Context: an optimization exercise on an open-source flow, tuned for small area, a short achievable clock period and few clock cycles per item. The choices shown serve that exercise and are no tape-out recipe. Where RTL was checked, it was by simulation tests only, not by an equivalence proof against the original. Some runs may be left out. An edit can pass the tests and still lose a function that they never use. No functional check of the RTL was part of runs 1 to 9. No activity file was given, so power comes from the tool's default toggle rates.

Fig. 1: run 1, CTS result over the die
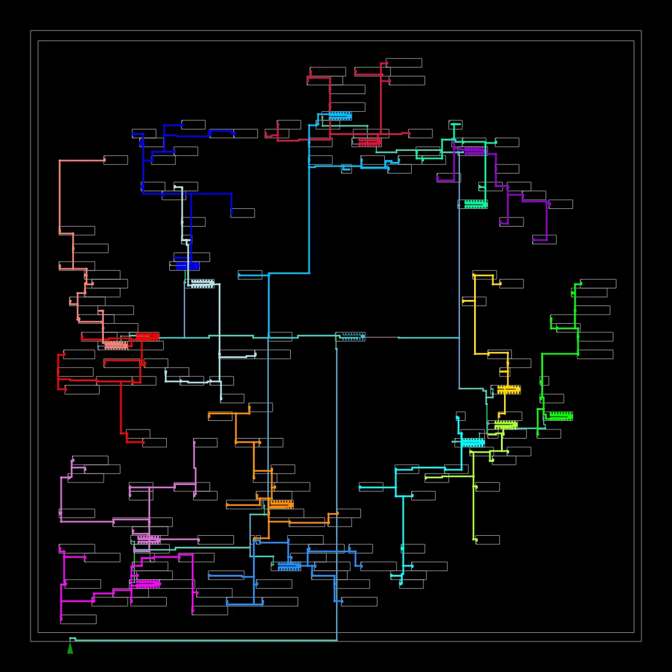
Fig. 2: run 1, register map, names as in the netlist
Bar = 50 um.
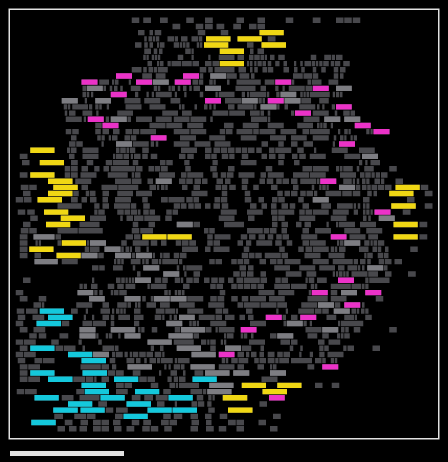
Fig. 3: run 1, I/O nets highlighted
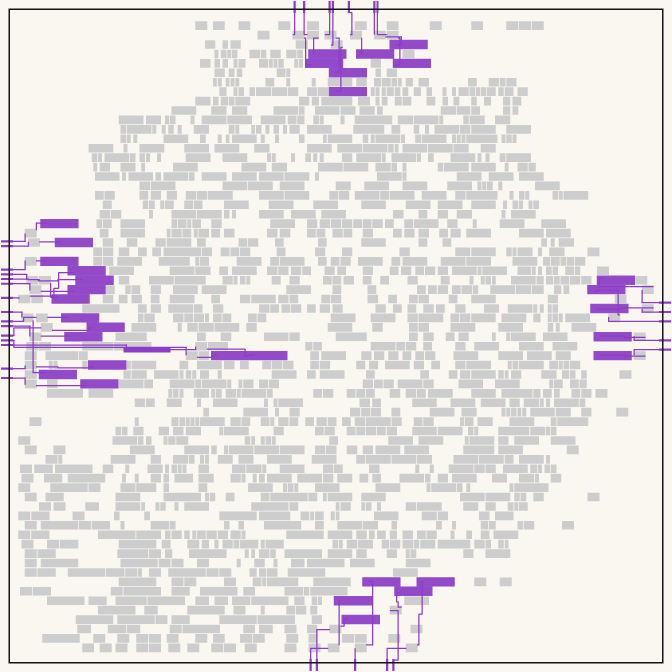
Fig. 4: run 1, met3 routing
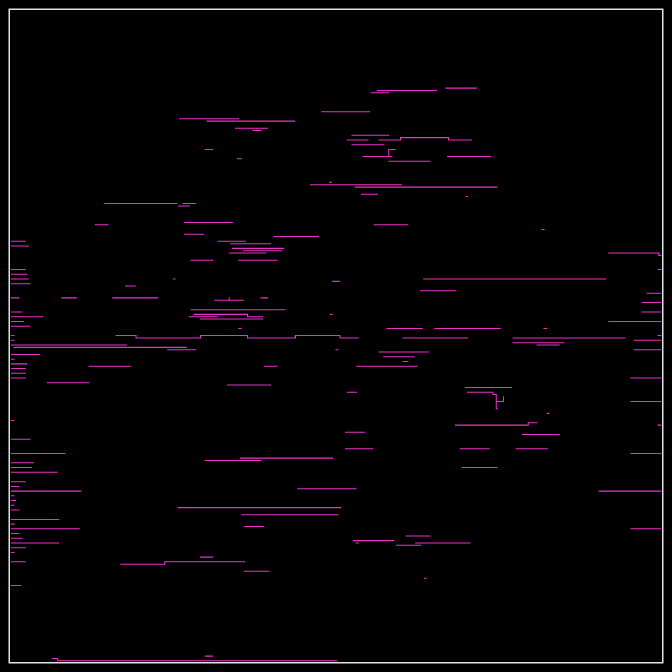
<file path="flow/design.v">
module booth_multiplier(
    input         clk,
    input         reset_n,
    input         op_start,
    input         op_clear,
    input  [31:0] multiplier,
    input  [31:0] multiplicand,
    output        op_done,
    output [63:0] result
);
  reg       busy, done;
  reg [1:0] cnt;
  wire      idle = !busy && !done;
  wire      last = (cnt == 2'd3);
  reg  [31:0] m_q;           
  reg  [31:0] lo_q;          
  reg  [31:0] s_q, c_q;      
  reg  [7:0]  rs_q, rc_q;    
  reg         cy_q;          
  reg  [3:0]  one_q, two_q, ng_q;   
  function [11:0] enc;
    input [7:0] b;
    input       bm;
    integer i;
    reg [8:0] x;
    begin
      x = {b, bm};
      for (i = 0; i < 4; i = i + 1) begin
        enc[i]         = x[2*i+1] ^ x[2*i];
        enc[4+i]     = (x[2*i+2] & ~x[2*i+1] & ~x[2*i]) | (~x[2*i+2] & x[2*i+1] & x[2*i]);
        enc[8+i]   = x[2*i+2];
      end
    end
  endfunction
  wire [11:0] enc_next = idle ? enc(multiplier[7:0], 1'b0) : enc(lo_q[15:8], lo_q[7]);
  wire [32:0] mg0 = ({33{one_q[0]}} & {m_q[31], m_q}) | ({33{two_q[0]}} & {m_q, 1'b0});
  wire [32:0] pp0 = mg0 ^ {33{ng_q[0]}};
  wire [32:0] e0 = {~pp0[32], pp0[31:0]};
  wire [32:0] mg1 = ({33{one_q[1]}} & {m_q[31], m_q}) | ({33{two_q[1]}} & {m_q, 1'b0});
  wire [32:0] pp1 = mg1 ^ {33{ng_q[1]}};
  wire [32:0] e1 = {~pp1[32], pp1[31:0]};
  wire [32:0] mg2 = ({33{one_q[2]}} & {m_q[31], m_q}) | ({33{two_q[2]}} & {m_q, 1'b0});
  wire [32:0] pp2 = mg2 ^ {33{ng_q[2]}};
  wire [32:0] e2 = {~pp2[32], pp2[31:0]};
  wire [32:0] mg3 = ({33{one_q[3]}} & {m_q[31], m_q}) | ({33{two_q[3]}} & {m_q, 1'b0});
  wire [32:0] pp3 = mg3 ^ {33{ng_q[3]}};
  wire [32:0] e3 = {~pp3[32], pp3[31:0]};
  wire fs1;
  wire fc2;
  wire fs3;
  wire fc4;
  wire fs5;
  wire fc6;
  wire fs7;
  wire fc8;
  wire fs9;
  wire fc10;
  wire fs11;
  wire fc12;
  wire fs13;
  wire fc14;
  wire fs15;
  wire fc16;
  wire fs17;
  wire fc18;
  wire fs19;
  wire fc20;
  wire fs21;
  wire fc22;
  wire fs23;
  wire fc24;
  wire fs25;
  wire fc26;
  wire fs27;
  wire fc28;
  wire fs29;
  wire fc30;
  wire fs31;
  wire fc32;
  wire fs33;
  wire fc34;
  wire fs35;
  wire fc36;
  wire fs37;
  wire fc38;
  wire fs39;
  wire fc40;
  wire fs41;
  wire fc42;
  wire fs43;
  wire fc44;
  wire fs45;
  wire fc46;
  wire fs47;
  wire fc48;
  wire hs49;
  wire hc50;
  wire fs51;
  wire fc52;
  wire fs53;
  wire fc54;
  wire fs55;
  wire fc56;
  wire fs57;
  wire fc58;
  wire fs59;
  wire fc60;
  wire fs61;
  wire fc62;
  wire fs63;
  wire fc64;
  wire fs65;
  wire fc66;
  wire fs67;
  wire fc68;
  wire hs69;
  wire hc70;
  wire fs71;
  wire fc72;
  wire fs73;
  wire fc74;
  wire fs75;
  wire fc76;
  wire fs77;
  wire fc78;
  wire fs79;
  wire fc80;
  wire fs81;
  wire fc82;
  wire fs83;
  wire fc84;
  wire fs85;
  wire fc86;
  wire fs87;
  wire fc88;
  wire hs89;
  wire hc90;
  wire fs91;
  wire fc92;
  wire fs93;
  wire fc94;
  wire fs95;
  wire fc96;
  wire fs97;
  wire fc98;
  wire fs99;
  wire fc100;
  wire fs101;
  wire fc102;
  wire fs103;
  wire fc104;
  wire fs105;
  wire fc106;
  wire fs107;
  wire fc108;
  wire hs109;
  wire hc110;
  wire fs111;
  wire fc112;
  wire fs113;
  wire fc114;
  wire fs115;
  wire fc116;
  wire fs117;
  wire fc118;
  wire fs119;
  wire fc120;
  wire fs121;
  wire fc122;
  wire fs123;
  wire fc124;
  wire fs125;
  wire fc126;
  wire fs127;
  wire fc128;
  wire hs129;
  wire hc130;
  wire fs131;
  wire fc132;
  wire fs133;
  wire fc134;
  wire fs135;
  wire fc136;
  wire fs137;
  wire fc138;
  wire fs139;
  wire fc140;
  wire fs141;
  wire fc142;
  wire fs143;
  wire fc144;
  wire fs145;
  wire fc146;
  wire fs147;
  wire fc148;
  wire hs149;
  wire hc150;
  wire fs151;
  wire fc152;
  wire fs153;
  wire fc154;
  wire fs155;
  wire fc156;
  wire fs157;
  wire fc158;
  wire fs159;
  wire fc160;
  wire fs161;
  wire fc162;
  wire fs163;
  wire fc164;
  wire fs165;
  wire fc166;
  wire fs167;
  wire fc168;
  wire hs169;
  wire hc170;
  wire fs171;
  wire fc172;
  wire fs173;
  wire fc174;
  wire fs175;
  wire fc176;
  wire fs177;
  wire fc178;
  wire fs179;
  wire fc180;
  wire fs181;
  wire fc182;
  wire fs183;
  wire fc184;
  wire fs185;
  wire fc186;
  wire fs187;
  wire fc188;
  wire hs189;
  wire hc190;
  wire fs191;
  wire fc192;
  wire fs193;
  wire fc194;
  wire fs195;
  wire fc196;
  wire fs197;
  wire fc198;
  wire fs199;
  wire fc200;
  wire fs201;
  wire fc202;
  wire fs203;
  wire fc204;
  wire fs205;
  wire fc206;
  wire fs207;
  wire fc208;
  wire hs209;
  wire hc210;
  wire fs211;
  wire fc212;
  wire fs213;
  wire fc214;
  wire fs215;
  wire fc216;
  wire fs217;
  wire fc218;
  wire fs219;
  wire fc220;
  wire fs221;
  wire fc222;
  wire fs223;
  wire fc224;
  wire fs225;
  wire fc226;
  wire fs227;
  wire fc228;
  wire hs229;
  wire hc230;
  wire fs231;
  wire fc232;
  wire fs233;
  wire fc234;
  wire fs235;
  wire fc236;
  wire fs237;
  wire fc238;
  wire fs239;
  wire fc240;
  wire fs241;
  wire fc242;
  wire fs243;
  wire fc244;
  wire fs245;
  wire fc246;
  wire fs247;
  wire fc248;
  wire hs249;
  wire hc250;
  wire fs251;
  wire fc252;
  wire fs253;
  wire fc254;
  wire fs255;
  wire fc256;
  wire fs257;
  wire fc258;
  wire fs259;
  wire fc260;
  wire fs261;
  wire fc262;
  wire fs263;
  wire fc264;
  wire fs265;
  wire fc266;
  wire fs267;
  wire fc268;
  wire hs269;
  wire hc270;
  wire fs271;
  wire fc272;
  wire fs273;
  wire fc274;
  wire fs275;
  wire fc276;
  wire fs277;
  wire fc278;
  wire fs279;
  wire fc280;
  wire fs281;
  wire fc282;
  wire fs283;
  wire fc284;
  wire fs285;
  wire fc286;
  wire hs287;
  wire hc288;
  wire fs289;
  wire fc290;
  wire fs291;
  wire fc292;
  wire fs293;
  wire fc294;
  wire fs295;
  wire fc296;
  wire fs297;
  wire fc298;
  wire fs299;
  wire fc300;
  wire hs301;
  wire hc302;
  wire fs303;
  wire fc304;
  wire hs305;
  wire hc306;
  mul_fa u_fs1 (.a(c_q[0]), .b(ng_q[0]), .ci(s_q[0]), .s(fs1), .co(fc2));
  mul_fa u_fs3 (.a(c_q[1]), .b(s_q[1]), .ci(fc2), .s(fs3), .co(fc4));
  mul_fa u_fs5 (.a(c_q[2]), .b(ng_q[1]), .ci(s_q[2]), .s(fs5), .co(fc6));
  mul_fa u_fs7 (.a(fs5), .b(e0[2]), .ci(e1[0]), .s(fs7), .co(fc8));
  mul_fa u_fs9 (.a(c_q[3]), .b(s_q[3]), .ci(fc6), .s(fs9), .co(fc10));
  mul_fa u_fs11 (.a(e0[3]), .b(e1[1]), .ci(fs9), .s(fs11), .co(fc12));
  mul_fa u_fs13 (.a(c_q[4]), .b(ng_q[2]), .ci(s_q[4]), .s(fs13), .co(fc14));
  mul_fa u_fs15 (.a(fs13), .b(e0[4]), .ci(e1[2]), .s(fs15), .co(fc16));
  mul_fa u_fs17 (.a(e2[0]), .b(fc10), .ci(fs15), .s(fs17), .co(fc18));
  mul_fa u_fs19 (.a(c_q[5]), .b(s_q[5]), .ci(fc14), .s(fs19), .co(fc20));
  mul_fa u_fs21 (.a(e0[5]), .b(e1[3]), .ci(e2[1]), .s(fs21), .co(fc22));
  mul_fa u_fs23 (.a(fs19), .b(fc16), .ci(fs21), .s(fs23), .co(fc24));
  mul_fa u_fs25 (.a(c_q[6]), .b(ng_q[3]), .ci(s_q[6]), .s(fs25), .co(fc26));
  mul_fa u_fs27 (.a(fs25), .b(e0[6]), .ci(e1[4]), .s(fs27), .co(fc28));
  mul_fa u_fs29 (.a(e2[2]), .b(e3[0]), .ci(fc20), .s(fs29), .co(fc30));
  mul_fa u_fs31 (.a(fc22), .b(fs27), .ci(fs29), .s(fs31), .co(fc32));
  mul_fa u_fs33 (.a(c_q[7]), .b(s_q[7]), .ci(fc26), .s(fs33), .co(fc34));
  mul_fa u_fs35 (.a(e0[7]), .b(e1[5]), .ci(e2[3]), .s(fs35), .co(fc36));
  mul_fa u_fs37 (.a(e3[1]), .b(fs33), .ci(fc28), .s(fs37), .co(fc38));
  mul_fa u_fs39 (.a(fs35), .b(fc30), .ci(fs37), .s(fs39), .co(fc40));
  mul_fa u_fs41 (.a(c_q[8]), .b(s_q[8]), .ci(last), .s(fs41), .co(fc42));
  mul_fa u_fs43 (.a(e0[8]), .b(e1[6]), .ci(e2[4]), .s(fs43), .co(fc44));
  mul_fa u_fs45 (.a(e3[2]), .b(fs41), .ci(fc34), .s(fs45), .co(fc46));
  mul_fa u_fs47 (.a(fc36), .b(fs43), .ci(fs45), .s(fs47), .co(fc48));
  mul_ha u_hs49 (.a(fc38), .b(fs47), .s(hs49), .c(hc50));
  mul_fa u_fs51 (.a(c_q[9]), .b(s_q[9]), .ci(last), .s(fs51), .co(fc52));
  mul_fa u_fs53 (.a(e0[9]), .b(e1[7]), .ci(e2[5]), .s(fs53), .co(fc54));
  mul_fa u_fs55 (.a(e3[3]), .b(fc42), .ci(fs51), .s(fs55), .co(fc56));
  mul_fa u_fs57 (.a(fc44), .b(fs53), .ci(fs55), .s(fs57), .co(fc58));
  mul_fa u_fs59 (.a(fc46), .b(fs57), .ci(fc48), .s(fs59), .co(fc60));
  mul_fa u_fs61 (.a(c_q[10]), .b(s_q[10]), .ci(e0[10]), .s(fs61), .co(fc62));
  mul_fa u_fs63 (.a(e1[8]), .b(e2[6]), .ci(e3[4]), .s(fs63), .co(fc64));
  mul_fa u_fs65 (.a(fc52), .b(fc54), .ci(fs61), .s(fs65), .co(fc66));
  mul_fa u_fs67 (.a(fs63), .b(fc56), .ci(fs65), .s(fs67), .co(fc68));
  mul_ha u_hs69 (.a(fc58), .b(fs67), .s(hs69), .c(hc70));
  mul_fa u_fs71 (.a(c_q[11]), .b(s_q[11]), .ci(last), .s(fs71), .co(fc72));
  mul_fa u_fs73 (.a(e0[11]), .b(e1[9]), .ci(e2[7]), .s(fs73), .co(fc74));
  mul_fa u_fs75 (.a(e3[5]), .b(fs71), .ci(fc62), .s(fs75), .co(fc76));
  mul_fa u_fs77 (.a(fc64), .b(fs73), .ci(fs75), .s(fs77), .co(fc78));
  mul_fa u_fs79 (.a(fc66), .b(fc68), .ci(fs77), .s(fs79), .co(fc80));
  mul_fa u_fs81 (.a(c_q[12]), .b(s_q[12]), .ci(e0[12]), .s(fs81), .co(fc82));
  mul_fa u_fs83 (.a(e1[10]), .b(e2[8]), .ci(e3[6]), .s(fs83), .co(fc84));
  mul_fa u_fs85 (.a(fc72), .b(fc74), .ci(fs81), .s(fs85), .co(fc86));
  mul_fa u_fs87 (.a(fs83), .b(fc76), .ci(fs85), .s(fs87), .co(fc88));
  mul_ha u_hs89 (.a(fc78), .b(fs87), .s(hs89), .c(hc90));
  mul_fa u_fs91 (.a(c_q[13]), .b(s_q[13]), .ci(last), .s(fs91), .co(fc92));
  mul_fa u_fs93 (.a(e0[13]), .b(e1[11]), .ci(e2[9]), .s(fs93), .co(fc94));
  mul_fa u_fs95 (.a(e3[7]), .b(fs91), .ci(fc82), .s(fs95), .co(fc96));
  mul_fa u_fs97 (.a(fc84), .b(fs93), .ci(fs95), .s(fs97), .co(fc98));
  mul_fa u_fs99 (.a(fc86), .b(fc88), .ci(fs97), .s(fs99), .co(fc100));
  mul_fa u_fs101 (.a(c_q[14]), .b(s_q[14]), .ci(e0[14]), .s(fs101), .co(fc102));
  mul_fa u_fs103 (.a(e1[12]), .b(e2[10]), .ci(e3[8]), .s(fs103), .co(fc104));
  mul_fa u_fs105 (.a(fc92), .b(fc94), .ci(fs101), .s(fs105), .co(fc106));
  mul_fa u_fs107 (.a(fs103), .b(fc96), .ci(fs105), .s(fs107), .co(fc108));
  mul_ha u_hs109 (.a(fc98), .b(fs107), .s(hs109), .c(hc110));
  mul_fa u_fs111 (.a(c_q[15]), .b(s_q[15]), .ci(last), .s(fs111), .co(fc112));
  mul_fa u_fs113 (.a(e0[15]), .b(e1[13]), .ci(e2[11]), .s(fs113), .co(fc114));
  mul_fa u_fs115 (.a(e3[9]), .b(fs111), .ci(fc102), .s(fs115), .co(fc116));
  mul_fa u_fs117 (.a(fc104), .b(fs113), .ci(fs115), .s(fs117), .co(fc118));
  mul_fa u_fs119 (.a(fc106), .b(fc108), .ci(fs117), .s(fs119), .co(fc120));
  mul_fa u_fs121 (.a(c_q[16]), .b(s_q[16]), .ci(e0[16]), .s(fs121), .co(fc122));
  mul_fa u_fs123 (.a(e1[14]), .b(e2[12]), .ci(e3[10]), .s(fs123), .co(fc124));
  mul_fa u_fs125 (.a(fc112), .b(fc114), .ci(fs121), .s(fs125), .co(fc126));
  mul_fa u_fs127 (.a(fs123), .b(fc116), .ci(fs125), .s(fs127), .co(fc128));
  mul_ha u_hs129 (.a(fc118), .b(fs127), .s(hs129), .c(hc130));
  mul_fa u_fs131 (.a(c_q[17]), .b(s_q[17]), .ci(last), .s(fs131), .co(fc132));
  mul_fa u_fs133 (.a(e0[17]), .b(e1[15]), .ci(e2[13]), .s(fs133), .co(fc134));
  mul_fa u_fs135 (.a(e3[11]), .b(fs131), .ci(fc122), .s(fs135), .co(fc136));
  mul_fa u_fs137 (.a(fc124), .b(fs133), .ci(fs135), .s(fs137), .co(fc138));
  mul_fa u_fs139 (.a(fc126), .b(fc128), .ci(fs137), .s(fs139), .co(fc140));
  mul_fa u_fs141 (.a(c_q[18]), .b(s_q[18]), .ci(e0[18]), .s(fs141), .co(fc142));
  mul_fa u_fs143 (.a(e1[16]), .b(e2[14]), .ci(e3[12]), .s(fs143), .co(fc144));
  mul_fa u_fs145 (.a(fc132), .b(fc134), .ci(fs141), .s(fs145), .co(fc146));
  mul_fa u_fs147 (.a(fs143), .b(fc136), .ci(fs145), .s(fs147), .co(fc148));
  mul_ha u_hs149 (.a(fc138), .b(fs147), .s(hs149), .c(hc150));
  mul_fa u_fs151 (.a(c_q[19]), .b(s_q[19]), .ci(last), .s(fs151), .co(fc152));
  mul_fa u_fs153 (.a(e0[19]), .b(e1[17]), .ci(e2[15]), .s(fs153), .co(fc154));
  mul_fa u_fs155 (.a(e3[13]), .b(fs151), .ci(fc142), .s(fs155), .co(fc156));
  mul_fa u_fs157 (.a(fc144), .b(fs153), .ci(fs155), .s(fs157), .co(fc158));
  mul_fa u_fs159 (.a(fc146), .b(fc148), .ci(fs157), .s(fs159), .co(fc160));
  mul_fa u_fs161 (.a(c_q[20]), .b(s_q[20]), .ci(e0[20]), .s(fs161), .co(fc162));
  mul_fa u_fs163 (.a(e1[18]), .b(e2[16]), .ci(e3[14]), .s(fs163), .co(fc164));
  mul_fa u_fs165 (.a(fc152), .b(fc154), .ci(fs161), .s(fs165), .co(fc166));
  mul_fa u_fs167 (.a(fs163), .b(fc156), .ci(fs165), .s(fs167), .co(fc168));
  mul_ha u_hs169 (.a(fc158), .b(fs167), .s(hs169), .c(hc170));
  mul_fa u_fs171 (.a(c_q[21]), .b(s_q[21]), .ci(last), .s(fs171), .co(fc172));
  mul_fa u_fs173 (.a(e0[21]), .b(e1[19]), .ci(e2[17]), .s(fs173), .co(fc174));
  mul_fa u_fs175 (.a(e3[15]), .b(fs171), .ci(fc162), .s(fs175), .co(fc176));
  mul_fa u_fs177 (.a(fc164), .b(fs173), .ci(fs175), .s(fs177), .co(fc178));
  mul_fa u_fs179 (.a(fc166), .b(fc168), .ci(fs177), .s(fs179), .co(fc180));
  mul_fa u_fs181 (.a(c_q[22]), .b(s_q[22]), .ci(e0[22]), .s(fs181), .co(fc182));
  mul_fa u_fs183 (.a(e1[20]), .b(e2[18]), .ci(e3[16]), .s(fs183), .co(fc184));
  mul_fa u_fs185 (.a(fc172), .b(fc174), .ci(fs181), .s(fs185), .co(fc186));
  mul_fa u_fs187 (.a(fs183), .b(fc176), .ci(fs185), .s(fs187), .co(fc188));
  mul_ha u_hs189 (.a(fc178), .b(fs187), .s(hs189), .c(hc190));
  mul_fa u_fs191 (.a(c_q[23]), .b(s_q[23]), .ci(last), .s(fs191), .co(fc192));
  mul_fa u_fs193 (.a(e0[23]), .b(e1[21]), .ci(e2[19]), .s(fs193), .co(fc194));
  mul_fa u_fs195 (.a(e3[17]), .b(fs191), .ci(fc182), .s(fs195), .co(fc196));
  mul_fa u_fs197 (.a(fc184), .b(fs193), .ci(fs195), .s(fs197), .co(fc198));
  mul_fa u_fs199 (.a(fc186), .b(fc188), .ci(fs197), .s(fs199), .co(fc200));
  mul_fa u_fs201 (.a(c_q[24]), .b(s_q[24]), .ci(e0[24]), .s(fs201), .co(fc202));
  mul_fa u_fs203 (.a(e1[22]), .b(e2[20]), .ci(e3[18]), .s(fs203), .co(fc204));
  mul_fa u_fs205 (.a(fc192), .b(fc194), .ci(fs201), .s(fs205), .co(fc206));
  mul_fa u_fs207 (.a(fs203), .b(fc196), .ci(fs205), .s(fs207), .co(fc208));
  mul_ha u_hs209 (.a(fc198), .b(fs207), .s(hs209), .c(hc210));
  mul_fa u_fs211 (.a(c_q[25]), .b(s_q[25]), .ci(last), .s(fs211), .co(fc212));
  mul_fa u_fs213 (.a(e0[25]), .b(e1[23]), .ci(e2[21]), .s(fs213), .co(fc214));
  mul_fa u_fs215 (.a(e3[19]), .b(fs211), .ci(fc202), .s(fs215), .co(fc216));
  mul_fa u_fs217 (.a(fc204), .b(fs213), .ci(fs215), .s(fs217), .co(fc218));
  mul_fa u_fs219 (.a(fc206), .b(fc208), .ci(fs217), .s(fs219), .co(fc220));
  mul_fa u_fs221 (.a(c_q[26]), .b(s_q[26]), .ci(e0[26]), .s(fs221), .co(fc222));
  mul_fa u_fs223 (.a(e1[24]), .b(e2[22]), .ci(e3[20]), .s(fs223), .co(fc224));
  mul_fa u_fs225 (.a(fc212), .b(fc214), .ci(fs221), .s(fs225), .co(fc226));
  mul_fa u_fs227 (.a(fs223), .b(fc216), .ci(fs225), .s(fs227), .co(fc228));
  mul_ha u_hs229 (.a(fc218), .b(fs227), .s(hs229), .c(hc230));
  mul_fa u_fs231 (.a(c_q[27]), .b(s_q[27]), .ci(last), .s(fs231), .co(fc232));
  mul_fa u_fs233 (.a(e0[27]), .b(e1[25]), .ci(e2[23]), .s(fs233), .co(fc234));
  mul_fa u_fs235 (.a(e3[21]), .b(fs231), .ci(fc222), .s(fs235), .co(fc236));
  mul_fa u_fs237 (.a(fc224), .b(fs233), .ci(fs235), .s(fs237), .co(fc238));
  mul_fa u_fs239 (.a(fc226), .b(fc228), .ci(fs237), .s(fs239), .co(fc240));
  mul_fa u_fs241 (.a(c_q[28]), .b(s_q[28]), .ci(e0[28]), .s(fs241), .co(fc242));
  mul_fa u_fs243 (.a(e1[26]), .b(e2[24]), .ci(e3[22]), .s(fs243), .co(fc244));
  mul_fa u_fs245 (.a(fc232), .b(fc234), .ci(fs241), .s(fs245), .co(fc246));
  mul_fa u_fs247 (.a(fs243), .b(fc236), .ci(fs245), .s(fs247), .co(fc248));
  mul_ha u_hs249 (.a(fc238), .b(fs247), .s(hs249), .c(hc250));
  mul_fa u_fs251 (.a(c_q[29]), .b(s_q[29]), .ci(last), .s(fs251), .co(fc252));
  mul_fa u_fs253 (.a(e0[29]), .b(e1[27]), .ci(e2[25]), .s(fs253), .co(fc254));
  mul_fa u_fs255 (.a(e3[23]), .b(fs251), .ci(fc242), .s(fs255), .co(fc256));
  mul_fa u_fs257 (.a(fc244), .b(fs253), .ci(fs255), .s(fs257), .co(fc258));
  mul_fa u_fs259 (.a(fc246), .b(fc248), .ci(fs257), .s(fs259), .co(fc260));
  mul_fa u_fs261 (.a(c_q[30]), .b(s_q[30]), .ci(e0[30]), .s(fs261), .co(fc262));
  mul_fa u_fs263 (.a(e1[28]), .b(e2[26]), .ci(e3[24]), .s(fs263), .co(fc264));
  mul_fa u_fs265 (.a(fc252), .b(fc254), .ci(fs261), .s(fs265), .co(fc266));
  mul_fa u_fs267 (.a(fs263), .b(fc256), .ci(fs265), .s(fs267), .co(fc268));
  mul_ha u_hs269 (.a(fc258), .b(fs267), .s(hs269), .c(hc270));
  mul_fa u_fs271 (.a(c_q[31]), .b(s_q[31]), .ci(last), .s(fs271), .co(fc272));
  mul_fa u_fs273 (.a(e0[31]), .b(e1[29]), .ci(e2[27]), .s(fs273), .co(fc274));
  mul_fa u_fs275 (.a(e3[25]), .b(fs271), .ci(fc262), .s(fs275), .co(fc276));
  mul_fa u_fs277 (.a(fc264), .b(fs273), .ci(fs275), .s(fs277), .co(fc278));
  mul_fa u_fs279 (.a(fc266), .b(fc268), .ci(fs277), .s(fs279), .co(fc280));
  mul_fa u_fs281 (.a(e0[32]), .b(e1[30]), .ci(e2[28]), .s(fs281), .co(fc282));
  mul_fa u_fs283 (.a(e3[26]), .b(fc272), .ci(fc274), .s(fs283), .co(fc284));
  mul_fa u_fs285 (.a(fs281), .b(fc276), .ci(fs283), .s(fs285), .co(fc286));
  mul_ha u_hs287 (.a(fc278), .b(fs285), .s(hs287), .c(hc288));
  mul_fa u_fs289 (.a(last), .b(e1[31]), .ci(e2[29]), .s(fs289), .co(fc290));
  mul_fa u_fs291 (.a(e3[27]), .b(fc282), .ci(fs289), .s(fs291), .co(fc292));
  mul_fa u_fs293 (.a(fc284), .b(fs291), .ci(fc286), .s(fs293), .co(fc294));
  mul_fa u_fs295 (.a(e1[32]), .b(e2[30]), .ci(e3[28]), .s(fs295), .co(fc296));
  mul_fa u_fs297 (.a(fc290), .b(fs295), .ci(fc292), .s(fs297), .co(fc298));
  mul_fa u_fs299 (.a(last), .b(e2[31]), .ci(e3[29]), .s(fs299), .co(fc300));
  mul_ha u_hs301 (.a(fc296), .b(fs299), .s(hs301), .c(hc302));
  mul_fa u_fs303 (.a(e2[32]), .b(e3[30]), .ci(fc300), .s(fs303), .co(fc304));
  mul_ha u_hs305 (.a(last), .b(e3[31]), .s(hs305), .c(hc306));
  wire [39:0] sn = {last, e3[32], fc304, hc302, fc298, fc294, hc288, fc280, hc270, fc260, hc250, fc240, hc230, fc220, hc210, fc200, hc190, fc180, hc170, fc160, hc150, fc140, hc130, fc120, hc110, fc100, hc90, fc80, hc70, fc60, hc50, fc40, fc32, fc24, fc18, fc12, fc8, fc4, e0[1], e0[0]};
  wire [39:0] cn = {1'b0, hc306, hs305, fs303, hs301, fs297, fs293, hs287, fs279, hs269, fs259, hs249, fs239, hs229, fs219, hs209, fs199, hs189, fs179, hs169, fs159, hs149, fs139, hs129, fs119, hs109, fs99, hs89, fs79, hs69, fs59, hs49, fs39, fs31, fs23, fs17, fs11, fs7, fs3, fs1};
  wire [8:0] lw_sum;
  mul_add8 u_lw (.a(rs_q), .b(rc_q), .ci(cy_q), .s(lw_sum));
  wire [31:0] hp, hg, hpp;
  mul_pg32 u_hf (.a(s_q[31:0]), .b(c_q[31:0]), .p(hp), .g(hg), .pp(hpp));
  wire [31:0] hc = hg | (hpp & {32{lw_sum[8]}});
  wire [31:0] hi = hp ^ {hc[30:0], lw_sum[8]};
  assign op_done = done;
  assign result  = {hi, lw_sum[7:0], lo_q[31:8]};
  always @(posedge clk or negedge reset_n) begin
    if (!reset_n) begin
      busy <= 1'b0;
      done <= 1'b0;
    end else if (op_clear) begin
      busy <= 1'b0;
      done <= 1'b0;
    end else if (idle) begin
      busy <= op_start;
    end else if (busy && last) begin
      busy <= 1'b0;
      done <= 1'b1;
    end
  end
  always @(posedge clk) begin
    if (!busy)
      cnt <= 2'd0;
    else
      cnt <= cnt + 2'd1;
    if (!busy)
      m_q <= multiplicand;
    if (idle) begin
      lo_q  <= multiplier;
      s_q   <= 0;
      c_q   <= 0;
      rs_q  <= 0;
      rc_q  <= 0;
      cy_q  <= 1'b0;
    end else if (busy) begin
      lo_q  <= {lw_sum[7:0], lo_q[31:8]};
      cy_q  <= lw_sum[8];
      rs_q  <= sn[7:0];
      rc_q  <= cn[7:0];
      s_q   <= sn[39:8];
      c_q   <= cn[39:8];
    end
    if (idle || busy)
      {ng_q, two_q, one_q} <= enc_next;
  end
endmodule
module mul_fa(input a, input b, input ci, output s, output co);
  assign s  = a ^ b ^ ci;
  assign co = (a & b) | (ci & (a ^ b));
endmodule
module mul_ha(input a, input b, output s, output c);
  assign s = a ^ b;
  assign c = a & b;
endmodule
module mul_add8(input [7:0] a, input [7:0] b, input ci, output [8:0] s);
  wire [7:0] p = a ^ b;
  wire [7:0] g = a & b;
  wire gg1 = g[1] | (p[1] & g[0]);
  wire pq2 = p[1] & p[0];
  wire gg3 = g[3] | (p[3] & g[2]);
  wire pq4 = p[3] & p[2];
  wire gg5 = g[5] | (p[5] & g[4]);
  wire pq6 = p[5] & p[4];
  wire gg7 = g[7] | (p[7] & g[6]);
  wire pq8 = p[7] & p[6];
  wire gg9 = gg3 | (pq4 & gg1);
  wire pq10 = pq4 & pq2;
  wire gg11 = gg7 | (pq8 & gg5);
  wire pq12 = pq8 & pq6;
  wire gg13 = gg11 | (pq12 & gg9);
  wire pq14 = pq12 & pq10;
  wire gg15 = gg5 | (pq6 & gg9);
  wire pq16 = pq6 & pq10;
  wire gg17 = g[2] | (p[2] & gg1);
  wire pq18 = p[2] & pq2;
  wire gg19 = g[4] | (p[4] & gg9);
  wire pq20 = p[4] & pq10;
  wire gg21 = g[6] | (p[6] & gg15);
  wire pq22 = p[6] & pq16;
  wire c0 = g[0] | (p[0] & ci);
  wire c1 = gg1 | (pq2 & ci);
  wire c2 = gg17 | (pq18 & ci);
  wire c3 = gg9 | (pq10 & ci);
  wire c4 = gg19 | (pq20 & ci);
  wire c5 = gg15 | (pq16 & ci);
  wire c6 = gg21 | (pq22 & ci);
  wire c7 = gg13 | (pq14 & ci);
  assign s = {c7, p ^ {c6, c5, c4, c3, c2, c1, c0, ci}};
endmodule
module mul_pg32(input [31:0] a, input [31:0] b, output [31:0] p, output [31:0] g, output [31:0] pp);
  wire [31:0] gb = a & b;
  assign p = a ^ b;
  wire gg1 = gb[1] | (p[1] & gb[0]);
  wire pq2 = p[1] & p[0];
  wire gg3 = gb[3] | (p[3] & gb[2]);
  wire pq4 = p[3] & p[2];
  wire gg5 = gb[5] | (p[5] & gb[4]);
  wire pq6 = p[5] & p[4];
  wire gg7 = gb[7] | (p[7] & gb[6]);
  wire pq8 = p[7] & p[6];
  wire gg9 = gb[9] | (p[9] & gb[8]);
  wire pq10 = p[9] & p[8];
  wire gg11 = gb[11] | (p[11] & gb[10]);
  wire pq12 = p[11] & p[10];
  wire gg13 = gb[13] | (p[13] & gb[12]);
  wire pq14 = p[13] & p[12];
  wire gg15 = gb[15] | (p[15] & gb[14]);
  wire pq16 = p[15] & p[14];
  wire gg17 = gb[17] | (p[17] & gb[16]);
  wire pq18 = p[17] & p[16];
  wire gg19 = gb[19] | (p[19] & gb[18]);
  wire pq20 = p[19] & p[18];
  wire gg21 = gb[21] | (p[21] & gb[20]);
  wire pq22 = p[21] & p[20];
  wire gg23 = gb[23] | (p[23] & gb[22]);
  wire pq24 = p[23] & p[22];
  wire gg25 = gb[25] | (p[25] & gb[24]);
  wire pq26 = p[25] & p[24];
  wire gg27 = gb[27] | (p[27] & gb[26]);
  wire pq28 = p[27] & p[26];
  wire gg29 = gb[29] | (p[29] & gb[28]);
  wire pq30 = p[29] & p[28];
  wire gg31 = gb[31] | (p[31] & gb[30]);
  wire pq32 = p[31] & p[30];
  wire gg33 = gg3 | (pq4 & gg1);
  wire pq34 = pq4 & pq2;
  wire gg35 = gg7 | (pq8 & gg5);
  wire pq36 = pq8 & pq6;
  wire gg37 = gg11 | (pq12 & gg9);
  wire pq38 = pq12 & pq10;
  wire gg39 = gg15 | (pq16 & gg13);
  wire pq40 = pq16 & pq14;
  wire gg41 = gg19 | (pq20 & gg17);
  wire pq42 = pq20 & pq18;
  wire gg43 = gg23 | (pq24 & gg21);
  wire pq44 = pq24 & pq22;
  wire gg45 = gg27 | (pq28 & gg25);
  wire pq46 = pq28 & pq26;
  wire gg47 = gg31 | (pq32 & gg29);
  wire pq48 = pq32 & pq30;
  wire gg49 = gg35 | (pq36 & gg33);
  wire pq50 = pq36 & pq34;
  wire gg51 = gg39 | (pq40 & gg37);
  wire pq52 = pq40 & pq38;
  wire gg53 = gg43 | (pq44 & gg41);
  wire pq54 = pq44 & pq42;
  wire gg55 = gg47 | (pq48 & gg45);
  wire pq56 = pq48 & pq46;
  wire gg57 = gg51 | (pq52 & gg49);
  wire pq58 = pq52 & pq50;
  wire gg59 = gg55 | (pq56 & gg53);
  wire pq60 = pq56 & pq54;
  wire gg61 = gg59 | (pq60 & gg57);
  wire pq62 = pq60 & pq58;
  wire gg63 = gg53 | (pq54 & gg57);
  wire pq64 = pq54 & pq58;
  wire gg65 = gg37 | (pq38 & gg49);
  wire pq66 = pq38 & pq50;
  wire gg67 = gg41 | (pq42 & gg57);
  wire pq68 = pq42 & pq58;
  wire gg69 = gg45 | (pq46 & gg63);
  wire pq70 = pq46 & pq64;
  wire gg71 = gg5 | (pq6 & gg33);
  wire pq72 = pq6 & pq34;
  wire gg73 = gg9 | (pq10 & gg49);
  wire pq74 = pq10 & pq50;
  wire gg75 = gg13 | (pq14 & gg65);
  wire pq76 = pq14 & pq66;
  wire gg77 = gg17 | (pq18 & gg57);
  wire pq78 = pq18 & pq58;
  wire gg79 = gg21 | (pq22 & gg67);
  wire pq80 = pq22 & pq68;
  wire gg81 = gg25 | (pq26 & gg63);
  wire pq82 = pq26 & pq64;
  wire gg83 = gg29 | (pq30 & gg69);
  wire pq84 = pq30 & pq70;
  wire gg85 = gb[2] | (p[2] & gg1);
  wire pq86 = p[2] & pq2;
  wire gg87 = gb[4] | (p[4] & gg33);
  wire pq88 = p[4] & pq34;
  wire gg89 = gb[6] | (p[6] & gg71);
  wire pq90 = p[6] & pq72;
  wire gg91 = gb[8] | (p[8] & gg49);
  wire pq92 = p[8] & pq50;
  wire gg93 = gb[10] | (p[10] & gg73);
  wire pq94 = p[10] & pq74;
  wire gg95 = gb[12] | (p[12] & gg65);
  wire pq96 = p[12] & pq66;
  wire gg97 = gb[14] | (p[14] & gg75);
  wire pq98 = p[14] & pq76;
  wire gg99 = gb[16] | (p[16] & gg57);
  wire pq100 = p[16] & pq58;
  wire gg101 = gb[18] | (p[18] & gg77);
  wire pq102 = p[18] & pq78;
  wire gg103 = gb[20] | (p[20] & gg67);
  wire pq104 = p[20] & pq68;
  wire gg105 = gb[22] | (p[22] & gg79);
  wire pq106 = p[22] & pq80;
  wire gg107 = gb[24] | (p[24] & gg63);
  wire pq108 = p[24] & pq64;
  wire gg109 = gb[26] | (p[26] & gg81);
  wire pq110 = p[26] & pq82;
  wire gg111 = gb[28] | (p[28] & gg69);
  wire pq112 = p[28] & pq70;
  wire gg113 = gb[30] | (p[30] & gg83);
  wire pq114 = p[30] & pq84;
  assign g = {gg61, gg113, gg83, gg111, gg69, gg109, gg81, gg107, gg63, gg105, gg79, gg103, gg67, gg101, gg77, gg99, gg57, gg97, gg75, gg95, gg65, gg93, gg73, gg91, gg49, gg89, gg71, gg87, gg33, gg85, gg1, gb[0]};
  assign pp = {pq62, pq114, pq84, pq112, pq70, pq110, pq82, pq108, pq64, pq106, pq80, pq104, pq68, pq102, pq78, pq100, pq58, pq98, pq76, pq96, pq66, pq94, pq74, pq92, pq50, pq90, pq72, pq88, pq34, pq86, pq2, p[0]};
endmodule
</file>
<file path="flow/run.sh">
#!/bin/bash
# synth_recipe.tcl (not shown) runs the flow's synth.tcl, then flattens the netlist and writes it again
# the make line also repeats each setting of config.mk as NAME=value (left out here)
make -C /OpenROAD-flow-scripts/flow DESIGN_CONFIG=/design/flow/config.mk WORK_HOME=/design/flow/orfs CLKGATE_MAP_FILE= SYNTH_SCRIPT=/design/flow/synth_recipe.tcl finish
</file>
<file path="flow/config.mk">
export PLATFORM = sky130hd
export DESIGN_NAME = booth_multiplier
export DESIGN_NICKNAME = booth_multiplier
export VERILOG_FILES = /design/flow/design.v
export SDC_FILE = /design/flow/constraint.sdc
export NUM_CORES = 4
export LEC_CHECK = 0
export CAP_MARGIN = 20
export CORE_MARGIN = 2
export CORE_UTILIZATION = 40
export PLACE_DENSITY = 0.6
export SLEW_MARGIN = 20
export SYNTH_HIERARCHICAL = 1
export SYNTH_MINIMUM_KEEP_SIZE = 0
</file>
<file path="flow/constraint.sdc">
create_clock -name core_clock -period 5.0 [get_ports {clk}]
set_input_delay 1.0000 -clock core_clock [delete_from_list [all_inputs] [get_ports {clk}]]
set_output_delay 1.0000 -clock core_clock [all_outputs]
set_load 0.01 [all_outputs]
</file>
==> summary.md, run 1 <==
| Metric | Value |
|---|---|
| Setup tns final | 0 ns |
| Synth-to-layout area growth | 11.8% |
| Die Area | about 35000 um^2 |
| # hold bufs at CTS | 0 |
| # rows | 67 |
| CP Launch Type | flip-flop |
| Slowest cell on the critical path | clkdlybuf4s50_1 |
| Hold path start | cnt[0]$_SDFF_PN0_ |
| GR Util met2 | 0.316 |
| R2r worst-path depth | 8 |
| RSZ-0062 raised after global routing | false |
| Sw Pwr | between 3 and 4 mW |
| Clk buf depth | 2 |
| Die width | approximately 190 um |
| Largest net degree at the start of global routing | 86 |
| Status | finished clean |
| Critical path required time | about 4.0 ns |
| Post-DP HPWL | between 20 and 25 mm |
| N_diodes | 0 |
| Syn_area_per_cell | between 10 and 15 um^2 |
| Max FO, Critical Path | 5 |
| Fmax | slightly above 200 MHz |
| Post-Syn Area | about 14000 um^2 |
| FF-to-FF End | c_q[17]$_SDFFE_PP0P_ |
| Tcrit/Tclk final | 0.962 |
| Highest metal used | met5 |
| Initial core utilization | 0.405 |
| Grt ovf | 0 |
| First-pass GRT wire length | about 54 mm |
| GRT met1 Usage | 0.271 |
| Clock power share | 0.162 |
| Most frequent cells in the layout | xnor2_1, nand2_1, fa_1 |
| Crit. path cell count | 12 |
| Wire per inst | a little under 20 um |
| Crit. End Element | primary output |
| Fin. max-slew vios | 0 |
| Post-layout min period | 4.81 ns |
| Clock latency on the worst-skew pair | roughly 0.45 ns |
| Met1 WL | between 15 and 20 mm |
| Cell internal pwr | between 5 and 6 mW |
| Worst Setup EP | result[54] |
| Count of nets after finishing | ~1600 |
| Maxcap violations | 0 |
| Share of cells above drive strength 1 | 0.0739 |
| Routed length on met2 | approximately 16 mm |
| Largest registers | m_q x32, s_q x32, c_q x31 |
| Die height | about 190 um |
| Clk pin slew, worst setup/hold paths | roughly 0.06 ns |
| Sw frac | 0.420 |
| Total power divided by cell area | between 500 and 600 nW/um^2 |
| CP bufs+invs | 3 |
| Worst Hold Path EP | cnt[0]$_SDFF_PN0_ |
| Pre-antenna DRT Iters | 6 |
| Core Area | 33400 um^2 |
| Crit Path Category | flip-flop to primary output |
About Fig. 1:
CTS Buf Count: 17
clock root buffer: clkbuf_16

About Fig. 2:
legend:
  yellow:
    signal: `m_q`
    flops: 32
    where: spread over the die
  cyan:
    signal: `lo_q`
    flops: 25
    where: lower left
  magenta:
    signal: `c_q`
    flops: 31
not colored: 64

About Fig. 3:
legend:
  purple:
    port: `multiplicand`
    bits: 32
    direction: input
    end_cells: 32
    buffers: 32
    wire: 725 um
num ports: 133
IO Port Bufs: 132

About Fig. 4:
longest straight run: 80.5 um
nets with wire on the layer: 114
wire length on this layer: 1680 um
share of all routed wire: 4.9%
main direction: horizontal
via count: 9424
overall routed net length: 34.1 mm
M3 GR Usage: 0.0401

-- run 1: layout make-up --
class                           count  area [um^2]
Clock buffer                       20          437
Clock inverter                     12          190
Fill cell                        3136        18300
Inverter                           15         56.3
Multi-Input combinational cell    958         8640
Sequential cell                   152         3740
Tap cell                          448          561
Timing Repair Buffer              155         1530
-- run 1: what timing repair did --
item,CTS,global route
pin swaps,1,2
setup endpoints to repair,1,4
resized for setup,1,4
setup buffers,1,0
-- run 1: per-stage QoR --
step                      utilization  worst slack [ns]  power [mW]  cell area, um^2
after CTS                       0.452            0.0520        8.81            15100
after global placement          0.433             0.479        7.31            14500
after floorplan                     -              1.46        5.49            13600
final                           0.453             0.192        8.71            15200
after detailed placement        0.433             0.464        7.32            14500
after global routing            0.453           0.00497        9.50            15200
-- run 1: power groups by stage --
stage	clock network, mW	registers, mW	logic [mW]
4_1_cts	1.45	1.92	5.44
3_3_place_gp	0	1.93	5.38
6_report	1.41	1.92	5.38
3_5_place_dp	0	1.94	5.38
5_1_grt	1.49	1.96	6.05
2_1_floorplan	0	1.77	3.72
Fig. 5: run 1, a small window of the routed layout
Bar = 10 um. Window x 82 to 107, y 119 to 144 um. Cells in gray, sequential cells in the stronger gray; small squares are vias.
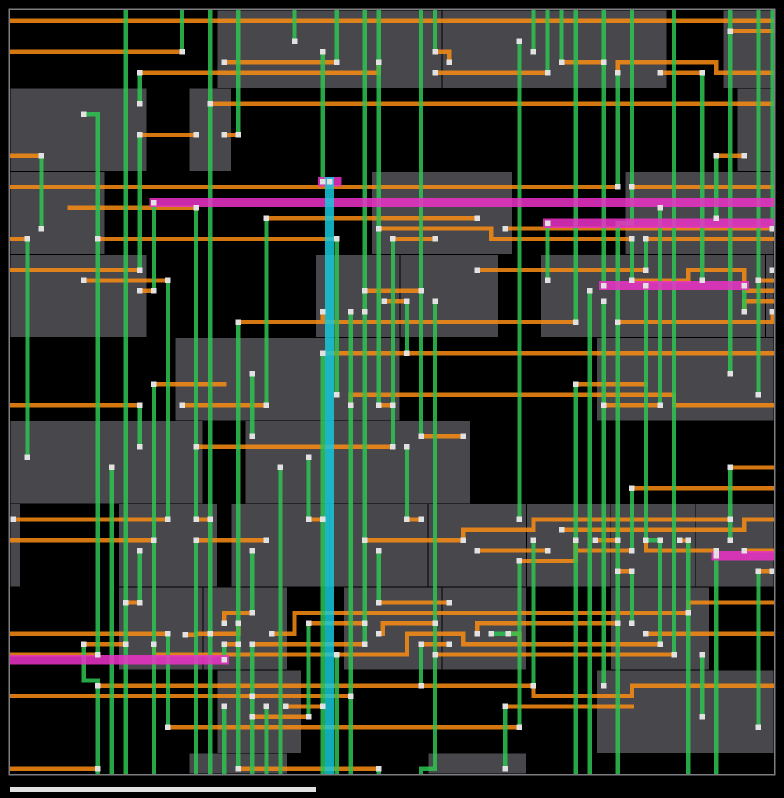

## Run 2: files that changed since run 1, shown whole
removed: flow/run.sh
==> flow/design.v <==
module booth_multiplier(
    input         clk,
    input         reset_n,
    input         op_start,
    input         op_clear,
    input  [31:0] multiplier,
    input  [31:0] multiplicand,
    output        op_done,
    output [63:0] result
);
  reg       busy, done;
  reg [1:0] cnt;
  wire      idle = !busy && !done;
  wire      fin  = (cnt == 2'd0);             
  wire      last = busy && (cnt == 2'd3);   
  reg  [31:0] m_q;           
  reg  [31:0] lo_q;          
  reg  [31:0] s_q, c_q;      
  reg  [7:0]  rs_q, rc_q;    
  reg         cy_q;          
  reg  [3:0]  one_q, two_q, ng_q;   
  function [11:0] enc;
    input [7:0] b;
    input       bm;
    integer i;
    reg [8:0] x;
    begin
      x = {b, bm};
      for (i = 0; i < 4; i = i + 1) begin
        enc[i]         = x[2*i+1] ^ x[2*i];
        enc[4+i]     = (x[2*i+2] & ~x[2*i+1] & ~x[2*i]) | (~x[2*i+2] & x[2*i+1] & x[2*i]);
        enc[8+i]   = x[2*i+2];
      end
    end
  endfunction
  wire [11:0] enc_next = idle ? enc(multiplier[15:8], multiplier[7]) : enc(lo_q[15:8], lo_q[7]);
  wire [11:0] enc_in   = enc(multiplier[7:0], 1'b0);
  wire [3:0]  one_c = idle ? enc_in[3:0]       : one_q;
  wire [3:0]  two_c = idle ? enc_in[7:4]   : two_q;
  wire [3:0]  ng_c  = idle ? enc_in[11:8] : ng_q;
  wire [31:0]     m_c   = idle ? multiplicand : m_q;
  wire [31:0] s_g = s_q & {32{busy}};
  wire [31:0] c_g = c_q & {32{busy}};
  wire [32:0] mg0 = ({33{one_c[0]}} & {m_c[31], m_c}) | ({33{two_c[0]}} & {m_c, 1'b0});
  wire [32:0] pp0 = mg0 ^ {33{ng_c[0]}};
  wire [32:0] e0 = {~pp0[32], pp0[31:0]};
  wire [32:0] mg1 = ({33{one_c[1]}} & {m_c[31], m_c}) | ({33{two_c[1]}} & {m_c, 1'b0});
  wire [32:0] pp1 = mg1 ^ {33{ng_c[1]}};
  wire [32:0] e1 = {~pp1[32], pp1[31:0]};
  wire [32:0] mg2 = ({33{one_c[2]}} & {m_c[31], m_c}) | ({33{two_c[2]}} & {m_c, 1'b0});
  wire [32:0] pp2 = mg2 ^ {33{ng_c[2]}};
  wire [32:0] e2 = {~pp2[32], pp2[31:0]};
  wire [32:0] mg3 = ({33{one_c[3]}} & {m_c[31], m_c}) | ({33{two_c[3]}} & {m_c, 1'b0});
  wire [32:0] pp3 = mg3 ^ {33{ng_c[3]}};
  wire [32:0] e3 = {~pp3[32], pp3[31:0]};
  wire fs1;
  wire fc2;
  wire fs3;
  wire fc4;
  wire fs5;
  wire fc6;
  wire fs7;
  wire fc8;
  wire fs9;
  wire fc10;
  wire fs11;
  wire fc12;
  wire fs13;
  wire fc14;
  wire fs15;
  wire fc16;
  wire fs17;
  wire fc18;
  wire fs19;
  wire fc20;
  wire fs21;
  wire fc22;
  wire fs23;
  wire fc24;
  wire fs25;
  wire fc26;
  wire fs27;
  wire fc28;
  wire fs29;
  wire fc30;
  wire fs31;
  wire fc32;
  wire fs33;
  wire fc34;
  wire fs35;
  wire fc36;
  wire fs37;
  wire fc38;
  wire fs39;
  wire fc40;
  wire fs41;
  wire fc42;
  wire fs43;
  wire fc44;
  wire fs45;
  wire fc46;
  wire fs47;
  wire fc48;
  wire hs49;
  wire hc50;
  wire fs51;
  wire fc52;
  wire fs53;
  wire fc54;
  wire fs55;
  wire fc56;
  wire fs57;
  wire fc58;
  wire fs59;
  wire fc60;
  wire fs61;
  wire fc62;
  wire fs63;
  wire fc64;
  wire fs65;
  wire fc66;
  wire fs67;
  wire fc68;
  wire hs69;
  wire hc70;
  wire fs71;
  wire fc72;
  wire fs73;
  wire fc74;
  wire fs75;
  wire fc76;
  wire fs77;
  wire fc78;
  wire fs79;
  wire fc80;
  wire fs81;
  wire fc82;
  wire fs83;
  wire fc84;
  wire fs85;
  wire fc86;
  wire fs87;
  wire fc88;
  wire hs89;
  wire hc90;
  wire fs91;
  wire fc92;
  wire fs93;
  wire fc94;
  wire fs95;
  wire fc96;
  wire fs97;
  wire fc98;
  wire fs99;
  wire fc100;
  wire fs101;
  wire fc102;
  wire fs103;
  wire fc104;
  wire fs105;
  wire fc106;
  wire fs107;
  wire fc108;
  wire hs109;
  wire hc110;
  wire fs111;
  wire fc112;
  wire fs113;
  wire fc114;
  wire fs115;
  wire fc116;
  wire fs117;
  wire fc118;
  wire fs119;
  wire fc120;
  wire fs121;
  wire fc122;
  wire fs123;
  wire fc124;
  wire fs125;
  wire fc126;
  wire fs127;
  wire fc128;
  wire hs129;
  wire hc130;
  wire fs131;
  wire fc132;
  wire fs133;
  wire fc134;
  wire fs135;
  wire fc136;
  wire fs137;
  wire fc138;
  wire fs139;
  wire fc140;
  wire fs141;
  wire fc142;
  wire fs143;
  wire fc144;
  wire fs145;
  wire fc146;
  wire fs147;
  wire fc148;
  wire hs149;
  wire hc150;
  wire fs151;
  wire fc152;
  wire fs153;
  wire fc154;
  wire fs155;
  wire fc156;
  wire fs157;
  wire fc158;
  wire fs159;
  wire fc160;
  wire fs161;
  wire fc162;
  wire fs163;
  wire fc164;
  wire fs165;
  wire fc166;
  wire fs167;
  wire fc168;
  wire hs169;
  wire hc170;
  wire fs171;
  wire fc172;
  wire fs173;
  wire fc174;
  wire fs175;
  wire fc176;
  wire fs177;
  wire fc178;
  wire fs179;
  wire fc180;
  wire fs181;
  wire fc182;
  wire fs183;
  wire fc184;
  wire fs185;
  wire fc186;
  wire fs187;
  wire fc188;
  wire hs189;
  wire hc190;
  wire fs191;
  wire fc192;
  wire fs193;
  wire fc194;
  wire fs195;
  wire fc196;
  wire fs197;
  wire fc198;
  wire fs199;
  wire fc200;
  wire fs201;
  wire fc202;
  wire fs203;
  wire fc204;
  wire fs205;
  wire fc206;
  wire fs207;
  wire fc208;
  wire hs209;
  wire hc210;
  wire fs211;
  wire fc212;
  wire fs213;
  wire fc214;
  wire fs215;
  wire fc216;
  wire fs217;
  wire fc218;
  wire fs219;
  wire fc220;
  wire fs221;
  wire fc222;
  wire fs223;
  wire fc224;
  wire fs225;
  wire fc226;
  wire fs227;
  wire fc228;
  wire hs229;
  wire hc230;
  wire fs231;
  wire fc232;
  wire fs233;
  wire fc234;
  wire fs235;
  wire fc236;
  wire fs237;
  wire fc238;
  wire fs239;
  wire fc240;
  wire fs241;
  wire fc242;
  wire fs243;
  wire fc244;
  wire fs245;
  wire fc246;
  wire fs247;
  wire fc248;
  wire hs249;
  wire hc250;
  wire fs251;
  wire fc252;
  wire fs253;
  wire fc254;
  wire fs255;
  wire fc256;
  wire fs257;
  wire fc258;
  wire fs259;
  wire fc260;
  wire fs261;
  wire fc262;
  wire fs263;
  wire fc264;
  wire fs265;
  wire fc266;
  wire fs267;
  wire fc268;
  wire hs269;
  wire hc270;
  wire fs271;
  wire fc272;
  wire fs273;
  wire fc274;
  wire fs275;
  wire fc276;
  wire fs277;
  wire fc278;
  wire fs279;
  wire fc280;
  wire fs281;
  wire fc282;
  wire fs283;
  wire fc284;
  wire fs285;
  wire fc286;
  wire hs287;
  wire hc288;
  wire fs289;
  wire fc290;
  wire fs291;
  wire fc292;
  wire fs293;
  wire fc294;
  wire fs295;
  wire fc296;
  wire fs297;
  wire fc298;
  wire fs299;
  wire fc300;
  wire hs301;
  wire hc302;
  wire fs303;
  wire fc304;
  wire hs305;
  wire hc306;
  mul_fa u_fs1 (.a(c_g[0]), .b(ng_c[0]), .ci(s_g[0]), .s(fs1), .co(fc2));
  mul_fa u_fs3 (.a(c_g[1]), .b(s_g[1]), .ci(fc2), .s(fs3), .co(fc4));
  mul_fa u_fs5 (.a(c_g[2]), .b(ng_c[1]), .ci(s_g[2]), .s(fs5), .co(fc6));
  mul_fa u_fs7 (.a(fs5), .b(e0[2]), .ci(e1[0]), .s(fs7), .co(fc8));
  mul_fa u_fs9 (.a(c_g[3]), .b(s_g[3]), .ci(fc6), .s(fs9), .co(fc10));
  mul_fa u_fs11 (.a(e0[3]), .b(e1[1]), .ci(fs9), .s(fs11), .co(fc12));
  mul_fa u_fs13 (.a(c_g[4]), .b(ng_c[2]), .ci(s_g[4]), .s(fs13), .co(fc14));
  mul_fa u_fs15 (.a(fs13), .b(e0[4]), .ci(e1[2]), .s(fs15), .co(fc16));
  mul_fa u_fs17 (.a(e2[0]), .b(fc10), .ci(fs15), .s(fs17), .co(fc18));
  mul_fa u_fs19 (.a(c_g[5]), .b(s_g[5]), .ci(fc14), .s(fs19), .co(fc20));
  mul_fa u_fs21 (.a(e0[5]), .b(e1[3]), .ci(e2[1]), .s(fs21), .co(fc22));
  mul_fa u_fs23 (.a(fs19), .b(fc16), .ci(fs21), .s(fs23), .co(fc24));
  mul_fa u_fs25 (.a(c_g[6]), .b(ng_c[3]), .ci(s_g[6]), .s(fs25), .co(fc26));
  mul_fa u_fs27 (.a(fs25), .b(e0[6]), .ci(e1[4]), .s(fs27), .co(fc28));
  mul_fa u_fs29 (.a(e2[2]), .b(e3[0]), .ci(fc20), .s(fs29), .co(fc30));
  mul_fa u_fs31 (.a(fc22), .b(fs27), .ci(fs29), .s(fs31), .co(fc32));
  mul_fa u_fs33 (.a(c_g[7]), .b(s_g[7]), .ci(fc26), .s(fs33), .co(fc34));
  mul_fa u_fs35 (.a(e0[7]), .b(e1[5]), .ci(e2[3]), .s(fs35), .co(fc36));
  mul_fa u_fs37 (.a(e3[1]), .b(fs33), .ci(fc28), .s(fs37), .co(fc38));
  mul_fa u_fs39 (.a(fs35), .b(fc30), .ci(fs37), .s(fs39), .co(fc40));
  mul_fa u_fs41 (.a(c_g[8]), .b(s_g[8]), .ci(last), .s(fs41), .co(fc42));
  mul_fa u_fs43 (.a(e0[8]), .b(e1[6]), .ci(e2[4]), .s(fs43), .co(fc44));
  mul_fa u_fs45 (.a(e3[2]), .b(fs41), .ci(fc34), .s(fs45), .co(fc46));
  mul_fa u_fs47 (.a(fc36), .b(fs43), .ci(fs45), .s(fs47), .co(fc48));
  mul_ha u_hs49 (.a(fc38), .b(fs47), .s(hs49), .c(hc50));
  mul_fa u_fs51 (.a(c_g[9]), .b(s_g[9]), .ci(last), .s(fs51), .co(fc52));
  mul_fa u_fs53 (.a(e0[9]), .b(e1[7]), .ci(e2[5]), .s(fs53), .co(fc54));
  mul_fa u_fs55 (.a(e3[3]), .b(fc42), .ci(fs51), .s(fs55), .co(fc56));
  mul_fa u_fs57 (.a(fc44), .b(fs53), .ci(fs55), .s(fs57), .co(fc58));
  mul_fa u_fs59 (.a(fc46), .b(fs57), .ci(fc48), .s(fs59), .co(fc60));
  mul_fa u_fs61 (.a(c_g[10]), .b(s_g[10]), .ci(e0[10]), .s(fs61), .co(fc62));
  mul_fa u_fs63 (.a(e1[8]), .b(e2[6]), .ci(e3[4]), .s(fs63), .co(fc64));
  mul_fa u_fs65 (.a(fc52), .b(fc54), .ci(fs61), .s(fs65), .co(fc66));
  mul_fa u_fs67 (.a(fs63), .b(fc56), .ci(fs65), .s(fs67), .co(fc68));
  mul_ha u_hs69 (.a(fc58), .b(fs67), .s(hs69), .c(hc70));
  mul_fa u_fs71 (.a(c_g[11]), .b(s_g[11]), .ci(last), .s(fs71), .co(fc72));
  mul_fa u_fs73 (.a(e0[11]), .b(e1[9]), .ci(e2[7]), .s(fs73), .co(fc74));
  mul_fa u_fs75 (.a(e3[5]), .b(fs71), .ci(fc62), .s(fs75), .co(fc76));
  mul_fa u_fs77 (.a(fc64), .b(fs73), .ci(fs75), .s(fs77), .co(fc78));
  mul_fa u_fs79 (.a(fc66), .b(fc68), .ci(fs77), .s(fs79), .co(fc80));
  mul_fa u_fs81 (.a(c_g[12]), .b(s_g[12]), .ci(e0[12]), .s(fs81), .co(fc82));
  mul_fa u_fs83 (.a(e1[10]), .b(e2[8]), .ci(e3[6]), .s(fs83), .co(fc84));
  mul_fa u_fs85 (.a(fc72), .b(fc74), .ci(fs81), .s(fs85), .co(fc86));
  mul_fa u_fs87 (.a(fs83), .b(fc76), .ci(fs85), .s(fs87), .co(fc88));
  mul_ha u_hs89 (.a(fc78), .b(fs87), .s(hs89), .c(hc90));
  mul_fa u_fs91 (.a(c_g[13]), .b(s_g[13]), .ci(last), .s(fs91), .co(fc92));
  mul_fa u_fs93 (.a(e0[13]), .b(e1[11]), .ci(e2[9]), .s(fs93), .co(fc94));
  mul_fa u_fs95 (.a(e3[7]), .b(fs91), .ci(fc82), .s(fs95), .co(fc96));
  mul_fa u_fs97 (.a(fc84), .b(fs93), .ci(fs95), .s(fs97), .co(fc98));
  mul_fa u_fs99 (.a(fc86), .b(fc88), .ci(fs97), .s(fs99), .co(fc100));
  mul_fa u_fs101 (.a(c_g[14]), .b(s_g[14]), .ci(e0[14]), .s(fs101), .co(fc102));
  mul_fa u_fs103 (.a(e1[12]), .b(e2[10]), .ci(e3[8]), .s(fs103), .co(fc104));
  mul_fa u_fs105 (.a(fc92), .b(fc94), .ci(fs101), .s(fs105), .co(fc106));
  mul_fa u_fs107 (.a(fs103), .b(fc96), .ci(fs105), .s(fs107), .co(fc108));
  mul_ha u_hs109 (.a(fc98), .b(fs107), .s(hs109), .c(hc110));
  mul_fa u_fs111 (.a(c_g[15]), .b(s_g[15]), .ci(last), .s(fs111), .co(fc112));
  mul_fa u_fs113 (.a(e0[15]), .b(e1[13]), .ci(e2[11]), .s(fs113), .co(fc114));
  mul_fa u_fs115 (.a(e3[9]), .b(fs111), .ci(fc102), .s(fs115), .co(fc116));
  mul_fa u_fs117 (.a(fc104), .b(fs113), .ci(fs115), .s(fs117), .co(fc118));
  mul_fa u_fs119 (.a(fc106), .b(fc108), .ci(fs117), .s(fs119), .co(fc120));
  mul_fa u_fs121 (.a(c_g[16]), .b(s_g[16]), .ci(e0[16]), .s(fs121), .co(fc122));
  mul_fa u_fs123 (.a(e1[14]), .b(e2[12]), .ci(e3[10]), .s(fs123), .co(fc124));
  mul_fa u_fs125 (.a(fc112), .b(fc114), .ci(fs121), .s(fs125), .co(fc126));
  mul_fa u_fs127 (.a(fs123), .b(fc116), .ci(fs125), .s(fs127), .co(fc128));
  mul_ha u_hs129 (.a(fc118), .b(fs127), .s(hs129), .c(hc130));
  mul_fa u_fs131 (.a(c_g[17]), .b(s_g[17]), .ci(last), .s(fs131), .co(fc132));
  mul_fa u_fs133 (.a(e0[17]), .b(e1[15]), .ci(e2[13]), .s(fs133), .co(fc134));
  mul_fa u_fs135 (.a(e3[11]), .b(fs131), .ci(fc122), .s(fs135), .co(fc136));
  mul_fa u_fs137 (.a(fc124), .b(fs133), .ci(fs135), .s(fs137), .co(fc138));
  mul_fa u_fs139 (.a(fc126), .b(fc128), .ci(fs137), .s(fs139), .co(fc140));
  mul_fa u_fs141 (.a(c_g[18]), .b(s_g[18]), .ci(e0[18]), .s(fs141), .co(fc142));
  mul_fa u_fs143 (.a(e1[16]), .b(e2[14]), .ci(e3[12]), .s(fs143), .co(fc144));
  mul_fa u_fs145 (.a(fc132), .b(fc134), .ci(fs141), .s(fs145), .co(fc146));
  mul_fa u_fs147 (.a(fs143), .b(fc136), .ci(fs145), .s(fs147), .co(fc148));
  mul_ha u_hs149 (.a(fc138), .b(fs147), .s(hs149), .c(hc150));
  mul_fa u_fs151 (.a(c_g[19]), .b(s_g[19]), .ci(last), .s(fs151), .co(fc152));
  mul_fa u_fs153 (.a(e0[19]), .b(e1[17]), .ci(e2[15]), .s(fs153), .co(fc154));
  mul_fa u_fs155 (.a(e3[13]), .b(fs151), .ci(fc142), .s(fs155), .co(fc156));
  mul_fa u_fs157 (.a(fc144), .b(fs153), .ci(fs155), .s(fs157), .co(fc158));
  mul_fa u_fs159 (.a(fc146), .b(fc148), .ci(fs157), .s(fs159), .co(fc160));
  mul_fa u_fs161 (.a(c_g[20]), .b(s_g[20]), .ci(e0[20]), .s(fs161), .co(fc162));
  mul_fa u_fs163 (.a(e1[18]), .b(e2[16]), .ci(e3[14]), .s(fs163), .co(fc164));
  mul_fa u_fs165 (.a(fc152), .b(fc154), .ci(fs161), .s(fs165), .co(fc166));
  mul_fa u_fs167 (.a(fs163), .b(fc156), .ci(fs165), .s(fs167), .co(fc168));
  mul_ha u_hs169 (.a(fc158), .b(fs167), .s(hs169), .c(hc170));
  mul_fa u_fs171 (.a(c_g[21]), .b(s_g[21]), .ci(last), .s(fs171), .co(fc172));
  mul_fa u_fs173 (.a(e0[21]), .b(e1[19]), .ci(e2[17]), .s(fs173), .co(fc174));
  mul_fa u_fs175 (.a(e3[15]), .b(fs171), .ci(fc162), .s(fs175), .co(fc176));
  mul_fa u_fs177 (.a(fc164), .b(fs173), .ci(fs175), .s(fs177), .co(fc178));
  mul_fa u_fs179 (.a(fc166), .b(fc168), .ci(fs177), .s(fs179), .co(fc180));
  mul_fa u_fs181 (.a(c_g[22]), .b(s_g[22]), .ci(e0[22]), .s(fs181), .co(fc182));
  mul_fa u_fs183 (.a(e1[20]), .b(e2[18]), .ci(e3[16]), .s(fs183), .co(fc184));
  mul_fa u_fs185 (.a(fc172), .b(fc174), .ci(fs181), .s(fs185), .co(fc186));
  mul_fa u_fs187 (.a(fs183), .b(fc176), .ci(fs185), .s(fs187), .co(fc188));
  mul_ha u_hs189 (.a(fc178), .b(fs187), .s(hs189), .c(hc190));
  mul_fa u_fs191 (.a(c_g[23]), .b(s_g[23]), .ci(last), .s(fs191), .co(fc192));
  mul_fa u_fs193 (.a(e0[23]), .b(e1[21]), .ci(e2[19]), .s(fs193), .co(fc194));
  mul_fa u_fs195 (.a(e3[17]), .b(fs191), .ci(fc182), .s(fs195), .co(fc196));
  mul_fa u_fs197 (.a(fc184), .b(fs193), .ci(fs195), .s(fs197), .co(fc198));
  mul_fa u_fs199 (.a(fc186), .b(fc188), .ci(fs197), .s(fs199), .co(fc200));
  mul_fa u_fs201 (.a(c_g[24]), .b(s_g[24]), .ci(e0[24]), .s(fs201), .co(fc202));
  mul_fa u_fs203 (.a(e1[22]), .b(e2[20]), .ci(e3[18]), .s(fs203), .co(fc204));
  mul_fa u_fs205 (.a(fc192), .b(fc194), .ci(fs201), .s(fs205), .co(fc206));
  mul_fa u_fs207 (.a(fs203), .b(fc196), .ci(fs205), .s(fs207), .co(fc208));
  mul_ha u_hs209 (.a(fc198), .b(fs207), .s(hs209), .c(hc210));
  mul_fa u_fs211 (.a(c_g[25]), .b(s_g[25]), .ci(last), .s(fs211), .co(fc212));
  mul_fa u_fs213 (.a(e0[25]), .b(e1[23]), .ci(e2[21]), .s(fs213), .co(fc214));
  mul_fa u_fs215 (.a(e3[19]), .b(fs211), .ci(fc202), .s(fs215), .co(fc216));
  mul_fa u_fs217 (.a(fc204), .b(fs213), .ci(fs215), .s(fs217), .co(fc218));
  mul_fa u_fs219 (.a(fc206), .b(fc208), .ci(fs217), .s(fs219), .co(fc220));
  mul_fa u_fs221 (.a(c_g[26]), .b(s_g[26]), .ci(e0[26]), .s(fs221), .co(fc222));
  mul_fa u_fs223 (.a(e1[24]), .b(e2[22]), .ci(e3[20]), .s(fs223), .co(fc224));
  mul_fa u_fs225 (.a(fc212), .b(fc214), .ci(fs221), .s(fs225), .co(fc226));
  mul_fa u_fs227 (.a(fs223), .b(fc216), .ci(fs225), .s(fs227), .co(fc228));
  mul_ha u_hs229 (.a(fc218), .b(fs227), .s(hs229), .c(hc230));
  mul_fa u_fs231 (.a(c_g[27]), .b(s_g[27]), .ci(last), .s(fs231), .co(fc232));
  mul_fa u_fs233 (.a(e0[27]), .b(e1[25]), .ci(e2[23]), .s(fs233), .co(fc234));
  mul_fa u_fs235 (.a(e3[21]), .b(fs231), .ci(fc222), .s(fs235), .co(fc236));
  mul_fa u_fs237 (.a(fc224), .b(fs233), .ci(fs235), .s(fs237), .co(fc238));
  mul_fa u_fs239 (.a(fc226), .b(fc228), .ci(fs237), .s(fs239), .co(fc240));
  mul_fa u_fs241 (.a(c_g[28]), .b(s_g[28]), .ci(e0[28]), .s(fs241), .co(fc242));
  mul_fa u_fs243 (.a(e1[26]), .b(e2[24]), .ci(e3[22]), .s(fs243), .co(fc244));
  mul_fa u_fs245 (.a(fc232), .b(fc234), .ci(fs241), .s(fs245), .co(fc246));
  mul_fa u_fs247 (.a(fs243), .b(fc236), .ci(fs245), .s(fs247), .co(fc248));
  mul_ha u_hs249 (.a(fc238), .b(fs247), .s(hs249), .c(hc250));
  mul_fa u_fs251 (.a(c_g[29]), .b(s_g[29]), .ci(last), .s(fs251), .co(fc252));
  mul_fa u_fs253 (.a(e0[29]), .b(e1[27]), .ci(e2[25]), .s(fs253), .co(fc254));
  mul_fa u_fs255 (.a(e3[23]), .b(fs251), .ci(fc242), .s(fs255), .co(fc256));
  mul_fa u_fs257 (.a(fc244), .b(fs253), .ci(fs255), .s(fs257), .co(fc258));
  mul_fa u_fs259 (.a(fc246), .b(fc248), .ci(fs257), .s(fs259), .co(fc260));
  mul_fa u_fs261 (.a(c_g[30]), .b(s_g[30]), .ci(e0[30]), .s(fs261), .co(fc262));
  mul_fa u_fs263 (.a(e1[28]), .b(e2[26]), .ci(e3[24]), .s(fs263), .co(fc264));
  mul_fa u_fs265 (.a(fc252), .b(fc254), .ci(fs261), .s(fs265), .co(fc266));
  mul_fa u_fs267 (.a(fs263), .b(fc256), .ci(fs265), .s(fs267), .co(fc268));
  mul_ha u_hs269 (.a(fc258), .b(fs267), .s(hs269), .c(hc270));
  mul_fa u_fs271 (.a(c_g[31]), .b(s_g[31]), .ci(last), .s(fs271), .co(fc272));
  mul_fa u_fs273 (.a(e0[31]), .b(e1[29]), .ci(e2[27]), .s(fs273), .co(fc274));
  mul_fa u_fs275 (.a(e3[25]), .b(fs271), .ci(fc262), .s(fs275), .co(fc276));
  mul_fa u_fs277 (.a(fc264), .b(fs273), .ci(fs275), .s(fs277), .co(fc278));
  mul_fa u_fs279 (.a(fc266), .b(fc268), .ci(fs277), .s(fs279), .co(fc280));
  mul_fa u_fs281 (.a(e0[32]), .b(e1[30]), .ci(e2[28]), .s(fs281), .co(fc282));
  mul_fa u_fs283 (.a(e3[26]), .b(fc272), .ci(fc274), .s(fs283), .co(fc284));
  mul_fa u_fs285 (.a(fs281), .b(fc276), .ci(fs283), .s(fs285), .co(fc286));
  mul_ha u_hs287 (.a(fc278), .b(fs285), .s(hs287), .c(hc288));
  mul_fa u_fs289 (.a(last), .b(e1[31]), .ci(e2[29]), .s(fs289), .co(fc290));
  mul_fa u_fs291 (.a(e3[27]), .b(fc282), .ci(fs289), .s(fs291), .co(fc292));
  mul_fa u_fs293 (.a(fc284), .b(fs291), .ci(fc286), .s(fs293), .co(fc294));
  mul_fa u_fs295 (.a(e1[32]), .b(e2[30]), .ci(e3[28]), .s(fs295), .co(fc296));
  mul_fa u_fs297 (.a(fc290), .b(fs295), .ci(fc292), .s(fs297), .co(fc298));
  mul_fa u_fs299 (.a(last), .b(e2[31]), .ci(e3[29]), .s(fs299), .co(fc300));
  mul_ha u_hs301 (.a(fc296), .b(fs299), .s(hs301), .c(hc302));
  mul_fa u_fs303 (.a(e2[32]), .b(e3[30]), .ci(fc300), .s(fs303), .co(fc304));
  mul_ha u_hs305 (.a(last), .b(e3[31]), .s(hs305), .c(hc306));
  wire [39:0] sn = {last, e3[32], fc304, hc302, fc298, fc294, hc288, fc280, hc270, fc260, hc250, fc240, hc230, fc220, hc210, fc200, hc190, fc180, hc170, fc160, hc150, fc140, hc130, fc120, hc110, fc100, hc90, fc80, hc70, fc60, hc50, fc40, fc32, fc24, fc18, fc12, fc8, fc4, e0[1], e0[0]};
  wire [39:0] cn = {1'b0, hc306, hs305, fs303, hs301, fs297, fs293, hs287, fs279, hs269, fs259, hs249, fs239, hs229, fs219, hs209, fs199, hs189, fs179, hs169, fs159, hs149, fs139, hs129, fs119, hs109, fs99, hs89, fs79, hs69, fs59, hs49, fs39, fs31, fs23, fs17, fs11, fs7, fs3, fs1};
  wire [8:0] lw_sum;
  mul_add8 u_lw (.a(rs_q), .b(rc_q), .ci(cy_q), .s(lw_sum));
  wire [31:0] hp, hg, hpp;
  mul_pg32 u_hf (.a(s_q[31:0]), .b(c_q[31:0]), .p(hp), .g(hg), .pp(hpp));
  wire [31:0] hc = hg | (hpp & {32{lw_sum[8]}});
  wire [31:0] hi = hp ^ {hc[30:0], lw_sum[8]};
  assign op_done = done;
  assign result  = {s_q[31:0], lo_q};
  always @(posedge clk or negedge reset_n) begin
    if (!reset_n) begin
      busy <= 1'b0;
      done <= 1'b0;
    end else if (op_clear) begin
      busy <= 1'b0;
      done <= 1'b0;
    end else if (idle) begin
      busy <= op_start;
    end else if (busy && fin) begin
      busy <= 1'b0;
      done <= 1'b1;
    end
  end
  always @(posedge clk) begin
    cnt <= busy ? cnt + 2'd1 : 2'd1;
    if (idle)
      m_q <= multiplicand;
    if (idle)
      lo_q <= {lw_sum[7:0], multiplier[31:8]};
    else if (busy)
      lo_q <= {lw_sum[7:0], lo_q[31:8]};
    if (!done)
      s_q <= (busy && fin) ? hi : sn[39:8];
    c_q  <= cn[39:8];
    rs_q <= sn[7:0];
    rc_q <= cn[7:0];
    cy_q <= busy & lw_sum[8];
    {ng_q, two_q, one_q} <= enc_next;
  end
endmodule
module mul_fa(input a, input b, input ci, output s, output co);
  assign s  = a ^ b ^ ci;
  assign co = (a & b) | (ci & (a ^ b));
endmodule
module mul_ha(input a, input b, output s, output c);
  assign s = a ^ b;
  assign c = a & b;
endmodule
module mul_add8(input [7:0] a, input [7:0] b, input ci, output [8:0] s);
  wire [7:0] p = a ^ b;
  wire [7:0] g = a & b;
  wire gg1 = g[1] | (p[1] & g[0]);
  wire pq2 = p[1] & p[0];
  wire gg3 = g[3] | (p[3] & g[2]);
  wire pq4 = p[3] & p[2];
  wire gg5 = g[5] | (p[5] & g[4]);
  wire pq6 = p[5] & p[4];
  wire gg7 = g[7] | (p[7] & g[6]);
  wire pq8 = p[7] & p[6];
  wire gg9 = gg3 | (pq4 & gg1);
  wire pq10 = pq4 & pq2;
  wire gg11 = gg7 | (pq8 & gg5);
  wire pq12 = pq8 & pq6;
  wire gg13 = gg11 | (pq12 & gg9);
  wire pq14 = pq12 & pq10;
  wire gg15 = gg5 | (pq6 & gg9);
  wire pq16 = pq6 & pq10;
  wire gg17 = g[2] | (p[2] & gg1);
  wire pq18 = p[2] & pq2;
  wire gg19 = g[4] | (p[4] & gg9);
  wire pq20 = p[4] & pq10;
  wire gg21 = g[6] | (p[6] & gg15);
  wire pq22 = p[6] & pq16;
  wire c0 = g[0] | (p[0] & ci);
  wire c1 = gg1 | (pq2 & ci);
  wire c2 = gg17 | (pq18 & ci);
  wire c3 = gg9 | (pq10 & ci);
  wire c4 = gg19 | (pq20 & ci);
  wire c5 = gg15 | (pq16 & ci);
  wire c6 = gg21 | (pq22 & ci);
  wire c7 = gg13 | (pq14 & ci);
  assign s = {c7, p ^ {c6, c5, c4, c3, c2, c1, c0, ci}};
endmodule
module mul_pg32(input [31:0] a, input [31:0] b, output [31:0] p, output [31:0] g, output [31:0] pp);
  wire [31:0] gb = a & b;
  assign p = a ^ b;
  wire gg1 = gb[1] | (p[1] & gb[0]);
  wire pq2 = p[1] & p[0];
  wire gg3 = gb[3] | (p[3] & gb[2]);
  wire pq4 = p[3] & p[2];
  wire gg5 = gb[5] | (p[5] & gb[4]);
  wire pq6 = p[5] & p[4];
  wire gg7 = gb[7] | (p[7] & gb[6]);
  wire pq8 = p[7] & p[6];
  wire gg9 = gb[9] | (p[9] & gb[8]);
  wire pq10 = p[9] & p[8];
  wire gg11 = gb[11] | (p[11] & gb[10]);
  wire pq12 = p[11] & p[10];
  wire gg13 = gb[13] | (p[13] & gb[12]);
  wire pq14 = p[13] & p[12];
  wire gg15 = gb[15] | (p[15] & gb[14]);
  wire pq16 = p[15] & p[14];
  wire gg17 = gb[17] | (p[17] & gb[16]);
  wire pq18 = p[17] & p[16];
  wire gg19 = gb[19] | (p[19] & gb[18]);
  wire pq20 = p[19] & p[18];
  wire gg21 = gb[21] | (p[21] & gb[20]);
  wire pq22 = p[21] & p[20];
  wire gg23 = gb[23] | (p[23] & gb[22]);
  wire pq24 = p[23] & p[22];
  wire gg25 = gb[25] | (p[25] & gb[24]);
  wire pq26 = p[25] & p[24];
  wire gg27 = gb[27] | (p[27] & gb[26]);
  wire pq28 = p[27] & p[26];
  wire gg29 = gb[29] | (p[29] & gb[28]);
  wire pq30 = p[29] & p[28];
  wire gg31 = gb[31] | (p[31] & gb[30]);
  wire pq32 = p[31] & p[30];
  wire gg33 = gg3 | (pq4 & gg1);
  wire pq34 = pq4 & pq2;
  wire gg35 = gg7 | (pq8 & gg5);
  wire pq36 = pq8 & pq6;
  wire gg37 = gg11 | (pq12 & gg9);
  wire pq38 = pq12 & pq10;
  wire gg39 = gg15 | (pq16 & gg13);
  wire pq40 = pq16 & pq14;
  wire gg41 = gg19 | (pq20 & gg17);
  wire pq42 = pq20 & pq18;
  wire gg43 = gg23 | (pq24 & gg21);
  wire pq44 = pq24 & pq22;
  wire gg45 = gg27 | (pq28 & gg25);
  wire pq46 = pq28 & pq26;
  wire gg47 = gg31 | (pq32 & gg29);
  wire pq48 = pq32 & pq30;
  wire gg49 = gg35 | (pq36 & gg33);
  wire pq50 = pq36 & pq34;
  wire gg51 = gg39 | (pq40 & gg37);
  wire pq52 = pq40 & pq38;
  wire gg53 = gg43 | (pq44 & gg41);
  wire pq54 = pq44 & pq42;
  wire gg55 = gg47 | (pq48 & gg45);
  wire pq56 = pq48 & pq46;
  wire gg57 = gg51 | (pq52 & gg49);
  wire pq58 = pq52 & pq50;
  wire gg59 = gg55 | (pq56 & gg53);
  wire pq60 = pq56 & pq54;
  wire gg61 = gg59 | (pq60 & gg57);
  wire pq62 = pq60 & pq58;
  wire gg63 = gg53 | (pq54 & gg57);
  wire pq64 = pq54 & pq58;
  wire gg65 = gg37 | (pq38 & gg49);
  wire pq66 = pq38 & pq50;
  wire gg67 = gg41 | (pq42 & gg57);
  wire pq68 = pq42 & pq58;
  wire gg69 = gg45 | (pq46 & gg63);
  wire pq70 = pq46 & pq64;
  wire gg71 = gg5 | (pq6 & gg33);
  wire pq72 = pq6 & pq34;
  wire gg73 = gg9 | (pq10 & gg49);
  wire pq74 = pq10 & pq50;
  wire gg75 = gg13 | (pq14 & gg65);
  wire pq76 = pq14 & pq66;
  wire gg77 = gg17 | (pq18 & gg57);
  wire pq78 = pq18 & pq58;
  wire gg79 = gg21 | (pq22 & gg67);
  wire pq80 = pq22 & pq68;
  wire gg81 = gg25 | (pq26 & gg63);
  wire pq82 = pq26 & pq64;
  wire gg83 = gg29 | (pq30 & gg69);
  wire pq84 = pq30 & pq70;
  wire gg85 = gb[2] | (p[2] & gg1);
  wire pq86 = p[2] & pq2;
  wire gg87 = gb[4] | (p[4] & gg33);
  wire pq88 = p[4] & pq34;
  wire gg89 = gb[6] | (p[6] & gg71);
  wire pq90 = p[6] & pq72;
  wire gg91 = gb[8] | (p[8] & gg49);
  wire pq92 = p[8] & pq50;
  wire gg93 = gb[10] | (p[10] & gg73);
  wire pq94 = p[10] & pq74;
  wire gg95 = gb[12] | (p[12] & gg65);
  wire pq96 = p[12] & pq66;
  wire gg97 = gb[14] | (p[14] & gg75);
  wire pq98 = p[14] & pq76;
  wire gg99 = gb[16] | (p[16] & gg57);
  wire pq100 = p[16] & pq58;
  wire gg101 = gb[18] | (p[18] & gg77);
  wire pq102 = p[18] & pq78;
  wire gg103 = gb[20] | (p[20] & gg67);
  wire pq104 = p[20] & pq68;
  wire gg105 = gb[22] | (p[22] & gg79);
  wire pq106 = p[22] & pq80;
  wire gg107 = gb[24] | (p[24] & gg63);
  wire pq108 = p[24] & pq64;
  wire gg109 = gb[26] | (p[26] & gg81);
  wire pq110 = p[26] & pq82;
  wire gg111 = gb[28] | (p[28] & gg69);
  wire pq112 = p[28] & pq70;
  wire gg113 = gb[30] | (p[30] & gg83);
  wire pq114 = p[30] & pq84;
  assign g = {gg61, gg113, gg83, gg111, gg69, gg109, gg81, gg107, gg63, gg105, gg79, gg103, gg67, gg101, gg77, gg99, gg57, gg97, gg75, gg95, gg65, gg93, gg73, gg91, gg49, gg89, gg71, gg87, gg33, gg85, gg1, gb[0]};
  assign pp = {pq62, pq114, pq84, pq112, pq70, pq110, pq82, pq108, pq64, pq106, pq80, pq104, pq68, pq102, pq78, pq100, pq58, pq98, pq76, pq96, pq66, pq94, pq74, pq92, pq50, pq90, pq72, pq88, pq34, pq86, pq2, p[0]};
endmodule
==> flow/flow/run.sh <==
#!/bin/bash
# Standard layout, except: plain buf_1 cells as the port buffers, and a
# clock tree of clkbuf_4 cells without dummy loads.
export BUFFER_PORTS_ARGS="-buffer_cell sky130_fd_sc_hd__buf_1"
export CTS_ARGS="-sink_clustering_enable -repair_clock_nets -dont_use_dummy_load -root_buf sky130_fd_sc_hd__clkbuf_16 -buf_list \"sky130_fd_sc_hd__clkbuf_4 sky130_fd_sc_hd__clkbuf_8\""
bash standard.sh > standard.log 2>&1
==> flow/standard.sh <==
#!/bin/bash
# synth_recipe.tcl (not shown) runs the flow's synth.tcl, then flattens the netlist and writes it again
# the make line also repeats each setting of config.mk as NAME=value (left out here)
make -C /OpenROAD-flow-scripts/flow DESIGN_CONFIG=/design/flow/config.mk WORK_HOME=/design/flow/orfs CLKGATE_MAP_FILE= SYNTH_SCRIPT=/design/flow/synth_recipe.tcl "${@:-finish}"
Fig. 6: run 2, a small window of the routed layout
Bar = 10 um. Window x 83 to 108, y 121 to 146 um. Cells in gray, sequential cells in the stronger gray; small squares are vias.
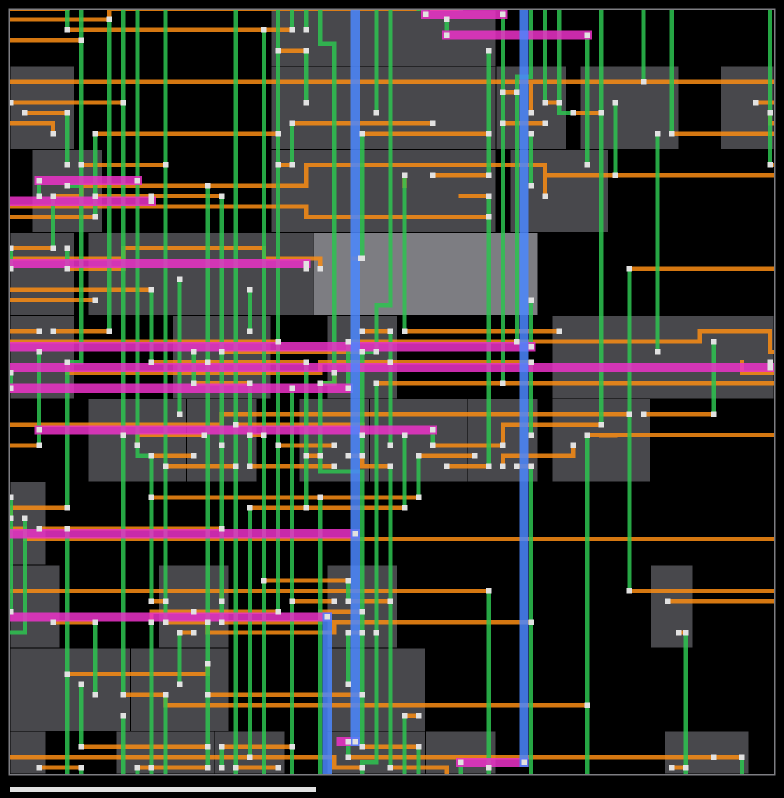
legend:
  green:
    layer: met2
  magenta:
    layer: met3
  blue:
    layer: met4
  orange:
    layer: met1
netlist names of flops here include: `c_q` (1)
cells with their middle in the window: 36
most frequent: xnor2_1 (14), o22ai_1 (13), fa_1 (6)
sequential cells in the window: 1

==> run 2 against run 1 <==
Against the previous run:
- still clean on timing, DRC and antenna
- synthesized cell count rose by 1.1%
- register-to-register slack got worse by 0.83 ns
- cell count rose by 4.4%
- clock power fell by 46%
- core utilization fell by 2.5 points
- design area fell by 2.7%
- critical path depth fell by 1
- die area rose by 3.1%
- total power rose by 18%
- worst setup slack improved by 0.38 ns
- critical path type is now flip-flop to flip-flop
==> summary.md, run 2 <==
| Metric | Value |
|---|---|
| # hold bufs at CTS | 0 (unchanged) |
| Post-Syn Area | 14000 um^2 (was 13600 um^2) |
| Post-layout min period | 4.43 ns (was 4.81 ns) |
| Invs w/o clock | 52 (was 15) |
| Status | finished clean (unchanged) |
| Multi-input gate share of the layout cell area | 0.616 (was 0.570) |
| H-Tree Depth | 4 (unchanged) |
| Setup Fix Bufs, Post-CTS | 0 (was 1) |
| Num ports | 133 (unchanged) |
| Clk buf depth | 2 (unchanged) |
| Multi-Input Combinational | 989 (was 958) |
| Layout clock buffers | 17 (was 20) |
| Highest metal used | met4 (was met5) |
| Worst EP arrival | 4.52 ns (was 3.81 ns) |
| Pre-antenna DRT Iters | 6 (unchanged) |
| M3 GR Usage | 0.0329 (was 0.0401) |
| Sw frac | 0.464 (was 0.420) |
| Fmax | 226 MHz (was 208 MHz) |
| Antenna violation net count after detailed routing | 0 (unchanged) |
| Final worst setup slack | 0.571 ns (was 0.192 ns) |
| Synth-to-layout area growth | 5.41% (was 11.8%) |
| All-Layer GR Usage | 0.202 (was 0.198) |
| Most common cell after layout, fill and taps aside | xnor2_1 (unchanged) |
| Via count | 9745 (was 9424) |
| Fillers | 3321 (was 3136) |
| Wire length on met3 | 1.78 mm (was 1.68 mm) |
| # rows | 68 (was 67) |
| Post-DP HPWL | 26.9 mm (was 24.6 mm) |
| Placed Cells | 1821 (was 1727) |
| Sw Pwr | 4.79 mW (was 3.66 mW) |
| RSZ-0062 raised after global routing | false (unchanged) |
| Final Hold Vio Count | 0 (unchanged) |
| Yosys Warn Count | 7 (unchanged) |
| Crit. path cell count | 11 (was 12) |
| TritonCTS clock tree | yes (unchanged) |
| Clk sink count | 160 (was 152) |
| Initial DRC Count | 714 (was 707) |
| Non-Filler Instances | 1838 (was 1760) |
| GR Util met2 | 0.332 (was 0.316) |
| Seq pwr share | 0.237 (was 0.220) |
| Setup tns final | 0 ns (unchanged) |
| CTS Buf Count | 17 (unchanged) |
| Count of nets after finishing | 1649 (was 1562) |
| Power share of the combinational group | 0.689 (was 0.618) |
| Data buffer area share | 0.0538 (was 0.101) |
| Largest net degree at the start of global routing | 78 (was 86) |
| Crit Path Category | flip-flop to flip-flop (was flip-flop to primary output) |
| Largest registers | lo_q x32, m_q x32, s_q x32 (was m_q x32, s_q x32, c_q x31) |
| First-pass GRT wire length | 56.3 mm (was 54.4 mm) |
| Syn_area_per_cell | 10.5 um^2 (was 10.3 um^2) |
| Tap Count | 455 (was 448) |
| Grt ovf | 0 (unchanged) |
| R2r worst-path depth | 11 (was 8) |
| Worst Setup EP | s_q[4]$_DFFE_PN_ (was result[54]) |
| CP Launch Type | flip-flop (unchanged) |
| Critical path required time | 5.09 ns (was 4.00 ns) |
| Number of remaining DRC errors | 0 (unchanged) |
| Reg area | 3850 um^2 (was 3740 um^2) |
| CP bufs+invs | 1 (was 3) |
| Routed length on met2 | 17.3 mm (was 16.2 mm) |
| Met1 WL | 16.3 mm (was 15.6 mm) |
| Setup Slack @ Placement | 0.478 ns (was 0.464 ns) |
| CP delay by family, top | adder cells (was compound AO/OA/AOI/OAI gates) |
| Hold WC Path Type | input port to async pin (was flip-flop to flip-flop) |
| Wire per inst | 19.5 um (was 19.3 um) |
| Seq cells | 160 (was 152) |
| Vias in the first global route | 10100 (was 9669) |
| Sequential share of cell area | 0.261 (was 0.247) |
| Bufs w/o clock | 165 (was 155) |
| Most common cell on crit path | fa_1 |
| FF-to-FF End | s_q[4]$_DFFE_PN_ (was c_q[17]$_SDFFE_PP0P_) |
| Cell internal pwr | 5.53 mW (was 5.05 mW) |
| Share of cells above drive strength 1 | 0.0817 (was 0.0739) |
| Die width | 191 um (was 188 um) |
| Vias per cell | 5.30 (was 5.35) |
| Total power divided by cell area | 700 nW/um^2 (was 575 nW/um^2) |
| Tcrit/Tclk final | 0.886 (was 0.962) |
| VDD IR-drop max | 0.247 mV (was 0.281 mV) |
| Clock latency on the worst-skew pair | 0.40 ns (was 0.45 ns) |
| Leading cell kind | multi-input gates (unchanged) |
| Core Area | 34500 um^2 (was 33400 um^2) |
| Clock root buffer | clkbuf_16 (unchanged) |
| Clk pin slew, worst setup/hold paths | 0.08 ns (was 0.06 ns) |
| Clock Network Area Fraction | 0.0166 (was 0.0414) |
| Maxcap violations | 0 (unchanged) |
| Slowest cell on the critical path | or2_4 (was clkdlybuf4s50_1) |
| Most frequent cells in the layout | xnor2_1, fa_1, buf_1 (was xnor2_1, nand2_1, fa_1) |
| CTS resizes | 0 (was 1) |
| Overall routed net length | 35.8 mm (was 34.1 mm) |
| Multi-input logic area | 9090 um^2 (was 8640 um^2) |
| Clock power share | 0.073 (was 0.162) |
| IO Port Bufs | 132 (unchanged) |
| GRT met1 Usage | 0.275 (was 0.271) |
| Crit. End Element | flip-flop (was primary output) |
| Max FO, Critical Path | 25 (was 5) |
| Initial core utilization | 0.406 (was 0.405) |
| N_diodes | 0 (unchanged) |
| Fin. max-slew vios | 0 (unchanged) |
| Die Area | 36500 um^2 (was 35400 um^2) |
| Die height | 191 um (was 188 um) |
| Critical R2R Launch | busy$_DFFE_PN0P_ (was ng_q[1]$_DFFE_PP_) |
Fig. 7: run 2, I/O nets highlighted
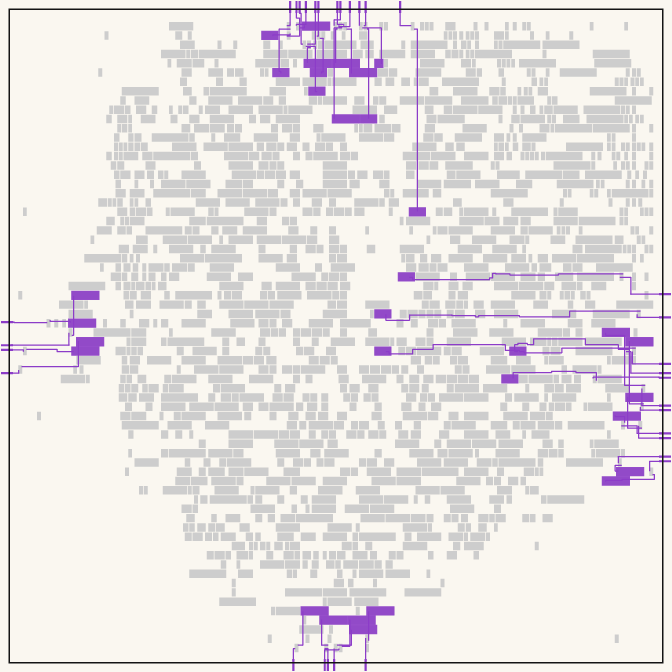
legend:
  purple:
    port: `multiplicand`
    bits: 32
    direction: input
    end_cells: 32
    buffers: 32
    wire: 992 um

==> run 2: cell count changes in the layout (fill, tap and decap cells not counted), moves of 23 or more <==
cell / previous run / this run
buf_1: 0 / 132
clkdlybuf4s50_1: 132 / 0
a22oi_1: 124 / 0
o22ai_1: 1 / 125
and2_1: 10 / 75
o21ai_0: 88 / 43
inv_1: 14 / 50
nand2_1: 160 / 131
xor2_1: 9 / 37
mux2i_4: 0 / 27
xnor2_1: 167 / 144
==> run 2: power groups by stage <==
stage	logic [mW]	clock network, mW	registers, mW
2_1_floorplan	5.38	0	2.42
3_3_place_gp	6.99	0	2.47
3_5_place_dp	7.09	0	2.48
4_1_cts	7.18	0.787	2.45
5_1_grt	8.03	0.829	2.50
6_report	7.12	0.757	2.45
==> run 2: through the flow <==
| stage | utilization | total power [mW] | hold WS [ns] | cell area [um^2] |
|---|---|---|---|---|
| after floorplan | - | 7.80 | 0.384 | 14000 |
| after global placement | 0.421 | 9.46 | 0.394 | 14500 |
| after detailed placement | 0.421 | 9.57 | 0.396 | 14500 |
| after CTS | 0.428 | 10.4 | 0.349 | 14700 |
| after global routing | 0.428 | 11.4 | 0.360 | 14800 |
| final | 0.428 | 10.3 | 0.371 | 14800 |
Fig. 8: run 2, met3 routing
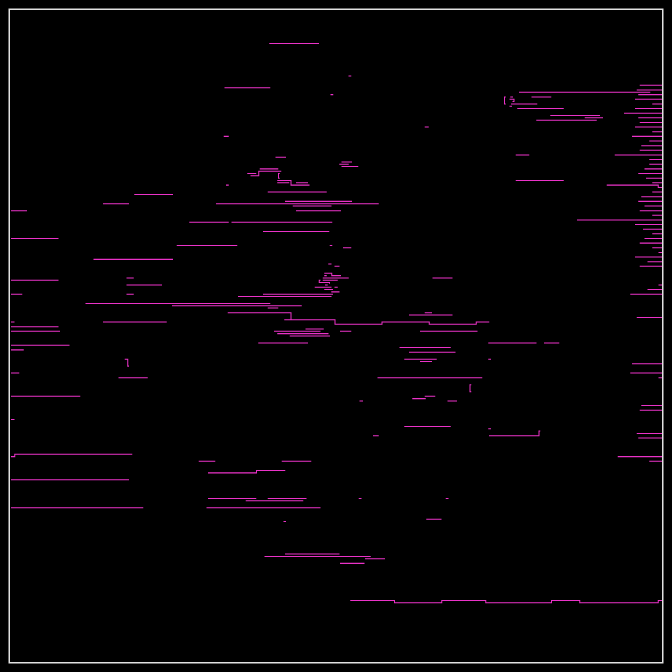

## Run 3: files that changed since run 2, shown whole
==> flow/design.v <==
module booth_multiplier(
    input         clk,
    input         reset_n,
    input         op_start,
    input         op_clear,
    input  [31:0] multiplier,
    input  [31:0] multiplicand,
    output        op_done,
    output [63:0] result
);
  reg       busy, done;
  reg       first;                        
  reg [2:0] cnt;
  wire      idle = !busy && !done;
  wire      fin  = cnt[2];                        
  reg  [31:0] m_q;           
  reg  [31:0] lo_q;          
  reg  [32:0] s_q, c_q;      
  reg  [7:0]  rs_q, rc_q;    
  reg         cy_q;          
  reg  [3:0]  one_q, two_q, ng_q;   
  function [11:0] enc;
    input [7:0] b;
    input       bm;
    integer i;
    reg [8:0] x;
    begin
      x = {b, bm};
      for (i = 0; i < 4; i = i + 1) begin
        enc[i]         = x[2*i+1] ^ x[2*i];
        enc[4+i]     = (x[2*i+2] & ~x[2*i+1] & ~x[2*i]) | (~x[2*i+2] & x[2*i+1] & x[2*i]);
        enc[8+i]   = x[2*i+2];
      end
    end
  endfunction
  wire [11:0] enc_next = busy ? enc(lo_q[15:8], lo_q[7]) : enc(multiplier[7:0], 1'b0);
  wire [32:0] mg0 = ({33{one_q[0]}} & {m_q[31], m_q}) | ({33{two_q[0]}} & {m_q, 1'b0});
  wire [32:0] pp0 = mg0 ^ {33{ng_q[0]}};
  wire [32:0] e0 = {~pp0[32], pp0[31:0]};
  wire [32:0] mg1 = ({33{one_q[1]}} & {m_q[31], m_q}) | ({33{two_q[1]}} & {m_q, 1'b0});
  wire [32:0] pp1 = mg1 ^ {33{ng_q[1]}};
  wire [32:0] e1 = {~pp1[32], pp1[31:0]};
  wire [32:0] mg2 = ({33{one_q[2]}} & {m_q[31], m_q}) | ({33{two_q[2]}} & {m_q, 1'b0});
  wire [32:0] pp2 = mg2 ^ {33{ng_q[2]}};
  wire [32:0] e2 = {~pp2[32], pp2[31:0]};
  wire [32:0] mg3 = ({33{one_q[3]}} & {m_q[31], m_q}) | ({33{two_q[3]}} & {m_q, 1'b0});
  wire [32:0] pp3 = mg3 ^ {33{ng_q[3]}};
  wire [32:0] e3 = {~pp3[32], pp3[31:0]};
  wire fs1;
  wire fc2;
  wire hs3;
  wire hc4;
  wire hs5;
  wire hc6;
  wire fs7;
  wire fc8;
  wire fs9;
  wire fc10;
  wire hs11;
  wire hc12;
  wire hs13;
  wire hc14;
  wire fs15;
  wire fc16;
  wire fs17;
  wire fc18;
  wire fs19;
  wire fc20;
  wire fs21;
  wire fc22;
  wire hs23;
  wire hc24;
  wire fs25;
  wire fc26;
  wire hs27;
  wire hc28;
  wire fs29;
  wire fc30;
  wire fs31;
  wire fc32;
  wire fs33;
  wire fc34;
  wire fs35;
  wire fc36;
  wire fs37;
  wire fc38;
  wire fs39;
  wire fc40;
  wire fs41;
  wire fc42;
  wire hs43;
  wire hc44;
  wire hs45;
  wire hc46;
  wire fs47;
  wire fc48;
  wire fs49;
  wire fc50;
  wire fs51;
  wire fc52;
  wire fs53;
  wire fc54;
  wire fs55;
  wire fc56;
  wire fs57;
  wire fc58;
  wire fs59;
  wire fc60;
  wire hs61;
  wire hc62;
  wire fs63;
  wire fc64;
  wire hs65;
  wire hc66;
  wire fs67;
  wire fc68;
  wire fs69;
  wire fc70;
  wire fs71;
  wire fc72;
  wire fs73;
  wire fc74;
  wire fs75;
  wire fc76;
  wire fs77;
  wire fc78;
  wire fs79;
  wire fc80;
  wire hs81;
  wire hc82;
  wire fs83;
  wire fc84;
  wire hs85;
  wire hc86;
  wire fs87;
  wire fc88;
  wire fs89;
  wire fc90;
  wire fs91;
  wire fc92;
  wire fs93;
  wire fc94;
  wire fs95;
  wire fc96;
  wire fs97;
  wire fc98;
  wire fs99;
  wire fc100;
  wire hs101;
  wire hc102;
  wire fs103;
  wire fc104;
  wire hs105;
  wire hc106;
  wire fs107;
  wire fc108;
  wire fs109;
  wire fc110;
  wire fs111;
  wire fc112;
  wire fs113;
  wire fc114;
  wire fs115;
  wire fc116;
  wire fs117;
  wire fc118;
  wire fs119;
  wire fc120;
  wire hs121;
  wire hc122;
  wire fs123;
  wire fc124;
  wire hs125;
  wire hc126;
  wire fs127;
  wire fc128;
  wire fs129;
  wire fc130;
  wire fs131;
  wire fc132;
  wire fs133;
  wire fc134;
  wire fs135;
  wire fc136;
  wire fs137;
  wire fc138;
  wire fs139;
  wire fc140;
  wire hs141;
  wire hc142;
  wire fs143;
  wire fc144;
  wire hs145;
  wire hc146;
  wire fs147;
  wire fc148;
  wire fs149;
  wire fc150;
  wire fs151;
  wire fc152;
  wire fs153;
  wire fc154;
  wire fs155;
  wire fc156;
  wire fs157;
  wire fc158;
  wire fs159;
  wire fc160;
  wire hs161;
  wire hc162;
  wire fs163;
  wire fc164;
  wire hs165;
  wire hc166;
  wire fs167;
  wire fc168;
  wire fs169;
  wire fc170;
  wire fs171;
  wire fc172;
  wire fs173;
  wire fc174;
  wire fs175;
  wire fc176;
  wire fs177;
  wire fc178;
  wire fs179;
  wire fc180;
  wire hs181;
  wire hc182;
  wire fs183;
  wire fc184;
  wire hs185;
  wire hc186;
  wire fs187;
  wire fc188;
  wire fs189;
  wire fc190;
  wire fs191;
  wire fc192;
  wire fs193;
  wire fc194;
  wire fs195;
  wire fc196;
  wire fs197;
  wire fc198;
  wire fs199;
  wire fc200;
  wire hs201;
  wire hc202;
  wire fs203;
  wire fc204;
  wire hs205;
  wire hc206;
  wire fs207;
  wire fc208;
  wire fs209;
  wire fc210;
  wire fs211;
  wire fc212;
  wire fs213;
  wire fc214;
  wire fs215;
  wire fc216;
  wire fs217;
  wire fc218;
  wire fs219;
  wire fc220;
  wire hs221;
  wire hc222;
  wire fs223;
  wire fc224;
  wire hs225;
  wire hc226;
  wire fs227;
  wire fc228;
  wire fs229;
  wire fc230;
  wire fs231;
  wire fc232;
  wire fs233;
  wire fc234;
  wire fs235;
  wire fc236;
  wire fs237;
  wire fc238;
  wire fs239;
  wire fc240;
  wire hs241;
  wire hc242;
  wire fs243;
  wire fc244;
  wire hs245;
  wire hc246;
  wire fs247;
  wire fc248;
  wire fs249;
  wire fc250;
  wire fs251;
  wire fc252;
  wire fs253;
  wire fc254;
  wire fs255;
  wire fc256;
  wire fs257;
  wire fc258;
  wire fs259;
  wire fc260;
  wire hs261;
  wire hc262;
  wire fs263;
  wire fc264;
  wire hs265;
  wire hc266;
  wire fs267;
  wire fc268;
  wire fs269;
  wire fc270;
  wire fs271;
  wire fc272;
  wire fs273;
  wire fc274;
  wire fs275;
  wire fc276;
  wire fs277;
  wire fc278;
  wire fs279;
  wire fc280;
  wire hs281;
  wire hc282;
  wire fs283;
  wire fc284;
  wire hs285;
  wire hc286;
  wire fs287;
  wire fc288;
  wire fs289;
  wire fc290;
  wire fs291;
  wire fc292;
  wire fs293;
  wire fc294;
  wire fs295;
  wire fc296;
  wire fs297;
  wire fc298;
  wire fs299;
  wire fc300;
  wire fs301;
  wire fc302;
  wire fs303;
  wire fc304;
  wire fs305;
  wire fc306;
  wire fs307;
  wire fc308;
  wire fs309;
  wire fc310;
  wire fs311;
  wire fc312;
  wire fs313;
  wire fc314;
  wire hs315;
  wire hc316;
  wire hs317;
  wire hc318;
  wire hs319;
  wire hc320;
  wire hs321;
  wire hc322;
  wire fs323;
  wire fc324;
  wire fs325;
  wire fc326;
  wire hs327;
  wire hc328;
  wire hs329;
  wire hc330;
  wire kx33 = ~e1[31];
  wire kx35 = ~e2[31];
  wire kx37 = ~e3[31];
  mul_fa u_fs1 (.a(c_q[0]), .b(ng_q[0]), .ci(s_q[0]), .s(fs1), .co(fc2));
  mul_ha u_hs3 (.a(c_q[1]), .b(s_q[1]), .s(hs3), .c(hc4));
  mul_ha u_hs5 (.a(hs3), .b(fc2), .s(hs5), .c(hc6));
  mul_fa u_fs7 (.a(c_q[2]), .b(ng_q[1]), .ci(s_q[2]), .s(fs7), .co(fc8));
  mul_fa u_fs9 (.a(hc4), .b(fs7), .ci(e0[2]), .s(fs9), .co(fc10));
  mul_ha u_hs11 (.a(e1[0]), .b(hc6), .s(hs11), .c(hc12));
  mul_ha u_hs13 (.a(c_q[3]), .b(s_q[3]), .s(hs13), .c(hc14));
  mul_fa u_fs15 (.a(hs13), .b(fc8), .ci(e0[3]), .s(fs15), .co(fc16));
  mul_fa u_fs17 (.a(e1[1]), .b(hc12), .ci(fc10), .s(fs17), .co(fc18));
  mul_fa u_fs19 (.a(c_q[4]), .b(ng_q[2]), .ci(s_q[4]), .s(fs19), .co(fc20));
  mul_fa u_fs21 (.a(hc14), .b(fs19), .ci(e0[4]), .s(fs21), .co(fc22));
  mul_ha u_hs23 (.a(e1[2]), .b(e2[0]), .s(hs23), .c(hc24));
  mul_fa u_fs25 (.a(hs23), .b(fc16), .ci(fs21), .s(fs25), .co(fc26));
  mul_ha u_hs27 (.a(c_q[5]), .b(s_q[5]), .s(hs27), .c(hc28));
  mul_fa u_fs29 (.a(hs27), .b(fc20), .ci(e0[5]), .s(fs29), .co(fc30));
  mul_fa u_fs31 (.a(e1[3]), .b(e2[1]), .ci(hc24), .s(fs31), .co(fc32));
  mul_fa u_fs33 (.a(fc22), .b(fs29), .ci(fs31), .s(fs33), .co(fc34));
  mul_fa u_fs35 (.a(c_q[6]), .b(ng_q[3]), .ci(s_q[6]), .s(fs35), .co(fc36));
  mul_fa u_fs37 (.a(hc28), .b(fs35), .ci(e0[6]), .s(fs37), .co(fc38));
  mul_fa u_fs39 (.a(e1[4]), .b(e2[2]), .ci(e3[0]), .s(fs39), .co(fc40));
  mul_fa u_fs41 (.a(fc30), .b(fs37), .ci(fs39), .s(fs41), .co(fc42));
  mul_ha u_hs43 (.a(fc32), .b(fs41), .s(hs43), .c(hc44));
  mul_ha u_hs45 (.a(c_q[7]), .b(s_q[7]), .s(hs45), .c(hc46));
  mul_fa u_fs47 (.a(hs45), .b(fc36), .ci(e0[7]), .s(fs47), .co(fc48));
  mul_fa u_fs49 (.a(e1[5]), .b(e2[3]), .ci(e3[1]), .s(fs49), .co(fc50));
  mul_fa u_fs51 (.a(fc38), .b(fc40), .ci(fs47), .s(fs51), .co(fc52));
  mul_fa u_fs53 (.a(fs49), .b(fc42), .ci(fs51), .s(fs53), .co(fc54));
  mul_fa u_fs55 (.a(c_q[8]), .b(s_q[8]), .ci(hc46), .s(fs55), .co(fc56));
  mul_fa u_fs57 (.a(e0[8]), .b(e1[6]), .ci(e2[4]), .s(fs57), .co(fc58));
  mul_fa u_fs59 (.a(e3[2]), .b(fs55), .ci(fc48), .s(fs59), .co(fc60));
  mul_ha u_hs61 (.a(fc50), .b(fs57), .s(hs61), .c(hc62));
  mul_fa u_fs63 (.a(hs61), .b(fs59), .ci(fc52), .s(fs63), .co(fc64));
  mul_ha u_hs65 (.a(c_q[9]), .b(s_q[9]), .s(hs65), .c(hc66));
  mul_fa u_fs67 (.a(hs65), .b(e0[9]), .ci(e1[7]), .s(fs67), .co(fc68));
  mul_fa u_fs69 (.a(e2[5]), .b(e3[3]), .ci(fc56), .s(fs69), .co(fc70));
  mul_fa u_fs71 (.a(fc58), .b(fs67), .ci(fs69), .s(fs71), .co(fc72));
  mul_fa u_fs73 (.a(hc62), .b(fc60), .ci(fs71), .s(fs73), .co(fc74));
  mul_fa u_fs75 (.a(c_q[10]), .b(s_q[10]), .ci(hc66), .s(fs75), .co(fc76));
  mul_fa u_fs77 (.a(e0[10]), .b(e1[8]), .ci(e2[6]), .s(fs77), .co(fc78));
  mul_fa u_fs79 (.a(e3[4]), .b(fs75), .ci(fc68), .s(fs79), .co(fc80));
  mul_ha u_hs81 (.a(fs77), .b(fc70), .s(hs81), .c(hc82));
  mul_fa u_fs83 (.a(hs81), .b(fs79), .ci(fc72), .s(fs83), .co(fc84));
  mul_ha u_hs85 (.a(c_q[11]), .b(s_q[11]), .s(hs85), .c(hc86));
  mul_fa u_fs87 (.a(hs85), .b(e0[11]), .ci(e1[9]), .s(fs87), .co(fc88));
  mul_fa u_fs89 (.a(e2[7]), .b(e3[5]), .ci(fc76), .s(fs89), .co(fc90));
  mul_fa u_fs91 (.a(fc78), .b(fs87), .ci(fs89), .s(fs91), .co(fc92));
  mul_fa u_fs93 (.a(hc82), .b(fc80), .ci(fs91), .s(fs93), .co(fc94));
  mul_fa u_fs95 (.a(c_q[12]), .b(s_q[12]), .ci(hc86), .s(fs95), .co(fc96));
  mul_fa u_fs97 (.a(e0[12]), .b(e1[10]), .ci(e2[8]), .s(fs97), .co(fc98));
  mul_fa u_fs99 (.a(e3[6]), .b(fs95), .ci(fc88), .s(fs99), .co(fc100));
  mul_ha u_hs101 (.a(fs97), .b(fc90), .s(hs101), .c(hc102));
  mul_fa u_fs103 (.a(hs101), .b(fs99), .ci(fc92), .s(fs103), .co(fc104));
  mul_ha u_hs105 (.a(c_q[13]), .b(s_q[13]), .s(hs105), .c(hc106));
  mul_fa u_fs107 (.a(hs105), .b(e0[13]), .ci(e1[11]), .s(fs107), .co(fc108));
  mul_fa u_fs109 (.a(e2[9]), .b(e3[7]), .ci(fc96), .s(fs109), .co(fc110));
  mul_fa u_fs111 (.a(fc98), .b(fs107), .ci(fs109), .s(fs111), .co(fc112));
  mul_fa u_fs113 (.a(hc102), .b(fc100), .ci(fs111), .s(fs113), .co(fc114));
  mul_fa u_fs115 (.a(c_q[14]), .b(s_q[14]), .ci(hc106), .s(fs115), .co(fc116));
  mul_fa u_fs117 (.a(e0[14]), .b(e1[12]), .ci(e2[10]), .s(fs117), .co(fc118));
  mul_fa u_fs119 (.a(e3[8]), .b(fs115), .ci(fc108), .s(fs119), .co(fc120));
  mul_ha u_hs121 (.a(fs117), .b(fc110), .s(hs121), .c(hc122));
  mul_fa u_fs123 (.a(hs121), .b(fs119), .ci(fc112), .s(fs123), .co(fc124));
  mul_ha u_hs125 (.a(c_q[15]), .b(s_q[15]), .s(hs125), .c(hc126));
  mul_fa u_fs127 (.a(hs125), .b(e0[15]), .ci(e1[13]), .s(fs127), .co(fc128));
  mul_fa u_fs129 (.a(e2[11]), .b(e3[9]), .ci(fc116), .s(fs129), .co(fc130));
  mul_fa u_fs131 (.a(fc118), .b(fs127), .ci(fs129), .s(fs131), .co(fc132));
  mul_fa u_fs133 (.a(hc122), .b(fc120), .ci(fs131), .s(fs133), .co(fc134));
  mul_fa u_fs135 (.a(c_q[16]), .b(s_q[16]), .ci(hc126), .s(fs135), .co(fc136));
  mul_fa u_fs137 (.a(e0[16]), .b(e1[14]), .ci(e2[12]), .s(fs137), .co(fc138));
  mul_fa u_fs139 (.a(e3[10]), .b(fs135), .ci(fc128), .s(fs139), .co(fc140));
  mul_ha u_hs141 (.a(fs137), .b(fc130), .s(hs141), .c(hc142));
  mul_fa u_fs143 (.a(hs141), .b(fs139), .ci(fc132), .s(fs143), .co(fc144));
  mul_ha u_hs145 (.a(c_q[17]), .b(s_q[17]), .s(hs145), .c(hc146));
  mul_fa u_fs147 (.a(hs145), .b(e0[17]), .ci(e1[15]), .s(fs147), .co(fc148));
  mul_fa u_fs149 (.a(e2[13]), .b(e3[11]), .ci(fc136), .s(fs149), .co(fc150));
  mul_fa u_fs151 (.a(fc138), .b(fs147), .ci(fs149), .s(fs151), .co(fc152));
  mul_fa u_fs153 (.a(hc142), .b(fc140), .ci(fs151), .s(fs153), .co(fc154));
  mul_fa u_fs155 (.a(c_q[18]), .b(s_q[18]), .ci(hc146), .s(fs155), .co(fc156));
  mul_fa u_fs157 (.a(e0[18]), .b(e1[16]), .ci(e2[14]), .s(fs157), .co(fc158));
  mul_fa u_fs159 (.a(e3[12]), .b(fs155), .ci(fc148), .s(fs159), .co(fc160));
  mul_ha u_hs161 (.a(fs157), .b(fc150), .s(hs161), .c(hc162));
  mul_fa u_fs163 (.a(hs161), .b(fs159), .ci(fc152), .s(fs163), .co(fc164));
  mul_ha u_hs165 (.a(c_q[19]), .b(s_q[19]), .s(hs165), .c(hc166));
  mul_fa u_fs167 (.a(hs165), .b(e0[19]), .ci(e1[17]), .s(fs167), .co(fc168));
  mul_fa u_fs169 (.a(e2[15]), .b(e3[13]), .ci(fc156), .s(fs169), .co(fc170));
  mul_fa u_fs171 (.a(fc158), .b(fs167), .ci(fs169), .s(fs171), .co(fc172));
  mul_fa u_fs173 (.a(hc162), .b(fc160), .ci(fs171), .s(fs173), .co(fc174));
  mul_fa u_fs175 (.a(c_q[20]), .b(s_q[20]), .ci(hc166), .s(fs175), .co(fc176));
  mul_fa u_fs177 (.a(e0[20]), .b(e1[18]), .ci(e2[16]), .s(fs177), .co(fc178));
  mul_fa u_fs179 (.a(e3[14]), .b(fs175), .ci(fc168), .s(fs179), .co(fc180));
  mul_ha u_hs181 (.a(fs177), .b(fc170), .s(hs181), .c(hc182));
  mul_fa u_fs183 (.a(hs181), .b(fs179), .ci(fc172), .s(fs183), .co(fc184));
  mul_ha u_hs185 (.a(c_q[21]), .b(s_q[21]), .s(hs185), .c(hc186));
  mul_fa u_fs187 (.a(hs185), .b(e0[21]), .ci(e1[19]), .s(fs187), .co(fc188));
  mul_fa u_fs189 (.a(e2[17]), .b(e3[15]), .ci(fc176), .s(fs189), .co(fc190));
  mul_fa u_fs191 (.a(fc178), .b(fs187), .ci(fs189), .s(fs191), .co(fc192));
  mul_fa u_fs193 (.a(hc182), .b(fc180), .ci(fs191), .s(fs193), .co(fc194));
  mul_fa u_fs195 (.a(c_q[22]), .b(s_q[22]), .ci(hc186), .s(fs195), .co(fc196));
  mul_fa u_fs197 (.a(e0[22]), .b(e1[20]), .ci(e2[18]), .s(fs197), .co(fc198));
  mul_fa u_fs199 (.a(e3[16]), .b(fs195), .ci(fc188), .s(fs199), .co(fc200));
  mul_ha u_hs201 (.a(fs197), .b(fc190), .s(hs201), .c(hc202));
  mul_fa u_fs203 (.a(hs201), .b(fs199), .ci(fc192), .s(fs203), .co(fc204));
  mul_ha u_hs205 (.a(c_q[23]), .b(s_q[23]), .s(hs205), .c(hc206));
  mul_fa u_fs207 (.a(hs205), .b(e0[23]), .ci(e1[21]), .s(fs207), .co(fc208));
  mul_fa u_fs209 (.a(e2[19]), .b(e3[17]), .ci(fc196), .s(fs209), .co(fc210));
  mul_fa u_fs211 (.a(fc198), .b(fs207), .ci(fs209), .s(fs211), .co(fc212));
  mul_fa u_fs213 (.a(hc202), .b(fc200), .ci(fs211), .s(fs213), .co(fc214));
  mul_fa u_fs215 (.a(c_q[24]), .b(s_q[24]), .ci(hc206), .s(fs215), .co(fc216));
  mul_fa u_fs217 (.a(e0[24]), .b(e1[22]), .ci(e2[20]), .s(fs217), .co(fc218));
  mul_fa u_fs219 (.a(e3[18]), .b(fs215), .ci(fc208), .s(fs219), .co(fc220));
  mul_ha u_hs221 (.a(fs217), .b(fc210), .s(hs221), .c(hc222));
  mul_fa u_fs223 (.a(hs221), .b(fs219), .ci(fc212), .s(fs223), .co(fc224));
  mul_ha u_hs225 (.a(c_q[25]), .b(s_q[25]), .s(hs225), .c(hc226));
  mul_fa u_fs227 (.a(hs225), .b(e0[25]), .ci(e1[23]), .s(fs227), .co(fc228));
  mul_fa u_fs229 (.a(e2[21]), .b(e3[19]), .ci(fc216), .s(fs229), .co(fc230));
  mul_fa u_fs231 (.a(fc218), .b(fs227), .ci(fs229), .s(fs231), .co(fc232));
  mul_fa u_fs233 (.a(hc222), .b(fc220), .ci(fs231), .s(fs233), .co(fc234));
  mul_fa u_fs235 (.a(c_q[26]), .b(s_q[26]), .ci(hc226), .s(fs235), .co(fc236));
  mul_fa u_fs237 (.a(e0[26]), .b(e1[24]), .ci(e2[22]), .s(fs237), .co(fc238));
  mul_fa u_fs239 (.a(e3[20]), .b(fs235), .ci(fc228), .s(fs239), .co(fc240));
  mul_ha u_hs241 (.a(fs237), .b(fc230), .s(hs241), .c(hc242));
  mul_fa u_fs243 (.a(hs241), .b(fs239), .ci(fc232), .s(fs243), .co(fc244));
  mul_ha u_hs245 (.a(c_q[27]), .b(s_q[27]), .s(hs245), .c(hc246));
  mul_fa u_fs247 (.a(hs245), .b(e0[27]), .ci(e1[25]), .s(fs247), .co(fc248));
  mul_fa u_fs249 (.a(e2[23]), .b(e3[21]), .ci(fc236), .s(fs249), .co(fc250));
  mul_fa u_fs251 (.a(fc238), .b(fs247), .ci(fs249), .s(fs251), .co(fc252));
  mul_fa u_fs253 (.a(hc242), .b(fc240), .ci(fs251), .s(fs253), .co(fc254));
  mul_fa u_fs255 (.a(c_q[28]), .b(s_q[28]), .ci(hc246), .s(fs255), .co(fc256));
  mul_fa u_fs257 (.a(e0[28]), .b(e1[26]), .ci(e2[24]), .s(fs257), .co(fc258));
  mul_fa u_fs259 (.a(e3[22]), .b(fs255), .ci(fc248), .s(fs259), .co(fc260));
  mul_ha u_hs261 (.a(fs257), .b(fc250), .s(hs261), .c(hc262));
  mul_fa u_fs263 (.a(hs261), .b(fs259), .ci(fc252), .s(fs263), .co(fc264));
  mul_ha u_hs265 (.a(c_q[29]), .b(s_q[29]), .s(hs265), .c(hc266));
  mul_fa u_fs267 (.a(hs265), .b(e0[29]), .ci(e1[27]), .s(fs267), .co(fc268));
  mul_fa u_fs269 (.a(e2[25]), .b(e3[23]), .ci(fc256), .s(fs269), .co(fc270));
  mul_fa u_fs271 (.a(fc258), .b(fs267), .ci(fs269), .s(fs271), .co(fc272));
  mul_fa u_fs273 (.a(hc262), .b(fc260), .ci(fs271), .s(fs273), .co(fc274));
  mul_fa u_fs275 (.a(c_q[30]), .b(s_q[30]), .ci(hc266), .s(fs275), .co(fc276));
  mul_fa u_fs277 (.a(e0[30]), .b(e1[28]), .ci(e2[26]), .s(fs277), .co(fc278));
  mul_fa u_fs279 (.a(e3[24]), .b(fs275), .ci(fc268), .s(fs279), .co(fc280));
  mul_ha u_hs281 (.a(fs277), .b(fc270), .s(hs281), .c(hc282));
  mul_fa u_fs283 (.a(hs281), .b(fs279), .ci(fc272), .s(fs283), .co(fc284));
  mul_ha u_hs285 (.a(c_q[31]), .b(s_q[31]), .s(hs285), .c(hc286));
  mul_fa u_fs287 (.a(hs285), .b(e0[31]), .ci(e1[29]), .s(fs287), .co(fc288));
  mul_fa u_fs289 (.a(e2[27]), .b(e3[25]), .ci(fc276), .s(fs289), .co(fc290));
  mul_fa u_fs291 (.a(fc278), .b(fs287), .ci(fs289), .s(fs291), .co(fc292));
  mul_fa u_fs293 (.a(hc282), .b(fc280), .ci(fs291), .s(fs293), .co(fc294));
  mul_fa u_fs295 (.a(c_q[32]), .b(first), .ci(s_q[32]), .s(fs295), .co(fc296));
  mul_fa u_fs297 (.a(hc286), .b(fs295), .ci(e0[32]), .s(fs297), .co(fc298));
  mul_fa u_fs299 (.a(e1[30]), .b(e2[28]), .ci(e3[26]), .s(fs299), .co(fc300));
  mul_fa u_fs301 (.a(fc288), .b(fs297), .ci(fs299), .s(fs301), .co(fc302));
  mul_fa u_fs303 (.a(fc290), .b(fc292), .ci(fs301), .s(fs303), .co(fc304));
  mul_fa u_fs305 (.a(fc296), .b(e2[29]), .ci(e3[27]), .s(fs305), .co(fc306));
  mul_fa u_fs307 (.a(kx33), .b(fc298), .ci(fc300), .s(fs307), .co(fc308));
  mul_fa u_fs309 (.a(fs305), .b(fs307), .ci(fc302), .s(fs309), .co(fc310));
  mul_fa u_fs311 (.a(e1[31]), .b(e1[32]), .ci(e2[30]), .s(fs311), .co(fc312));
  mul_fa u_fs313 (.a(e3[28]), .b(fc306), .ci(fs311), .s(fs313), .co(fc314));
  mul_ha u_hs315 (.a(fc308), .b(fs313), .s(hs315), .c(hc316));
  mul_ha u_hs317 (.a(e3[29]), .b(kx35), .s(hs317), .c(hc318));
  mul_ha u_hs319 (.a(hs317), .b(fc312), .s(hs319), .c(hc320));
  mul_ha u_hs321 (.a(hs319), .b(fc314), .s(hs321), .c(hc322));
  mul_fa u_fs323 (.a(e2[31]), .b(e2[32]), .ci(e3[30]), .s(fs323), .co(fc324));
  mul_fa u_fs325 (.a(hc318), .b(fs323), .ci(hc320), .s(fs325), .co(fc326));
  mul_ha u_hs327 (.a(kx37), .b(fc324), .s(hs327), .c(hc328));
  mul_ha u_hs329 (.a(e3[31]), .b(e3[32]), .s(hs329), .c(hc330));
  wire [40:0] sn = {1'b0, 1'b1, hc328, fc326, hc322, hc316, fc310, fc304, fc294, fc284, fc274, fc264, fc254, fc244, fc234, fc224, fc214, fc204, fc194, fc184, fc174, fc164, fc154, fc144, fc134, fc124, fc114, fc104, fc94, fc84, fc74, fc64, fc54, hc44, fc34, fc26, fc18, fs15, fs9, e0[1], e0[0]};
  wire [40:0] cn = {1'b0, hc330, hs329, hs327, fs325, hs321, hs315, fs309, fs303, fs293, fs283, fs273, fs263, fs253, fs243, fs233, fs223, fs213, fs203, fs193, fs183, fs173, fs163, fs153, fs143, fs133, fs123, fs113, fs103, fs93, fs83, fs73, fs63, fs53, hs43, fs33, fs25, fs17, hs11, hs5, fs1};
  wire [8:0] lw;                       
  mul_add8 u_lw (.a(rs_q), .b(rc_q), .ci(cy_q), .s(lw));
  wire [31:0] hp, hg, hpp;
  mul_pg32 u_hf (.a(s_q[31:0]), .b(c_q[31:0]), .p(hp), .g(hg), .pp(hpp));
  wire [31:0] hc = hg | (hpp & {32{lw[8]}});
  wire [31:0] hi = hp ^ {hc[30:0], lw[8]};
  wire [39:0] ad_sum = {hi, lw[7:0]};
  wire        ad_cy = lw[8];
  assign op_done = done;
  assign result  = {s_q[31:0], lo_q};
  always @(posedge clk or negedge reset_n) begin
    if (!reset_n) begin
      busy <= 1'b0;
      done <= 1'b0;
    end else if (op_clear) begin
      busy <= 1'b0;
      done <= 1'b0;
    end else if (idle) begin
      busy <= op_start;
    end else if (busy && fin) begin
      busy <= 1'b0;
      done <= 1'b1;
    end
  end
  always @(posedge clk) begin
    first <= idle && op_start && !op_clear;
    cnt <= busy ? cnt + 3'd1 : 3'd0;
    if (!busy)
      m_q <= multiplicand;
    if (idle)
      lo_q <= multiplier;
    else if (busy)
      lo_q <= {ad_sum[7:0], lo_q[31:8]};
    if (idle)
      s_q  <= 0;
    else if (busy)
      s_q  <= fin ? {1'b0, ad_sum[39:8]} : sn[40:8];
    c_q  <= busy ? cn[40:8] : 33'd0;
    rs_q <= busy ? sn[7:0] : 8'd0;
    rc_q <= busy ? cn[7:0] : 8'd0;
    cy_q <= busy & ad_cy;
    {ng_q, two_q, one_q} <= enc_next;
  end
endmodule
module mul_fa(input a, input b, input ci, output s, output co);
  assign s  = a ^ b ^ ci;
  assign co = (a & b) | (ci & (a ^ b));
endmodule
module mul_ha(input a, input b, output s, output c);
  assign s = a ^ b;
  assign c = a & b;
endmodule
module mul_add8(input [7:0] a, input [7:0] b, input ci, output [8:0] s);
  wire [7:0] p = a ^ b;
  wire [7:0] g = a & b;
  wire gg1 = g[1] | (p[1] & g[0]);
  wire pq2 = p[1] & p[0];
  wire gg3 = g[3] | (p[3] & g[2]);
  wire pq4 = p[3] & p[2];
  wire gg5 = g[5] | (p[5] & g[4]);
  wire pq6 = p[5] & p[4];
  wire gg7 = g[7] | (p[7] & g[6]);
  wire pq8 = p[7] & p[6];
  wire gg9 = g[2] | (p[2] & gg1);
  wire pq10 = p[2] & pq2;
  wire gg11 = gg3 | (pq4 & gg1);
  wire pq12 = pq4 & pq2;
  wire gg13 = g[6] | (p[6] & gg5);
  wire pq14 = p[6] & pq6;
  wire gg15 = gg7 | (pq8 & gg5);
  wire pq16 = pq8 & pq6;
  wire gg17 = g[4] | (p[4] & gg11);
  wire pq18 = p[4] & pq12;
  wire gg19 = gg5 | (pq6 & gg11);
  wire pq20 = pq6 & pq12;
  wire gg21 = gg13 | (pq14 & gg11);
  wire pq22 = pq14 & pq12;
  wire gg23 = gg15 | (pq16 & gg11);
  wire pq24 = pq16 & pq12;
  wire c0 = g[0] | (p[0] & ci);
  wire c1 = gg1 | (pq2 & ci);
  wire c2 = gg9 | (pq10 & ci);
  wire c3 = gg11 | (pq12 & ci);
  wire c4 = gg17 | (pq18 & ci);
  wire c5 = gg19 | (pq20 & ci);
  wire c6 = gg21 | (pq22 & ci);
  wire c7 = gg23 | (pq24 & ci);
  assign s = {c7, p ^ {c6, c5, c4, c3, c2, c1, c0, ci}};
endmodule
module mul_pg32(input [31:0] a, input [31:0] b, output [31:0] p, output [31:0] g, output [31:0] pp);
  wire [31:0] gb = a & b;
  assign p = a ^ b;
  wire gg1 = gb[1] | (p[1] & gb[0]);
  wire pq2 = p[1] & p[0];
  wire gg3 = gb[3] | (p[3] & gb[2]);
  wire pq4 = p[3] & p[2];
  wire gg5 = gb[5] | (p[5] & gb[4]);
  wire pq6 = p[5] & p[4];
  wire gg7 = gb[7] | (p[7] & gb[6]);
  wire pq8 = p[7] & p[6];
  wire gg9 = gb[9] | (p[9] & gb[8]);
  wire pq10 = p[9] & p[8];
  wire gg11 = gb[11] | (p[11] & gb[10]);
  wire pq12 = p[11] & p[10];
  wire gg13 = gb[13] | (p[13] & gb[12]);
  wire pq14 = p[13] & p[12];
  wire gg15 = gb[15] | (p[15] & gb[14]);
  wire pq16 = p[15] & p[14];
  wire gg17 = gb[17] | (p[17] & gb[16]);
  wire pq18 = p[17] & p[16];
  wire gg19 = gb[19] | (p[19] & gb[18]);
  wire pq20 = p[19] & p[18];
  wire gg21 = gb[21] | (p[21] & gb[20]);
  wire pq22 = p[21] & p[20];
  wire gg23 = gb[23] | (p[23] & gb[22]);
  wire pq24 = p[23] & p[22];
  wire gg25 = gb[25] | (p[25] & gb[24]);
  wire pq26 = p[25] & p[24];
  wire gg27 = gb[27] | (p[27] & gb[26]);
  wire pq28 = p[27] & p[26];
  wire gg29 = gb[29] | (p[29] & gb[28]);
  wire pq30 = p[29] & p[28];
  wire gg31 = gb[31] | (p[31] & gb[30]);
  wire pq32 = p[31] & p[30];
  wire gg33 = gb[2] | (p[2] & gg1);
  wire pq34 = p[2] & pq2;
  wire gg35 = gg3 | (pq4 & gg1);
  wire pq36 = pq4 & pq2;
  wire gg37 = gb[6] | (p[6] & gg5);
  wire pq38 = p[6] & pq6;
  wire gg39 = gg7 | (pq8 & gg5);
  wire pq40 = pq8 & pq6;
  wire gg41 = gb[10] | (p[10] & gg9);
  wire pq42 = p[10] & pq10;
  wire gg43 = gg11 | (pq12 & gg9);
  wire pq44 = pq12 & pq10;
  wire gg45 = gb[14] | (p[14] & gg13);
  wire pq46 = p[14] & pq14;
  wire gg47 = gg15 | (pq16 & gg13);
  wire pq48 = pq16 & pq14;
  wire gg49 = gb[18] | (p[18] & gg17);
  wire pq50 = p[18] & pq18;
  wire gg51 = gg19 | (pq20 & gg17);
  wire pq52 = pq20 & pq18;
  wire gg53 = gb[22] | (p[22] & gg21);
  wire pq54 = p[22] & pq22;
  wire gg55 = gg23 | (pq24 & gg21);
  wire pq56 = pq24 & pq22;
  wire gg57 = gb[26] | (p[26] & gg25);
  wire pq58 = p[26] & pq26;
  wire gg59 = gg27 | (pq28 & gg25);
  wire pq60 = pq28 & pq26;
  wire gg61 = gb[30] | (p[30] & gg29);
  wire pq62 = p[30] & pq30;
  wire gg63 = gg31 | (pq32 & gg29);
  wire pq64 = pq32 & pq30;
  wire gg65 = gb[4] | (p[4] & gg35);
  wire pq66 = p[4] & pq36;
  wire gg67 = gg5 | (pq6 & gg35);
  wire pq68 = pq6 & pq36;
  wire gg69 = gg37 | (pq38 & gg35);
  wire pq70 = pq38 & pq36;
  wire gg71 = gg39 | (pq40 & gg35);
  wire pq72 = pq40 & pq36;
  wire gg73 = gb[12] | (p[12] & gg43);
  wire pq74 = p[12] & pq44;
  wire gg75 = gg13 | (pq14 & gg43);
  wire pq76 = pq14 & pq44;
  wire gg77 = gg45 | (pq46 & gg43);
  wire pq78 = pq46 & pq44;
  wire gg79 = gg47 | (pq48 & gg43);
  wire pq80 = pq48 & pq44;
  wire gg81 = gb[20] | (p[20] & gg51);
  wire pq82 = p[20] & pq52;
  wire gg83 = gg21 | (pq22 & gg51);
  wire pq84 = pq22 & pq52;
  wire gg85 = gg53 | (pq54 & gg51);
  wire pq86 = pq54 & pq52;
  wire gg87 = gg55 | (pq56 & gg51);
  wire pq88 = pq56 & pq52;
  wire gg89 = gb[28] | (p[28] & gg59);
  wire pq90 = p[28] & pq60;
  wire gg91 = gg29 | (pq30 & gg59);
  wire pq92 = pq30 & pq60;
  wire gg93 = gg61 | (pq62 & gg59);
  wire pq94 = pq62 & pq60;
  wire gg95 = gg63 | (pq64 & gg59);
  wire pq96 = pq64 & pq60;
  wire gg97 = gb[8] | (p[8] & gg71);
  wire pq98 = p[8] & pq72;
  wire gg99 = gg9 | (pq10 & gg71);
  wire pq100 = pq10 & pq72;
  wire gg101 = gg41 | (pq42 & gg71);
  wire pq102 = pq42 & pq72;
  wire gg103 = gg43 | (pq44 & gg71);
  wire pq104 = pq44 & pq72;
  wire gg105 = gg73 | (pq74 & gg71);
  wire pq106 = pq74 & pq72;
  wire gg107 = gg75 | (pq76 & gg71);
  wire pq108 = pq76 & pq72;
  wire gg109 = gg77 | (pq78 & gg71);
  wire pq110 = pq78 & pq72;
  wire gg111 = gg79 | (pq80 & gg71);
  wire pq112 = pq80 & pq72;
  wire gg113 = gb[24] | (p[24] & gg87);
  wire pq114 = p[24] & pq88;
  wire gg115 = gg25 | (pq26 & gg87);
  wire pq116 = pq26 & pq88;
  wire gg117 = gg57 | (pq58 & gg87);
  wire pq118 = pq58 & pq88;
  wire gg119 = gg59 | (pq60 & gg87);
  wire pq120 = pq60 & pq88;
  wire gg121 = gg89 | (pq90 & gg87);
  wire pq122 = pq90 & pq88;
  wire gg123 = gg91 | (pq92 & gg87);
  wire pq124 = pq92 & pq88;
  wire gg125 = gg93 | (pq94 & gg87);
  wire pq126 = pq94 & pq88;
  wire gg127 = gg95 | (pq96 & gg87);
  wire pq128 = pq96 & pq88;
  wire gg129 = gb[16] | (p[16] & gg111);
  wire pq130 = p[16] & pq112;
  wire gg131 = gg17 | (pq18 & gg111);
  wire pq132 = pq18 & pq112;
  wire gg133 = gg49 | (pq50 & gg111);
  wire pq134 = pq50 & pq112;
  wire gg135 = gg51 | (pq52 & gg111);
  wire pq136 = pq52 & pq112;
  wire gg137 = gg81 | (pq82 & gg111);
  wire pq138 = pq82 & pq112;
  wire gg139 = gg83 | (pq84 & gg111);
  wire pq140 = pq84 & pq112;
  wire gg141 = gg85 | (pq86 & gg111);
  wire pq142 = pq86 & pq112;
  wire gg143 = gg87 | (pq88 & gg111);
  wire pq144 = pq88 & pq112;
  wire gg145 = gg113 | (pq114 & gg111);
  wire pq146 = pq114 & pq112;
  wire gg147 = gg115 | (pq116 & gg111);
  wire pq148 = pq116 & pq112;
  wire gg149 = gg117 | (pq118 & gg111);
  wire pq150 = pq118 & pq112;
  wire gg151 = gg119 | (pq120 & gg111);
  wire pq152 = pq120 & pq112;
  wire gg153 = gg121 | (pq122 & gg111);
  wire pq154 = pq122 & pq112;
  wire gg155 = gg123 | (pq124 & gg111);
  wire pq156 = pq124 & pq112;
  wire gg157 = gg125 | (pq126 & gg111);
  wire pq158 = pq126 & pq112;
  wire gg159 = gg127 | (pq128 & gg111);
  wire pq160 = pq128 & pq112;
  assign g = {gg159, gg157, gg155, gg153, gg151, gg149, gg147, gg145, gg143, gg141, gg139, gg137, gg135, gg133, gg131, gg129, gg111, gg109, gg107, gg105, gg103, gg101, gg99, gg97, gg71, gg69, gg67, gg65, gg35, gg33, gg1, gb[0]};
  assign pp = {pq160, pq158, pq156, pq154, pq152, pq150, pq148, pq146, pq144, pq142, pq140, pq138, pq136, pq134, pq132, pq130, pq112, pq110, pq108, pq106, pq104, pq102, pq100, pq98, pq72, pq70, pq68, pq66, pq36, pq34, pq2, p[0]};
endmodule
==> flow/flow/run.sh <==
#!/bin/bash
# Standard layout, except: plain buf_1 cells as the port buffers, and a clock
# tree of clkbuf_4/clkbuf_8 cells under a clkbuf_16 root, without dummy loads.
export BUFFER_PORTS_ARGS="-buffer_cell sky130_fd_sc_hd__buf_1"
export CTS_ARGS="-sink_clustering_enable -repair_clock_nets -dont_use_dummy_load -root_buf sky130_fd_sc_hd__clkbuf_16 -buf_list \"sky130_fd_sc_hd__clkbuf_4 sky130_fd_sc_hd__clkbuf_8\""
bash standard.sh > standard.log 2>&1
==> flow/config.mk <==
export PLATFORM = sky130hd
export DESIGN_NAME = booth_multiplier
export DESIGN_NICKNAME = booth_multiplier
export VERILOG_FILES = /design/flow/design.v
export SDC_FILE = /design/flow/constraint.sdc
export NUM_CORES = 4
export LEC_CHECK = 0
export CAP_MARGIN = 20
export CORE_MARGIN = 2
export CORE_UTILIZATION = 40
export PLACE_DENSITY = 0.75
export SETUP_SLACK_MARGIN = 2.0
export SLEW_MARGIN = 20
export SYNTH_HIERARCHICAL = 1
export SYNTH_MINIMUM_KEEP_SIZE = 0
Fig. 9: run 3, met3 routing
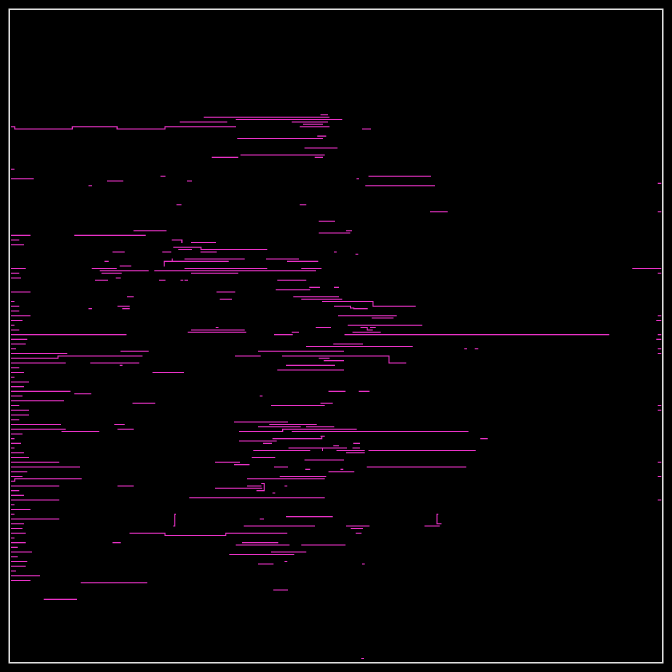
main direction: horizontal
share of all routed wire: 6.5%
via count: 9518
overall routed net length: 33.0 mm
M3 GR Usage: 0.0331

==> run 3 against run 2 <==
Against the previous run:
- worst setup slack improved by 1.5 ns
- area after synthesis down 3.7%
- critical endpoint is now s_q[21]$_SDFFE_PP0P_
- highest routed layer unchanged
- register-to-register slack better by 1.5 ns
- critical path type unchanged
==> summary.md, run 3 <==
| Metric | Value |
|---|---|
| Status | finished clean (unchanged) |
| H-Tree Depth | 4 (unchanged) |
| Clock Network Area Fraction | 0.0171 (was 0.0166) |
| CTS resizes | 31 (was 0) |
| Tap Count | 448 (was 455) |
| Vias per cell | 5.57 (was 5.30) |
| # rows | 67 (was 68) |
| Total power divided by cell area | 496 nW/um^2 (was 700 nW/um^2) |
| Design area | 14300 um^2 (was 14800 um^2) |
| Vias in the first global route | 9461 (was 10100) |
| Post-layout min period | 2.94 ns (was 4.43 ns) |
| Setup Fix Bufs, Post-CTS | 3 (was 0) |
| Syn_area_per_cell | 10.8 um^2 (was 10.5 um^2) |
| RSZ-0062 raised after global routing | true (was false) |
| Die width | 188 um (was 191 um) |
| Crit Path Category | flip-flop to flip-flop (unchanged) |
| Reg area | 3980 um^2 (was 3850 um^2) |
| Die Area | 35200 um^2 (was 36500 um^2) |
| Max FO, Critical Path | 7 (was 25) |
| Sw Pwr | 3.06 mW (was 4.79 mW) |
| Clock power share | 0.109 (was 0.073) |
| # hold bufs at CTS | 0 (unchanged) |
| Most frequent cells in the layout | xnor2_1, buf_1, fa_1 (was xnor2_1, fa_1, buf_1) |
| Bufs w/o clock | 161 (was 165) |
| Wire per inst | 19.3 um (was 19.5 um) |
| Count of nets after finishing | 1538 (was 1649) |
| Data buffer area share | 0.0516 (was 0.0538) |
| Invs w/o clock | 16 (was 52) |
| Worst hold slack | 0.388 ns (was 0.371 ns) |
| Critical path required time | 5.23 ns (was 5.09 ns) |
| Largest net degree at the start of global routing | 59 (was 78) |
| Fin. max-slew vios | 0 (unchanged) |
| Final Core Density | 0.429 (was 0.428) |
| Final Hold Vio Count | 0 (unchanged) |
| Placed Area | 13700 um^2 (was 14500 um^2) |
| Placed Cells | 1677 (was 1821) |
| CP bufs+invs | 0 (was 1) |
| Heaviest power group | combinational cells (unchanged) |
| Initial core utilization | 0.404 (was 0.406) |
| Setup Slack @ Placement | 1.60 ns (was 0.478 ns) |
| Layout clock buffers | 17 (unchanged) |
| Core Area | 33400 um^2 (was 34500 um^2) |
| Non-Filler Instances | 1709 (was 1838) |
| Worst EP arrival | 3.17 ns (was 4.52 ns) |
| All-Layer GR Usage | 0.186 (was 0.202) |
| GRT met1 Usage | 0.262 (was 0.275) |
| Cell internal pwr | 4.04 mW (was 5.53 mW) |
| Comb power | 4.25 mW (was 7.12 mW) |
| Number of remaining DRC errors | 0 (unchanged) |
| Multi-input logic area | 8740 um^2 (was 9090 um^2) |
| CTS Buf Count | 17 (unchanged) |
| Most common cell after layout, fill and taps aside | xnor2_1 (unchanged) |
| Sequential share of cell area | 0.278 (was 0.261) |
| FF-to-FF End | s_q[21]$_SDFFE_PP0P_ (was s_q[4]$_DFFE_PN_) |
| CP delay by family, top | compound AO/OA/AOI/OAI gates (was adder cells) |
| Num ports | 133 (unchanged) |
| CP Launch Type | flip-flop (unchanged) |
| Most common cell on crit path | a221o_2 (was fa_1) |
| VDD IR-drop max | 0.222 mV (was 0.247 mV) |
| Clock latency on the worst-skew pair | 0.40 ns (about the same) |
| Hold WC Path Type | input port to async pin (unchanged) |
| Fillers | 3232 (was 3321) |
| Die height | 188 um (was 191 um) |
| N_diodes | 0 (unchanged) |
| Initial DRC Count | 819 (was 714) |
| Grt ovf | 0 (unchanged) |
| Share of cells above drive strength 1 | 0.132 (was 0.0817) |
| Clk sink count | 163 (was 160) |
| Clk pin slew, worst setup/hold paths | 0.09 ns (was 0.08 ns) |
| Sw frac | 0.431 (was 0.464) |
| Maxcap violations | 0 (unchanged) |
| Yosys Warn Count | 7 (unchanged) |
| Clock root buffer | clkbuf_16 (unchanged) |
| First-pass GRT wire length | 52.2 mm (was 56.3 mm) |
| Flop+latch power | 2.08 mW (was 2.45 mW) |
Fig. 10: run 3, I/O nets highlighted
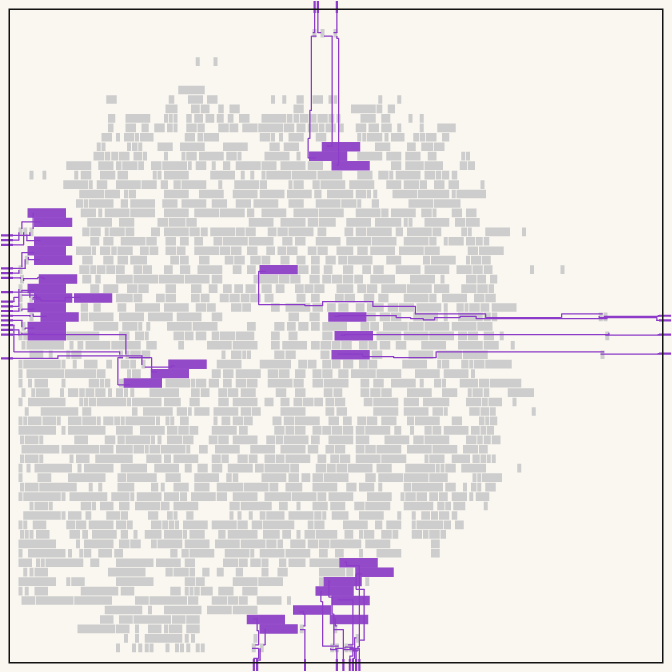
legend:
  purple:
    port: `multiplicand`
    bits: 32
    direction: input
    end_cells: 32
    buffers: 32
    wire: 1060 um

## run 3: changes by cell type in the layout (fill, tap and decap cells not counted), sizes merged, moves of 12 or more
cell,previous run,this run
a21o,16,29
and2,75,58
a21oi,59,44
mux2i,40,0
ha,57,79
mux2,0,35
nor2,39,27
nand2,132,84
a22oi,0,124
o22ai,125,1
inv,52,16
o221ai,1,30
o21ai,43,15
## run 3: how the worst max path moves through the flow
stage | slack, ns | start | to | depth (start not counted)
after floorplan | 2.00 | s_q[17]$_SDFFE_PP0P_ | s_q[31]$_SDFFE_PP0P_ | 12
after global placement | 1.51 | one_q[0]$_DFF_P_ | s_q[0]$_SDFFE_PP0P_ | 8
after detailed placement | 1.60 | two_q[0]$_DFF_P_ | s_q[0]$_SDFFE_PP0P_ | 8
after CTS | 1.99 | s_q[1]$_SDFFE_PP0P_ | s_q[31]$_SDFFE_PP0P_ | 11
after global routing | 1.95 | c_q[17]$_SDFF_PN0_ | s_q[31]$_SDFFE_PP0P_ | 11
final | 2.06 | c_q[1]$_SDFF_PN0_ | s_q[21]$_SDFFE_PP0P_ | 11
## run 3: routing by layer
layer,wire [um],part of all wire
met5,0,0
met4,733,0.022
met2,15300,0.46
met1,14800,0.45
met3,2150,0.065
Fig. 11: run 3, CTS result over the die
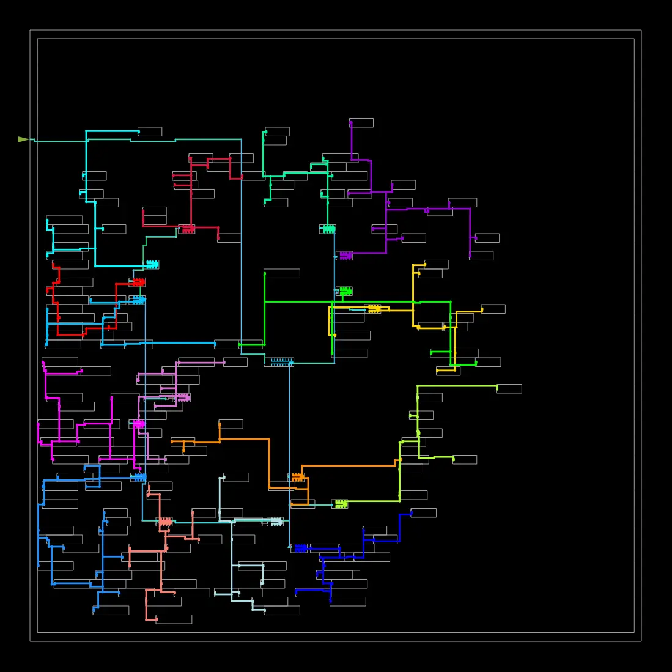

==> run 4: changes to the inputs <==
--- a/flow/config.mk
+++ b/flow/config.mk
@@ -9,7 +9,7 @@
 export CORE_MARGIN = 2
 export CORE_UTILIZATION = 40
 export PLACE_DENSITY = 0.75
-export SETUP_SLACK_MARGIN = 2.0
+export SETUP_SLACK_MARGIN = 2.2
 export SLEW_MARGIN = 20
 export SYNTH_HIERARCHICAL = 1
 export SYNTH_MINIMUM_KEEP_SIZE = 0
Fig. 12: run 4, CTS result over the die
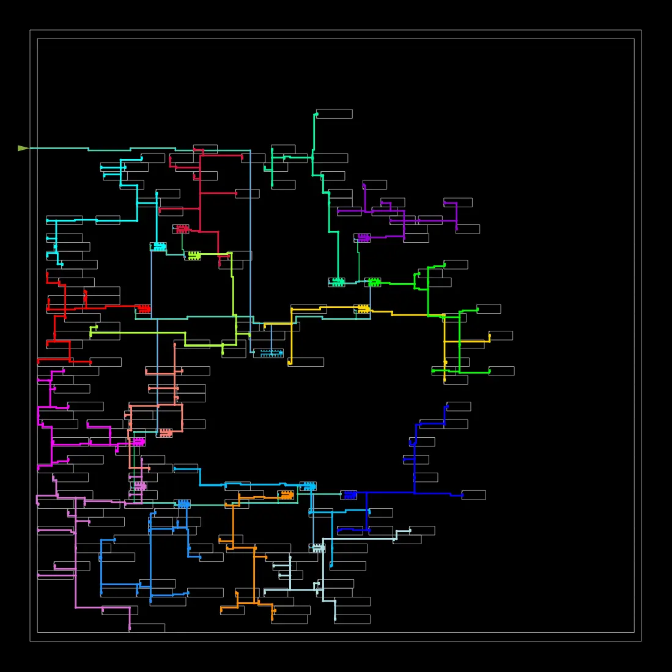
clk sink count: 163
H-Tree Depth: 4

==> run 4 against run 3 <==
Against the previous run:
- critical path depth unchanged
- global-route usage increased by 0.57 points
- critical path type unchanged
- hold slack improved by 0.0047 ns
- via count increased by 2.8%
- register-to-register slack improved by 0.06 ns
- sequential cell count unchanged
- area after synthesis unchanged
- clock skew decreased by 0.0099 ns
- critical endpoint is now s_q[19]$_SDFFE_PP0P_
- sequential power decreased by 2%
- worst setup slack improved by 0.059 ns
- still clean on timing, DRC and antenna
==> summary.md, run 4 <==
| Metric | Value |
|---|---|
| Post-Syn Area | 13500 um^2 (unchanged) |
| IO Port Bufs | 132 (unchanged) |
| Largest net degree at the start of global routing | 103 (was 59) |
| Setup Slack @ Placement | 1.63 ns (was 1.60 ns) |
| N_diodes | 0 (unchanged) |
| Syn Inst Count | 1249 (unchanged) |
| Crit. End Element | flip-flop (unchanged) |
| Tightest Pin Transition | 0.978 ns (was 0.879 ns) |
| Total power divided by cell area | 488 nW/um^2 (was 496 nW/um^2) |
| Clock root buffer | clkbuf_16 (unchanged) |
| Vias per cell | 5.61 (was 5.57) |
| CP Launch Type | flip-flop (unchanged) |
| CTS resizes | 48 (was 31) |
| Count of nets after finishing | 1574 (was 1538) |
| Tcrit/Tclk final | 0.575 (was 0.587) |
| Setup tns final | 0 ns (unchanged) |
| First-pass GRT wire length | 53.6 mm (was 52.2 mm) |
| Initial core utilization | 0.404 (unchanged) |
| Post-layout min period | 2.88 ns (was 2.94 ns) |
| Wire per inst | 20.2 um (was 19.3 um) |
| Worst hold slack | 0.393 ns (was 0.388 ns) |
| Die height | 188 um (unchanged) |
| Num ports | 133 (unchanged) |
| Overall routed net length | 35.3 mm (was 33.0 mm) |
| Final Core Density | 0.446 (was 0.429) |
| FF-to-FF End | s_q[19]$_SDFFE_PP0P_ (was s_q[21]$_SDFFE_PP0P_) |
| Share of cells above drive strength 1 | 0.184 (was 0.132) |
| Crit Path Category | flip-flop to flip-flop (unchanged) |
| M3 GR Usage | 0.0408 (was 0.0331) |
| # hold bufs at CTS | 0 (unchanged) |
| Clock latency on the worst-skew pair | 0.40 ns (about the same) |
| Vias in the first global route | 9873 (was 9461) |
| Via count | 9782 (was 9518) |
| Initial antenna violation count | 0 (unchanged) |
| RSZ-0062 raised after global routing | true (unchanged) |
| # rows | 67 (unchanged) |
| Critical R2R Launch | s_q[1]$_SDFFE_PP0P_ (was c_q[1]$_SDFF_PN0_) |
| Crit path launch | s_q[1]$_SDFFE_PP0P_ (was c_q[1]$_SDFF_PN0_) |
| GR Util met2 | 0.310 (was 0.292) |
| TritonCTS clock tree | yes (unchanged) |
| Initial DRC Count | 877 (was 819) |
| GRT met1 Usage | 0.258 (was 0.262) |
| Final Wtd Congestion | 0.880 (was 0.889) |
| Status | finished clean (unchanged) |
| CTS Buf Count | 17 (unchanged) |
| Critical path required time | 5.21 ns (was 5.23 ns) |
| Syn_area_per_cell | 10.8 um^2 (unchanged) |
| Fmax | 348 MHz (was 341 MHz) |
| VDD IR-drop max | 0.224 mV (was 0.222 mV) |
| Pre-antenna DRT Iters | 6 (unchanged) |
| Max FO, Critical Path | 6 (was 7) |
| Setup Fix Bufs, Post-CTS | 19 (was 3) |
| Hold WC Path Type | input port to async pin (unchanged) |
| Core Area | 33400 um^2 (unchanged) |
| Final worst setup slack | 2.12 ns (was 2.06 ns) |
| Fin. max-slew vios | 0 (unchanged) |
| Die width | 188 um (unchanged) |
| Yosys Warn Count | 7 (unchanged) |
| Synth-to-layout area growth | 10.4% (was 6.27%) |
| Post-DP HPWL | 24.2 mm (was 24.1 mm) |
| Clk buf depth | 2 (unchanged) |
| R2r worst-path depth | 11 (unchanged) |
| Clk pin slew, worst setup/hold paths | 0.08 ns (was 0.09 ns) |
| Maxcap violations | 0 (unchanged) |
| Worst Setup EP | s_q[19]$_SDFFE_PP0P_ (was s_q[21]$_SDFFE_PP0P_) |
| Endpoints failing setup | 0 (unchanged) |
| Number of remaining DRC errors | 0 (unchanged) |
| Antenna violation net count after detailed routing | 0 (unchanged) |
| Die Area | 35200 um^2 (unchanged) |
| Grt ovf | 0 (unchanged) |
| Final Hold Vio Count | 0 (unchanged) |
| Worst EP arrival | 3.09 ns (was 3.17 ns) |
| All-Layer GR Usage | 0.192 (was 0.186) |
| Most frequent cells in the layout | xnor2_1, buf_1, fa_1 (unchanged) |
Fig. 13: run 4, register map, names as in the netlist
Bar = 50 um.
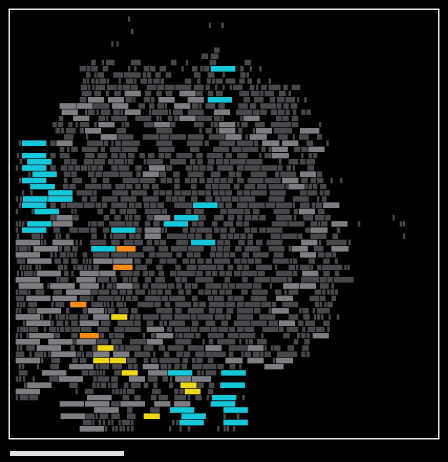
legend:
  cyan:
    signal: `m_q`
    flops: 32
  yellow:
    signal: `rc_q`
    flops: 8
    where: lower left
  orange:
    signal: `one_q`
    flops: 4
Reg area: 3980 um^2
sequential share of cell area: 0.268

run 4: final cells by class:
cell class	count	area [um^2]
multi-input combinational	904	8900
tap	448	561
fill	3170	18500
timing repair buffer	197	1130
sequential	163	3980
inverter	16	62.6
clock buffer	17	245
run 4: worst max-delay path, stage by stage, from the launching register on:
cell and delay (ns):
dfxtp_4 0.36, ha_4 0.24, a21o_4 0.21, a31o_4 0.26, nand2_4 0.08, o21ai_4 0.07, a221o_2 0.46, a21o_2 0.24
a221o_1 0.30, a21oi_2 0.14, xor2_1 0.20, o221ai_1 0.14
run 4: report_power, final:
group	switching, mW	total (mW)	internal (mW)
Clock	0.448	0.770	0.322
Sequential	0.341	2.03	1.69
Combinational	2.34	4.46	2.13
Total	3.12	7.26	4.13
run 4: per-layer routing:
metal	vias to the layer above	share of wire
li1	4404	-
met1	4841	0.42
met2	453	0.47
met3	84	0.082
met4	0	0.028
met5	-	0
run 4: stage by stage:
step                total power [mW]  cell area, um^2  std cells
finish                          7.26            14900       1745
detailed placement              6.26            13800       1674
CTS                             7.11            14300       1710
global route                    7.96            14900       1745
floorplan                       5.07            13600       1250
global placement                6.15            13800       1674
Fig. 14: run 4, I/O nets highlighted
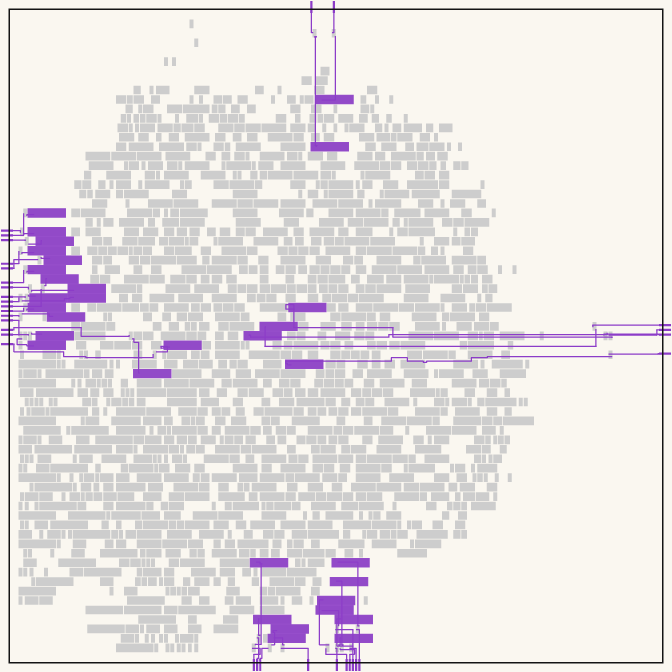

==> run 5: changes to the inputs <==
--- a/flow/config.mk
+++ b/flow/config.mk
@@ -8,8 +8,8 @@
 export CAP_MARGIN = 20
 export CORE_MARGIN = 2
 export CORE_UTILIZATION = 40
-export PLACE_DENSITY = 0.75
-export SETUP_SLACK_MARGIN = 2.2
+export PLACE_DENSITY = 0.65
+export SETUP_SLACK_MARGIN = 2.0
 export SLEW_MARGIN = 20
 export SYNTH_HIERARCHICAL = 1
 export SYNTH_MINIMUM_KEEP_SIZE = 0
Fig. 15: run 5, I/O nets highlighted
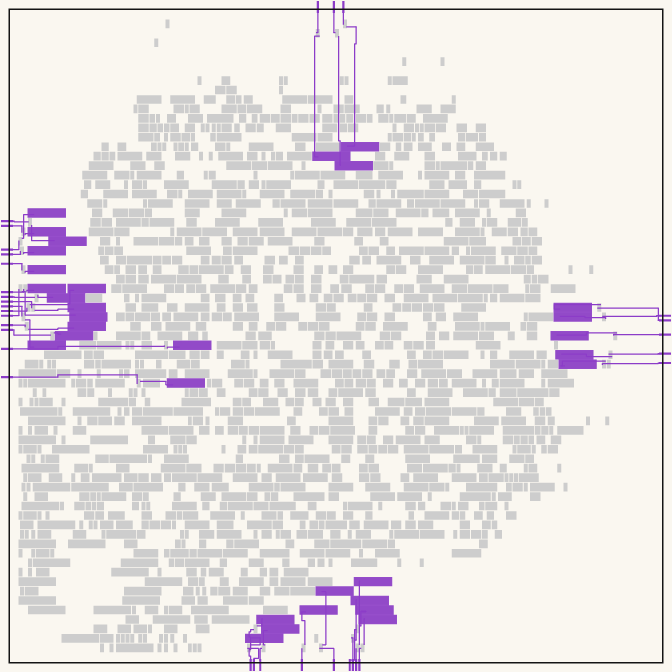
legend:
  purple:
    port: `multiplicand`
    bits: 32
    direction: input
    end_cells: 32
    buffers: 32
    wire: 740 um

Fig. 16: run 5, met3 routing
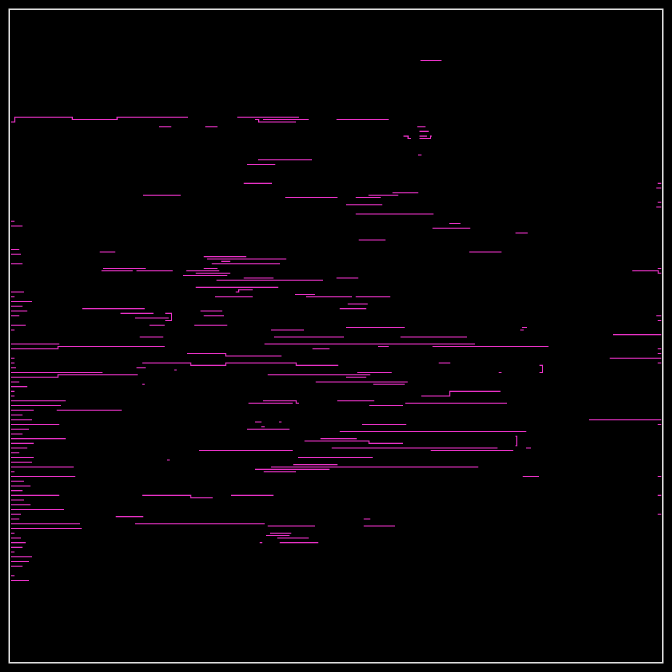
main direction: horizontal
nets with wire on the layer: 158

==> run 5 against run 4 <==
Against the previous run:
- still clean
- die area did not move
- core utilization shrank 1.7 points
- hold slack gained 0.018 ns
- clock skew increased by 0.0015 ns
- combinational power is 4.9% lower
- synthesized cell count unchanged
- non-clock buffer count shrank 37
- first-iteration DRC count fell by 9.2%
- largest cell class unchanged
==> summary.md, run 5 <==
| Metric | Value |
|---|---|
| CP bufs+invs | 0 (unchanged) |
| Routed length on met2 | 15.1 mm (was 16.5 mm) |
| Most common cell after layout, fill and taps aside | xnor2_1 |
| Crit. path cell count | 11 (unchanged) |
| Status | finished clean (unchanged) |
| Initial core utilization | 0.404 (unchanged) |
| Clk pin slew, worst setup/hold paths | 0.10 ns (was 0.08 ns) |
| R2r worst-path depth | 11 (unchanged) |
| Crit. End Element | flip-flop (unchanged) |
| Grt ovf | 0 (unchanged) |
| Total power draw | 7.09 mW (was 7.26 mW) |
| Worst slew margin | 0.356 (was 0.348) |
| Initial DRC Count | 796 (was 877) |
| Post-DP HPWL | 23.9 mm (was 24.2 mm) |
| All-Layer GR Usage | 0.190 (was 0.192) |
| Vias per cell | 5.45 (was 5.61) |
| Clock latency on the worst-skew pair | 0.39 ns (was 0.40 ns) |
| Number of remaining DRC errors | 0 (unchanged) |
| Tightest Pin Transition | 0.966 ns (was 0.978 ns) |
| Most common cell on crit path | a221o_2 |
| Worst EP arrival | 3.16 ns (was 3.09 ns) |
| Skew final | 0.0349 ns (was 0.0335 ns) |
| Yosys Warn Count | 7 (unchanged) |
| Antenna violation net count after detailed routing | 0 (unchanged) |
| M3 GR Usage | 0.0354 (was 0.0408) |
| Crit Path Category | flip-flop to flip-flop (unchanged) |
| Final Core Density | 0.429 (was 0.446) |
| Pre-antenna DRT Iters | 8 (was 6) |
| Wire per inst | 19.4 um (was 20.2 um) |
| Num ports | 133 (unchanged) |
| Via count | 9302 (was 9782) |
| Final Wtd Congestion | 0.865 (was 0.880) |
| # hold bufs at CTS | 0 (unchanged) |
| GRT busiest layer | met2 (unchanged) |
| CP Launch Type | flip-flop (unchanged) |
| Count of nets after finishing | 1537 (was 1574) |
| Syn Inst Count | 1249 (unchanged) |
| Worst hold slack | 0.411 ns (was 0.393 ns) |
| Tcrit/Tclk final | 0.589 (was 0.575) |
| Clock root buffer | clkbuf_16 (unchanged) |
| Share of cells above drive strength 1 | 0.128 (was 0.184) |
| Core Area | 33400 um^2 (unchanged) |
| Endpoints failing setup | 0 (unchanged) |
| Final Hold Vio Count | 0 (unchanged) |
| Overall routed net length | 33.1 mm (was 35.3 mm) |
| N_diodes | 0 (unchanged) |
| GR Util met2 | 0.298 (was 0.310) |
| Die height | 188 um (unchanged) |
| Post-Syn Area | 13500 um^2 (unchanged) |
| Synth-to-layout area growth | 6.22% (was 10.4%) |
| CP delay by family, top | compound AO/OA/AOI/OAI gates (unchanged) |
| Highest metal used | met4 (unchanged) |
| Max FO, Critical Path | 7 (was 6) |
| GRT met1 Usage | 0.270 (was 0.258) |
| CP Cell Sequence | ha_4 -> a21o_4 -> a31o_4 -> nand2_4 -> o21ai_4 -> a221o_2 -> a221o_2 -> a21o_1 -> a21oi_2 -> xor2_1 -> o221ai_1 (was ha_4 -> a21o_4 -> a31o_4 -> nand2_4 -> o21ai_4 -> a221o_2 -> a21o_2 -> a221o_1 -> a21oi_2 -> xor2_1 -> o221ai_1) |
| Maxcap violations | 0 (unchanged) |
| Final worst setup slack | 2.05 ns (was 2.12 ns) |
| Wire length on met3 | 2.04 mm (was 2.90 mm) |
| Die width | 188 um (unchanged) |
| Post-layout min period | 2.95 ns (was 2.88 ns) |
| CTS resizes | 29 (was 48) |
| Setup Slack @ Placement | 1.64 ns (was 1.63 ns) |
| VDD IR-drop max | 0.201 mV (was 0.224 mV) |
| First-pass GRT wire length | 52.8 mm (was 53.6 mm) |
| Worst stage delay on the critical path | 0.52 ns (was 0.46 ns) |
| CTS Buf Count | 17 (unchanged) |
| Initial antenna violation count | 0 (unchanged) |
| Leakage | 5.63 nW (was 5.86 nW) |
| # rows | 67 (unchanged) |
| Met1 WL | 15.2 mm (was 14.9 mm) |
| H-Tree Depth | 4 (unchanged) |
| Die Area | 35200 um^2 (unchanged) |
| Most frequent cells in the layout | xnor2_1, buf_1, fa_1 (unchanged) |
| Hold WC Path Type | input port to async pin (unchanged) |
| TritonCTS clock tree | yes (unchanged) |
| Setup tns final | 0 ns (unchanged) |
| Fmax | 339 MHz (was 348 MHz) |
| R2r setup slk | 2.05 ns (was 2.12 ns) |
| Clk sink count | 163 (unchanged) |
| RSZ-0062 raised after global routing | true (unchanged) |
| Syn_area_per_cell | 10.8 um^2 (unchanged) |
| Largest net degree at the start of global routing | 100 (was 103) |
| Fin. max-slew vios | 0 (unchanged) |
| Slowest cell on the critical path | a221o_2 (unchanged) |
| Vias in the first global route | 9439 (was 9873) |
| Clk buf depth | 2 (unchanged) |
| Critical path required time | 5.22 ns (was 5.21 ns) |
| IO Port Bufs | 132 (unchanged) |
| Setup Fix Bufs, Post-CTS | 2 (was 19) |
| Total power divided by cell area | 495 nW/um^2 (was 488 nW/um^2) |
==> run 5: through the flow <==
step / cell area [um^2] / std cells
after global placement: 13700 / 1675
after CTS: 14100 / 1694
final: 14300 / 1708
after global routing: 14300 / 1708
after detailed placement: 13700 / 1675
after floorplan: 13500 / 1250
==> run 5: power breakdown <==
group	switching [mW]	total, mW	internal [mW]
Sequential	0.406	2.09	1.68
Clock	0.440	0.762	0.322
Combinational	2.20	4.24	2.04
Total	3.05	7.09	4.04
==> run 5: worst paths after layout <==
path,endpoint,startpoint
max reg2reg,s_q[21]$_SDFFE_PP0P_,s_q[1]$_SDFFE_PP0P_
max,s_q[21]$_SDFFE_PP0P_,s_q[1]$_SDFFE_PP0P_
min in group core_clock,cnt[0]$_SDFF_PN0_,cnt[0]$_SDFF_PN0_
min,done$_DFFE_PN0P_,reset_n
min reg2reg,cnt[0]$_SDFF_PN0_,cnt[0]$_SDFF_PN0_
max in group asynchronous,busy$_DFFE_PN0P_,reset_n
==> run 5: cell type report <==
cell class,instances,area [um^2]
Sequential cell,163,3970
Multi-Input combinational cell,904,8750
Clock buffer,17,245
Inverter,16,60.1
Timing Repair Buffer,160,729
Tap cell,448,561
Fill cell,3223,19000
Fig. 17: run 5, register map, names as in the netlist
Bar = 50 um.
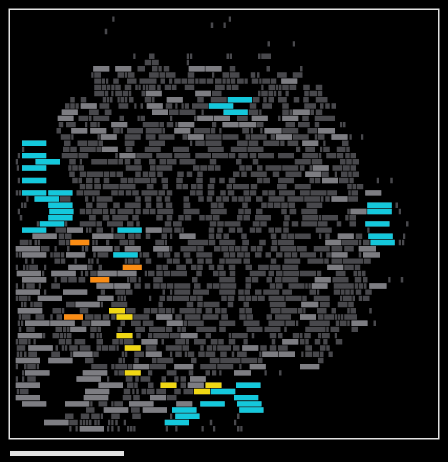

==> run 6: changes to the inputs <==
--- a/flow/config.mk
+++ b/flow/config.mk
@@ -8,7 +8,7 @@
 export CAP_MARGIN = 20
 export CORE_MARGIN = 2
 export CORE_UTILIZATION = 40
-export PLACE_DENSITY = 0.65
+export PLACE_DENSITY = 0.85
 export SETUP_SLACK_MARGIN = 2.0
 export SLEW_MARGIN = 20
 export SYNTH_HIERARCHICAL = 1
Fig. 18: run 6, register map, names as in the netlist
Bar = 50 um.
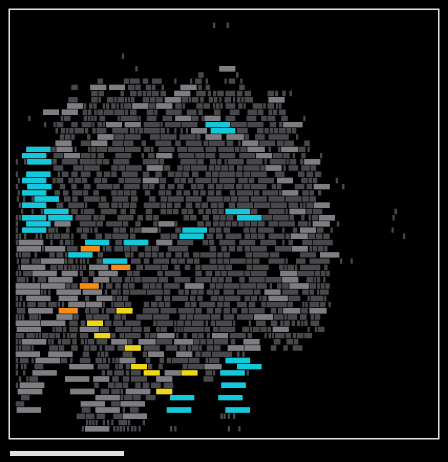
legend:
  orange:
    signal: `one_q`
    flops: 4
  cyan:
    signal: `m_q`
    flops: 32
  yellow:
    signal: `rc_q`
    flops: 8
not colored: 119
Flop+latch power: 2.08 mW
sequential share of cell area: 0.279
Final Core Density: 0.429
Reg area: 3990 um^2

Fig. 19: run 6, CTS result over the die
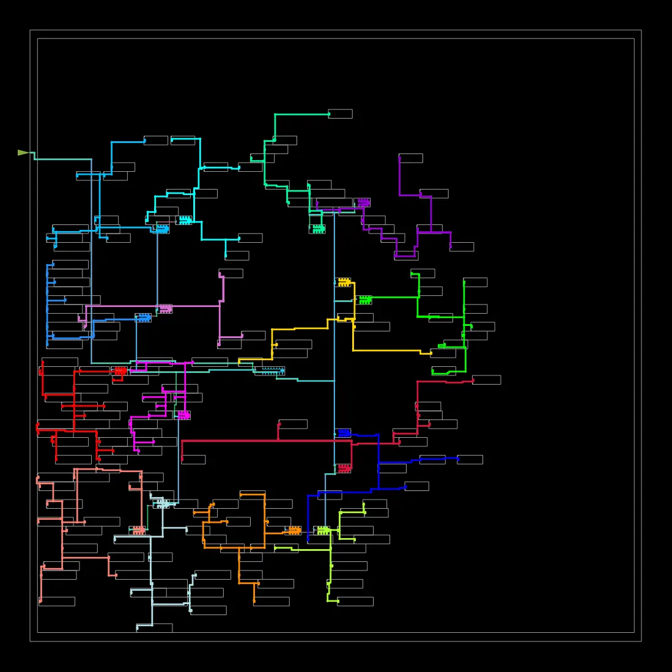
Seq cells: 163

==> run 6 against run 5 <==
Against the previous run:
- sequential share of layout area is 0.17 points higher
- die area unchanged
- design area shrank 0.12%
- first-iteration DRC count up 32%
- critical endpoint is now s_q[30]$_SDFFE_PP0P_
==> summary.md, run 6 <==
| Metric | Value |
|---|---|
| Status | finished clean (unchanged) |
| Fmax | 336 MHz (was 339 MHz) |
| GRT met1 Usage | 0.256 (was 0.270) |
| CP Cell Sequence | ha_4 -> a21o_1 -> a211oi_2 -> o31ai_2 -> o31a_1 -> a221o_1 -> a31oi_4 -> buf_4 -> buf_4 -> o21ai_0 -> a21oi_1 -> xor2_1 -> o221ai_1 (was ha_4 -> a21o_4 -> a31o_4 -> nand2_4 -> o21ai_4 -> a221o_2 -> a221o_2 -> a21o_1 -> a21oi_2 -> xor2_1 -> o221ai_1) |
| Tightest Pin Transition | 0.889 ns (was 0.966 ns) |
| N_diodes | 0 (unchanged) |
| R2r setup slk | 2.03 ns (was 2.05 ns) |
| Hold WC Path Type | input port to async pin (unchanged) |
| GRT busiest layer | met2 (unchanged) |
| GR Util met2 | 0.313 (was 0.298) |
| VDD IR-drop max | 0.210 mV (was 0.201 mV) |
| Vias per cell | 5.69 (was 5.45) |
| Critical R2R Launch | s_q[17]$_SDFFE_PP0P_ (was s_q[1]$_SDFFE_PP0P_) |
| First-pass GRT wire length | 54.2 mm (was 52.8 mm) |
| Crit. path cell count | 13 (was 11) |
| Placed Cells | 1678 (was 1675) |
| Clk pin slew, worst setup/hold paths | 0.10 ns (about the same) |
| Post-DP HPWL | 24.9 mm (was 23.9 mm) |
| Num ports | 133 (unchanged) |
| Most frequent cells in the layout | xnor2_1, buf_1, fa_1 (unchanged) |
| Synth-to-layout area growth | 6.09% (was 6.22%) |
| Non-Filler Instances | 1710 (was 1708) |
| RSZ-0062 raised after global routing | true (unchanged) |
| Maxcap violations | 0 (unchanged) |
| Clk buf depth | 2 (unchanged) |
| Antenna violation net count after detailed routing | 0 (unchanged) |
| Skew final | 0.0349 ns (about the same) |
| Seq pwr share | 0.289 (was 0.295) |
| Yosys Warn Count | 7 (unchanged) |
| Final Hold Vio Count | 0 (unchanged) |
| All-Layer GR Usage | 0.193 (was 0.190) |
| Grt ovf | 0 (unchanged) |
| TritonCTS clock tree | yes (unchanged) |
| Slowest cell on the critical path | dfxtp_4 (was a221o_2) |
| IO Port Bufs | 132 (unchanged) |
| Total power draw | 7.19 mW (was 7.09 mW) |
| Largest net degree at the start of global routing | 56 (was 100) |
| Wire per inst | 20.0 um (was 19.4 um) |
| Worst stage delay on the critical path | 0.37 ns (was 0.52 ns) |
| Crit Path Category | flip-flop to flip-flop (unchanged) |
| Placed Area | 13700 um^2 (about the same) |
| Fillers | 3105 (was 3223) |
| Most common cell on crit path | buf_4 (was a221o_2) |
| Design area | 14300 um^2 (about the same) |
| Die Area | 35200 um^2 (unchanged) |
| Clock latency on the worst-skew pair | 0.40 ns (was 0.39 ns) |
| Setup Slack @ Placement | 1.58 ns (was 1.64 ns) |
| Tcrit/Tclk final | 0.595 (was 0.589) |
| Sw frac | 0.434 (was 0.430) |
| # rows | 67 (unchanged) |
| Crit. End Element | flip-flop (unchanged) |
| Initial DRC Count | 1050 (was 796) |
| Leakage | 5.64 nW (was 5.63 nW) |
| Total power divided by cell area | 503 nW/um^2 (was 495 nW/um^2) |
| CP Launch Type | flip-flop (unchanged) |
| Clk sink count | 163 (unchanged) |
| R2r worst-path depth | 13 (was 11) |
| Syn_area_per_cell | 10.8 um^2 (unchanged) |
| Final Wtd Congestion | 0.900 (was 0.865) |
| M3 GR Usage | 0.0397 (was 0.0354) |
| Setup tns final | 0 ns (unchanged) |
| Initial core utilization | 0.404 (unchanged) |
| Max FO, Critical Path | 5 (was 7) |
| Core Area | 33400 um^2 (unchanged) |
| Final worst setup slack | 2.03 ns (was 2.05 ns) |
| Critical path required time | 5.23 ns (was 5.22 ns) |
| Initial antenna violation count | 0 (unchanged) |
| Fin. max-slew vios | 0 (unchanged) |
| CP bufs+invs | 2 (was 0) |
| Worst slew margin | 0.406 (was 0.356) |
| Cell internal pwr | 4.07 mW (was 4.04 mW) |
| CTS Buf Count | 17 (unchanged) |
| Endpoints failing setup | 0 (unchanged) |
| Worst EP arrival | 3.20 ns (was 3.16 ns) |
| Sw Pwr | 3.13 mW (was 3.05 mW) |
| Via count | 9726 (was 9302) |
| CP delay by family, top | compound AO/OA/AOI/OAI gates (unchanged) |
| Power share of the combinational group | 0.603 (was 0.598) |
| Count of nets after finishing | 1539 (was 1537) |
| Clock power share | 0.107 (was 0.108) |
| Pre-antenna DRT Iters | 7 (was 8) |
| Syn Inst Count | 1249 (unchanged) |
| Post-layout min period | 2.97 ns (was 2.95 ns) |
| Worst Setup EP | s_q[30]$_SDFFE_PP0P_ (was s_q[21]$_SDFFE_PP0P_) |
| Post-Syn Area | 13500 um^2 (unchanged) |
| Share of cells above drive strength 1 | 0.128 (about the same) |
| Clock root buffer | clkbuf_16 (unchanged) |
| Die width | 188 um (unchanged) |
| FF-to-FF End | s_q[30]$_SDFFE_PP0P_ (was s_q[21]$_SDFFE_PP0P_) |
| Vias in the first global route | 9908 (was 9439) |
| Crit path launch | s_q[17]$_SDFFE_PP0P_ (was s_q[1]$_SDFFE_PP0P_) |
| Number of remaining DRC errors | 0 (unchanged) |
| Worst hold slack | 0.366 ns (was 0.411 ns) |
| # hold bufs at CTS | 0 (unchanged) |
| Most common cell after layout, fill and taps aside | xnor2_1 (unchanged) |
| Die height | 188 um (unchanged) |
| Multi-input logic area | 8710 um^2 (was 8750 um^2) |
| H-Tree Depth | 4 (unchanged) |
[run 6: timing repair]
| action | in CTS | in global routing |
|---|---|---|
| endpoints found under the setup margin | 63 | 77 |
| hold endpoints to repair | 0 | 0 |
| setup buffers | 1 | 14 |
| pin swaps | 2 | 15 |
| resized for setup | 28 | 42 |
| gates cloned | 0 | 0 |
[run 6: layout make-up]
class | instances | area share
multi-input combinational | 904 | 0.609
sequential | 163 | 0.279
timing repair buffer | 162 | 0.0509
tap | 448 | 0.0392
clock buffer | 17 | 0.0171
inverter | 16 | 0.00420
[run 6: power by group through the flow]
stage | sequential [mW] | clock (mW) | combinational [mW]
floorplan | 1.92 | 0 | 3.13
global placement | 2.07 | 0 | 3.98
detailed placement | 2.08 | 0 | 4.20
CTS | 2.06 | 0.781 | 4.25
global route | 2.12 | 0.838 | 4.88
finish | 2.08 | 0.772 | 4.34
[run 6: metal layers]
layer	vias to the layer above	part of all wire
met5	-	0
li1	4320	-
met3	81	0.080
met1	4772	0.42
met2	553	0.47
met4	0	0.025
Fig. 20: run 6, I/O nets highlighted
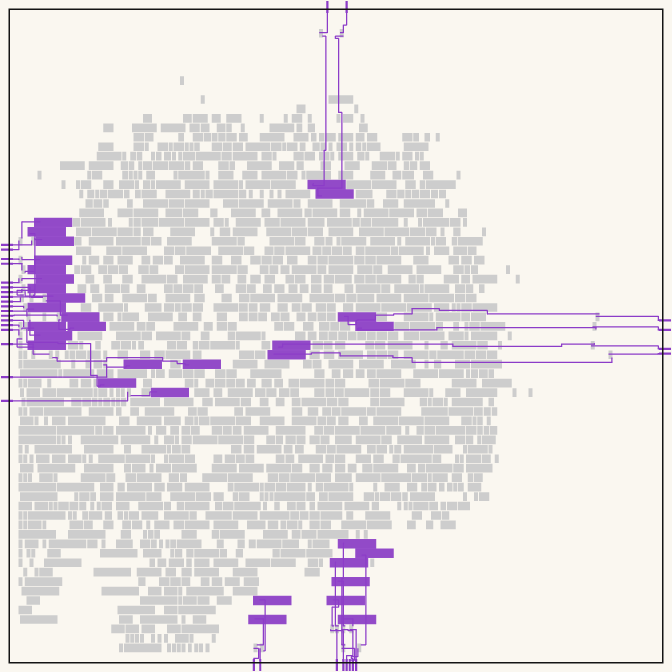

==> run 7: changes to the inputs <==
--- a/flow/config.mk
+++ b/flow/config.mk
@@ -5,11 +5,11 @@
 export SDC_FILE = /design/flow/constraint.sdc
 export NUM_CORES = 4
 export LEC_CHECK = 0
-export CAP_MARGIN = 20
+export CAP_MARGIN = 5
 export CORE_MARGIN = 2
 export CORE_UTILIZATION = 40
-export PLACE_DENSITY = 0.85
+export PLACE_DENSITY = 0.75
 export SETUP_SLACK_MARGIN = 2.0
-export SLEW_MARGIN = 20
+export SLEW_MARGIN = 5
 export SYNTH_HIERARCHICAL = 1
 export SYNTH_MINIMUM_KEEP_SIZE = 0
Fig. 21: run 7, I/O nets highlighted
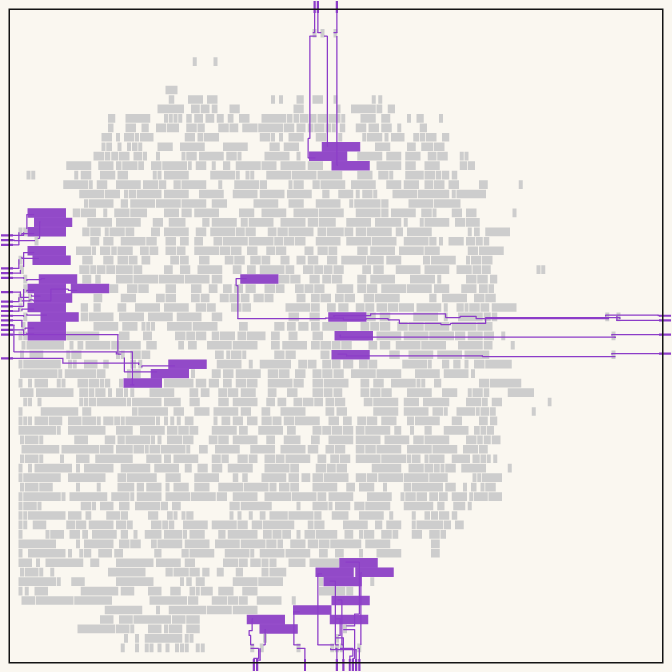
legend:
  purple:
    port: `multiplicand`
    bits: 32
    direction: input
    end_cells: 32
    buffers: 32
    wire: 1060 um

Fig. 22: run 7, register map, names as in the netlist
Bar = 50 um.
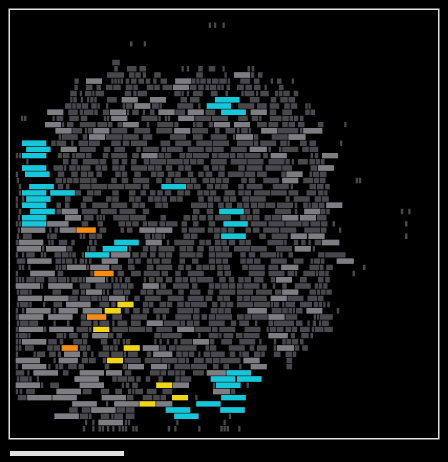
legend:
  cyan:
    signal: `m_q`
    flops: 32
  orange:
    signal: `one_q`
    flops: 4
  yellow:
    signal: `rc_q`
    flops: 8
    where: lower left
sequential share of cell area: 0.278
Final Core Density: 0.430
Reg area: 3980 um^2
Flop+latch power: 2.07 mW

==> run 7 against run 6 <==
Against the previous run:
- first-iteration DRC count fell by 21%
- via count down 2.8%
- wire length decreased by 4.4%
==> summary.md, run 7 <==
| Metric | Value |
|---|---|
| Post-Syn Area | 13500 um^2 (unchanged) |
| Hold WC Path Type | input port to async pin (unchanged) |
| Final Wtd Congestion | 0.889 (was 0.900) |
| Most frequent cells in the layout | xnor2_1, buf_1, fa_1 (unchanged) |
| Clk pin slew, worst setup/hold paths | 0.11 ns (was 0.10 ns) |
| N_diodes | 0 (unchanged) |
| Worst hold slack | 0.374 ns (was 0.366 ns) |
| Multi-input logic area | 8740 um^2 (was 8710 um^2) |
| # rows | 67 (unchanged) |
| Syn_area_per_cell | 10.8 um^2 (unchanged) |
| Vias per cell | 5.52 (was 5.69) |
| Final worst setup slack | 2.07 ns (was 2.03 ns) |
| Clk sink count | 163 (unchanged) |
| Die width | 188 um (unchanged) |
| Placed Area | 13700 um^2 (about the same) |
| Critical path required time | 5.27 ns (was 5.23 ns) |
| Post-DP HPWL | 24.2 mm (was 24.9 mm) |
| Worst EP arrival | 3.20 ns (about the same) |
| Sw Pwr | 3.06 mW (was 3.13 mW) |
| Skew final | 0.0379 ns (was 0.0349 ns) |
| Slowest cell on the critical path | fa_1 (was dfxtp_4) |
| Power share of the combinational group | 0.599 (was 0.603) |
| Cell internal pwr | 4.05 mW (was 4.07 mW) |
| Total power draw | 7.11 mW (was 7.19 mW) |
| Max FO, Critical Path | 21 (was 5) |
| TritonCTS clock tree | yes (unchanged) |
| Design area | 14300 um^2 (about the same) |
| Clock root buffer | clkbuf_16 (unchanged) |
| Clock power share | 0.109 (was 0.107) |
| Most common cell on crit path | fa_1 (was buf_4) |
| Met1 WL | 14.7 mm (was 14.4 mm) |
| Clock latency on the worst-skew pair | 0.40 ns (about the same) |
| Num ports | 133 (unchanged) |
| Antenna violation net count after detailed routing | 0 (unchanged) |
| Highest metal used | met4 (unchanged) |
| Routed length on met2 | 15.2 mm (was 16.3 mm) |
| Seq pwr share | 0.292 (was 0.289) |
| Tcrit/Tclk final | 0.587 (was 0.595) |
| IO Port Bufs | 132 (unchanged) |
| VDD IR-drop max | 0.214 mV (was 0.210 mV) |
| Die Area | 35200 um^2 (unchanged) |
| CP Launch Type | flip-flop (unchanged) |
| Post-layout min period | 2.93 ns (was 2.97 ns) |
| Wire per inst | 19.1 um (was 20.0 um) |
| Tightest Pin Transition | 0.897 ns (was 0.889 ns) |
| R2r worst-path depth | 8 (was 13) |
| Largest net degree at the start of global routing | 59 (was 56) |
| Final Hold Vio Count | 0 (unchanged) |
| Initial core utilization | 0.404 (unchanged) |
| Setup Slack @ Placement | 1.51 ns (was 1.58 ns) |
| Count of nets after finishing | 1541 (was 1539) |
| Syn Inst Count | 1249 (unchanged) |
| Heaviest power group | combinational cells (unchanged) |
| Initial antenna violation count | 0 (unchanged) |
| Worst slew margin | 0.400 (was 0.406) |
| Initial DRC Count | 830 (was 1050) |
| Pre-antenna DRT Iters | 6 (was 7) |
| CP Cell Sequence | buf_8 -> fa_1 -> fa_1 -> fa_1 -> fa_1 -> o21ai_0 -> a21oi_1 -> a31o_2 (was ha_4 -> a21o_1 -> a211oi_2 -> o31ai_2 -> o31a_1 -> a221o_1 -> a31oi_4 -> buf_4 -> buf_4 -> o21ai_0 -> a21oi_1 -> xor2_1 -> o221ai_1) |
| Worst stage delay on the critical path | 0.46 ns (was 0.37 ns) |
| Synth-to-layout area growth | 6.42% (was 6.09%) |
| Grt ovf | 0 (unchanged) |
| Placed Cells | 1677 (was 1678) |
| Clk. pwr | 0.775 mW (was 0.772 mW) |
| First-pass GRT wire length | 52.4 mm (was 54.2 mm) |
| Crit. End Element | flip-flop (unchanged) |
| Fmax | 341 MHz (was 336 MHz) |
| Status | finished clean (unchanged) |
| Total power divided by cell area | 496 nW/um^2 (was 503 nW/um^2) |
| Fin. max-slew vios | 0 (unchanged) |
| Yosys Warn Count | 7 (unchanged) |
| Fillers | 3210 (was 3105) |
| GRT busiest layer | met2 (unchanged) |
| M3 GR Usage | 0.0374 (was 0.0397) |
| Leakage | 5.65 nW (was 5.64 nW) |
| Vias in the first global route | 9537 (was 9908) |
| Overall routed net length | 32.7 mm (was 34.3 mm) |
| Setup tns final | 0 ns (unchanged) |
| H-Tree Depth | 4 (unchanged) |
| Comb power | 4.26 mW (was 4.34 mW) |
| GR Util met2 | 0.295 (was 0.313) |
| RSZ-0062 raised after global routing | true (unchanged) |
| Number of remaining DRC errors | 0 (unchanged) |
| GRT met1 Usage | 0.260 (was 0.256) |
| All-Layer GR Usage | 0.187 (was 0.193) |
| Crit Path Category | flip-flop to flip-flop (unchanged) |
| Clk buf depth | 2 (unchanged) |
| Most common cell after layout, fill and taps aside | xnor2_1 (unchanged) |
| Via count | 9455 (was 9726) |
| Non-Filler Instances | 1712 (was 1710) |
| Maxcap violations | 0 (unchanged) |
| CTS Buf Count | 17 (unchanged) |
| Share of cells above drive strength 1 | 0.133 (was 0.128) |
| Wire length on met3 | 2.19 mm (was 2.74 mm) |
| Core Area | 33400 um^2 (unchanged) |
| Sw frac | 0.430 (was 0.434) |
| Endpoints failing setup | 0 (unchanged) |
-- run 7: critical path: cells and delay by family (launching register included) --
kind | cells | cell delay [ns]
DFF | 1 | 0.40
adders and majority gates | 4 | 1.75
buffers and inverters | 1 | 0.19
AOI/OAI and AO/OA | 3 | 0.44
-- run 7: what timing repair did --
item                       4_1_cts  5_1_grt
resized for setup               30       46
setup endpoints to repair       63       37
pin swaps                        3       23
hold buffers                     0        0
setup buffers                    2       16
-- run 7: final timing paths --
check	from	endpoint	slack (ns)
setup / recovery	ng_q[2]$_DFF_P_	s_q[0]$_SDFFE_PP0P_	2.07
max in group asynchronous	reset_n	busy$_DFFE_PN0P_	4.46
min in group core_clock	cnt[0]$_SDFF_PN0_	cnt[0]$_SDFF_PN0_	0.42
hold / removal	reset_n	done$_DFFE_PN0P_	0.37
hold reg to reg	cnt[0]$_SDFF_PN0_	cnt[0]$_SDFF_PN0_	0.42
setup reg to reg	ng_q[2]$_DFF_P_	s_q[0]$_SDFFE_PP0P_	2.07
-- run 7: cell type report --
cell class,instances,area share
multi-input cells,904,0.609
flip-flops and latches,163,0.278
repair buffers,164,0.0529
well taps,448,0.0391
clock buffers,17,0.0171
inverters,16,0.00436
Fig. 23: run 7, CTS result over the die
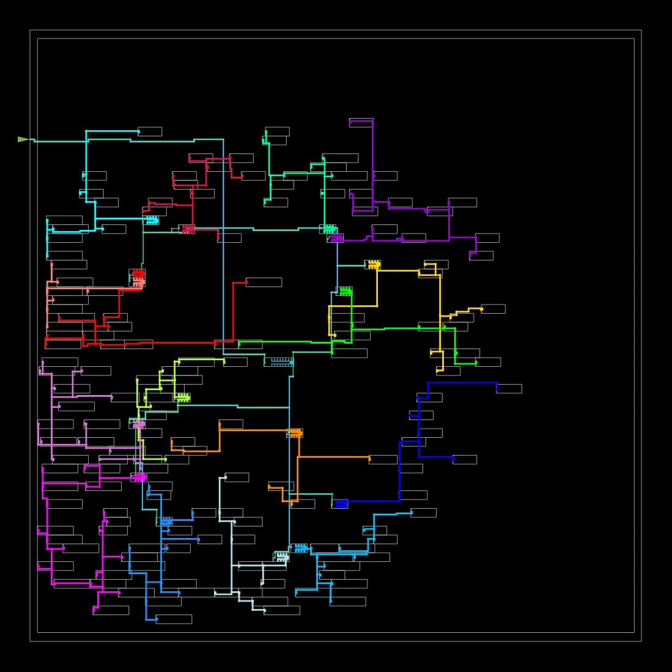

==> run 8: changes to the inputs <==
--- a/flow/design.v
+++ b/flow/design.v
@@ -546,14 +546,9 @@
   mul_ha u_hs329 (.a(e3[31]), .b(e3[32]), .s(hs329), .c(hc330));
   wire [40:0] sn = {1'b0, 1'b1, hc328, fc326, hc322, hc316, fc310, fc304, fc294, fc284, fc274, fc264, fc254, fc244, fc234, fc224, fc214, fc204, fc194, fc184, fc174, fc164, fc154, fc144, fc134, fc124, fc114, fc104, fc94, fc84, fc74, fc64, fc54, hc44, fc34, fc26, fc18, fs15, fs9, e0[1], e0[0]};
   wire [40:0] cn = {1'b0, hc330, hs329, hs327, fs325, hs321, hs315, fs309, fs303, fs293, fs283, fs273, fs263, fs253, fs243, fs233, fs223, fs213, fs203, fs193, fs183, fs173, fs163, fs153, fs143, fs133, fs123, fs113, fs103, fs93, fs83, fs73, fs63, fs53, hs43, fs33, fs25, fs17, hs11, hs5, fs1};
-  wire [8:0] lw;                       
-  mul_add8 u_lw (.a(rs_q), .b(rc_q), .ci(cy_q), .s(lw));
-  wire [31:0] hp, hg, hpp;
-  mul_pg32 u_hf (.a(s_q[31:0]), .b(c_q[31:0]), .p(hp), .g(hg), .pp(hpp));
-  wire [31:0] hc = hg | (hpp & {32{lw[8]}});
-  wire [31:0] hi = hp ^ {hc[30:0], lw[8]};
-  wire [39:0] ad_sum = {hi, lw[7:0]};
-  wire        ad_cy = lw[8];
+  wire [39:0] ad_sum;
+  wire        ad_cy;                     
+  mul_add40 u_ad (.a({s_q[31:0], rs_q}), .b({c_q[31:0], rc_q}), .ci(cy_q), .s(ad_sum), .ct(ad_cy));
   assign op_done = done;
   assign result  = {s_q[31:0], lo_q};
   always @(posedge clk or negedge reset_n) begin
@@ -598,9 +593,10 @@
   assign s = a ^ b;
   assign c = a & b;
 endmodule
-module mul_add8(input [7:0] a, input [7:0] b, input ci, output [8:0] s);
-  wire [7:0] p = a ^ b;
-  wire [7:0] g = a & b;
+module mul_add40(input [39:0] a, input [39:0] b, input ci, output [39:0] s, output ct);
+  wire [39:0] p = a ^ b;
+  wire [39:0] g0 = a & b;
+  wire [39:0] g = {g0[39:1], g0[0] | (p[0] & ci)};
   wire gg1 = g[1] | (p[1] & g[0]);
   wire pq2 = p[1] & p[0];
   wire gg3 = g[3] | (p[3] & g[2]);
@@ -609,195 +605,198 @@
   wire pq6 = p[5] & p[4];
   wire gg7 = g[7] | (p[7] & g[6]);
   wire pq8 = p[7] & p[6];
-  wire gg9 = g[2] | (p[2] & gg1);
-  wire pq10 = p[2] & pq2;
-  wire gg11 = gg3 | (pq4 & gg1);
-  wire pq12 = pq4 & pq2;
-  wire gg13 = g[6] | (p[6] & gg5);
-  wire pq14 = p[6] & pq6;
-  wire gg15 = gg7 | (pq8 & gg5);
-  wire pq16 = pq8 & pq6;
-  wire gg17 = g[4] | (p[4] & gg11);
-  wire pq18 = p[4] & pq12;
-  wire gg19 = gg5 | (pq6 & gg11);
-  wire pq20 = pq6 & pq12;
-  wire gg21 = gg13 | (pq14 & gg11);
-  wire pq22 = pq14 & pq12;
-  wire gg23 = gg15 | (pq16 & gg11);
-  wire pq24 = pq16 & pq12;
-  wire c0 = g[0] | (p[0] & ci);
-  wire c1 = gg1 | (pq2 & ci);
-  wire c2 = gg9 | (pq10 & ci);
-  wire c3 = gg11 | (pq12 & ci);
-  wire c4 = gg17 | (pq18 & ci);
-  wire c5 = gg19 | (pq20 & ci);
-  wire c6 = gg21 | (pq22 & ci);
-  wire c7 = gg23 | (pq24 & ci);
-  assign s = {c7, p ^ {c6, c5, c4, c3, c2, c1, c0, ci}};
-endmodule
-module mul_pg32(input [31:0] a, input [31:0] b, output [31:0] p, output [31:0] g, output [31:0] pp);
-  wire [31:0] gb = a & b;
-  assign p = a ^ b;
-  wire gg1 = gb[1] | (p[1] & gb[0]);
-  wire pq2 = p[1] & p[0];
-  wire gg3 = gb[3] | (p[3] & gb[2]);
-  wire pq4 = p[3] & p[2];
-  wire gg5 = gb[5] | (p[5] & gb[4]);
-  wire pq6 = p[5] & p[4];
-  wire gg7 = gb[7] | (p[7] & gb[6]);
-  wire pq8 = p[7] & p[6];
-  wire gg9 = gb[9] | (p[9] & gb[8]);
+  wire gg9 = g[9] | (p[9] & g[8]);
   wire pq10 = p[9] & p[8];
-  wire gg11 = gb[11] | (p[11] & gb[10]);
+  wire gg11 = g[11] | (p[11] & g[10]);
   wire pq12 = p[11] & p[10];
-  wire gg13 = gb[13] | (p[13] & gb[12]);
+  wire gg13 = g[13] | (p[13] & g[12]);
   wire pq14 = p[13] & p[12];
-  wire gg15 = gb[15] | (p[15] & gb[14]);
+  wire gg15 = g[15] | (p[15] & g[14]);
   wire pq16 = p[15] & p[14];
-  wire gg17 = gb[17] | (p[17] & gb[16]);
+  wire gg17 = g[17] | (p[17] & g[16]);
   wire pq18 = p[17] & p[16];
-  wire gg19 = gb[19] | (p[19] & gb[18]);
+  wire gg19 = g[19] | (p[19] & g[18]);
   wire pq20 = p[19] & p[18];
-  wire gg21 = gb[21] | (p[21] & gb[20]);
+  wire gg21 = g[21] | (p[21] & g[20]);
   wire pq22 = p[21] & p[20];
-  wire gg23 = gb[23] | (p[23] & gb[22]);
+  wire gg23 = g[23] | (p[23] & g[22]);
   wire pq24 = p[23] & p[22];
-  wire gg25 = gb[25] | (p[25] & gb[24]);
+  wire gg25 = g[25] | (p[25] & g[24]);
   wire pq26 = p[25] & p[24];
-  wire gg27 = gb[27] | (p[27] & gb[26]);
+  wire gg27 = g[27] | (p[27] & g[26]);
   wire pq28 = p[27] & p[26];
-  wire gg29 = gb[29] | (p[29] & gb[28]);
+  wire gg29 = g[29] | (p[29] & g[28]);
   wire pq30 = p[29] & p[28];
-  wire gg31 = gb[31] | (p[31] & gb[30]);
+  wire gg31 = g[31] | (p[31] & g[30]);
   wire pq32 = p[31] & p[30];
-  wire gg33 = gb[2] | (p[2] & gg1);
-  wire pq34 = p[2] & pq2;
-  wire gg35 = gg3 | (pq4 & gg1);
-  wire pq36 = pq4 & pq2;
-  wire gg37 = gb[6] | (p[6] & gg5);
-  wire pq38 = p[6] & pq6;
-  wire gg39 = gg7 | (pq8 & gg5);
-  wire pq40 = pq8 & pq6;
-  wire gg41 = gb[10] | (p[10] & gg9);
-  wire pq42 = p[10] & pq10;
-  wire gg43 = gg11 | (pq12 & gg9);
-  wire pq44 = pq12 & pq10;
-  wire gg45 = gb[14] | (p[14] & gg13);
-  wire pq46 = p[14] & pq14;
-  wire gg47 = gg15 | (pq16 & gg13);
-  wire pq48 = pq16 & pq14;
-  wire gg49 = gb[18] | (p[18] & gg17);
-  wire pq50 = p[18] & pq18;
-  wire gg51 = gg19 | (pq20 & gg17);
-  wire pq52 = pq20 & pq18;
-  wire gg53 = gb[22] | (p[22] & gg21);
-  wire pq54 = p[22] & pq22;
-  wire gg55 = gg23 | (pq24 & gg21);
-  wire pq56 = pq24 & pq22;
-  wire gg57 = gb[26] | (p[26] & gg25);
-  wire pq58 = p[26] & pq26;
-  wire gg59 = gg27 | (pq28 & gg25);
-  wire pq60 = pq28 & pq26;
-  wire gg61 = gb[30] | (p[30] & gg29);
-  wire pq62 = p[30] & pq30;
-  wire gg63 = gg31 | (pq32 & gg29);
-  wire pq64 = pq32 & pq30;
-  wire gg65 = gb[4] | (p[4] & gg35);
-  wire pq66 = p[4] & pq36;
-  wire gg67 = gg5 | (pq6 & gg35);
-  wire pq68 = pq6 & pq36;
-  wire gg69 = gg37 | (pq38 & gg35);
-  wire pq70 = pq38 & pq36;
-  wire gg71 = gg39 | (pq40 & gg35);
-  wire pq72 = pq40 & pq36;
-  wire gg73 = gb[12] | (p[12] & gg43);
-  wire pq74 = p[12] & pq44;
-  wire gg75 = gg13 | (pq14 & gg43);
-  wire pq76 = pq14 & pq44;
-  wire gg77 = gg45 | (pq46 & gg43);
-  wire pq78 = pq46 & pq44;
-  wire gg79 = gg47 | (pq48 & gg43);
-  wire pq80 = pq48 & pq44;
-  wire gg81 = gb[20] | (p[20] & gg51);
-  wire pq82 = p[20] & pq52;
-  wire gg83 = gg21 | (pq22 & gg51);
-  wire pq84 = pq22 & pq52;
-  wire gg85 = gg53 | (pq54 & gg51);
-  wire pq86 = pq54 & pq52;
-  wire gg87 = gg55 | (pq56 & gg51);
-  wire pq88 = pq56 & pq52;
-  wire gg89 = gb[28] | (p[28] & gg59);
-  wire pq90 = p[28] & pq60;
-  wire gg91 = gg29 | (pq30 & gg59);
-  wire pq92 = pq30 & pq60;
-  wire gg93 = gg61 | (pq62 & gg59);
-  wire pq94 = pq62 & pq60;
-  wire gg95 = gg63 | (pq64 & gg59);
-  wire pq96 = pq64 & pq60;
-  wire gg97 = gb[8] | (p[8] & gg71);
-  wire pq98 = p[8] & pq72;
-  wire gg99 = gg9 | (pq10 & gg71);
-  wire pq100 = pq10 & pq72;
-  wire gg101 = gg41 | (pq42 & gg71);
-  wire pq102 = pq42 & pq72;
-  wire gg103 = gg43 | (pq44 & gg71);
-  wire pq104 = pq44 & pq72;
-  wire gg105 = gg73 | (pq74 & gg71);
-  wire pq106 = pq74 & pq72;
-  wire gg107 = gg75 | (pq76 & gg71);
-  wire pq108 = pq76 & pq72;
-  wire gg109 = gg77 | (pq78 & gg71);
-  wire pq110 = pq78 & pq72;
-  wire gg111 = gg79 | (pq80 & gg71);
-  wire pq112 = pq80 & pq72;
-  wire gg113 = gb[24] | (p[24] & gg87);
-  wire pq114 = p[24] & pq88;
-  wire gg115 = gg25 | (pq26 & gg87);
-  wire pq116 = pq26 & pq88;
-  wire gg117 = gg57 | (pq58 & gg87);
-  wire pq118 = pq58 & pq88;
-  wire gg119 = gg59 | (pq60 & gg87);
-  wire pq120 = pq60 & pq88;
-  wire gg121 = gg89 | (pq90 & gg87);
-  wire pq122 = pq90 & pq88;
-  wire gg123 = gg91 | (pq92 & gg87);
-  wire pq124 = pq92 & pq88;
-  wire gg125 = gg93 | (pq94 & gg87);
-  wire pq126 = pq94 & pq88;
-  wire gg127 = gg95 | (pq96 & gg87);
-  wire pq128 = pq96 & pq88;
-  wire gg129 = gb[16] | (p[16] & gg111);
-  wire pq130 = p[16] & pq112;
-  wire gg131 = gg17 | (pq18 & gg111);
-  wire pq132 = pq18 & pq112;
-  wire gg133 = gg49 | (pq50 & gg111);
-  wire pq134 = pq50 & pq112;
-  wire gg135 = gg51 | (pq52 & gg111);
-  wire pq136 = pq52 & pq112;
-  wire gg137 = gg81 | (pq82 & gg111);
-  wire pq138 = pq82 & pq112;
-  wire gg139 = gg83 | (pq84 & gg111);
-  wire pq140 = pq84 & pq112;
-  wire gg141 = gg85 | (pq86 & gg111);
-  wire pq142 = pq86 & pq112;
-  wire gg143 = gg87 | (pq88 & gg111);
-  wire pq144 = pq88 & pq112;
-  wire gg145 = gg113 | (pq114 & gg111);
-  wire pq146 = pq114 & pq112;
-  wire gg147 = gg115 | (pq116 & gg111);
-  wire pq148 = pq116 & pq112;
-  wire gg149 = gg117 | (pq118 & gg111);
-  wire pq150 = pq118 & pq112;
-  wire gg151 = gg119 | (pq120 & gg111);
-  wire pq152 = pq120 & pq112;
-  wire gg153 = gg121 | (pq122 & gg111);
-  wire pq154 = pq122 & pq112;
-  wire gg155 = gg123 | (pq124 & gg111);
-  wire pq156 = pq124 & pq112;
-  wire gg157 = gg125 | (pq126 & gg111);
-  wire pq158 = pq126 & pq112;
-  wire gg159 = gg127 | (pq128 & gg111);
-  wire pq160 = pq128 & pq112;
-  assign g = {gg159, gg157, gg155, gg153, gg151, gg149, gg147, gg145, gg143, gg141, gg139, gg137, gg135, gg133, gg131, gg129, gg111, gg109, gg107, gg105, gg103, gg101, gg99, gg97, gg71, gg69, gg67, gg65, gg35, gg33, gg1, gb[0]};
-  assign pp = {pq160, pq158, pq156, pq154, pq152, pq150, pq148, pq146, pq144, pq142, pq140, pq138, pq136, pq134, pq132, pq130, pq112, pq110, pq108, pq106, pq104, pq102, pq100, pq98, pq72, pq70, pq68, pq66, pq36, pq34, pq2, p[0]};
+  wire gg33 = g[33] | (p[33] & g[32]);
+  wire pq34 = p[33] & p[32];
+  wire gg35 = g[35] | (p[35] & g[34]);
+  wire pq36 = p[35] & p[34];
+  wire gg37 = g[37] | (p[37] & g[36]);
+  wire pq38 = p[37] & p[36];
+  wire gg39 = g[39] | (p[39] & g[38]);
+  wire pq40 = p[39] & p[38];
+  wire gg41 = g[2] | (p[2] & gg1);
+  wire pq42 = p[2] & pq2;
+  wire gg43 = gg3 | (pq4 & gg1);
+  wire pq44 = pq4 & pq2;
+  wire gg45 = g[6] | (p[6] & gg5);
+  wire pq46 = p[6] & pq6;
+  wire gg47 = gg7 | (pq8 & gg5);
+  wire pq48 = pq8 & pq6;
+  wire gg49 = g[10] | (p[10] & gg9);
+  wire pq50 = p[10] & pq10;
+  wire gg51 = gg11 | (pq12 & gg9);
+  wire pq52 = pq12 & pq10;
+  wire gg53 = g[14] | (p[14] & gg13);
+  wire pq54 = p[14] & pq14;
+  wire gg55 = gg15 | (pq16 & gg13);
+  wire pq56 = pq16 & pq14;
+  wire gg57 = g[18] | (p[18] & gg17);
+  wire pq58 = p[18] & pq18;
+  wire gg59 = gg19 | (pq20 & gg17);
+  wire pq60 = pq20 & pq18;
+  wire gg61 = g[22] | (p[22] & gg21);
+  wire pq62 = p[22] & pq22;
+  wire gg63 = gg23 | (pq24 & gg21);
+  wire pq64 = pq24 & pq22;
+  wire gg65 = g[26] | (p[26] & gg25);
+  wire pq66 = p[26] & pq26;
+  wire gg67 = gg27 | (pq28 & gg25);
+  wire pq68 = pq28 & pq26;
+  wire gg69 = g[30] | (p[30] & gg29);
+  wire pq70 = p[30] & pq30;
+  wire gg71 = gg31 | (pq32 & gg29);
+  wire pq72 = pq32 & pq30;
+  wire gg73 = g[34] | (p[34] & gg33);
+  wire pq74 = p[34] & pq34;
+  wire gg75 = gg35 | (pq36 & gg33);
+  wire pq76 = pq36 & pq34;
+  wire gg77 = g[38] | (p[38] & gg37);
+  wire pq78 = p[38] & pq38;
+  wire gg79 = gg39 | (pq40 & gg37);
+  wire pq80 = pq40 & pq38;
+  wire gg81 = g[4] | (p[4] & gg43);
+  wire pq82 = p[4] & pq44;
+  wire gg83 = gg5 | (pq6 & gg43);
+  wire pq84 = pq6 & pq44;
+  wire gg85 = gg45 | (pq46 & gg43);
+  wire pq86 = pq46 & pq44;
+  wire gg87 = gg47 | (pq48 & gg43);
+  wire pq88 = pq48 & pq44;
+  wire gg89 = g[12] | (p[12] & gg51);
+  wire pq90 = p[12] & pq52;
+  wire gg91 = gg13 | (pq14 & gg51);
+  wire pq92 = pq14 & pq52;
+  wire gg93 = gg53 | (pq54 & gg51);
+  wire pq94 = pq54 & pq52;
+  wire gg95 = gg55 | (pq56 & gg51);
+  wire pq96 = pq56 & pq52;
+  wire gg97 = g[20] | (p[20] & gg59);
+  wire pq98 = p[20] & pq60;
+  wire gg99 = gg21 | (pq22 & gg59);
+  wire pq100 = pq22 & pq60;
+  wire gg101 = gg61 | (pq62 & gg59);
+  wire pq102 = pq62 & pq60;
+  wire gg103 = gg63 | (pq64 & gg59);
+  wire pq104 = pq64 & pq60;
+  wire gg105 = g[28] | (p[28] & gg67);
+  wire pq106 = p[28] & pq68;
+  wire gg107 = gg29 | (pq30 & gg67);
+  wire pq108 = pq30 & pq68;
+  wire gg109 = gg69 | (pq70 & gg67);
+  wire pq110 = pq70 & pq68;
+  wire gg111 = gg71 | (pq72 & gg67);
+  wire pq112 = pq72 & pq68;
+  wire gg113 = g[36] | (p[36] & gg75);
+  wire pq114 = p[36] & pq76;
+  wire gg115 = gg37 | (pq38 & gg75);
+  wire pq116 = pq38 & pq76;
+  wire gg117 = gg77 | (pq78 & gg75);
+  wire pq118 = pq78 & pq76;
+  wire gg119 = gg79 | (pq80 & gg75);
+  wire pq120 = pq80 & pq76;
+  wire gg121 = g[8] | (p[8] & gg87);
+  wire pq122 = p[8] & pq88;
+  wire gg123 = gg9 | (pq10 & gg87);
+  wire pq124 = pq10 & pq88;
+  wire gg125 = gg49 | (pq50 & gg87);
+  wire pq126 = pq50 & pq88;
+  wire gg127 = gg51 | (pq52 & gg87);
+  wire pq128 = pq52 & pq88;
+  wire gg129 = gg89 | (pq90 & gg87);
+  wire pq130 = pq90 & pq88;
+  wire gg131 = gg91 | (pq92 & gg87);
+  wire pq132 = pq92 & pq88;
+  wire gg133 = gg93 | (pq94 & gg87);
+  wire pq134 = pq94 & pq88;
+  wire gg135 = gg95 | (pq96 & gg87);
+  wire pq136 = pq96 & pq88;
+  wire gg137 = g[24] | (p[24] & gg103);
+  wire pq138 = p[24] & pq104;
+  wire gg139 = gg25 | (pq26 & gg103);
+  wire pq140 = pq26 & pq104;
+  wire gg141 = gg65 | (pq66 & gg103);
+  wire pq142 = pq66 & pq104;
+  wire gg143 = gg67 | (pq68 & gg103);
+  wire pq144 = pq68 & pq104;
+  wire gg145 = gg105 | (pq106 & gg103);
+  wire pq146 = pq106 & pq104;
+  wire gg147 = gg107 | (pq108 & gg103);
+  wire pq148 = pq108 & pq104;
+  wire gg149 = gg109 | (pq110 & gg103);
+  wire pq150 = pq110 & pq104;
+  wire gg151 = gg111 | (pq112 & gg103);
+  wire pq152 = pq112 & pq104;
+  wire gg153 = g[16] | (p[16] & gg135);
+  wire pq154 = p[16] & pq136;
+  wire gg155 = gg17 | (pq18 & gg135);
+  wire pq156 = pq18 & pq136;
+  wire gg157 = gg57 | (pq58 & gg135);
+  wire pq158 = pq58 & pq136;
+  wire gg159 = gg59 | (pq60 & gg135);
+  wire pq160 = pq60 & pq136;
+  wire gg161 = gg97 | (pq98 & gg135);
+  wire pq162 = pq98 & pq136;
+  wire gg163 = gg99 | (pq100 & gg135);
+  wire pq164 = pq100 & pq136;
+  wire gg165 = gg101 | (pq102 & gg135);
+  wire pq166 = pq102 & pq136;
+  wire gg167 = gg103 | (pq104 & gg135);
+  wire pq168 = pq104 & pq136;
+  wire gg169 = gg137 | (pq138 & gg135);
+  wire pq170 = pq138 & pq136;
+  wire gg171 = gg139 | (pq140 & gg135);
+  wire pq172 = pq140 & pq136;
+  wire gg173 = gg141 | (pq142 & gg135);
+  wire pq174 = pq142 & pq136;
+  wire gg175 = gg143 | (pq144 & gg135);
+  wire pq176 = pq144 & pq136;
+  wire gg177 = gg145 | (pq146 & gg135);
+  wire pq178 = pq146 & pq136;
+  wire gg179 = gg147 | (pq148 & gg135);
+  wire pq180 = pq148 & pq136;
+  wire gg181 = gg149 | (pq150 & gg135);
+  wire pq182 = pq150 & pq136;
+  wire gg183 = gg151 | (pq152 & gg135);
+  wire pq184 = pq152 & pq136;
+  wire gg185 = g[32] | (p[32] & gg183);
+  wire pq186 = p[32] & pq184;
+  wire gg187 = gg33 | (pq34 & gg183);
+  wire pq188 = pq34 & pq184;
+  wire gg189 = gg73 | (pq74 & gg183);
+  wire pq190 = pq74 & pq184;
+  wire gg191 = gg75 | (pq76 & gg183);
+  wire pq192 = pq76 & pq184;
+  wire gg193 = gg113 | (pq114 & gg183);
+  wire pq194 = pq114 & pq184;
+  wire gg195 = gg115 | (pq116 & gg183);
+  wire pq196 = pq116 & pq184;
+  wire gg197 = gg117 | (pq118 & gg183);
+  wire pq198 = pq118 & pq184;
+  wire gg199 = gg119 | (pq120 & gg183);
+  wire pq200 = pq120 & pq184;
+  assign s = p ^ {gg197, gg195, gg193, gg191, gg189, gg187, gg185, gg183, gg181, gg179, gg177, gg175, gg173, gg171, gg169, gg167, gg165, gg163, gg161, gg159, gg157, gg155, gg153, gg135, gg133, gg131, gg129, gg127, gg125, gg123, gg121, gg87, gg85, gg83, gg81, gg43, gg41, gg1, g[0], ci};
+  assign ct = gg87;
 endmodule
--- a/flow/config.mk
+++ b/flow/config.mk
@@ -5,11 +5,11 @@
 export SDC_FILE = /design/flow/constraint.sdc
 export NUM_CORES = 4
 export LEC_CHECK = 0
-export CAP_MARGIN = 5
+export CAP_MARGIN = 20
 export CORE_MARGIN = 2
 export CORE_UTILIZATION = 40
 export PLACE_DENSITY = 0.75
 export SETUP_SLACK_MARGIN = 2.0
-export SLEW_MARGIN = 5
+export SLEW_MARGIN = 20
 export SYNTH_HIERARCHICAL = 1
 export SYNTH_MINIMUM_KEEP_SIZE = 0
Fig. 24: run 8, CTS result over the die
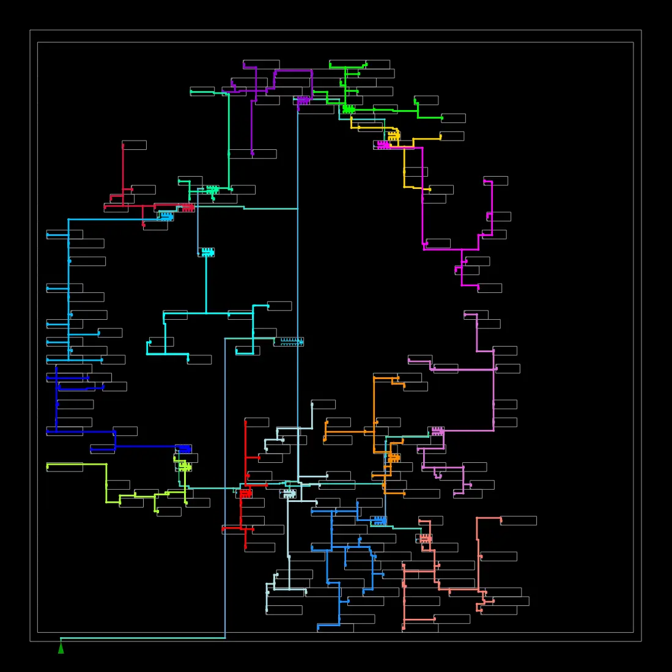

Fig. 25: run 8, a small window of the routed layout
Bar = 10 um. Window x 80 to 105, y 118 to 143 um. Cells in gray, sequential cells in the stronger gray; small squares are vias.
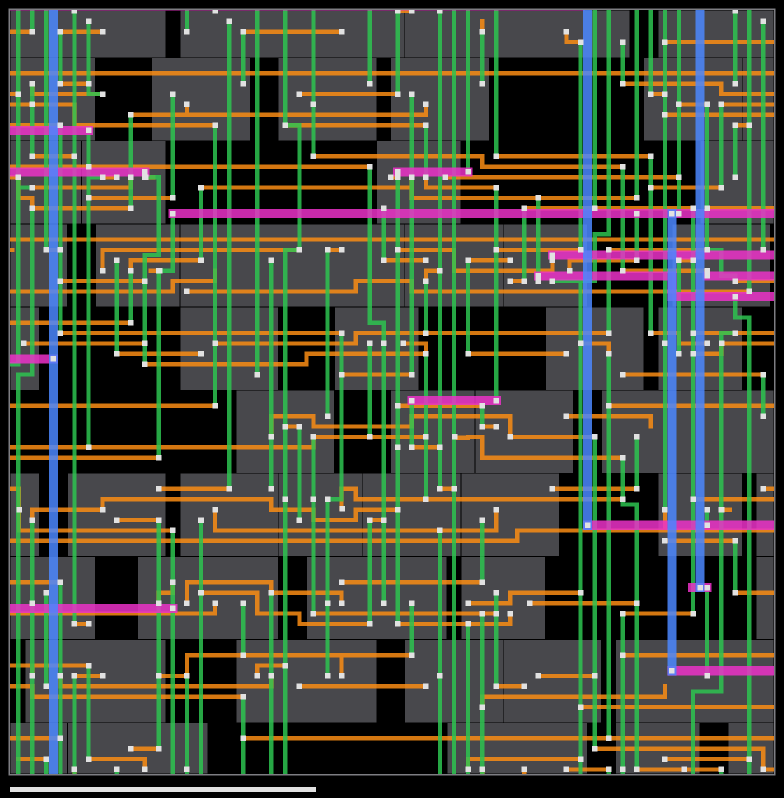
legend:
  magenta:
    layer: met3
  blue:
    layer: met4
  green:
    layer: met2
  orange:
    layer: met1
sequential cells in the window: 0
most frequent: xnor2_1 (19), a22oi_1 (11), fa_1 (7)
cells with their middle in the window: 43

==> run 8 against run 7 <==
Against the previous run:
- still clean
- worst setup slack got worse by 0.067 ns
- global-route usage increased by 0.40 points
- sequential share of layout area down 0.21 points
- synthesized cell count shrank 9.4%
- fmax fell by 2.2%
- hold slack better by 0.027 ns
- wire length is 2.3% higher
- cell count decreased by 3.6%
- critical path type unchanged
- largest cell class unchanged
==> summary.md, run 8 <==
| Metric | Value |
|---|---|
| Via count | 9071 (was 9455) |
| CP Launch Type | flip-flop (unchanged) |
| GR Util met2 | 0.324 (was 0.295) |
| Post-Syn Area | 13200 um^2 (was 13500 um^2) |
| Endpoints failing setup | 0 (unchanged) |
| All-Layer GR Usage | 0.191 (was 0.187) |
| FF-to-FF End | s_q[22]$_SDFFE_PP0P_ (was s_q[0]$_SDFFE_PP0P_) |
| Flop+latch power | 2.04 mW (was 2.07 mW) |
| Vias in the first global route | 9345 (was 9537) |
| Most frequent cells in the layout | xnor2_1, fa_1, buf_1 (was xnor2_1, buf_1, fa_1) |
| Sw Pwr | 3.22 mW (was 3.06 mW) |
| Highest metal used | met4 (unchanged) |
| Worst slew margin | 0.474 (was 0.400) |
| Synth-to-layout area growth | 8.00% (was 6.42%) |
| CTS resizes | 11 (was 30) |
| GRT met1 Usage | 0.250 (was 0.260) |
| Wire per inst | 20.3 um (was 19.1 um) |
| Grt ovf | 0 (unchanged) |
| Tcrit/Tclk final | 0.600 (was 0.587) |
| N_diodes | 0 (unchanged) |
| Clock latency on the worst-skew pair | 0.40 ns (about the same) |
| Leakage | 5.69 nW (was 5.65 nW) |
| H-Tree Depth | 4 (unchanged) |
| Status | finished clean (unchanged) |
| Clk pin slew, worst setup/hold paths | 0.09 ns (was 0.11 ns) |
| Most common cell after layout, fill and taps aside | xnor2_1 (unchanged) |
| Clk. pwr | 0.764 mW (was 0.775 mW) |
| Vias per cell | 5.49 (was 5.52) |
| Total power divided by cell area | 519 nW/um^2 (was 496 nW/um^2) |
| Die height | 186 um (was 188 um) |
| Worst hold slack | 0.400 ns (was 0.374 ns) |
| Worst Setup EP | s_q[22]$_SDFFE_PP0P_ (was s_q[0]$_SDFFE_PP0P_) |
| Clk buf depth | 2 (unchanged) |
| Syn_area_per_cell | 11.7 um^2 (was 10.8 um^2) |
| Crit. path cell count | 15 (was 8) |
| # hold bufs at CTS | 0 (unchanged) |
| Routed length on met2 | 16.6 mm (was 15.2 mm) |
| RSZ-0062 raised after global routing | true (unchanged) |
| Setup Fix Bufs, Post-CTS | 3 (was 2) |
| Yosys Warn Count | 7 (unchanged) |
| Antenna violation net count after detailed routing | 0 (unchanged) |
| Slowest cell on the critical path | fa_2 (was fa_1) |
| Non-Filler Instances | 1651 (was 1712) |
| Setup Slack @ Placement | 1.56 ns (was 1.51 ns) |
| Tightest Pin Transition | 0.789 ns (was 0.897 ns) |
| Post-layout min period | 3.00 ns (was 2.93 ns) |
| TritonCTS clock tree | yes (unchanged) |
| Pre-antenna DRT Iters | 5 (was 6) |
| Final worst setup slack | 2.00 ns (was 2.07 ns) |
| Setup tns final | 0 ns (unchanged) |
| IO Port Bufs | 132 (unchanged) |
| Overall routed net length | 33.5 mm (was 32.7 mm) |
| Initial core utilization | 0.407 (was 0.404) |
| Hold WC Path Type | input port to async pin (unchanged) |
| Design area | 14300 um^2 (about the same) |
| M3 GR Usage | 0.0290 (was 0.0374) |
| Comb power | 4.62 mW (was 4.26 mW) |
| Count of nets after finishing | 1489 (was 1541) |
| Initial DRC Count | 842 (was 830) |
| Clock power share | 0.103 (was 0.109) |
| Cell internal pwr | 4.20 mW (was 4.05 mW) |
| Crit path launch | rs_q[0]$_SDFF_PN0_ (was ng_q[2]$_DFF_P_) |
| Post-DP HPWL | 23.4 mm (was 24.2 mm) |
| # rows | 66 (was 67) |
| Fmax | 333 MHz (was 341 MHz) |
run 8: cell types whose count changed in the layout (fill, tap and decap cells not counted), moves of 11 or more:
| cell | delta |
|---|---|
| mux2i_1 | +31 |
| dfxtp_1 | +15 |
| buf_4 | -13 |
| mux2_4 | +29 |
| a21oi_1 | -17 |
| nand3_1 | +28 |
| xor2_1 | -16 |
| o221ai_1 | -30 |
| mux2_2 | -29 |
| nand2_1 | -58 |
| a22oi_2 | +21 |
| o21ai_0 | +25 |
| a22oi_1 | -21 |
| xnor2_1 | +11 |
run 8: per-module statistics from Yosys (local to each module, per instance):
module	flip-flops and latches	copies in the design	cells inside
mul_add40	0	1	203
mul_ha	0	38	1
booth_multiplier	163	1	764
mul_fa	0	127	1
run 8: logic make-up after synthesis:
logic type,share of synthesized area
AO/OA/AOI/OAI,0.135
XOR/XNOR,0.114
adder cells (fa/ha/maj),0.274
buffers and inverters,0.0557
flip-flops,0.295
multiplexers,0.0614
other,0.000283
AND/OR/NAND/NOR,0.0638
run 8: layout make-up:
cell class,instances,area [um^2]
Fill cell,3011,18200
Multi-Input combinational cell,845,8660
Sequential cell,163,3940
Timing Repair Buffer,160,810
Tap cell,442,553
Clock buffer,17,245
Inverter,24,91.3
Fig. 26: run 8, register map, names as in the netlist
Bar = 50 um.
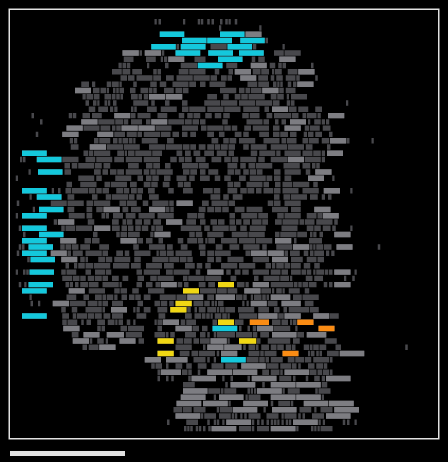

==> run 9: changes to the inputs <==
--- a/flow/config.mk
+++ b/flow/config.mk
@@ -9,7 +9,7 @@
 export CORE_MARGIN = 2
 export CORE_UTILIZATION = 40
 export PLACE_DENSITY = 0.75
-export SETUP_SLACK_MARGIN = 2.0
+export SETUP_SLACK_MARGIN = 2.3
 export SLEW_MARGIN = 20
 export SYNTH_HIERARCHICAL = 1
 export SYNTH_MINIMUM_KEEP_SIZE = 0
Fig. 27: run 9, register map, names as in the netlist
Bar = 50 um.
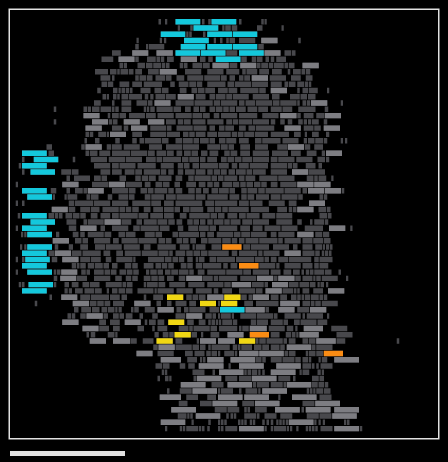
legend:
  yellow:
    signal: `rc_q`
    flops: 8
  orange:
    signal: `one_q`
    flops: 4
  cyan:
    signal: `m_q`
    flops: 32
not colored: 119
Flop+latch power: 2.00 mW
Final Core Density: 0.487
sequential share of cell area: 0.250
Reg area: 3960 um^2

Fig. 28: run 9, I/O nets highlighted
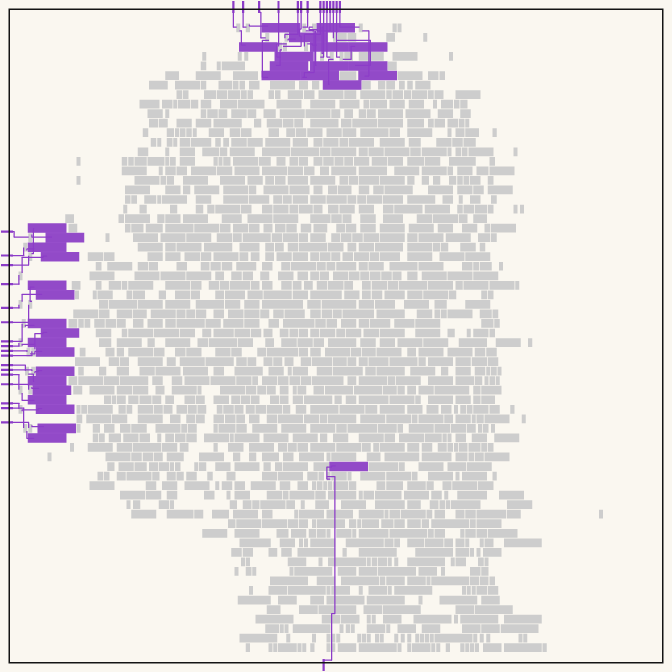
legend:
  purple:
    port: `multiplicand`
    bits: 32
    direction: input
    end_cells: 32
    buffers: 32
    wire: 544 um

==> run 9 against run 8 <==
Against the previous run:
- still clean
- clock skew is 0.018 ns higher
- sequential cell count stayed put
- total power is 9.1% higher
- sequential power is 2% lower
- fmax is 1.8% higher
- die area stayed put
- sequential share of layout area is 2.5 points lower
- area after synthesis stayed put
- worst setup slack better by 0.052 ns
- wire length is 14% higher
- via count is 10% higher
- register-to-register slack better by 0.05 ns
- critical path type unchanged
- largest cell class unchanged
- largest power group unchanged
==> summary.md, run 9 <==
| Metric | Value |
|---|---|
| Count of nets after finishing | 1584 (was 1489) |
| Routed length on met2 | 18.8 mm (was 16.6 mm) |
| Clk pin slew, worst setup/hold paths | 0.11 ns (was 0.09 ns) |
| Setup Slack @ Placement | 1.62 ns (was 1.56 ns) |
| CP bufs+invs | 3 (unchanged) |
| Grt ovf | 0 (unchanged) |
| Critical R2R Launch | one_q[1]$_DFF_P_ (was rs_q[0]$_SDFF_PN0_) |
| Final Hold Vio Count | 0 (unchanged) |
| Syn_area_per_cell | 11.7 um^2 (unchanged) |
| Most common cell on crit path | fa_2 |
| # rows | 66 (unchanged) |
| Clock power share | 0.096 (was 0.103) |
| Vias in the first global route | 9737 (was 9345) |
| CTS resizes | 62 (was 11) |
| R2r worst-path depth | 9 (was 15) |
| CP Cell Sequence | buf_6 -> clkbuf_16 -> buf_6 -> a22oi_2 -> xnor2_2 -> fa_2 -> fa_2 -> fa_2 -> and2_1 (was inv_2 -> fa_2 -> inv_2 -> fa_2 -> a21o_1 -> o21ai_2 -> a32o_2 -> o41ai_4 -> buf_6 -> a21oi_4 -> o21bai_4 -> o21a_1 -> o311ai_1 -> mux2i_1 -> o21ai_0) |
| Syn Inst Count | 1132 (unchanged) |
| RSZ-0062 raised after global routing | true (unchanged) |
| Fmax | 339 MHz (was 333 MHz) |
| FF-to-FF End | c_q[1]$_SDFF_PN0_ (was s_q[22]$_SDFFE_PP0P_) |
| Worst stage delay on the critical path | 0.55 ns (was 0.38 ns) |
| Sw Pwr | 3.53 mW (was 3.22 mW) |
| M3 GR Usage | 0.0374 (was 0.0290) |
| Yosys Warn Count | 7 (unchanged) |
| Setup Fix Bufs, Post-CTS | 36 (was 3) |
| Seq pwr share | 0.247 (was 0.275) |
| Vias per cell | 5.73 (was 5.49) |
| Initial antenna violation count | 0 (unchanged) |
| First-pass GRT wire length | 53.8 mm (was 50.6 mm) |
| Initial core utilization | 0.407 (unchanged) |
| CP delay by family, top | adder cells (was compound AO/OA/AOI/OAI gates) |
| Crit Path Category | flip-flop to flip-flop (unchanged) |
| Fin. max-slew vios | 0 (unchanged) |
| Share of cells above drive strength 1 | 0.272 (was 0.114) |
| Number of remaining DRC errors | 0 (unchanged) |
| Clk. pwr | 0.776 mW (was 0.764 mW) |
| Cell internal pwr | 4.57 mW (was 4.20 mW) |
| Slowest cell on the critical path | fa_2 (unchanged) |
| Worst hold slack | 0.388 ns (was 0.400 ns) |
| R2r setup slk | 2.05 ns (was 2.00 ns) |
| Leakage | 6.37 nW (was 5.69 nW) |
| Placed Area | 13800 um^2 (about the same) |
| Synth-to-layout area growth | 19.5% (was 8.00%) |
| Maxcap violations | 0 (unchanged) |
| H-Tree Depth | 4 (unchanged) |
| Antenna violation net count after detailed routing | 0 (unchanged) |
| Worst slew margin | 0.508 (was 0.474) |
| Power share of the combinational group | 0.657 (was 0.623) |
| GRT busiest layer | met2 (unchanged) |
| Post-Syn Area | 13200 um^2 (unchanged) |
| Total power draw | 8.10 mW (was 7.42 mW) |
| Die width | 186 um (unchanged) |
| Clk buf depth | 2 (unchanged) |
| CP Launch Type | flip-flop (unchanged) |
| All-Layer GR Usage | 0.203 (was 0.191) |
| Clock latency on the worst-skew pair | 0.42 ns (was 0.40 ns) |
| Die Area | 34600 um^2 (unchanged) |
| Pre-antenna DRT Iters | 7 (was 5) |
| Post-layout min period | 2.95 ns (was 3.00 ns) |
| IO Port Bufs | 132 (unchanged) |
| Wire per inst | 21.8 um (was 20.3 um) |
| Final Wtd Congestion | 0.896 (was 0.869) |
| Clk sink count | 163 (unchanged) |
| GR Util met2 | 0.340 (was 0.324) |
| Clock root buffer | clkbuf_16 (unchanged) |
| Final worst setup slack | 2.05 ns (was 2.00 ns) |
| Tightest Pin Transition | 0.738 ns (was 0.789 ns) |
| Total power divided by cell area | 511 nW/um^2 (was 519 nW/um^2) |
| Crit path launch | one_q[1]$_DFF_P_ (was rs_q[0]$_SDFF_PN0_) |
| # hold bufs at CTS | 0 (unchanged) |
| Design area | 15800 um^2 (was 14300 um^2) |
| Endpoints failing setup | 0 (unchanged) |
| Skew final | 0.0538 ns (was 0.0362 ns) |
| Die height | 186 um (unchanged) |
| GRT met1 Usage | 0.263 (was 0.250) |
| Number of synthesized register bits | 163 (unchanged) |
| Post-DP HPWL | 23.6 mm (was 23.4 mm) |
| Comb power | 5.32 mW (was 4.62 mW) |
| Via count | 10000 (was 9071) |
| Non-Filler Instances | 1746 (was 1651) |
| Overall routed net length | 38.2 mm (was 33.5 mm) |
| Placed Cells | 1626 (was 1620) |
| Setup tns final | 0 ns (unchanged) |
| Worst EP arrival | 3.27 ns (was 3.22 ns) |
| CTS Buf Count | 17 (unchanged) |
| Status | finished clean (unchanged) |
| Heaviest power group | combinational cells (unchanged) |
| Max FO, Critical Path | 8 (was 5) |
| Most frequent cells in the layout | buf_1, xnor2_1, fa_1 (was xnor2_1, fa_1, buf_1) |
| Tcrit/Tclk final | 0.590 (was 0.600) |
| Met1 WL | 14.7 mm (was 13.8 mm) |
| Highest metal used | met4 (unchanged) |
| Critical path required time | 5.33 ns (was 5.22 ns) |
| Largest net degree at the start of global routing | 53 (was 73) |
| TritonCTS clock tree | yes (unchanged) |
| Hold WC Path Type | input port to async pin (unchanged) |
| Num ports | 133 (unchanged) |
| Crit. End Element | flip-flop (unchanged) |
| Core Area | 32500 um^2 (unchanged) |
| N_diodes | 0 (unchanged) |
| Wire length on met3 | 3.14 mm (was 2.22 mm) |
| VDD IR-drop max | 0.258 mV (was 0.218 mV) |
[run 9: how the worst max path moves through the flow]
stage / to / cells past startpoint / slack (ns)
after floorplan: s_q[24]$_SDFFE_PP0P_ / 12 / 2.29
after global placement: s_q[10]$_SDFFE_PP0P_ / 7 / 1.60
after detailed placement: s_q[12]$_SDFFE_PP0P_ / 8 / 1.62
after CTS: s_q[29]$_SDFFE_PP0P_ / 15 / 2.01
after global routing: s_q[21]$_SDFFE_PP0P_ / 15 / 1.89
final: c_q[1]$_SDFF_PN0_ / 9 / 2.05
[run 9: cells by family (layout without fill, tap and decap cells)]
kind of cell               count (synthesis)  count (layout)  synth area share
adders and majority gates                210             210             0.274
AOI/OAI and AO/OA                        241             241             0.135
DFF                                      163             163             0.295
and+or+nand+nor                          154             154            0.0638
muxes                                     66              66            0.0614
xor gates and xnor gates                 172             172             0.114
other                                      1               2          0.000283
buffers and inverters                    125             296            0.0557
[run 9: area by class of cell]
class | instances | area (um^2)
clock buffers | 17 | 245
inverters | 24 | 91.3
multi-input cells | 845 | 9220
fillers | 2746 | 16700
repair buffers | 255 | 1760
well taps | 442 | 553
flip-flops and latches | 163 | 3960
Fig. 29: run 9, a small window of the routed layout
Bar = 10 um. Window x 80 to 105, y 118 to 143 um. Cells in gray, sequential cells in the stronger gray; small squares are vias.
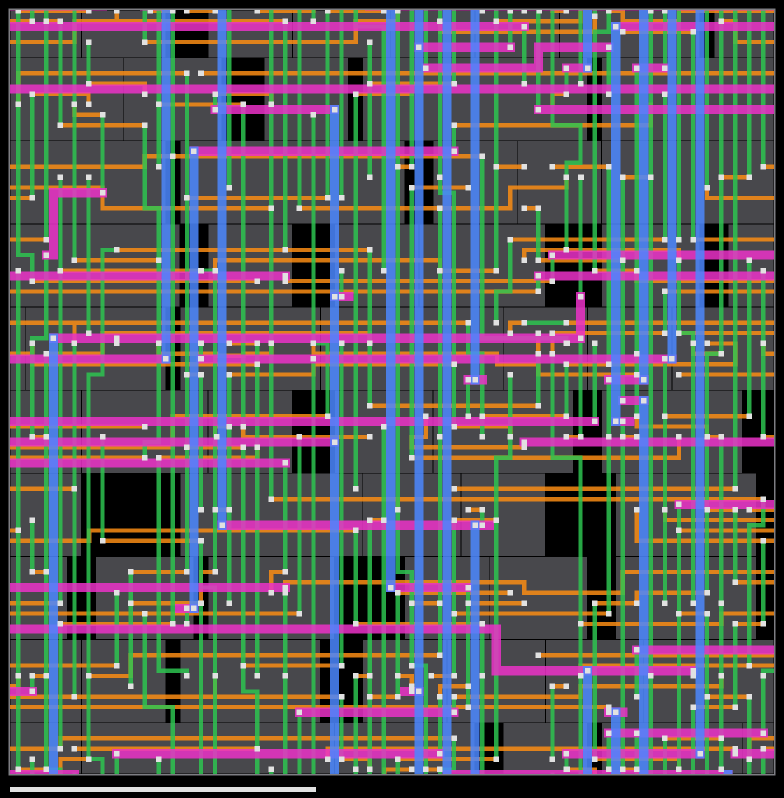

## Run 10: large edit since run 9, in outline
flow/design.v: 802 -> 718 lines; modules unchanged: 2
  booth_multiplier: edited, 587 -> 476 lines
  mul_add8: new, 37 lines
  mul_add32: new, 197 lines
  removed: mul_add40
==> module mul_add8 as of run 10 <==
module mul_add8(input [7:0] a, input [7:0] b, input ci, output [8:0] s);
  wire [7:0] p = a ^ b;
  wire [7:0] g = a & b;
  wire gg1 = g[1] | (p[1] & g[0]);
  wire pp2 = p[1] & p[0];
  wire gg3 = g[3] | (p[3] & g[2]);
  wire pp4 = p[3] & p[2];
  wire gg5 = g[5] | (p[5] & g[4]);
  wire pp6 = p[5] & p[4];
  wire gg7 = g[7] | (p[7] & g[6]);
  wire pp8 = p[7] & p[6];
  wire gg9 = g[2] | (p[2] & gg1);
  wire pp10 = p[2] & pp2;
  wire gg11 = gg3 | (pp4 & gg1);
  wire pp12 = pp4 & pp2;
  wire gg13 = g[6] | (p[6] & gg5);
  wire pp14 = p[6] & pp6;
  wire gg15 = gg7 | (pp8 & gg5);
  wire pp16 = pp8 & pp6;
  wire gg17 = g[4] | (p[4] & gg11);
  wire pp18 = p[4] & pp12;
  wire gg19 = gg5 | (pp6 & gg11);
  wire pp20 = pp6 & pp12;
  wire gg21 = gg13 | (pp14 & gg11);
  wire pp22 = pp14 & pp12;
  wire gg23 = gg15 | (pp16 & gg11);
  wire pp24 = pp16 & pp12;
  wire c25 = g[0] | (p[0] & ci);
  wire c26 = gg1 | (pp2 & ci);
  wire c27 = gg9 | (pp10 & ci);
  wire c28 = gg11 | (pp12 & ci);
  wire c29 = gg17 | (pp18 & ci);
  wire c30 = gg19 | (pp20 & ci);
  wire c31 = gg21 | (pp22 & ci);
  wire c32 = gg23 | (pp24 & ci);
  assign s = {c32, p ^ {c31, c30, c29, c28, c27, c26, c25, ci}};
endmodule
==> module mul_add32 as of run 10 <==
module mul_add32(input [31:0] a, input [31:0] b, input ci, output [32:0] s);
  wire [31:0] p = a ^ b;
  wire [31:0] g = a & b;
  wire gg1 = g[1] | (p[1] & g[0]);
  wire pp2 = p[1] & p[0];
  wire gg3 = g[3] | (p[3] & g[2]);
  wire pp4 = p[3] & p[2];
  wire gg5 = g[5] | (p[5] & g[4]);
  wire pp6 = p[5] & p[4];
  wire gg7 = g[7] | (p[7] & g[6]);
  wire pp8 = p[7] & p[6];
  wire gg9 = g[9] | (p[9] & g[8]);
  wire pp10 = p[9] & p[8];
  wire gg11 = g[11] | (p[11] & g[10]);
  wire pp12 = p[11] & p[10];
  wire gg13 = g[13] | (p[13] & g[12]);
  wire pp14 = p[13] & p[12];
  wire gg15 = g[15] | (p[15] & g[14]);
  wire pp16 = p[15] & p[14];
  wire gg17 = g[17] | (p[17] & g[16]);
  wire pp18 = p[17] & p[16];
  wire gg19 = g[19] | (p[19] & g[18]);
  wire pp20 = p[19] & p[18];
  wire gg21 = g[21] | (p[21] & g[20]);
  wire pp22 = p[21] & p[20];
  wire gg23 = g[23] | (p[23] & g[22]);
  wire pp24 = p[23] & p[22];
  wire gg25 = g[25] | (p[25] & g[24]);
  wire pp26 = p[25] & p[24];
  wire gg27 = g[27] | (p[27] & g[26]);
  wire pp28 = p[27] & p[26];
  wire gg29 = g[29] | (p[29] & g[28]);
  wire pp30 = p[29] & p[28];
  wire gg31 = g[31] | (p[31] & g[30]);
  wire pp32 = p[31] & p[30];
  wire gg33 = g[2] | (p[2] & gg1);
  wire pp34 = p[2] & pp2;
  wire gg35 = gg3 | (pp4 & gg1);
  wire pp36 = pp4 & pp2;
  wire gg37 = g[6] | (p[6] & gg5);
  wire pp38 = p[6] & pp6;
  wire gg39 = gg7 | (pp8 & gg5);
  wire pp40 = pp8 & pp6;
  wire gg41 = g[10] | (p[10] & gg9);
  wire pp42 = p[10] & pp10;
  wire gg43 = gg11 | (pp12 & gg9);
  wire pp44 = pp12 & pp10;
  wire gg45 = g[14] | (p[14] & gg13);
  wire pp46 = p[14] & pp14;
  wire gg47 = gg15 | (pp16 & gg13);
  wire pp48 = pp16 & pp14;
  wire gg49 = g[18] | (p[18] & gg17);
  wire pp50 = p[18] & pp18;
  wire gg51 = gg19 | (pp20 & gg17);
  wire pp52 = pp20 & pp18;
  wire gg53 = g[22] | (p[22] & gg21);
  wire pp54 = p[22] & pp22;
  wire gg55 = gg23 | (pp24 & gg21);
  wire pp56 = pp24 & pp22;
  wire gg57 = g[26] | (p[26] & gg25);
  wire pp58 = p[26] & pp26;
  wire gg59 = gg27 | (pp28 & gg25);
  wire pp60 = pp28 & pp26;
  wire gg61 = g[30] | (p[30] & gg29);
  wire pp62 = p[30] & pp30;
  wire gg63 = gg31 | (pp32 & gg29);
  wire pp64 = pp32 & pp30;
  wire gg65 = g[4] | (p[4] & gg35);
  wire pp66 = p[4] & pp36;
  wire gg67 = gg5 | (pp6 & gg35);
  wire pp68 = pp6 & pp36;
  wire gg69 = gg37 | (pp38 & gg35);
  wire pp70 = pp38 & pp36;
  wire gg71 = gg39 | (pp40 & gg35);
  wire pp72 = pp40 & pp36;
  wire gg73 = g[12] | (p[12] & gg43);
  wire pp74 = p[12] & pp44;
  wire gg75 = gg13 | (pp14 & gg43);
  wire pp76 = pp14 & pp44;
  wire gg77 = gg45 | (pp46 & gg43);
  wire pp78 = pp46 & pp44;
  wire gg79 = gg47 | (pp48 & gg43);
  wire pp80 = pp48 & pp44;
  wire gg81 = g[20] | (p[20] & gg51);
  wire pp82 = p[20] & pp52;
  wire gg83 = gg21 | (pp22 & gg51);
  wire pp84 = pp22 & pp52;
  wire gg85 = gg53 | (pp54 & gg51);
  wire pp86 = pp54 & pp52;
  wire gg87 = gg55 | (pp56 & gg51);
  wire pp88 = pp56 & pp52;
  wire gg89 = g[28] | (p[28] & gg59);
  wire pp90 = p[28] & pp60;
  wire gg91 = gg29 | (pp30 & gg59);
  wire pp92 = pp30 & pp60;
  wire gg93 = gg61 | (pp62 & gg59);
  wire pp94 = pp62 & pp60;
  wire gg95 = gg63 | (pp64 & gg59);
  wire pp96 = pp64 & pp60;
  wire gg97 = g[8] | (p[8] & gg71);
  wire pp98 = p[8] & pp72;
  wire gg99 = gg9 | (pp10 & gg71);
  wire pp100 = pp10 & pp72;
  wire gg101 = gg41 | (pp42 & gg71);
  wire pp102 = pp42 & pp72;
  wire gg103 = gg43 | (pp44 & gg71);
  wire pp104 = pp44 & pp72;
  wire gg105 = gg73 | (pp74 & gg71);
  wire pp106 = pp74 & pp72;
  wire gg107 = gg75 | (pp76 & gg71);
  wire pp108 = pp76 & pp72;
  wire gg109 = gg77 | (pp78 & gg71);
  wire pp110 = pp78 & pp72;
  wire gg111 = gg79 | (pp80 & gg71);
  wire pp112 = pp80 & pp72;
  wire gg113 = g[24] | (p[24] & gg87);
  wire pp114 = p[24] & pp88;
  wire gg115 = gg25 | (pp26 & gg87);
  wire pp116 = pp26 & pp88;
  wire gg117 = gg57 | (pp58 & gg87);
  wire pp118 = pp58 & pp88;
  wire gg119 = gg59 | (pp60 & gg87);
  wire pp120 = pp60 & pp88;
  wire gg121 = gg89 | (pp90 & gg87);
  wire pp122 = pp90 & pp88;
  wire gg123 = gg91 | (pp92 & gg87);
  wire pp124 = pp92 & pp88;
  wire gg125 = gg93 | (pp94 & gg87);
  wire pp126 = pp94 & pp88;
  wire gg127 = gg95 | (pp96 & gg87);
  wire pp128 = pp96 & pp88;
  wire gg129 = g[16] | (p[16] & gg111);
  wire pp130 = p[16] & pp112;
  wire gg131 = gg17 | (pp18 & gg111);
  wire pp132 = pp18 & pp112;
  wire gg133 = gg49 | (pp50 & gg111);
  wire pp134 = pp50 & pp112;
  wire gg135 = gg51 | (pp52 & gg111);
  wire pp136 = pp52 & pp112;
  wire gg137 = gg81 | (pp82 & gg111);
  wire pp138 = pp82 & pp112;
  wire gg139 = gg83 | (pp84 & gg111);
  wire pp140 = pp84 & pp112;
  wire gg141 = gg85 | (pp86 & gg111);
  wire pp142 = pp86 & pp112;
  wire gg143 = gg87 | (pp88 & gg111);
  wire pp144 = pp88 & pp112;
  wire gg145 = gg113 | (pp114 & gg111);
  wire pp146 = pp114 & pp112;
  wire gg147 = gg115 | (pp116 & gg111);
  wire pp148 = pp116 & pp112;
  wire gg149 = gg117 | (pp118 & gg111);
  wire pp150 = pp118 & pp112;
  wire gg151 = gg119 | (pp120 & gg111);
  wire pp152 = pp120 & pp112;
  wire gg153 = gg121 | (pp122 & gg111);
  wire pp154 = pp122 & pp112;
  wire gg155 = gg123 | (pp124 & gg111);
  wire pp156 = pp124 & pp112;
  wire gg157 = gg125 | (pp126 & gg111);
  wire pp158 = pp126 & pp112;
  wire gg159 = gg127 | (pp128 & gg111);
  wire pp160 = pp128 & pp112;
  wire c161 = g[0] | (p[0] & ci);
  wire c162 = gg1 | (pp2 & ci);
  wire c163 = gg33 | (pp34 & ci);
  wire c164 = gg35 | (pp36 & ci);
  wire c165 = gg65 | (pp66 & ci);
  wire c166 = gg67 | (pp68 & ci);
  wire c167 = gg69 | (pp70 & ci);
  wire c168 = gg71 | (pp72 & ci);
  wire c169 = gg97 | (pp98 & ci);
  wire c170 = gg99 | (pp100 & ci);
  wire c171 = gg101 | (pp102 & ci);
  wire c172 = gg103 | (pp104 & ci);
  wire c173 = gg105 | (pp106 & ci);
  wire c174 = gg107 | (pp108 & ci);
  wire c175 = gg109 | (pp110 & ci);
  wire c176 = gg111 | (pp112 & ci);
  wire c177 = gg129 | (pp130 & ci);
  wire c178 = gg131 | (pp132 & ci);
  wire c179 = gg133 | (pp134 & ci);
  wire c180 = gg135 | (pp136 & ci);
  wire c181 = gg137 | (pp138 & ci);
  wire c182 = gg139 | (pp140 & ci);
  wire c183 = gg141 | (pp142 & ci);
  wire c184 = gg143 | (pp144 & ci);
  wire c185 = gg145 | (pp146 & ci);
  wire c186 = gg147 | (pp148 & ci);
  wire c187 = gg149 | (pp150 & ci);
  wire c188 = gg151 | (pp152 & ci);
  wire c189 = gg153 | (pp154 & ci);
  wire c190 = gg155 | (pp156 & ci);
  wire c191 = gg157 | (pp158 & ci);
  wire c192 = gg159 | (pp160 & ci);
  assign s = {c192, p ^ {c191, c190, c189, c188, c187, c186, c185, c184, c183, c182, c181, c180, c179, c178, c177, c176, c175, c174, c173, c172, c171, c170, c169, c168, c167, c166, c165, c164, c163, c162, c161, ci}};
endmodule
==> flow/run.sh (new file) <==
#!/bin/bash
# synth_recipe.tcl (not shown) runs the flow's synth.tcl, then flattens the netlist and writes it again
# the make line also repeats each setting of config.mk as NAME=value (left out here)
make -C /OpenROAD-flow-scripts/flow DESIGN_CONFIG=/design/flow/config.mk WORK_HOME=/design/flow/orfs CLKGATE_MAP_FILE= SYNTH_SCRIPT=/design/flow/synth_recipe.tcl finish
--- a/flow/config.mk
+++ b/flow/config.mk
@@ -9,7 +9,4 @@
 export CORE_MARGIN = 2
 export CORE_UTILIZATION = 40
-export PLACE_DENSITY = 0.75
-export SETUP_SLACK_MARGIN = 2.3
+export PLACE_DENSITY = 0.6
 export SLEW_MARGIN = 20
-export SYNTH_HIERARCHICAL = 1
-export SYNTH_MINIMUM_KEEP_SIZE = 0
removed: flow/flow/run.sh
removed: flow/standard.sh
Fig. 30: run 10, a small window of the routed layout
Bar = 10 um. Window x 83 to 108, y 121 to 146 um. Cells in gray, sequential cells in the stronger gray; small squares are vias.
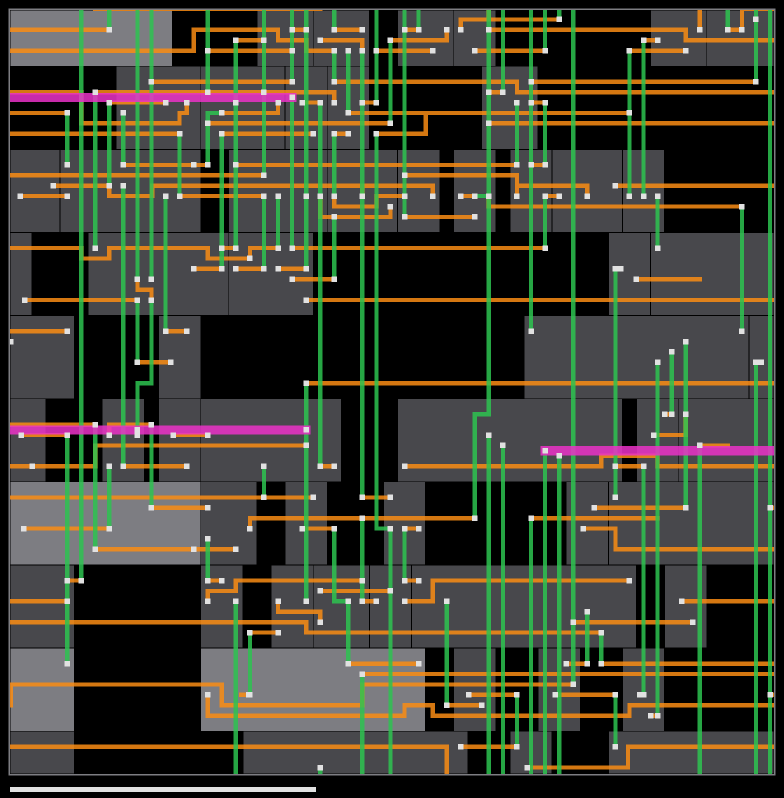
legend:
  green:
    layer: met2
  magenta:
    layer: met3
  orange:
    layer: met1
netlist names of flops here include: `c_q` (3)
sequential cells in the window: 3
cells with their middle in the window: 55
most frequent: inv_1 (14), nor2_1 (9), fa_1 (7)

Fig. 31: run 10, register map, names as in the netlist
Bar = 50 um.
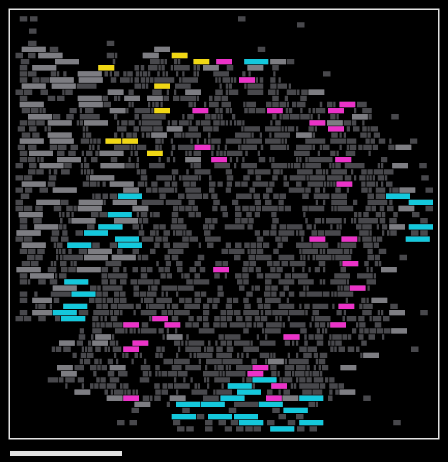
legend:
  magenta:
    signal: `c_q`
    flops: 30
  yellow:
    signal: `rc_q`
    flops: 8
  cyan:
    signal: `m_q`
    flops: 32
not colored: 90

==> run 10 against run 9 <==
Against the previous run:
- still clean
- non-clock buffer count down 99
- total power rose by 8.7%
- design area is 0.63% higher
- hold slack gained 0.033 ns
- area after synthesis rose by 4.7%
- sequential power is 3% lower
- clock skew decreased by 0.036 ns
- clock power is 78% higher
- die area increased by 4.6%
- fmax fell by 24%
- sequential share of layout area fell by 0.079 points
==> summary.md, run 10 <==
| Metric | Value |
|---|---|
| # rows | 68 (was 66) |
| Num ports | 133 (unchanged) |
| Largest registers | lo_q x32, m_q x32, s_q x32 |
| Critical path required time | 5.32 ns (was 5.33 ns) |
| Status | finished clean (unchanged) |
| Vias per cell | 5.27 (was 5.73) |
| Post-Synth Adder-Cell Area | 0.240 (was 0.274) |
| Die width | 190 um (was 186 um) |
| Crit. path cell count | 13 (was 9) |
| Worst slew margin | 0.296 (was 0.508) |
| Worst EP arrival | 4.22 ns (was 3.27 ns) |
| Pre-antenna DRT Iters | 6 (was 7) |
| Max FO, Critical Path | 4 (was 8) |
| Design area | 15900 um^2 (was 15800 um^2) |
| Power share of the combinational group | 0.623 (was 0.657) |
| Xor-xnor portion of the synthesized cell area | 0.110 (was 0.114) |
| Comb power | 5.48 mW (was 5.32 mW) |
| Seq cells | 160 (was 163) |
| Fillers | 3260 (was 2746) |
| Die height | 190 um (was 186 um) |
| Setup tns final | 0 ns (unchanged) |
| Compound-cell area share of the yosys netlist | 0.156 (was 0.135) |
| Setup Fix Bufs, Post-CTS | 0 (was 36) |
| R2r worst-path depth | 13 (was 9) |
| Hold WC Path Type | flip-flop to flip-flop (was input port to async pin) |
| Tcrit/Tclk final | 0.779 (was 0.590) |
| CTS Buf Count | 17 (unchanged) |
| Reg area | 3970 um^2 (was 3960 um^2) |
| Clock Network Area Fraction | 0.0374 (was 0.0155) |
| Largest net degree at the start of global routing | 86 (was 53) |
| Final worst setup slack | 1.11 ns (was 2.05 ns) |
| Final Hold Vio Count | 0 (unchanged) |
| TritonCTS clock tree | yes (unchanged) |
| Skew final | 0.0176 ns (was 0.0538 ns) |
| Synth Area in Simple Gates | 0.0727 (was 0.0638) |
| CP Launch Type | flip-flop (unchanged) |
| Non-Filler Instances | 1973 (was 1746) |
| Initial DRC Count | 855 (was 1073) |
| Clock root buffer | clkbuf_16 (unchanged) |
| RSZ-0062 raised after global routing | false (was true) |
| # hold bufs at CTS | 0 (unchanged) |
| Syn Inst Count | 1469 (was 1132) |
| Cell internal pwr | 4.84 mW (was 4.57 mW) |
| Syn_area_per_cell | 9.44 um^2 (was 11.7 um^2) |
| Mux contribution to synthesized area | 0.0224 (was 0.0614) |
| All-Layer GR Usage | 0.225 (was 0.203) |
| Total power draw | 8.80 mW (was 8.10 mW) |
| First-pass GRT wire length | 61.8 mm (was 53.8 mm) |
| Data buffer area share | 0.0968 (was 0.111) |
| CTS resizes | 0 (was 62) |
| Die Area | 36200 um^2 (was 34600 um^2) |
| Hold path start | cnt[0]$_SDFF_PN0_ |
| Vias in the first global route | 10800 (was 9737) |
| Synth-to-layout area growth | 14.8% (was 19.5%) |
| Slowest cell on the critical path | o21ai_0 (was fa_2) |
| Share of cells above drive strength 1 | 0.0613 (was 0.272) |
| FF-to-FF End | s_q[30]$_SDFFE_PP0P_ (was c_q[1]$_SDFF_PN0_) |
Testbench counts for the RTL of run 10, summed over its fixed seeds: cycles 11,192, items 1,600.
run 10: cell types whose count changed after synthesis, sizes merged, moves of 28 or more:
cell / before / now
and2: 51 / 6
buf: 86 / 49
clkbuf: 15 / 90
inv: 24 / 236
nand2: 25 / 91
nand3: 34 / 6
nor2: 18 / 73
run 10: worst max-delay path by stage:
stage | start | end | slack [ns]
2_1_floorplan | ng_q[0]$_DFFE_PP_ | s_q[19]$_SDFFE_PP0P_ | 1.61
3_3_place_gp | one_q[0]$_DFFE_PP_ | s_q[8]$_SDFFE_PP0P_ | 1.15
3_5_place_dp | s_q[1]$_SDFFE_PP0P_ | s_q[30]$_SDFFE_PP0P_ | 1.21
4_1_cts | s_q[1]$_SDFFE_PP0P_ | s_q[30]$_SDFFE_PP0P_ | 1.19
5_1_grt | s_q[1]$_SDFFE_PP0P_ | s_q[30]$_SDFFE_PP0P_ | 0.94
6_report | s_q[1]$_SDFFE_PP0P_ | s_q[30]$_SDFFE_PP0P_ | 1.11
run 10: per-layer routing:
metal  vias up  GRT usage  wire, um
li1       4889          -         -
met2       342      0.362     18300
met5         -          0         0
met4         0     0.0593       591
met3        39     0.0502      2460
met1      5118      0.307     18000
Fig. 32: run 10, met3 routing
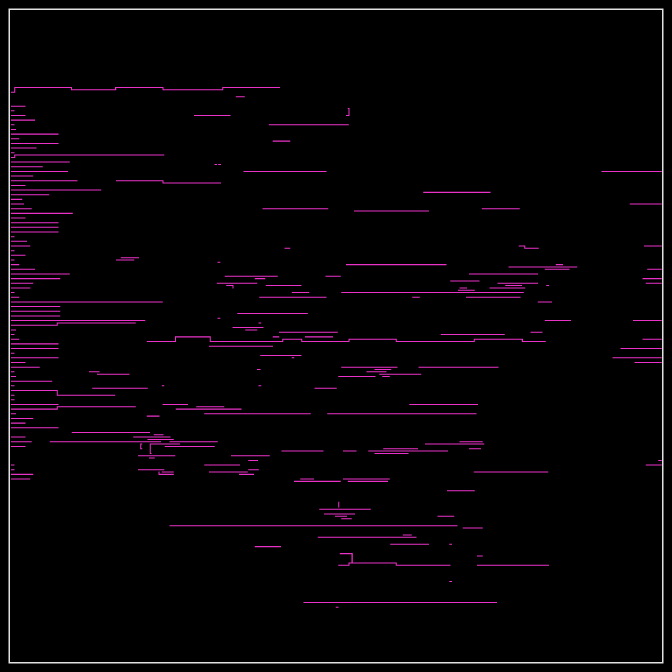

==> run 11: changes to the inputs <==
--- a/flow/config.mk
+++ b/flow/config.mk
@@ -10,3 +10,5 @@
 export CORE_UTILIZATION = 40
 export PLACE_DENSITY = 0.6
 export SLEW_MARGIN = 20
+export SYNTH_HIERARCHICAL = 1
+export SYNTH_MINIMUM_KEEP_SIZE = 0
Fig. 33: run 11, met3 routing
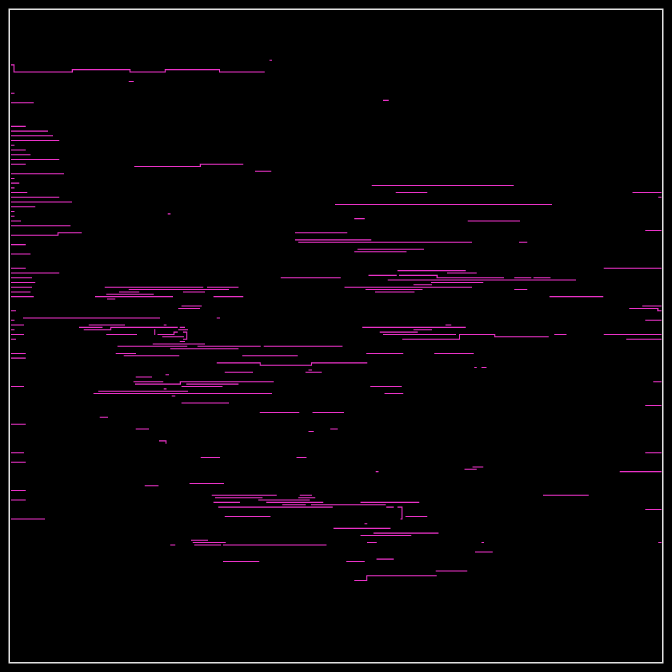
longest straight run: 62.1 um
main direction: horizontal
nets with wire on the layer: 146
share of all routed wire: 5.9%
via count: 9903
overall routed net length: 36.7 mm
M3 GR Usage: 0.0417

==> run 11 against run 10 <==
Against the previous run:
- largest power group unchanged
- clock skew increased by 0.0033 ns
- fmax increased by 7.7%
- global-route usage decreased by 1.1 points
- highest routed layer unchanged
- critical path depth increased by 1
- critical endpoint is now s_q[31]$_SDFFE_PP0P_
==> summary.md, run 11 <==
| Metric | Value |
|---|---|
| Bufs w/o clock | 160 (was 156) |
| Tap Count | 448 (was 455) |
| Initial core utilization | 0.404 (about the same) |
| Crit. End Element | flip-flop (unchanged) |
| Maxcap violations | 0 (unchanged) |
| Num ports | 133 (unchanged) |
| All-Layer GR Usage | 0.214 (was 0.225) |
| Endpoints failing setup | 0 (unchanged) |
| Clk sink count | 160 (unchanged) |
| Crit Path Category | flip-flop to flip-flop (unchanged) |
| GRT busiest layer | met2 (unchanged) |
| Wire per inst | 20.0 um (about the same) |
| VDD IR-drop max | 0.279 mV (was 0.293 mV) |
| Multi-input gate share of the layout cell area | 0.551 (was 0.525) |
| Worst hold slack | 0.424 ns (was 0.420 ns) |
| Syn_area_per_cell | 10.3 um^2 (was 9.44 um^2) |
| Yosys Warn Count | 7 (was 1) |
| Leakage | 5.94 nW (was 6.48 nW) |
| Seq pwr share | 0.227 (was 0.221) |
| Synth-to-layout area growth | 16.0% (was 14.8%) |
| Data buffer area share | 0.100 (was 0.0968) |
| Invs w/o clock | 84 (was 237) |
| Count of nets after finishing | 1641 (was 1762) |
| Met1 WL | 16.6 mm (was 18.0 mm) |
| Clk buf depth | 2 (unchanged) |
| Die width | 187 um (was 190 um) |
| Clock root buffer | clkbuf_16 (unchanged) |
| Initial DRC Count | 917 (was 855) |
| Clock power share | 0.151 (was 0.157) |
| Die height | 187 um (was 190 um) |
| Worst Setup EP | s_q[31]$_SDFFE_PP0P_ (was s_q[30]$_SDFFE_PP0P_) |
| Placed Cells | 1800 (was 1941) |
| TritonCTS clock tree | yes (unchanged) |
| RSZ-0062 raised after global routing | false (unchanged) |
| CTS resizes | 0 (unchanged) |
| Tcrit/Tclk final | 0.723 (was 0.779) |
| Die Area | 35200 um^2 (was 36200 um^2) |
| Fillers | 3185 (was 3260) |
| Leading cell kind | multi-input gates (unchanged) |
| Vias in the first global route | 10200 (was 10800) |
| Post-DP HPWL | 26.8 mm (was 29.1 mm) |
| # hold bufs at CTS | 0 (unchanged) |
| H-Tree Depth | 4 (unchanged) |
| Syn Inst Count | 1304 (was 1469) |
| Final worst setup slack | 1.39 ns (was 1.11 ns) |
| Cell internal pwr | 5.02 mW (was 4.84 mW) |
| Sw frac | 0.440 (was 0.450) |
| N_diodes | 0 (unchanged) |
| GR Util met2 | 0.343 (was 0.362) |
| Multi-Input Combinational | 952 (was 933) |
| Placed Area | 15000 um^2 (was 15300 um^2) |
| Heaviest power group | combinational cells (unchanged) |
| Final Core Density | 0.468 (was 0.463) |
| Highest metal used | met4 (unchanged) |
| Setup Fix Bufs, Post-CTS | 0 (unchanged) |
| Number of remaining DRC errors | 0 (unchanged) |
| Critical R2R Launch | rs_q[0]$_SDFFE_PP0P_ (was s_q[1]$_SDFFE_PP0P_) |
| GRT met1 Usage | 0.294 (was 0.307) |
| Seq cells | 160 (unchanged) |
| CP Launch Type | flip-flop (unchanged) |
| Clock latency on the worst-skew pair | 0.46 ns (about the same) |
| Hold WC Path Type | flip-flop to flip-flop (unchanged) |
| Clk pin slew, worst setup/hold paths | 0.07 ns (about the same) |
| Total power draw | 8.95 mW (was 8.80 mW) |
| Total power divided by cell area | 573 nW/um^2 (was 552 nW/um^2) |
| Fmax | 277 MHz (was 257 MHz) |
| FF-to-FF End | s_q[31]$_SDFFE_PP0P_ (was s_q[30]$_SDFFE_PP0P_) |
| Clk. pwr | 1.35 mW (was 1.38 mW) |
| Most common cell after layout, fill and taps aside | xnor2_1 (was inv_1) |
| First-pass GRT wire length | 57.9 mm (was 61.8 mm) |
| IO Port Bufs | 132 (unchanged) |
| Routed length on met2 | 17.1 mm (was 18.3 mm) |
| Clock Network Area Fraction | 0.0383 (was 0.0374) |
| Critical path required time | 5.38 ns (was 5.32 ns) |
| Design area | 15600 um^2 (was 15900 um^2) |
| Fin. max-slew vios | 0 (unchanged) |
| Wire length on met3 | 2.17 mm (was 2.46 mm) |
| Layout clock buffers | 21 (unchanged) |
| Initial antenna violation count | 0 (was 1) |
| Worst EP arrival | 3.99 ns (was 4.22 ns) |
| Comb power | 5.56 mW (was 5.48 mW) |
| Sw Pwr | 3.94 mW (was 3.96 mW) |
| Post-layout min period | 3.61 ns (was 3.89 ns) |
| Core Area | 33400 um^2 (was 34400 um^2) |
| Vias per cell | 5.39 (was 5.27) |
| Share of cells above drive strength 1 | 0.0771 (was 0.0613) |
| Skew final | 0.0209 ns (was 0.0176 ns) |
| Non-Filler Instances | 1836 (was 1973) |
| Status | finished clean (unchanged) |
| Antenna violation net count after detailed routing | 0 (unchanged) |
| Reg area | 3980 um^2 (was 3970 um^2) |
| R2r setup slk | 1.39 ns (was 1.11 ns) |
| Largest registers | lo_q x32, m_q x32, s_q x32 (unchanged) |
| Largest net degree at the start of global routing | 50 (was 86) |
| Worst slew margin | 0.188 (was 0.296) |
| Multi-input logic area | 8610 um^2 (was 8360 um^2) |
| Final Wtd Congestion | 0.860 (was 0.879) |
| Power share of the combinational group | 0.622 (was 0.623) |
| # rows | 67 (was 68) |
| Pre-antenna DRT Iters | 5 (was 6) |
| Final Hold Vio Count | 0 (unchanged) |
| Post-Syn Area | 13500 um^2 (was 13900 um^2) |
| Grt ovf | 0 (unchanged) |
| Setup tns final | 0 ns (unchanged) |
| Sequential share of cell area | 0.254 (was 0.249) |
| Most frequent cells in the layout | xnor2_1, clkdlybuf4s50_1, a22oi_1, fa_1, nand2_1 (was inv_1, xnor2_1, clkdlybuf4s50_1) |
Fig. 34: run 11, a small window of the routed layout
Bar = 10 um. Window x 81 to 106, y 119 to 144 um. Cells in gray, sequential cells in the stronger gray; small squares are vias.
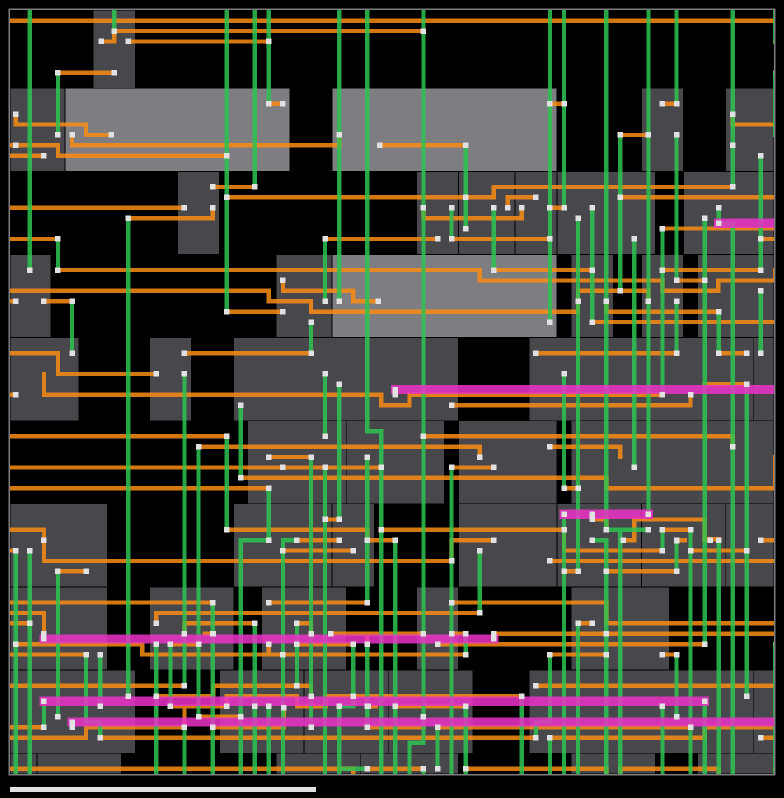
legend:
  green:
    layer: met2
  magenta:
    layer: met3
  orange:
    layer: met1
most frequent: nand2_1 (11), xnor2_1 (10), a22oi_1 (6)
sequential cells in the window: 3
netlist names of flops here include: `rs_q` (2), `rc_q` (1)
cells with their middle in the window: 40

[run 11: worst min path at each step]
stage / start / endpoint / slack [ns] / depth (start not counted)
after floorplan: cnt[0]$_SDFF_PN0_ / cnt[0]$_SDFF_PN0_ / 0.39 / 1
after global placement: cnt[0]$_SDFF_PN0_ / cnt[0]$_SDFF_PN0_ / 0.40 / 1
after detailed placement: cnt[0]$_SDFF_PN0_ / cnt[0]$_SDFF_PN0_ / 0.41 / 1
after CTS: cnt[0]$_SDFF_PN0_ / cnt[0]$_SDFF_PN0_ / 0.42 / 1
after global routing: cnt[0]$_SDFF_PN0_ / cnt[0]$_SDFF_PN0_ / 0.43 / 1
final: cnt[0]$_SDFF_PN0_ / cnt[0]$_SDFF_PN0_ / 0.42 / 1
[run 11: critical path: stages (launching register included)]
cell	delay, ns
dfxtp_1	0.33
ha_1	0.31
a21oi_2	0.19
o2111ai_2	0.19
a221o_1	0.39
a21o_1	0.22
a21oi_1	0.17
nand4b_4	0.21
a2111oi_4	0.10
o31ai_1	0.49
or3b_4	0.48
a21oi_2	0.16
xnor2_1	0.12
nand3_1	0.07
o21ai_0	0.09
Fig. 35: run 11, I/O nets highlighted
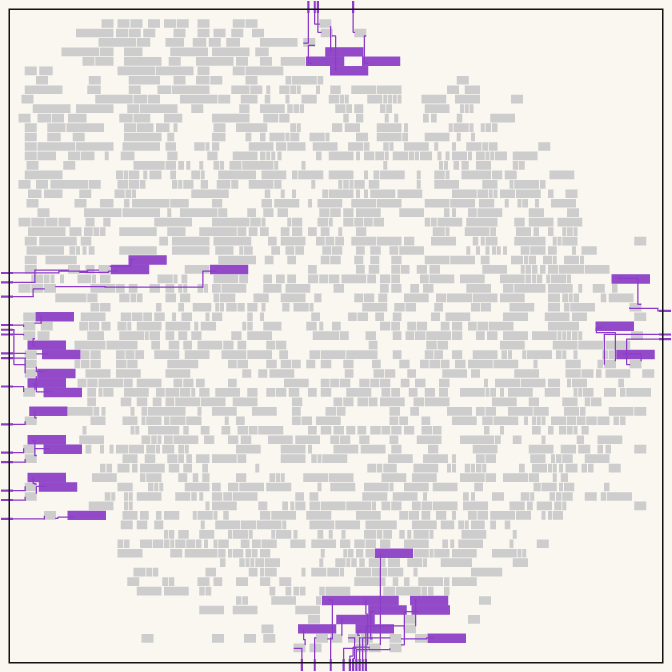

==> run 12: changes to the inputs <==
==> flow/flow/run.sh (new file) <==
#!/bin/bash
# Standard layout, except: plain buf_1 cells as the port buffers, and a
# clock tree of clkbuf_4 cells without dummy loads.
export BUFFER_PORTS_ARGS="-buffer_cell sky130_fd_sc_hd__buf_1"
export CTS_ARGS="-sink_clustering_enable -repair_clock_nets -dont_use_dummy_load -root_buf sky130_fd_sc_hd__clkbuf_16 -buf_list \"sky130_fd_sc_hd__clkbuf_4 sky130_fd_sc_hd__clkbuf_8\""
bash standard.sh > standard.log 2>&1
==> flow/standard.sh (new file) <==
#!/bin/bash
# synth_recipe.tcl (not shown) runs the flow's synth.tcl, then flattens the netlist and writes it again
# the make line also repeats each setting of config.mk as NAME=value (left out here)
make -C /OpenROAD-flow-scripts/flow DESIGN_CONFIG=/design/flow/config.mk WORK_HOME=/design/flow/orfs CLKGATE_MAP_FILE= SYNTH_SCRIPT=/design/flow/synth_recipe.tcl "${@:-finish}"
removed: flow/run.sh
Fig. 36: run 12, I/O nets highlighted
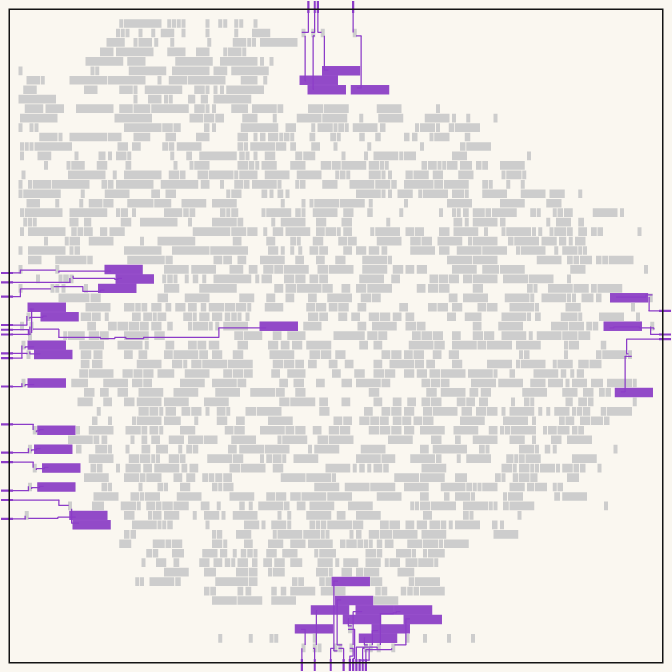
legend:
  purple:
    port: `multiplicand`
    bits: 32
    direction: input
    end_cells: 32
    buffers: 32
    wire: 629 um

==> run 12 against run 11 <==
Against the previous run:
- core utilization is 3.6 points lower
- critical path depth stayed put
- register-to-register slack worse by 0.15 ns
- wire length is 0.81% lower
- area after synthesis stayed put
- synthesized cell count stayed put
- largest cell class unchanged
- count of clock-buffer cells in the layout is 4 lower
- sequential cell count stayed put
==> summary.md, run 12 <==
| Metric | Value |
|---|---|
| Status | finished clean (unchanged) |
| Core Area | 33400 um^2 (unchanged) |
| Share of cells above drive strength 1 | 0.0650 (was 0.0771) |
| Die Area | 35200 um^2 (unchanged) |
| GR Util met2 | 0.343 (about the same) |
| Endpoints failing setup | 0 (unchanged) |
| Skew final | 0.0437 ns (was 0.0209 ns) |
| Tightest Pin Transition | 1.12 ns (was 1.22 ns) |
| Initial core utilization | 0.404 (unchanged) |
| Clock power share | 0.095 (was 0.151) |
| Vias per cell | 5.48 (was 5.39) |
| Final Hold Vio Count | 0 (unchanged) |
| Via count | 9959 (was 9903) |
| Overall routed net length | 36.4 mm (was 36.7 mm) |
| Count of nets after finishing | 1637 (was 1641) |
| M3 GR Usage | 0.0398 (was 0.0417) |
| Seq pwr share | 0.253 (was 0.227) |
| Post-layout min period | 3.76 ns (was 3.61 ns) |
| Clock root buffer | clkbuf_16 (unchanged) |
| Yosys Warn Count | 7 (unchanged) |
| Setup Fix Bufs, Post-CTS | 0 (unchanged) |
| Critical path required time | 5.31 ns (was 5.38 ns) |
| Grt ovf | 0 (unchanged) |
| Leakage | 5.41 nW (was 5.94 nW) |
| Final worst setup slack | 1.24 ns (was 1.39 ns) |
| Power share of the combinational group | 0.651 (was 0.622) |
| Fillers | 3291 (was 3185) |
| TritonCTS clock tree | yes (unchanged) |
| All-Layer GR Usage | 0.212 (was 0.214) |
| Clk buf depth | 2 (unchanged) |
| Number of remaining DRC errors | 0 (unchanged) |
| Post-Syn Area | 13500 um^2 (unchanged) |
| Clock latency on the worst-skew pair | 0.41 ns (was 0.46 ns) |
| R2r setup slk | 1.24 ns (was 1.39 ns) |
| # hold bufs at CTS | 0 (unchanged) |
| Worst hold slack | 0.375 ns (was 0.424 ns) |
| Sw Pwr | 3.77 mW (was 3.94 mW) |
| GRT met1 Usage | 0.287 (was 0.294) |
| Multi-input logic area | 8620 um^2 (was 8610 um^2) |
| Crit. End Element | flip-flop (unchanged) |
| Most common cell after layout, fill and taps aside | xnor2_1 (unchanged) |
| Worst stage delay on the critical path | 0.68 ns (was 0.49 ns) |
| Setup tns final | 0 ns (unchanged) |
| Clk. pwr | 0.778 mW (was 1.35 mW) |
| Max FO, Critical Path | 4 (unchanged) |
| Crit Path Category | flip-flop to flip-flop (unchanged) |
| Final Core Density | 0.432 (was 0.468) |
| Worst slew margin | 0.252 (was 0.188) |
| RSZ-0062 raised after global routing | false (unchanged) |
| Heaviest power group | combinational cells (unchanged) |
| Sw frac | 0.462 (was 0.440) |
| Pre-antenna DRT Iters | 5 (unchanged) |
| Fin. max-slew vios | 0 (unchanged) |
| Antenna violation net count after detailed routing | 0 (unchanged) |
| IO Port Bufs | 132 (unchanged) |
| Cell internal pwr | 4.39 mW (was 5.02 mW) |
| H-Tree Depth | 4 (unchanged) |
| Clk sink count | 160 (unchanged) |
| Most frequent cells in the layout | xnor2_1, buf_1, a22oi_1, fa_1, nand2_1 (was xnor2_1, clkdlybuf4s50_1, a22oi_1, fa_1, nand2_1) |
| Total power draw | 8.16 mW (was 8.95 mW) |
| VDD IR-drop max | 0.264 mV (was 0.279 mV) |
| CTS resizes | 0 (unchanged) |
| Syn_area_per_cell | 10.3 um^2 (unchanged) |
| CP delay by family, top | compound AO/OA/AOI/OAI gates (unchanged) |
| Comb power | 5.32 mW (was 5.56 mW) |
| Initial DRC Count | 870 (was 917) |
| CP Launch Type | flip-flop (unchanged) |
| Die width | 187 um (unchanged) |
| Num ports | 133 (unchanged) |
| GRT busiest layer | met2 (unchanged) |
| Syn Inst Count | 1304 (unchanged) |
| Maxcap violations | 0 (unchanged) |
| Total power divided by cell area | 566 nW/um^2 (was 573 nW/um^2) |
| Clk pin slew, worst setup/hold paths | 0.08 ns (was 0.07 ns) |
| CP Cell Sequence | ha_1 -> a21oi_2 -> o2111ai_2 -> a221o_1 -> a21o_1 -> a21oi_1 -> nand4b_4 -> a2111oi_4 -> nor3_1 -> o31ai_1 -> a21oi_1 -> xnor2_1 -> mux2i_1 -> o21ai_0 (was ha_1 -> a21oi_2 -> o2111ai_2 -> a221o_1 -> a21o_1 -> a21oi_1 -> nand4b_4 -> a2111oi_4 -> o31ai_1 -> or3b_4 -> a21oi_2 -> xnor2_1 -> nand3_1 -> o21ai_0) |
| Reg area | 3980 um^2 (unchanged) |
| Synth-to-layout area growth | 7.12% (was 16.0%) |
| Final Wtd Congestion | 0.842 (was 0.860) |
| Largest net degree at the start of global routing | 49 (was 50) |
| Tcrit/Tclk final | 0.752 (was 0.723) |
Fig. 37: run 12, register map, names as in the netlist
Bar = 50 um.
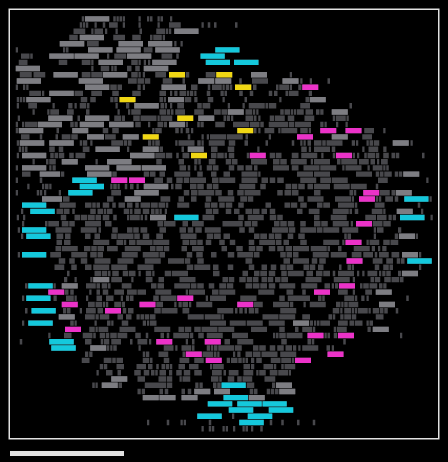
legend:
  cyan:
    signal: `m_q`
    flops: 32
  yellow:
    signal: `rc_q`
    flops: 8
    where: top center
  magenta:
    signal: `c_q`
    flops: 30

[run 12: through the flow]
step / cell area, um^2 / cells
floorplan: 13500 / 1308
global placement: 14100 / 1795
detailed placement: 14100 / 1798
CTS: 14400 / 1815
global route: 14400 / 1817
finish: 14400 / 1817
[run 12: metal layers]
metal | wire length [um] | vias up
met5 | 0 | -
met4 | 759 | 0
met3 | 2230 | 40
met2 | 17200 | 341
met1 | 16200 | 4978
li1 | - | 4600
[run 12: cell type report]
type	instances	share of cell area
timing repair buffer	156	0.0494
inverter	84	0.0219
sequential	160	0.276
tap	448	0.0389
clock buffer	17	0.0170
multi-input combinational	952	0.597
[run 12: final timing paths]
check,startpoint,endpoint,depth (start not counted)
max in group asynchronous,reset_n,done$_DFFE_PN0P_,1
max,rs_q[0]$_SDFFE_PP0P_,s_q[25]$_SDFFE_PP0P_,14
max reg2reg,rs_q[0]$_SDFFE_PP0P_,s_q[25]$_SDFFE_PP0P_,14
min reg2reg,cnt[0]$_SDFF_PN0_,cnt[0]$_SDFF_PN0_,1
min in group core_clock,cnt[0]$_SDFF_PN0_,cnt[0]$_SDFF_PN0_,1
min,reset_n,busy$_DFFE_PN0P_,1

==> port drivers added, routing unchanged <==
No port has a modelled driver above. Below, the same layouts with a new extraction and two added sets of constraints. Step 1 sets driving cells, clkbuf_16 on the clock port and buf_2 on the other inputs (assumed; they add their load-dependent delay and slew). Step 2 moves the port delays by t, midway between the first and last clock arrival at a register: inputs arrive t later, outputs are due t later. That takes back most of the time a late clock gives input paths. Three values: no drivers, after step 1, after step 2; two values: the first two.
| run | t, ns | slack for setup (ns) | worst setup path at the end | worst slew at a driven data input, ns |
|---|---|---|---|---|
| run 1 | 0.489 | 0.192 / 0.145 / 0.634 | register to output | 0.07 |
| run 2 | 0.433 | 0.571 / 0.571 / 0.473 | input to register | 0.04 |
| run 3 | 0.428 | 2.064 / 2.064 / 2.064 | register to register | 0.05 |
| run 4 | 0.427 | 2.123 / 2.123 / 2.123 | register to register | 0.06 |
| run 5 | 0.423 | 2.054 / 2.054 / 2.054 | register to register | 0.06 |
| run 6 | 0.429 | 2.026 / 2.026 / 2.026 | register to register | 0.05 |
| run 7 | 0.427 | 2.067 / 2.067 / 2.067 | register to register | 0.05 |
| run 8 | 0.428 | 2.000 / 2.000 / 2.000 | register to register | 0.05 |
| run 9 | 0.440 | 2.052 / 2.052 / 2.052 | register to register | 0.06 |
| run 10 | 0.503 | 1.105 / 1.105 / 1.105 | register to register | 0.06 |
| run 11 | 0.498 | 1.385 / 1.385 / 1.385 | register to register | 0.05 |
| run 12 | 0.439 | 1.238 / 1.238 / 1.238 | register to register | 0.04 |
After both steps setup and hold are still met in every run listed. For run 2, which loses most, drivers alone change the setup slack by 0.000 ns; drivers and shift together by -0.098 ns.
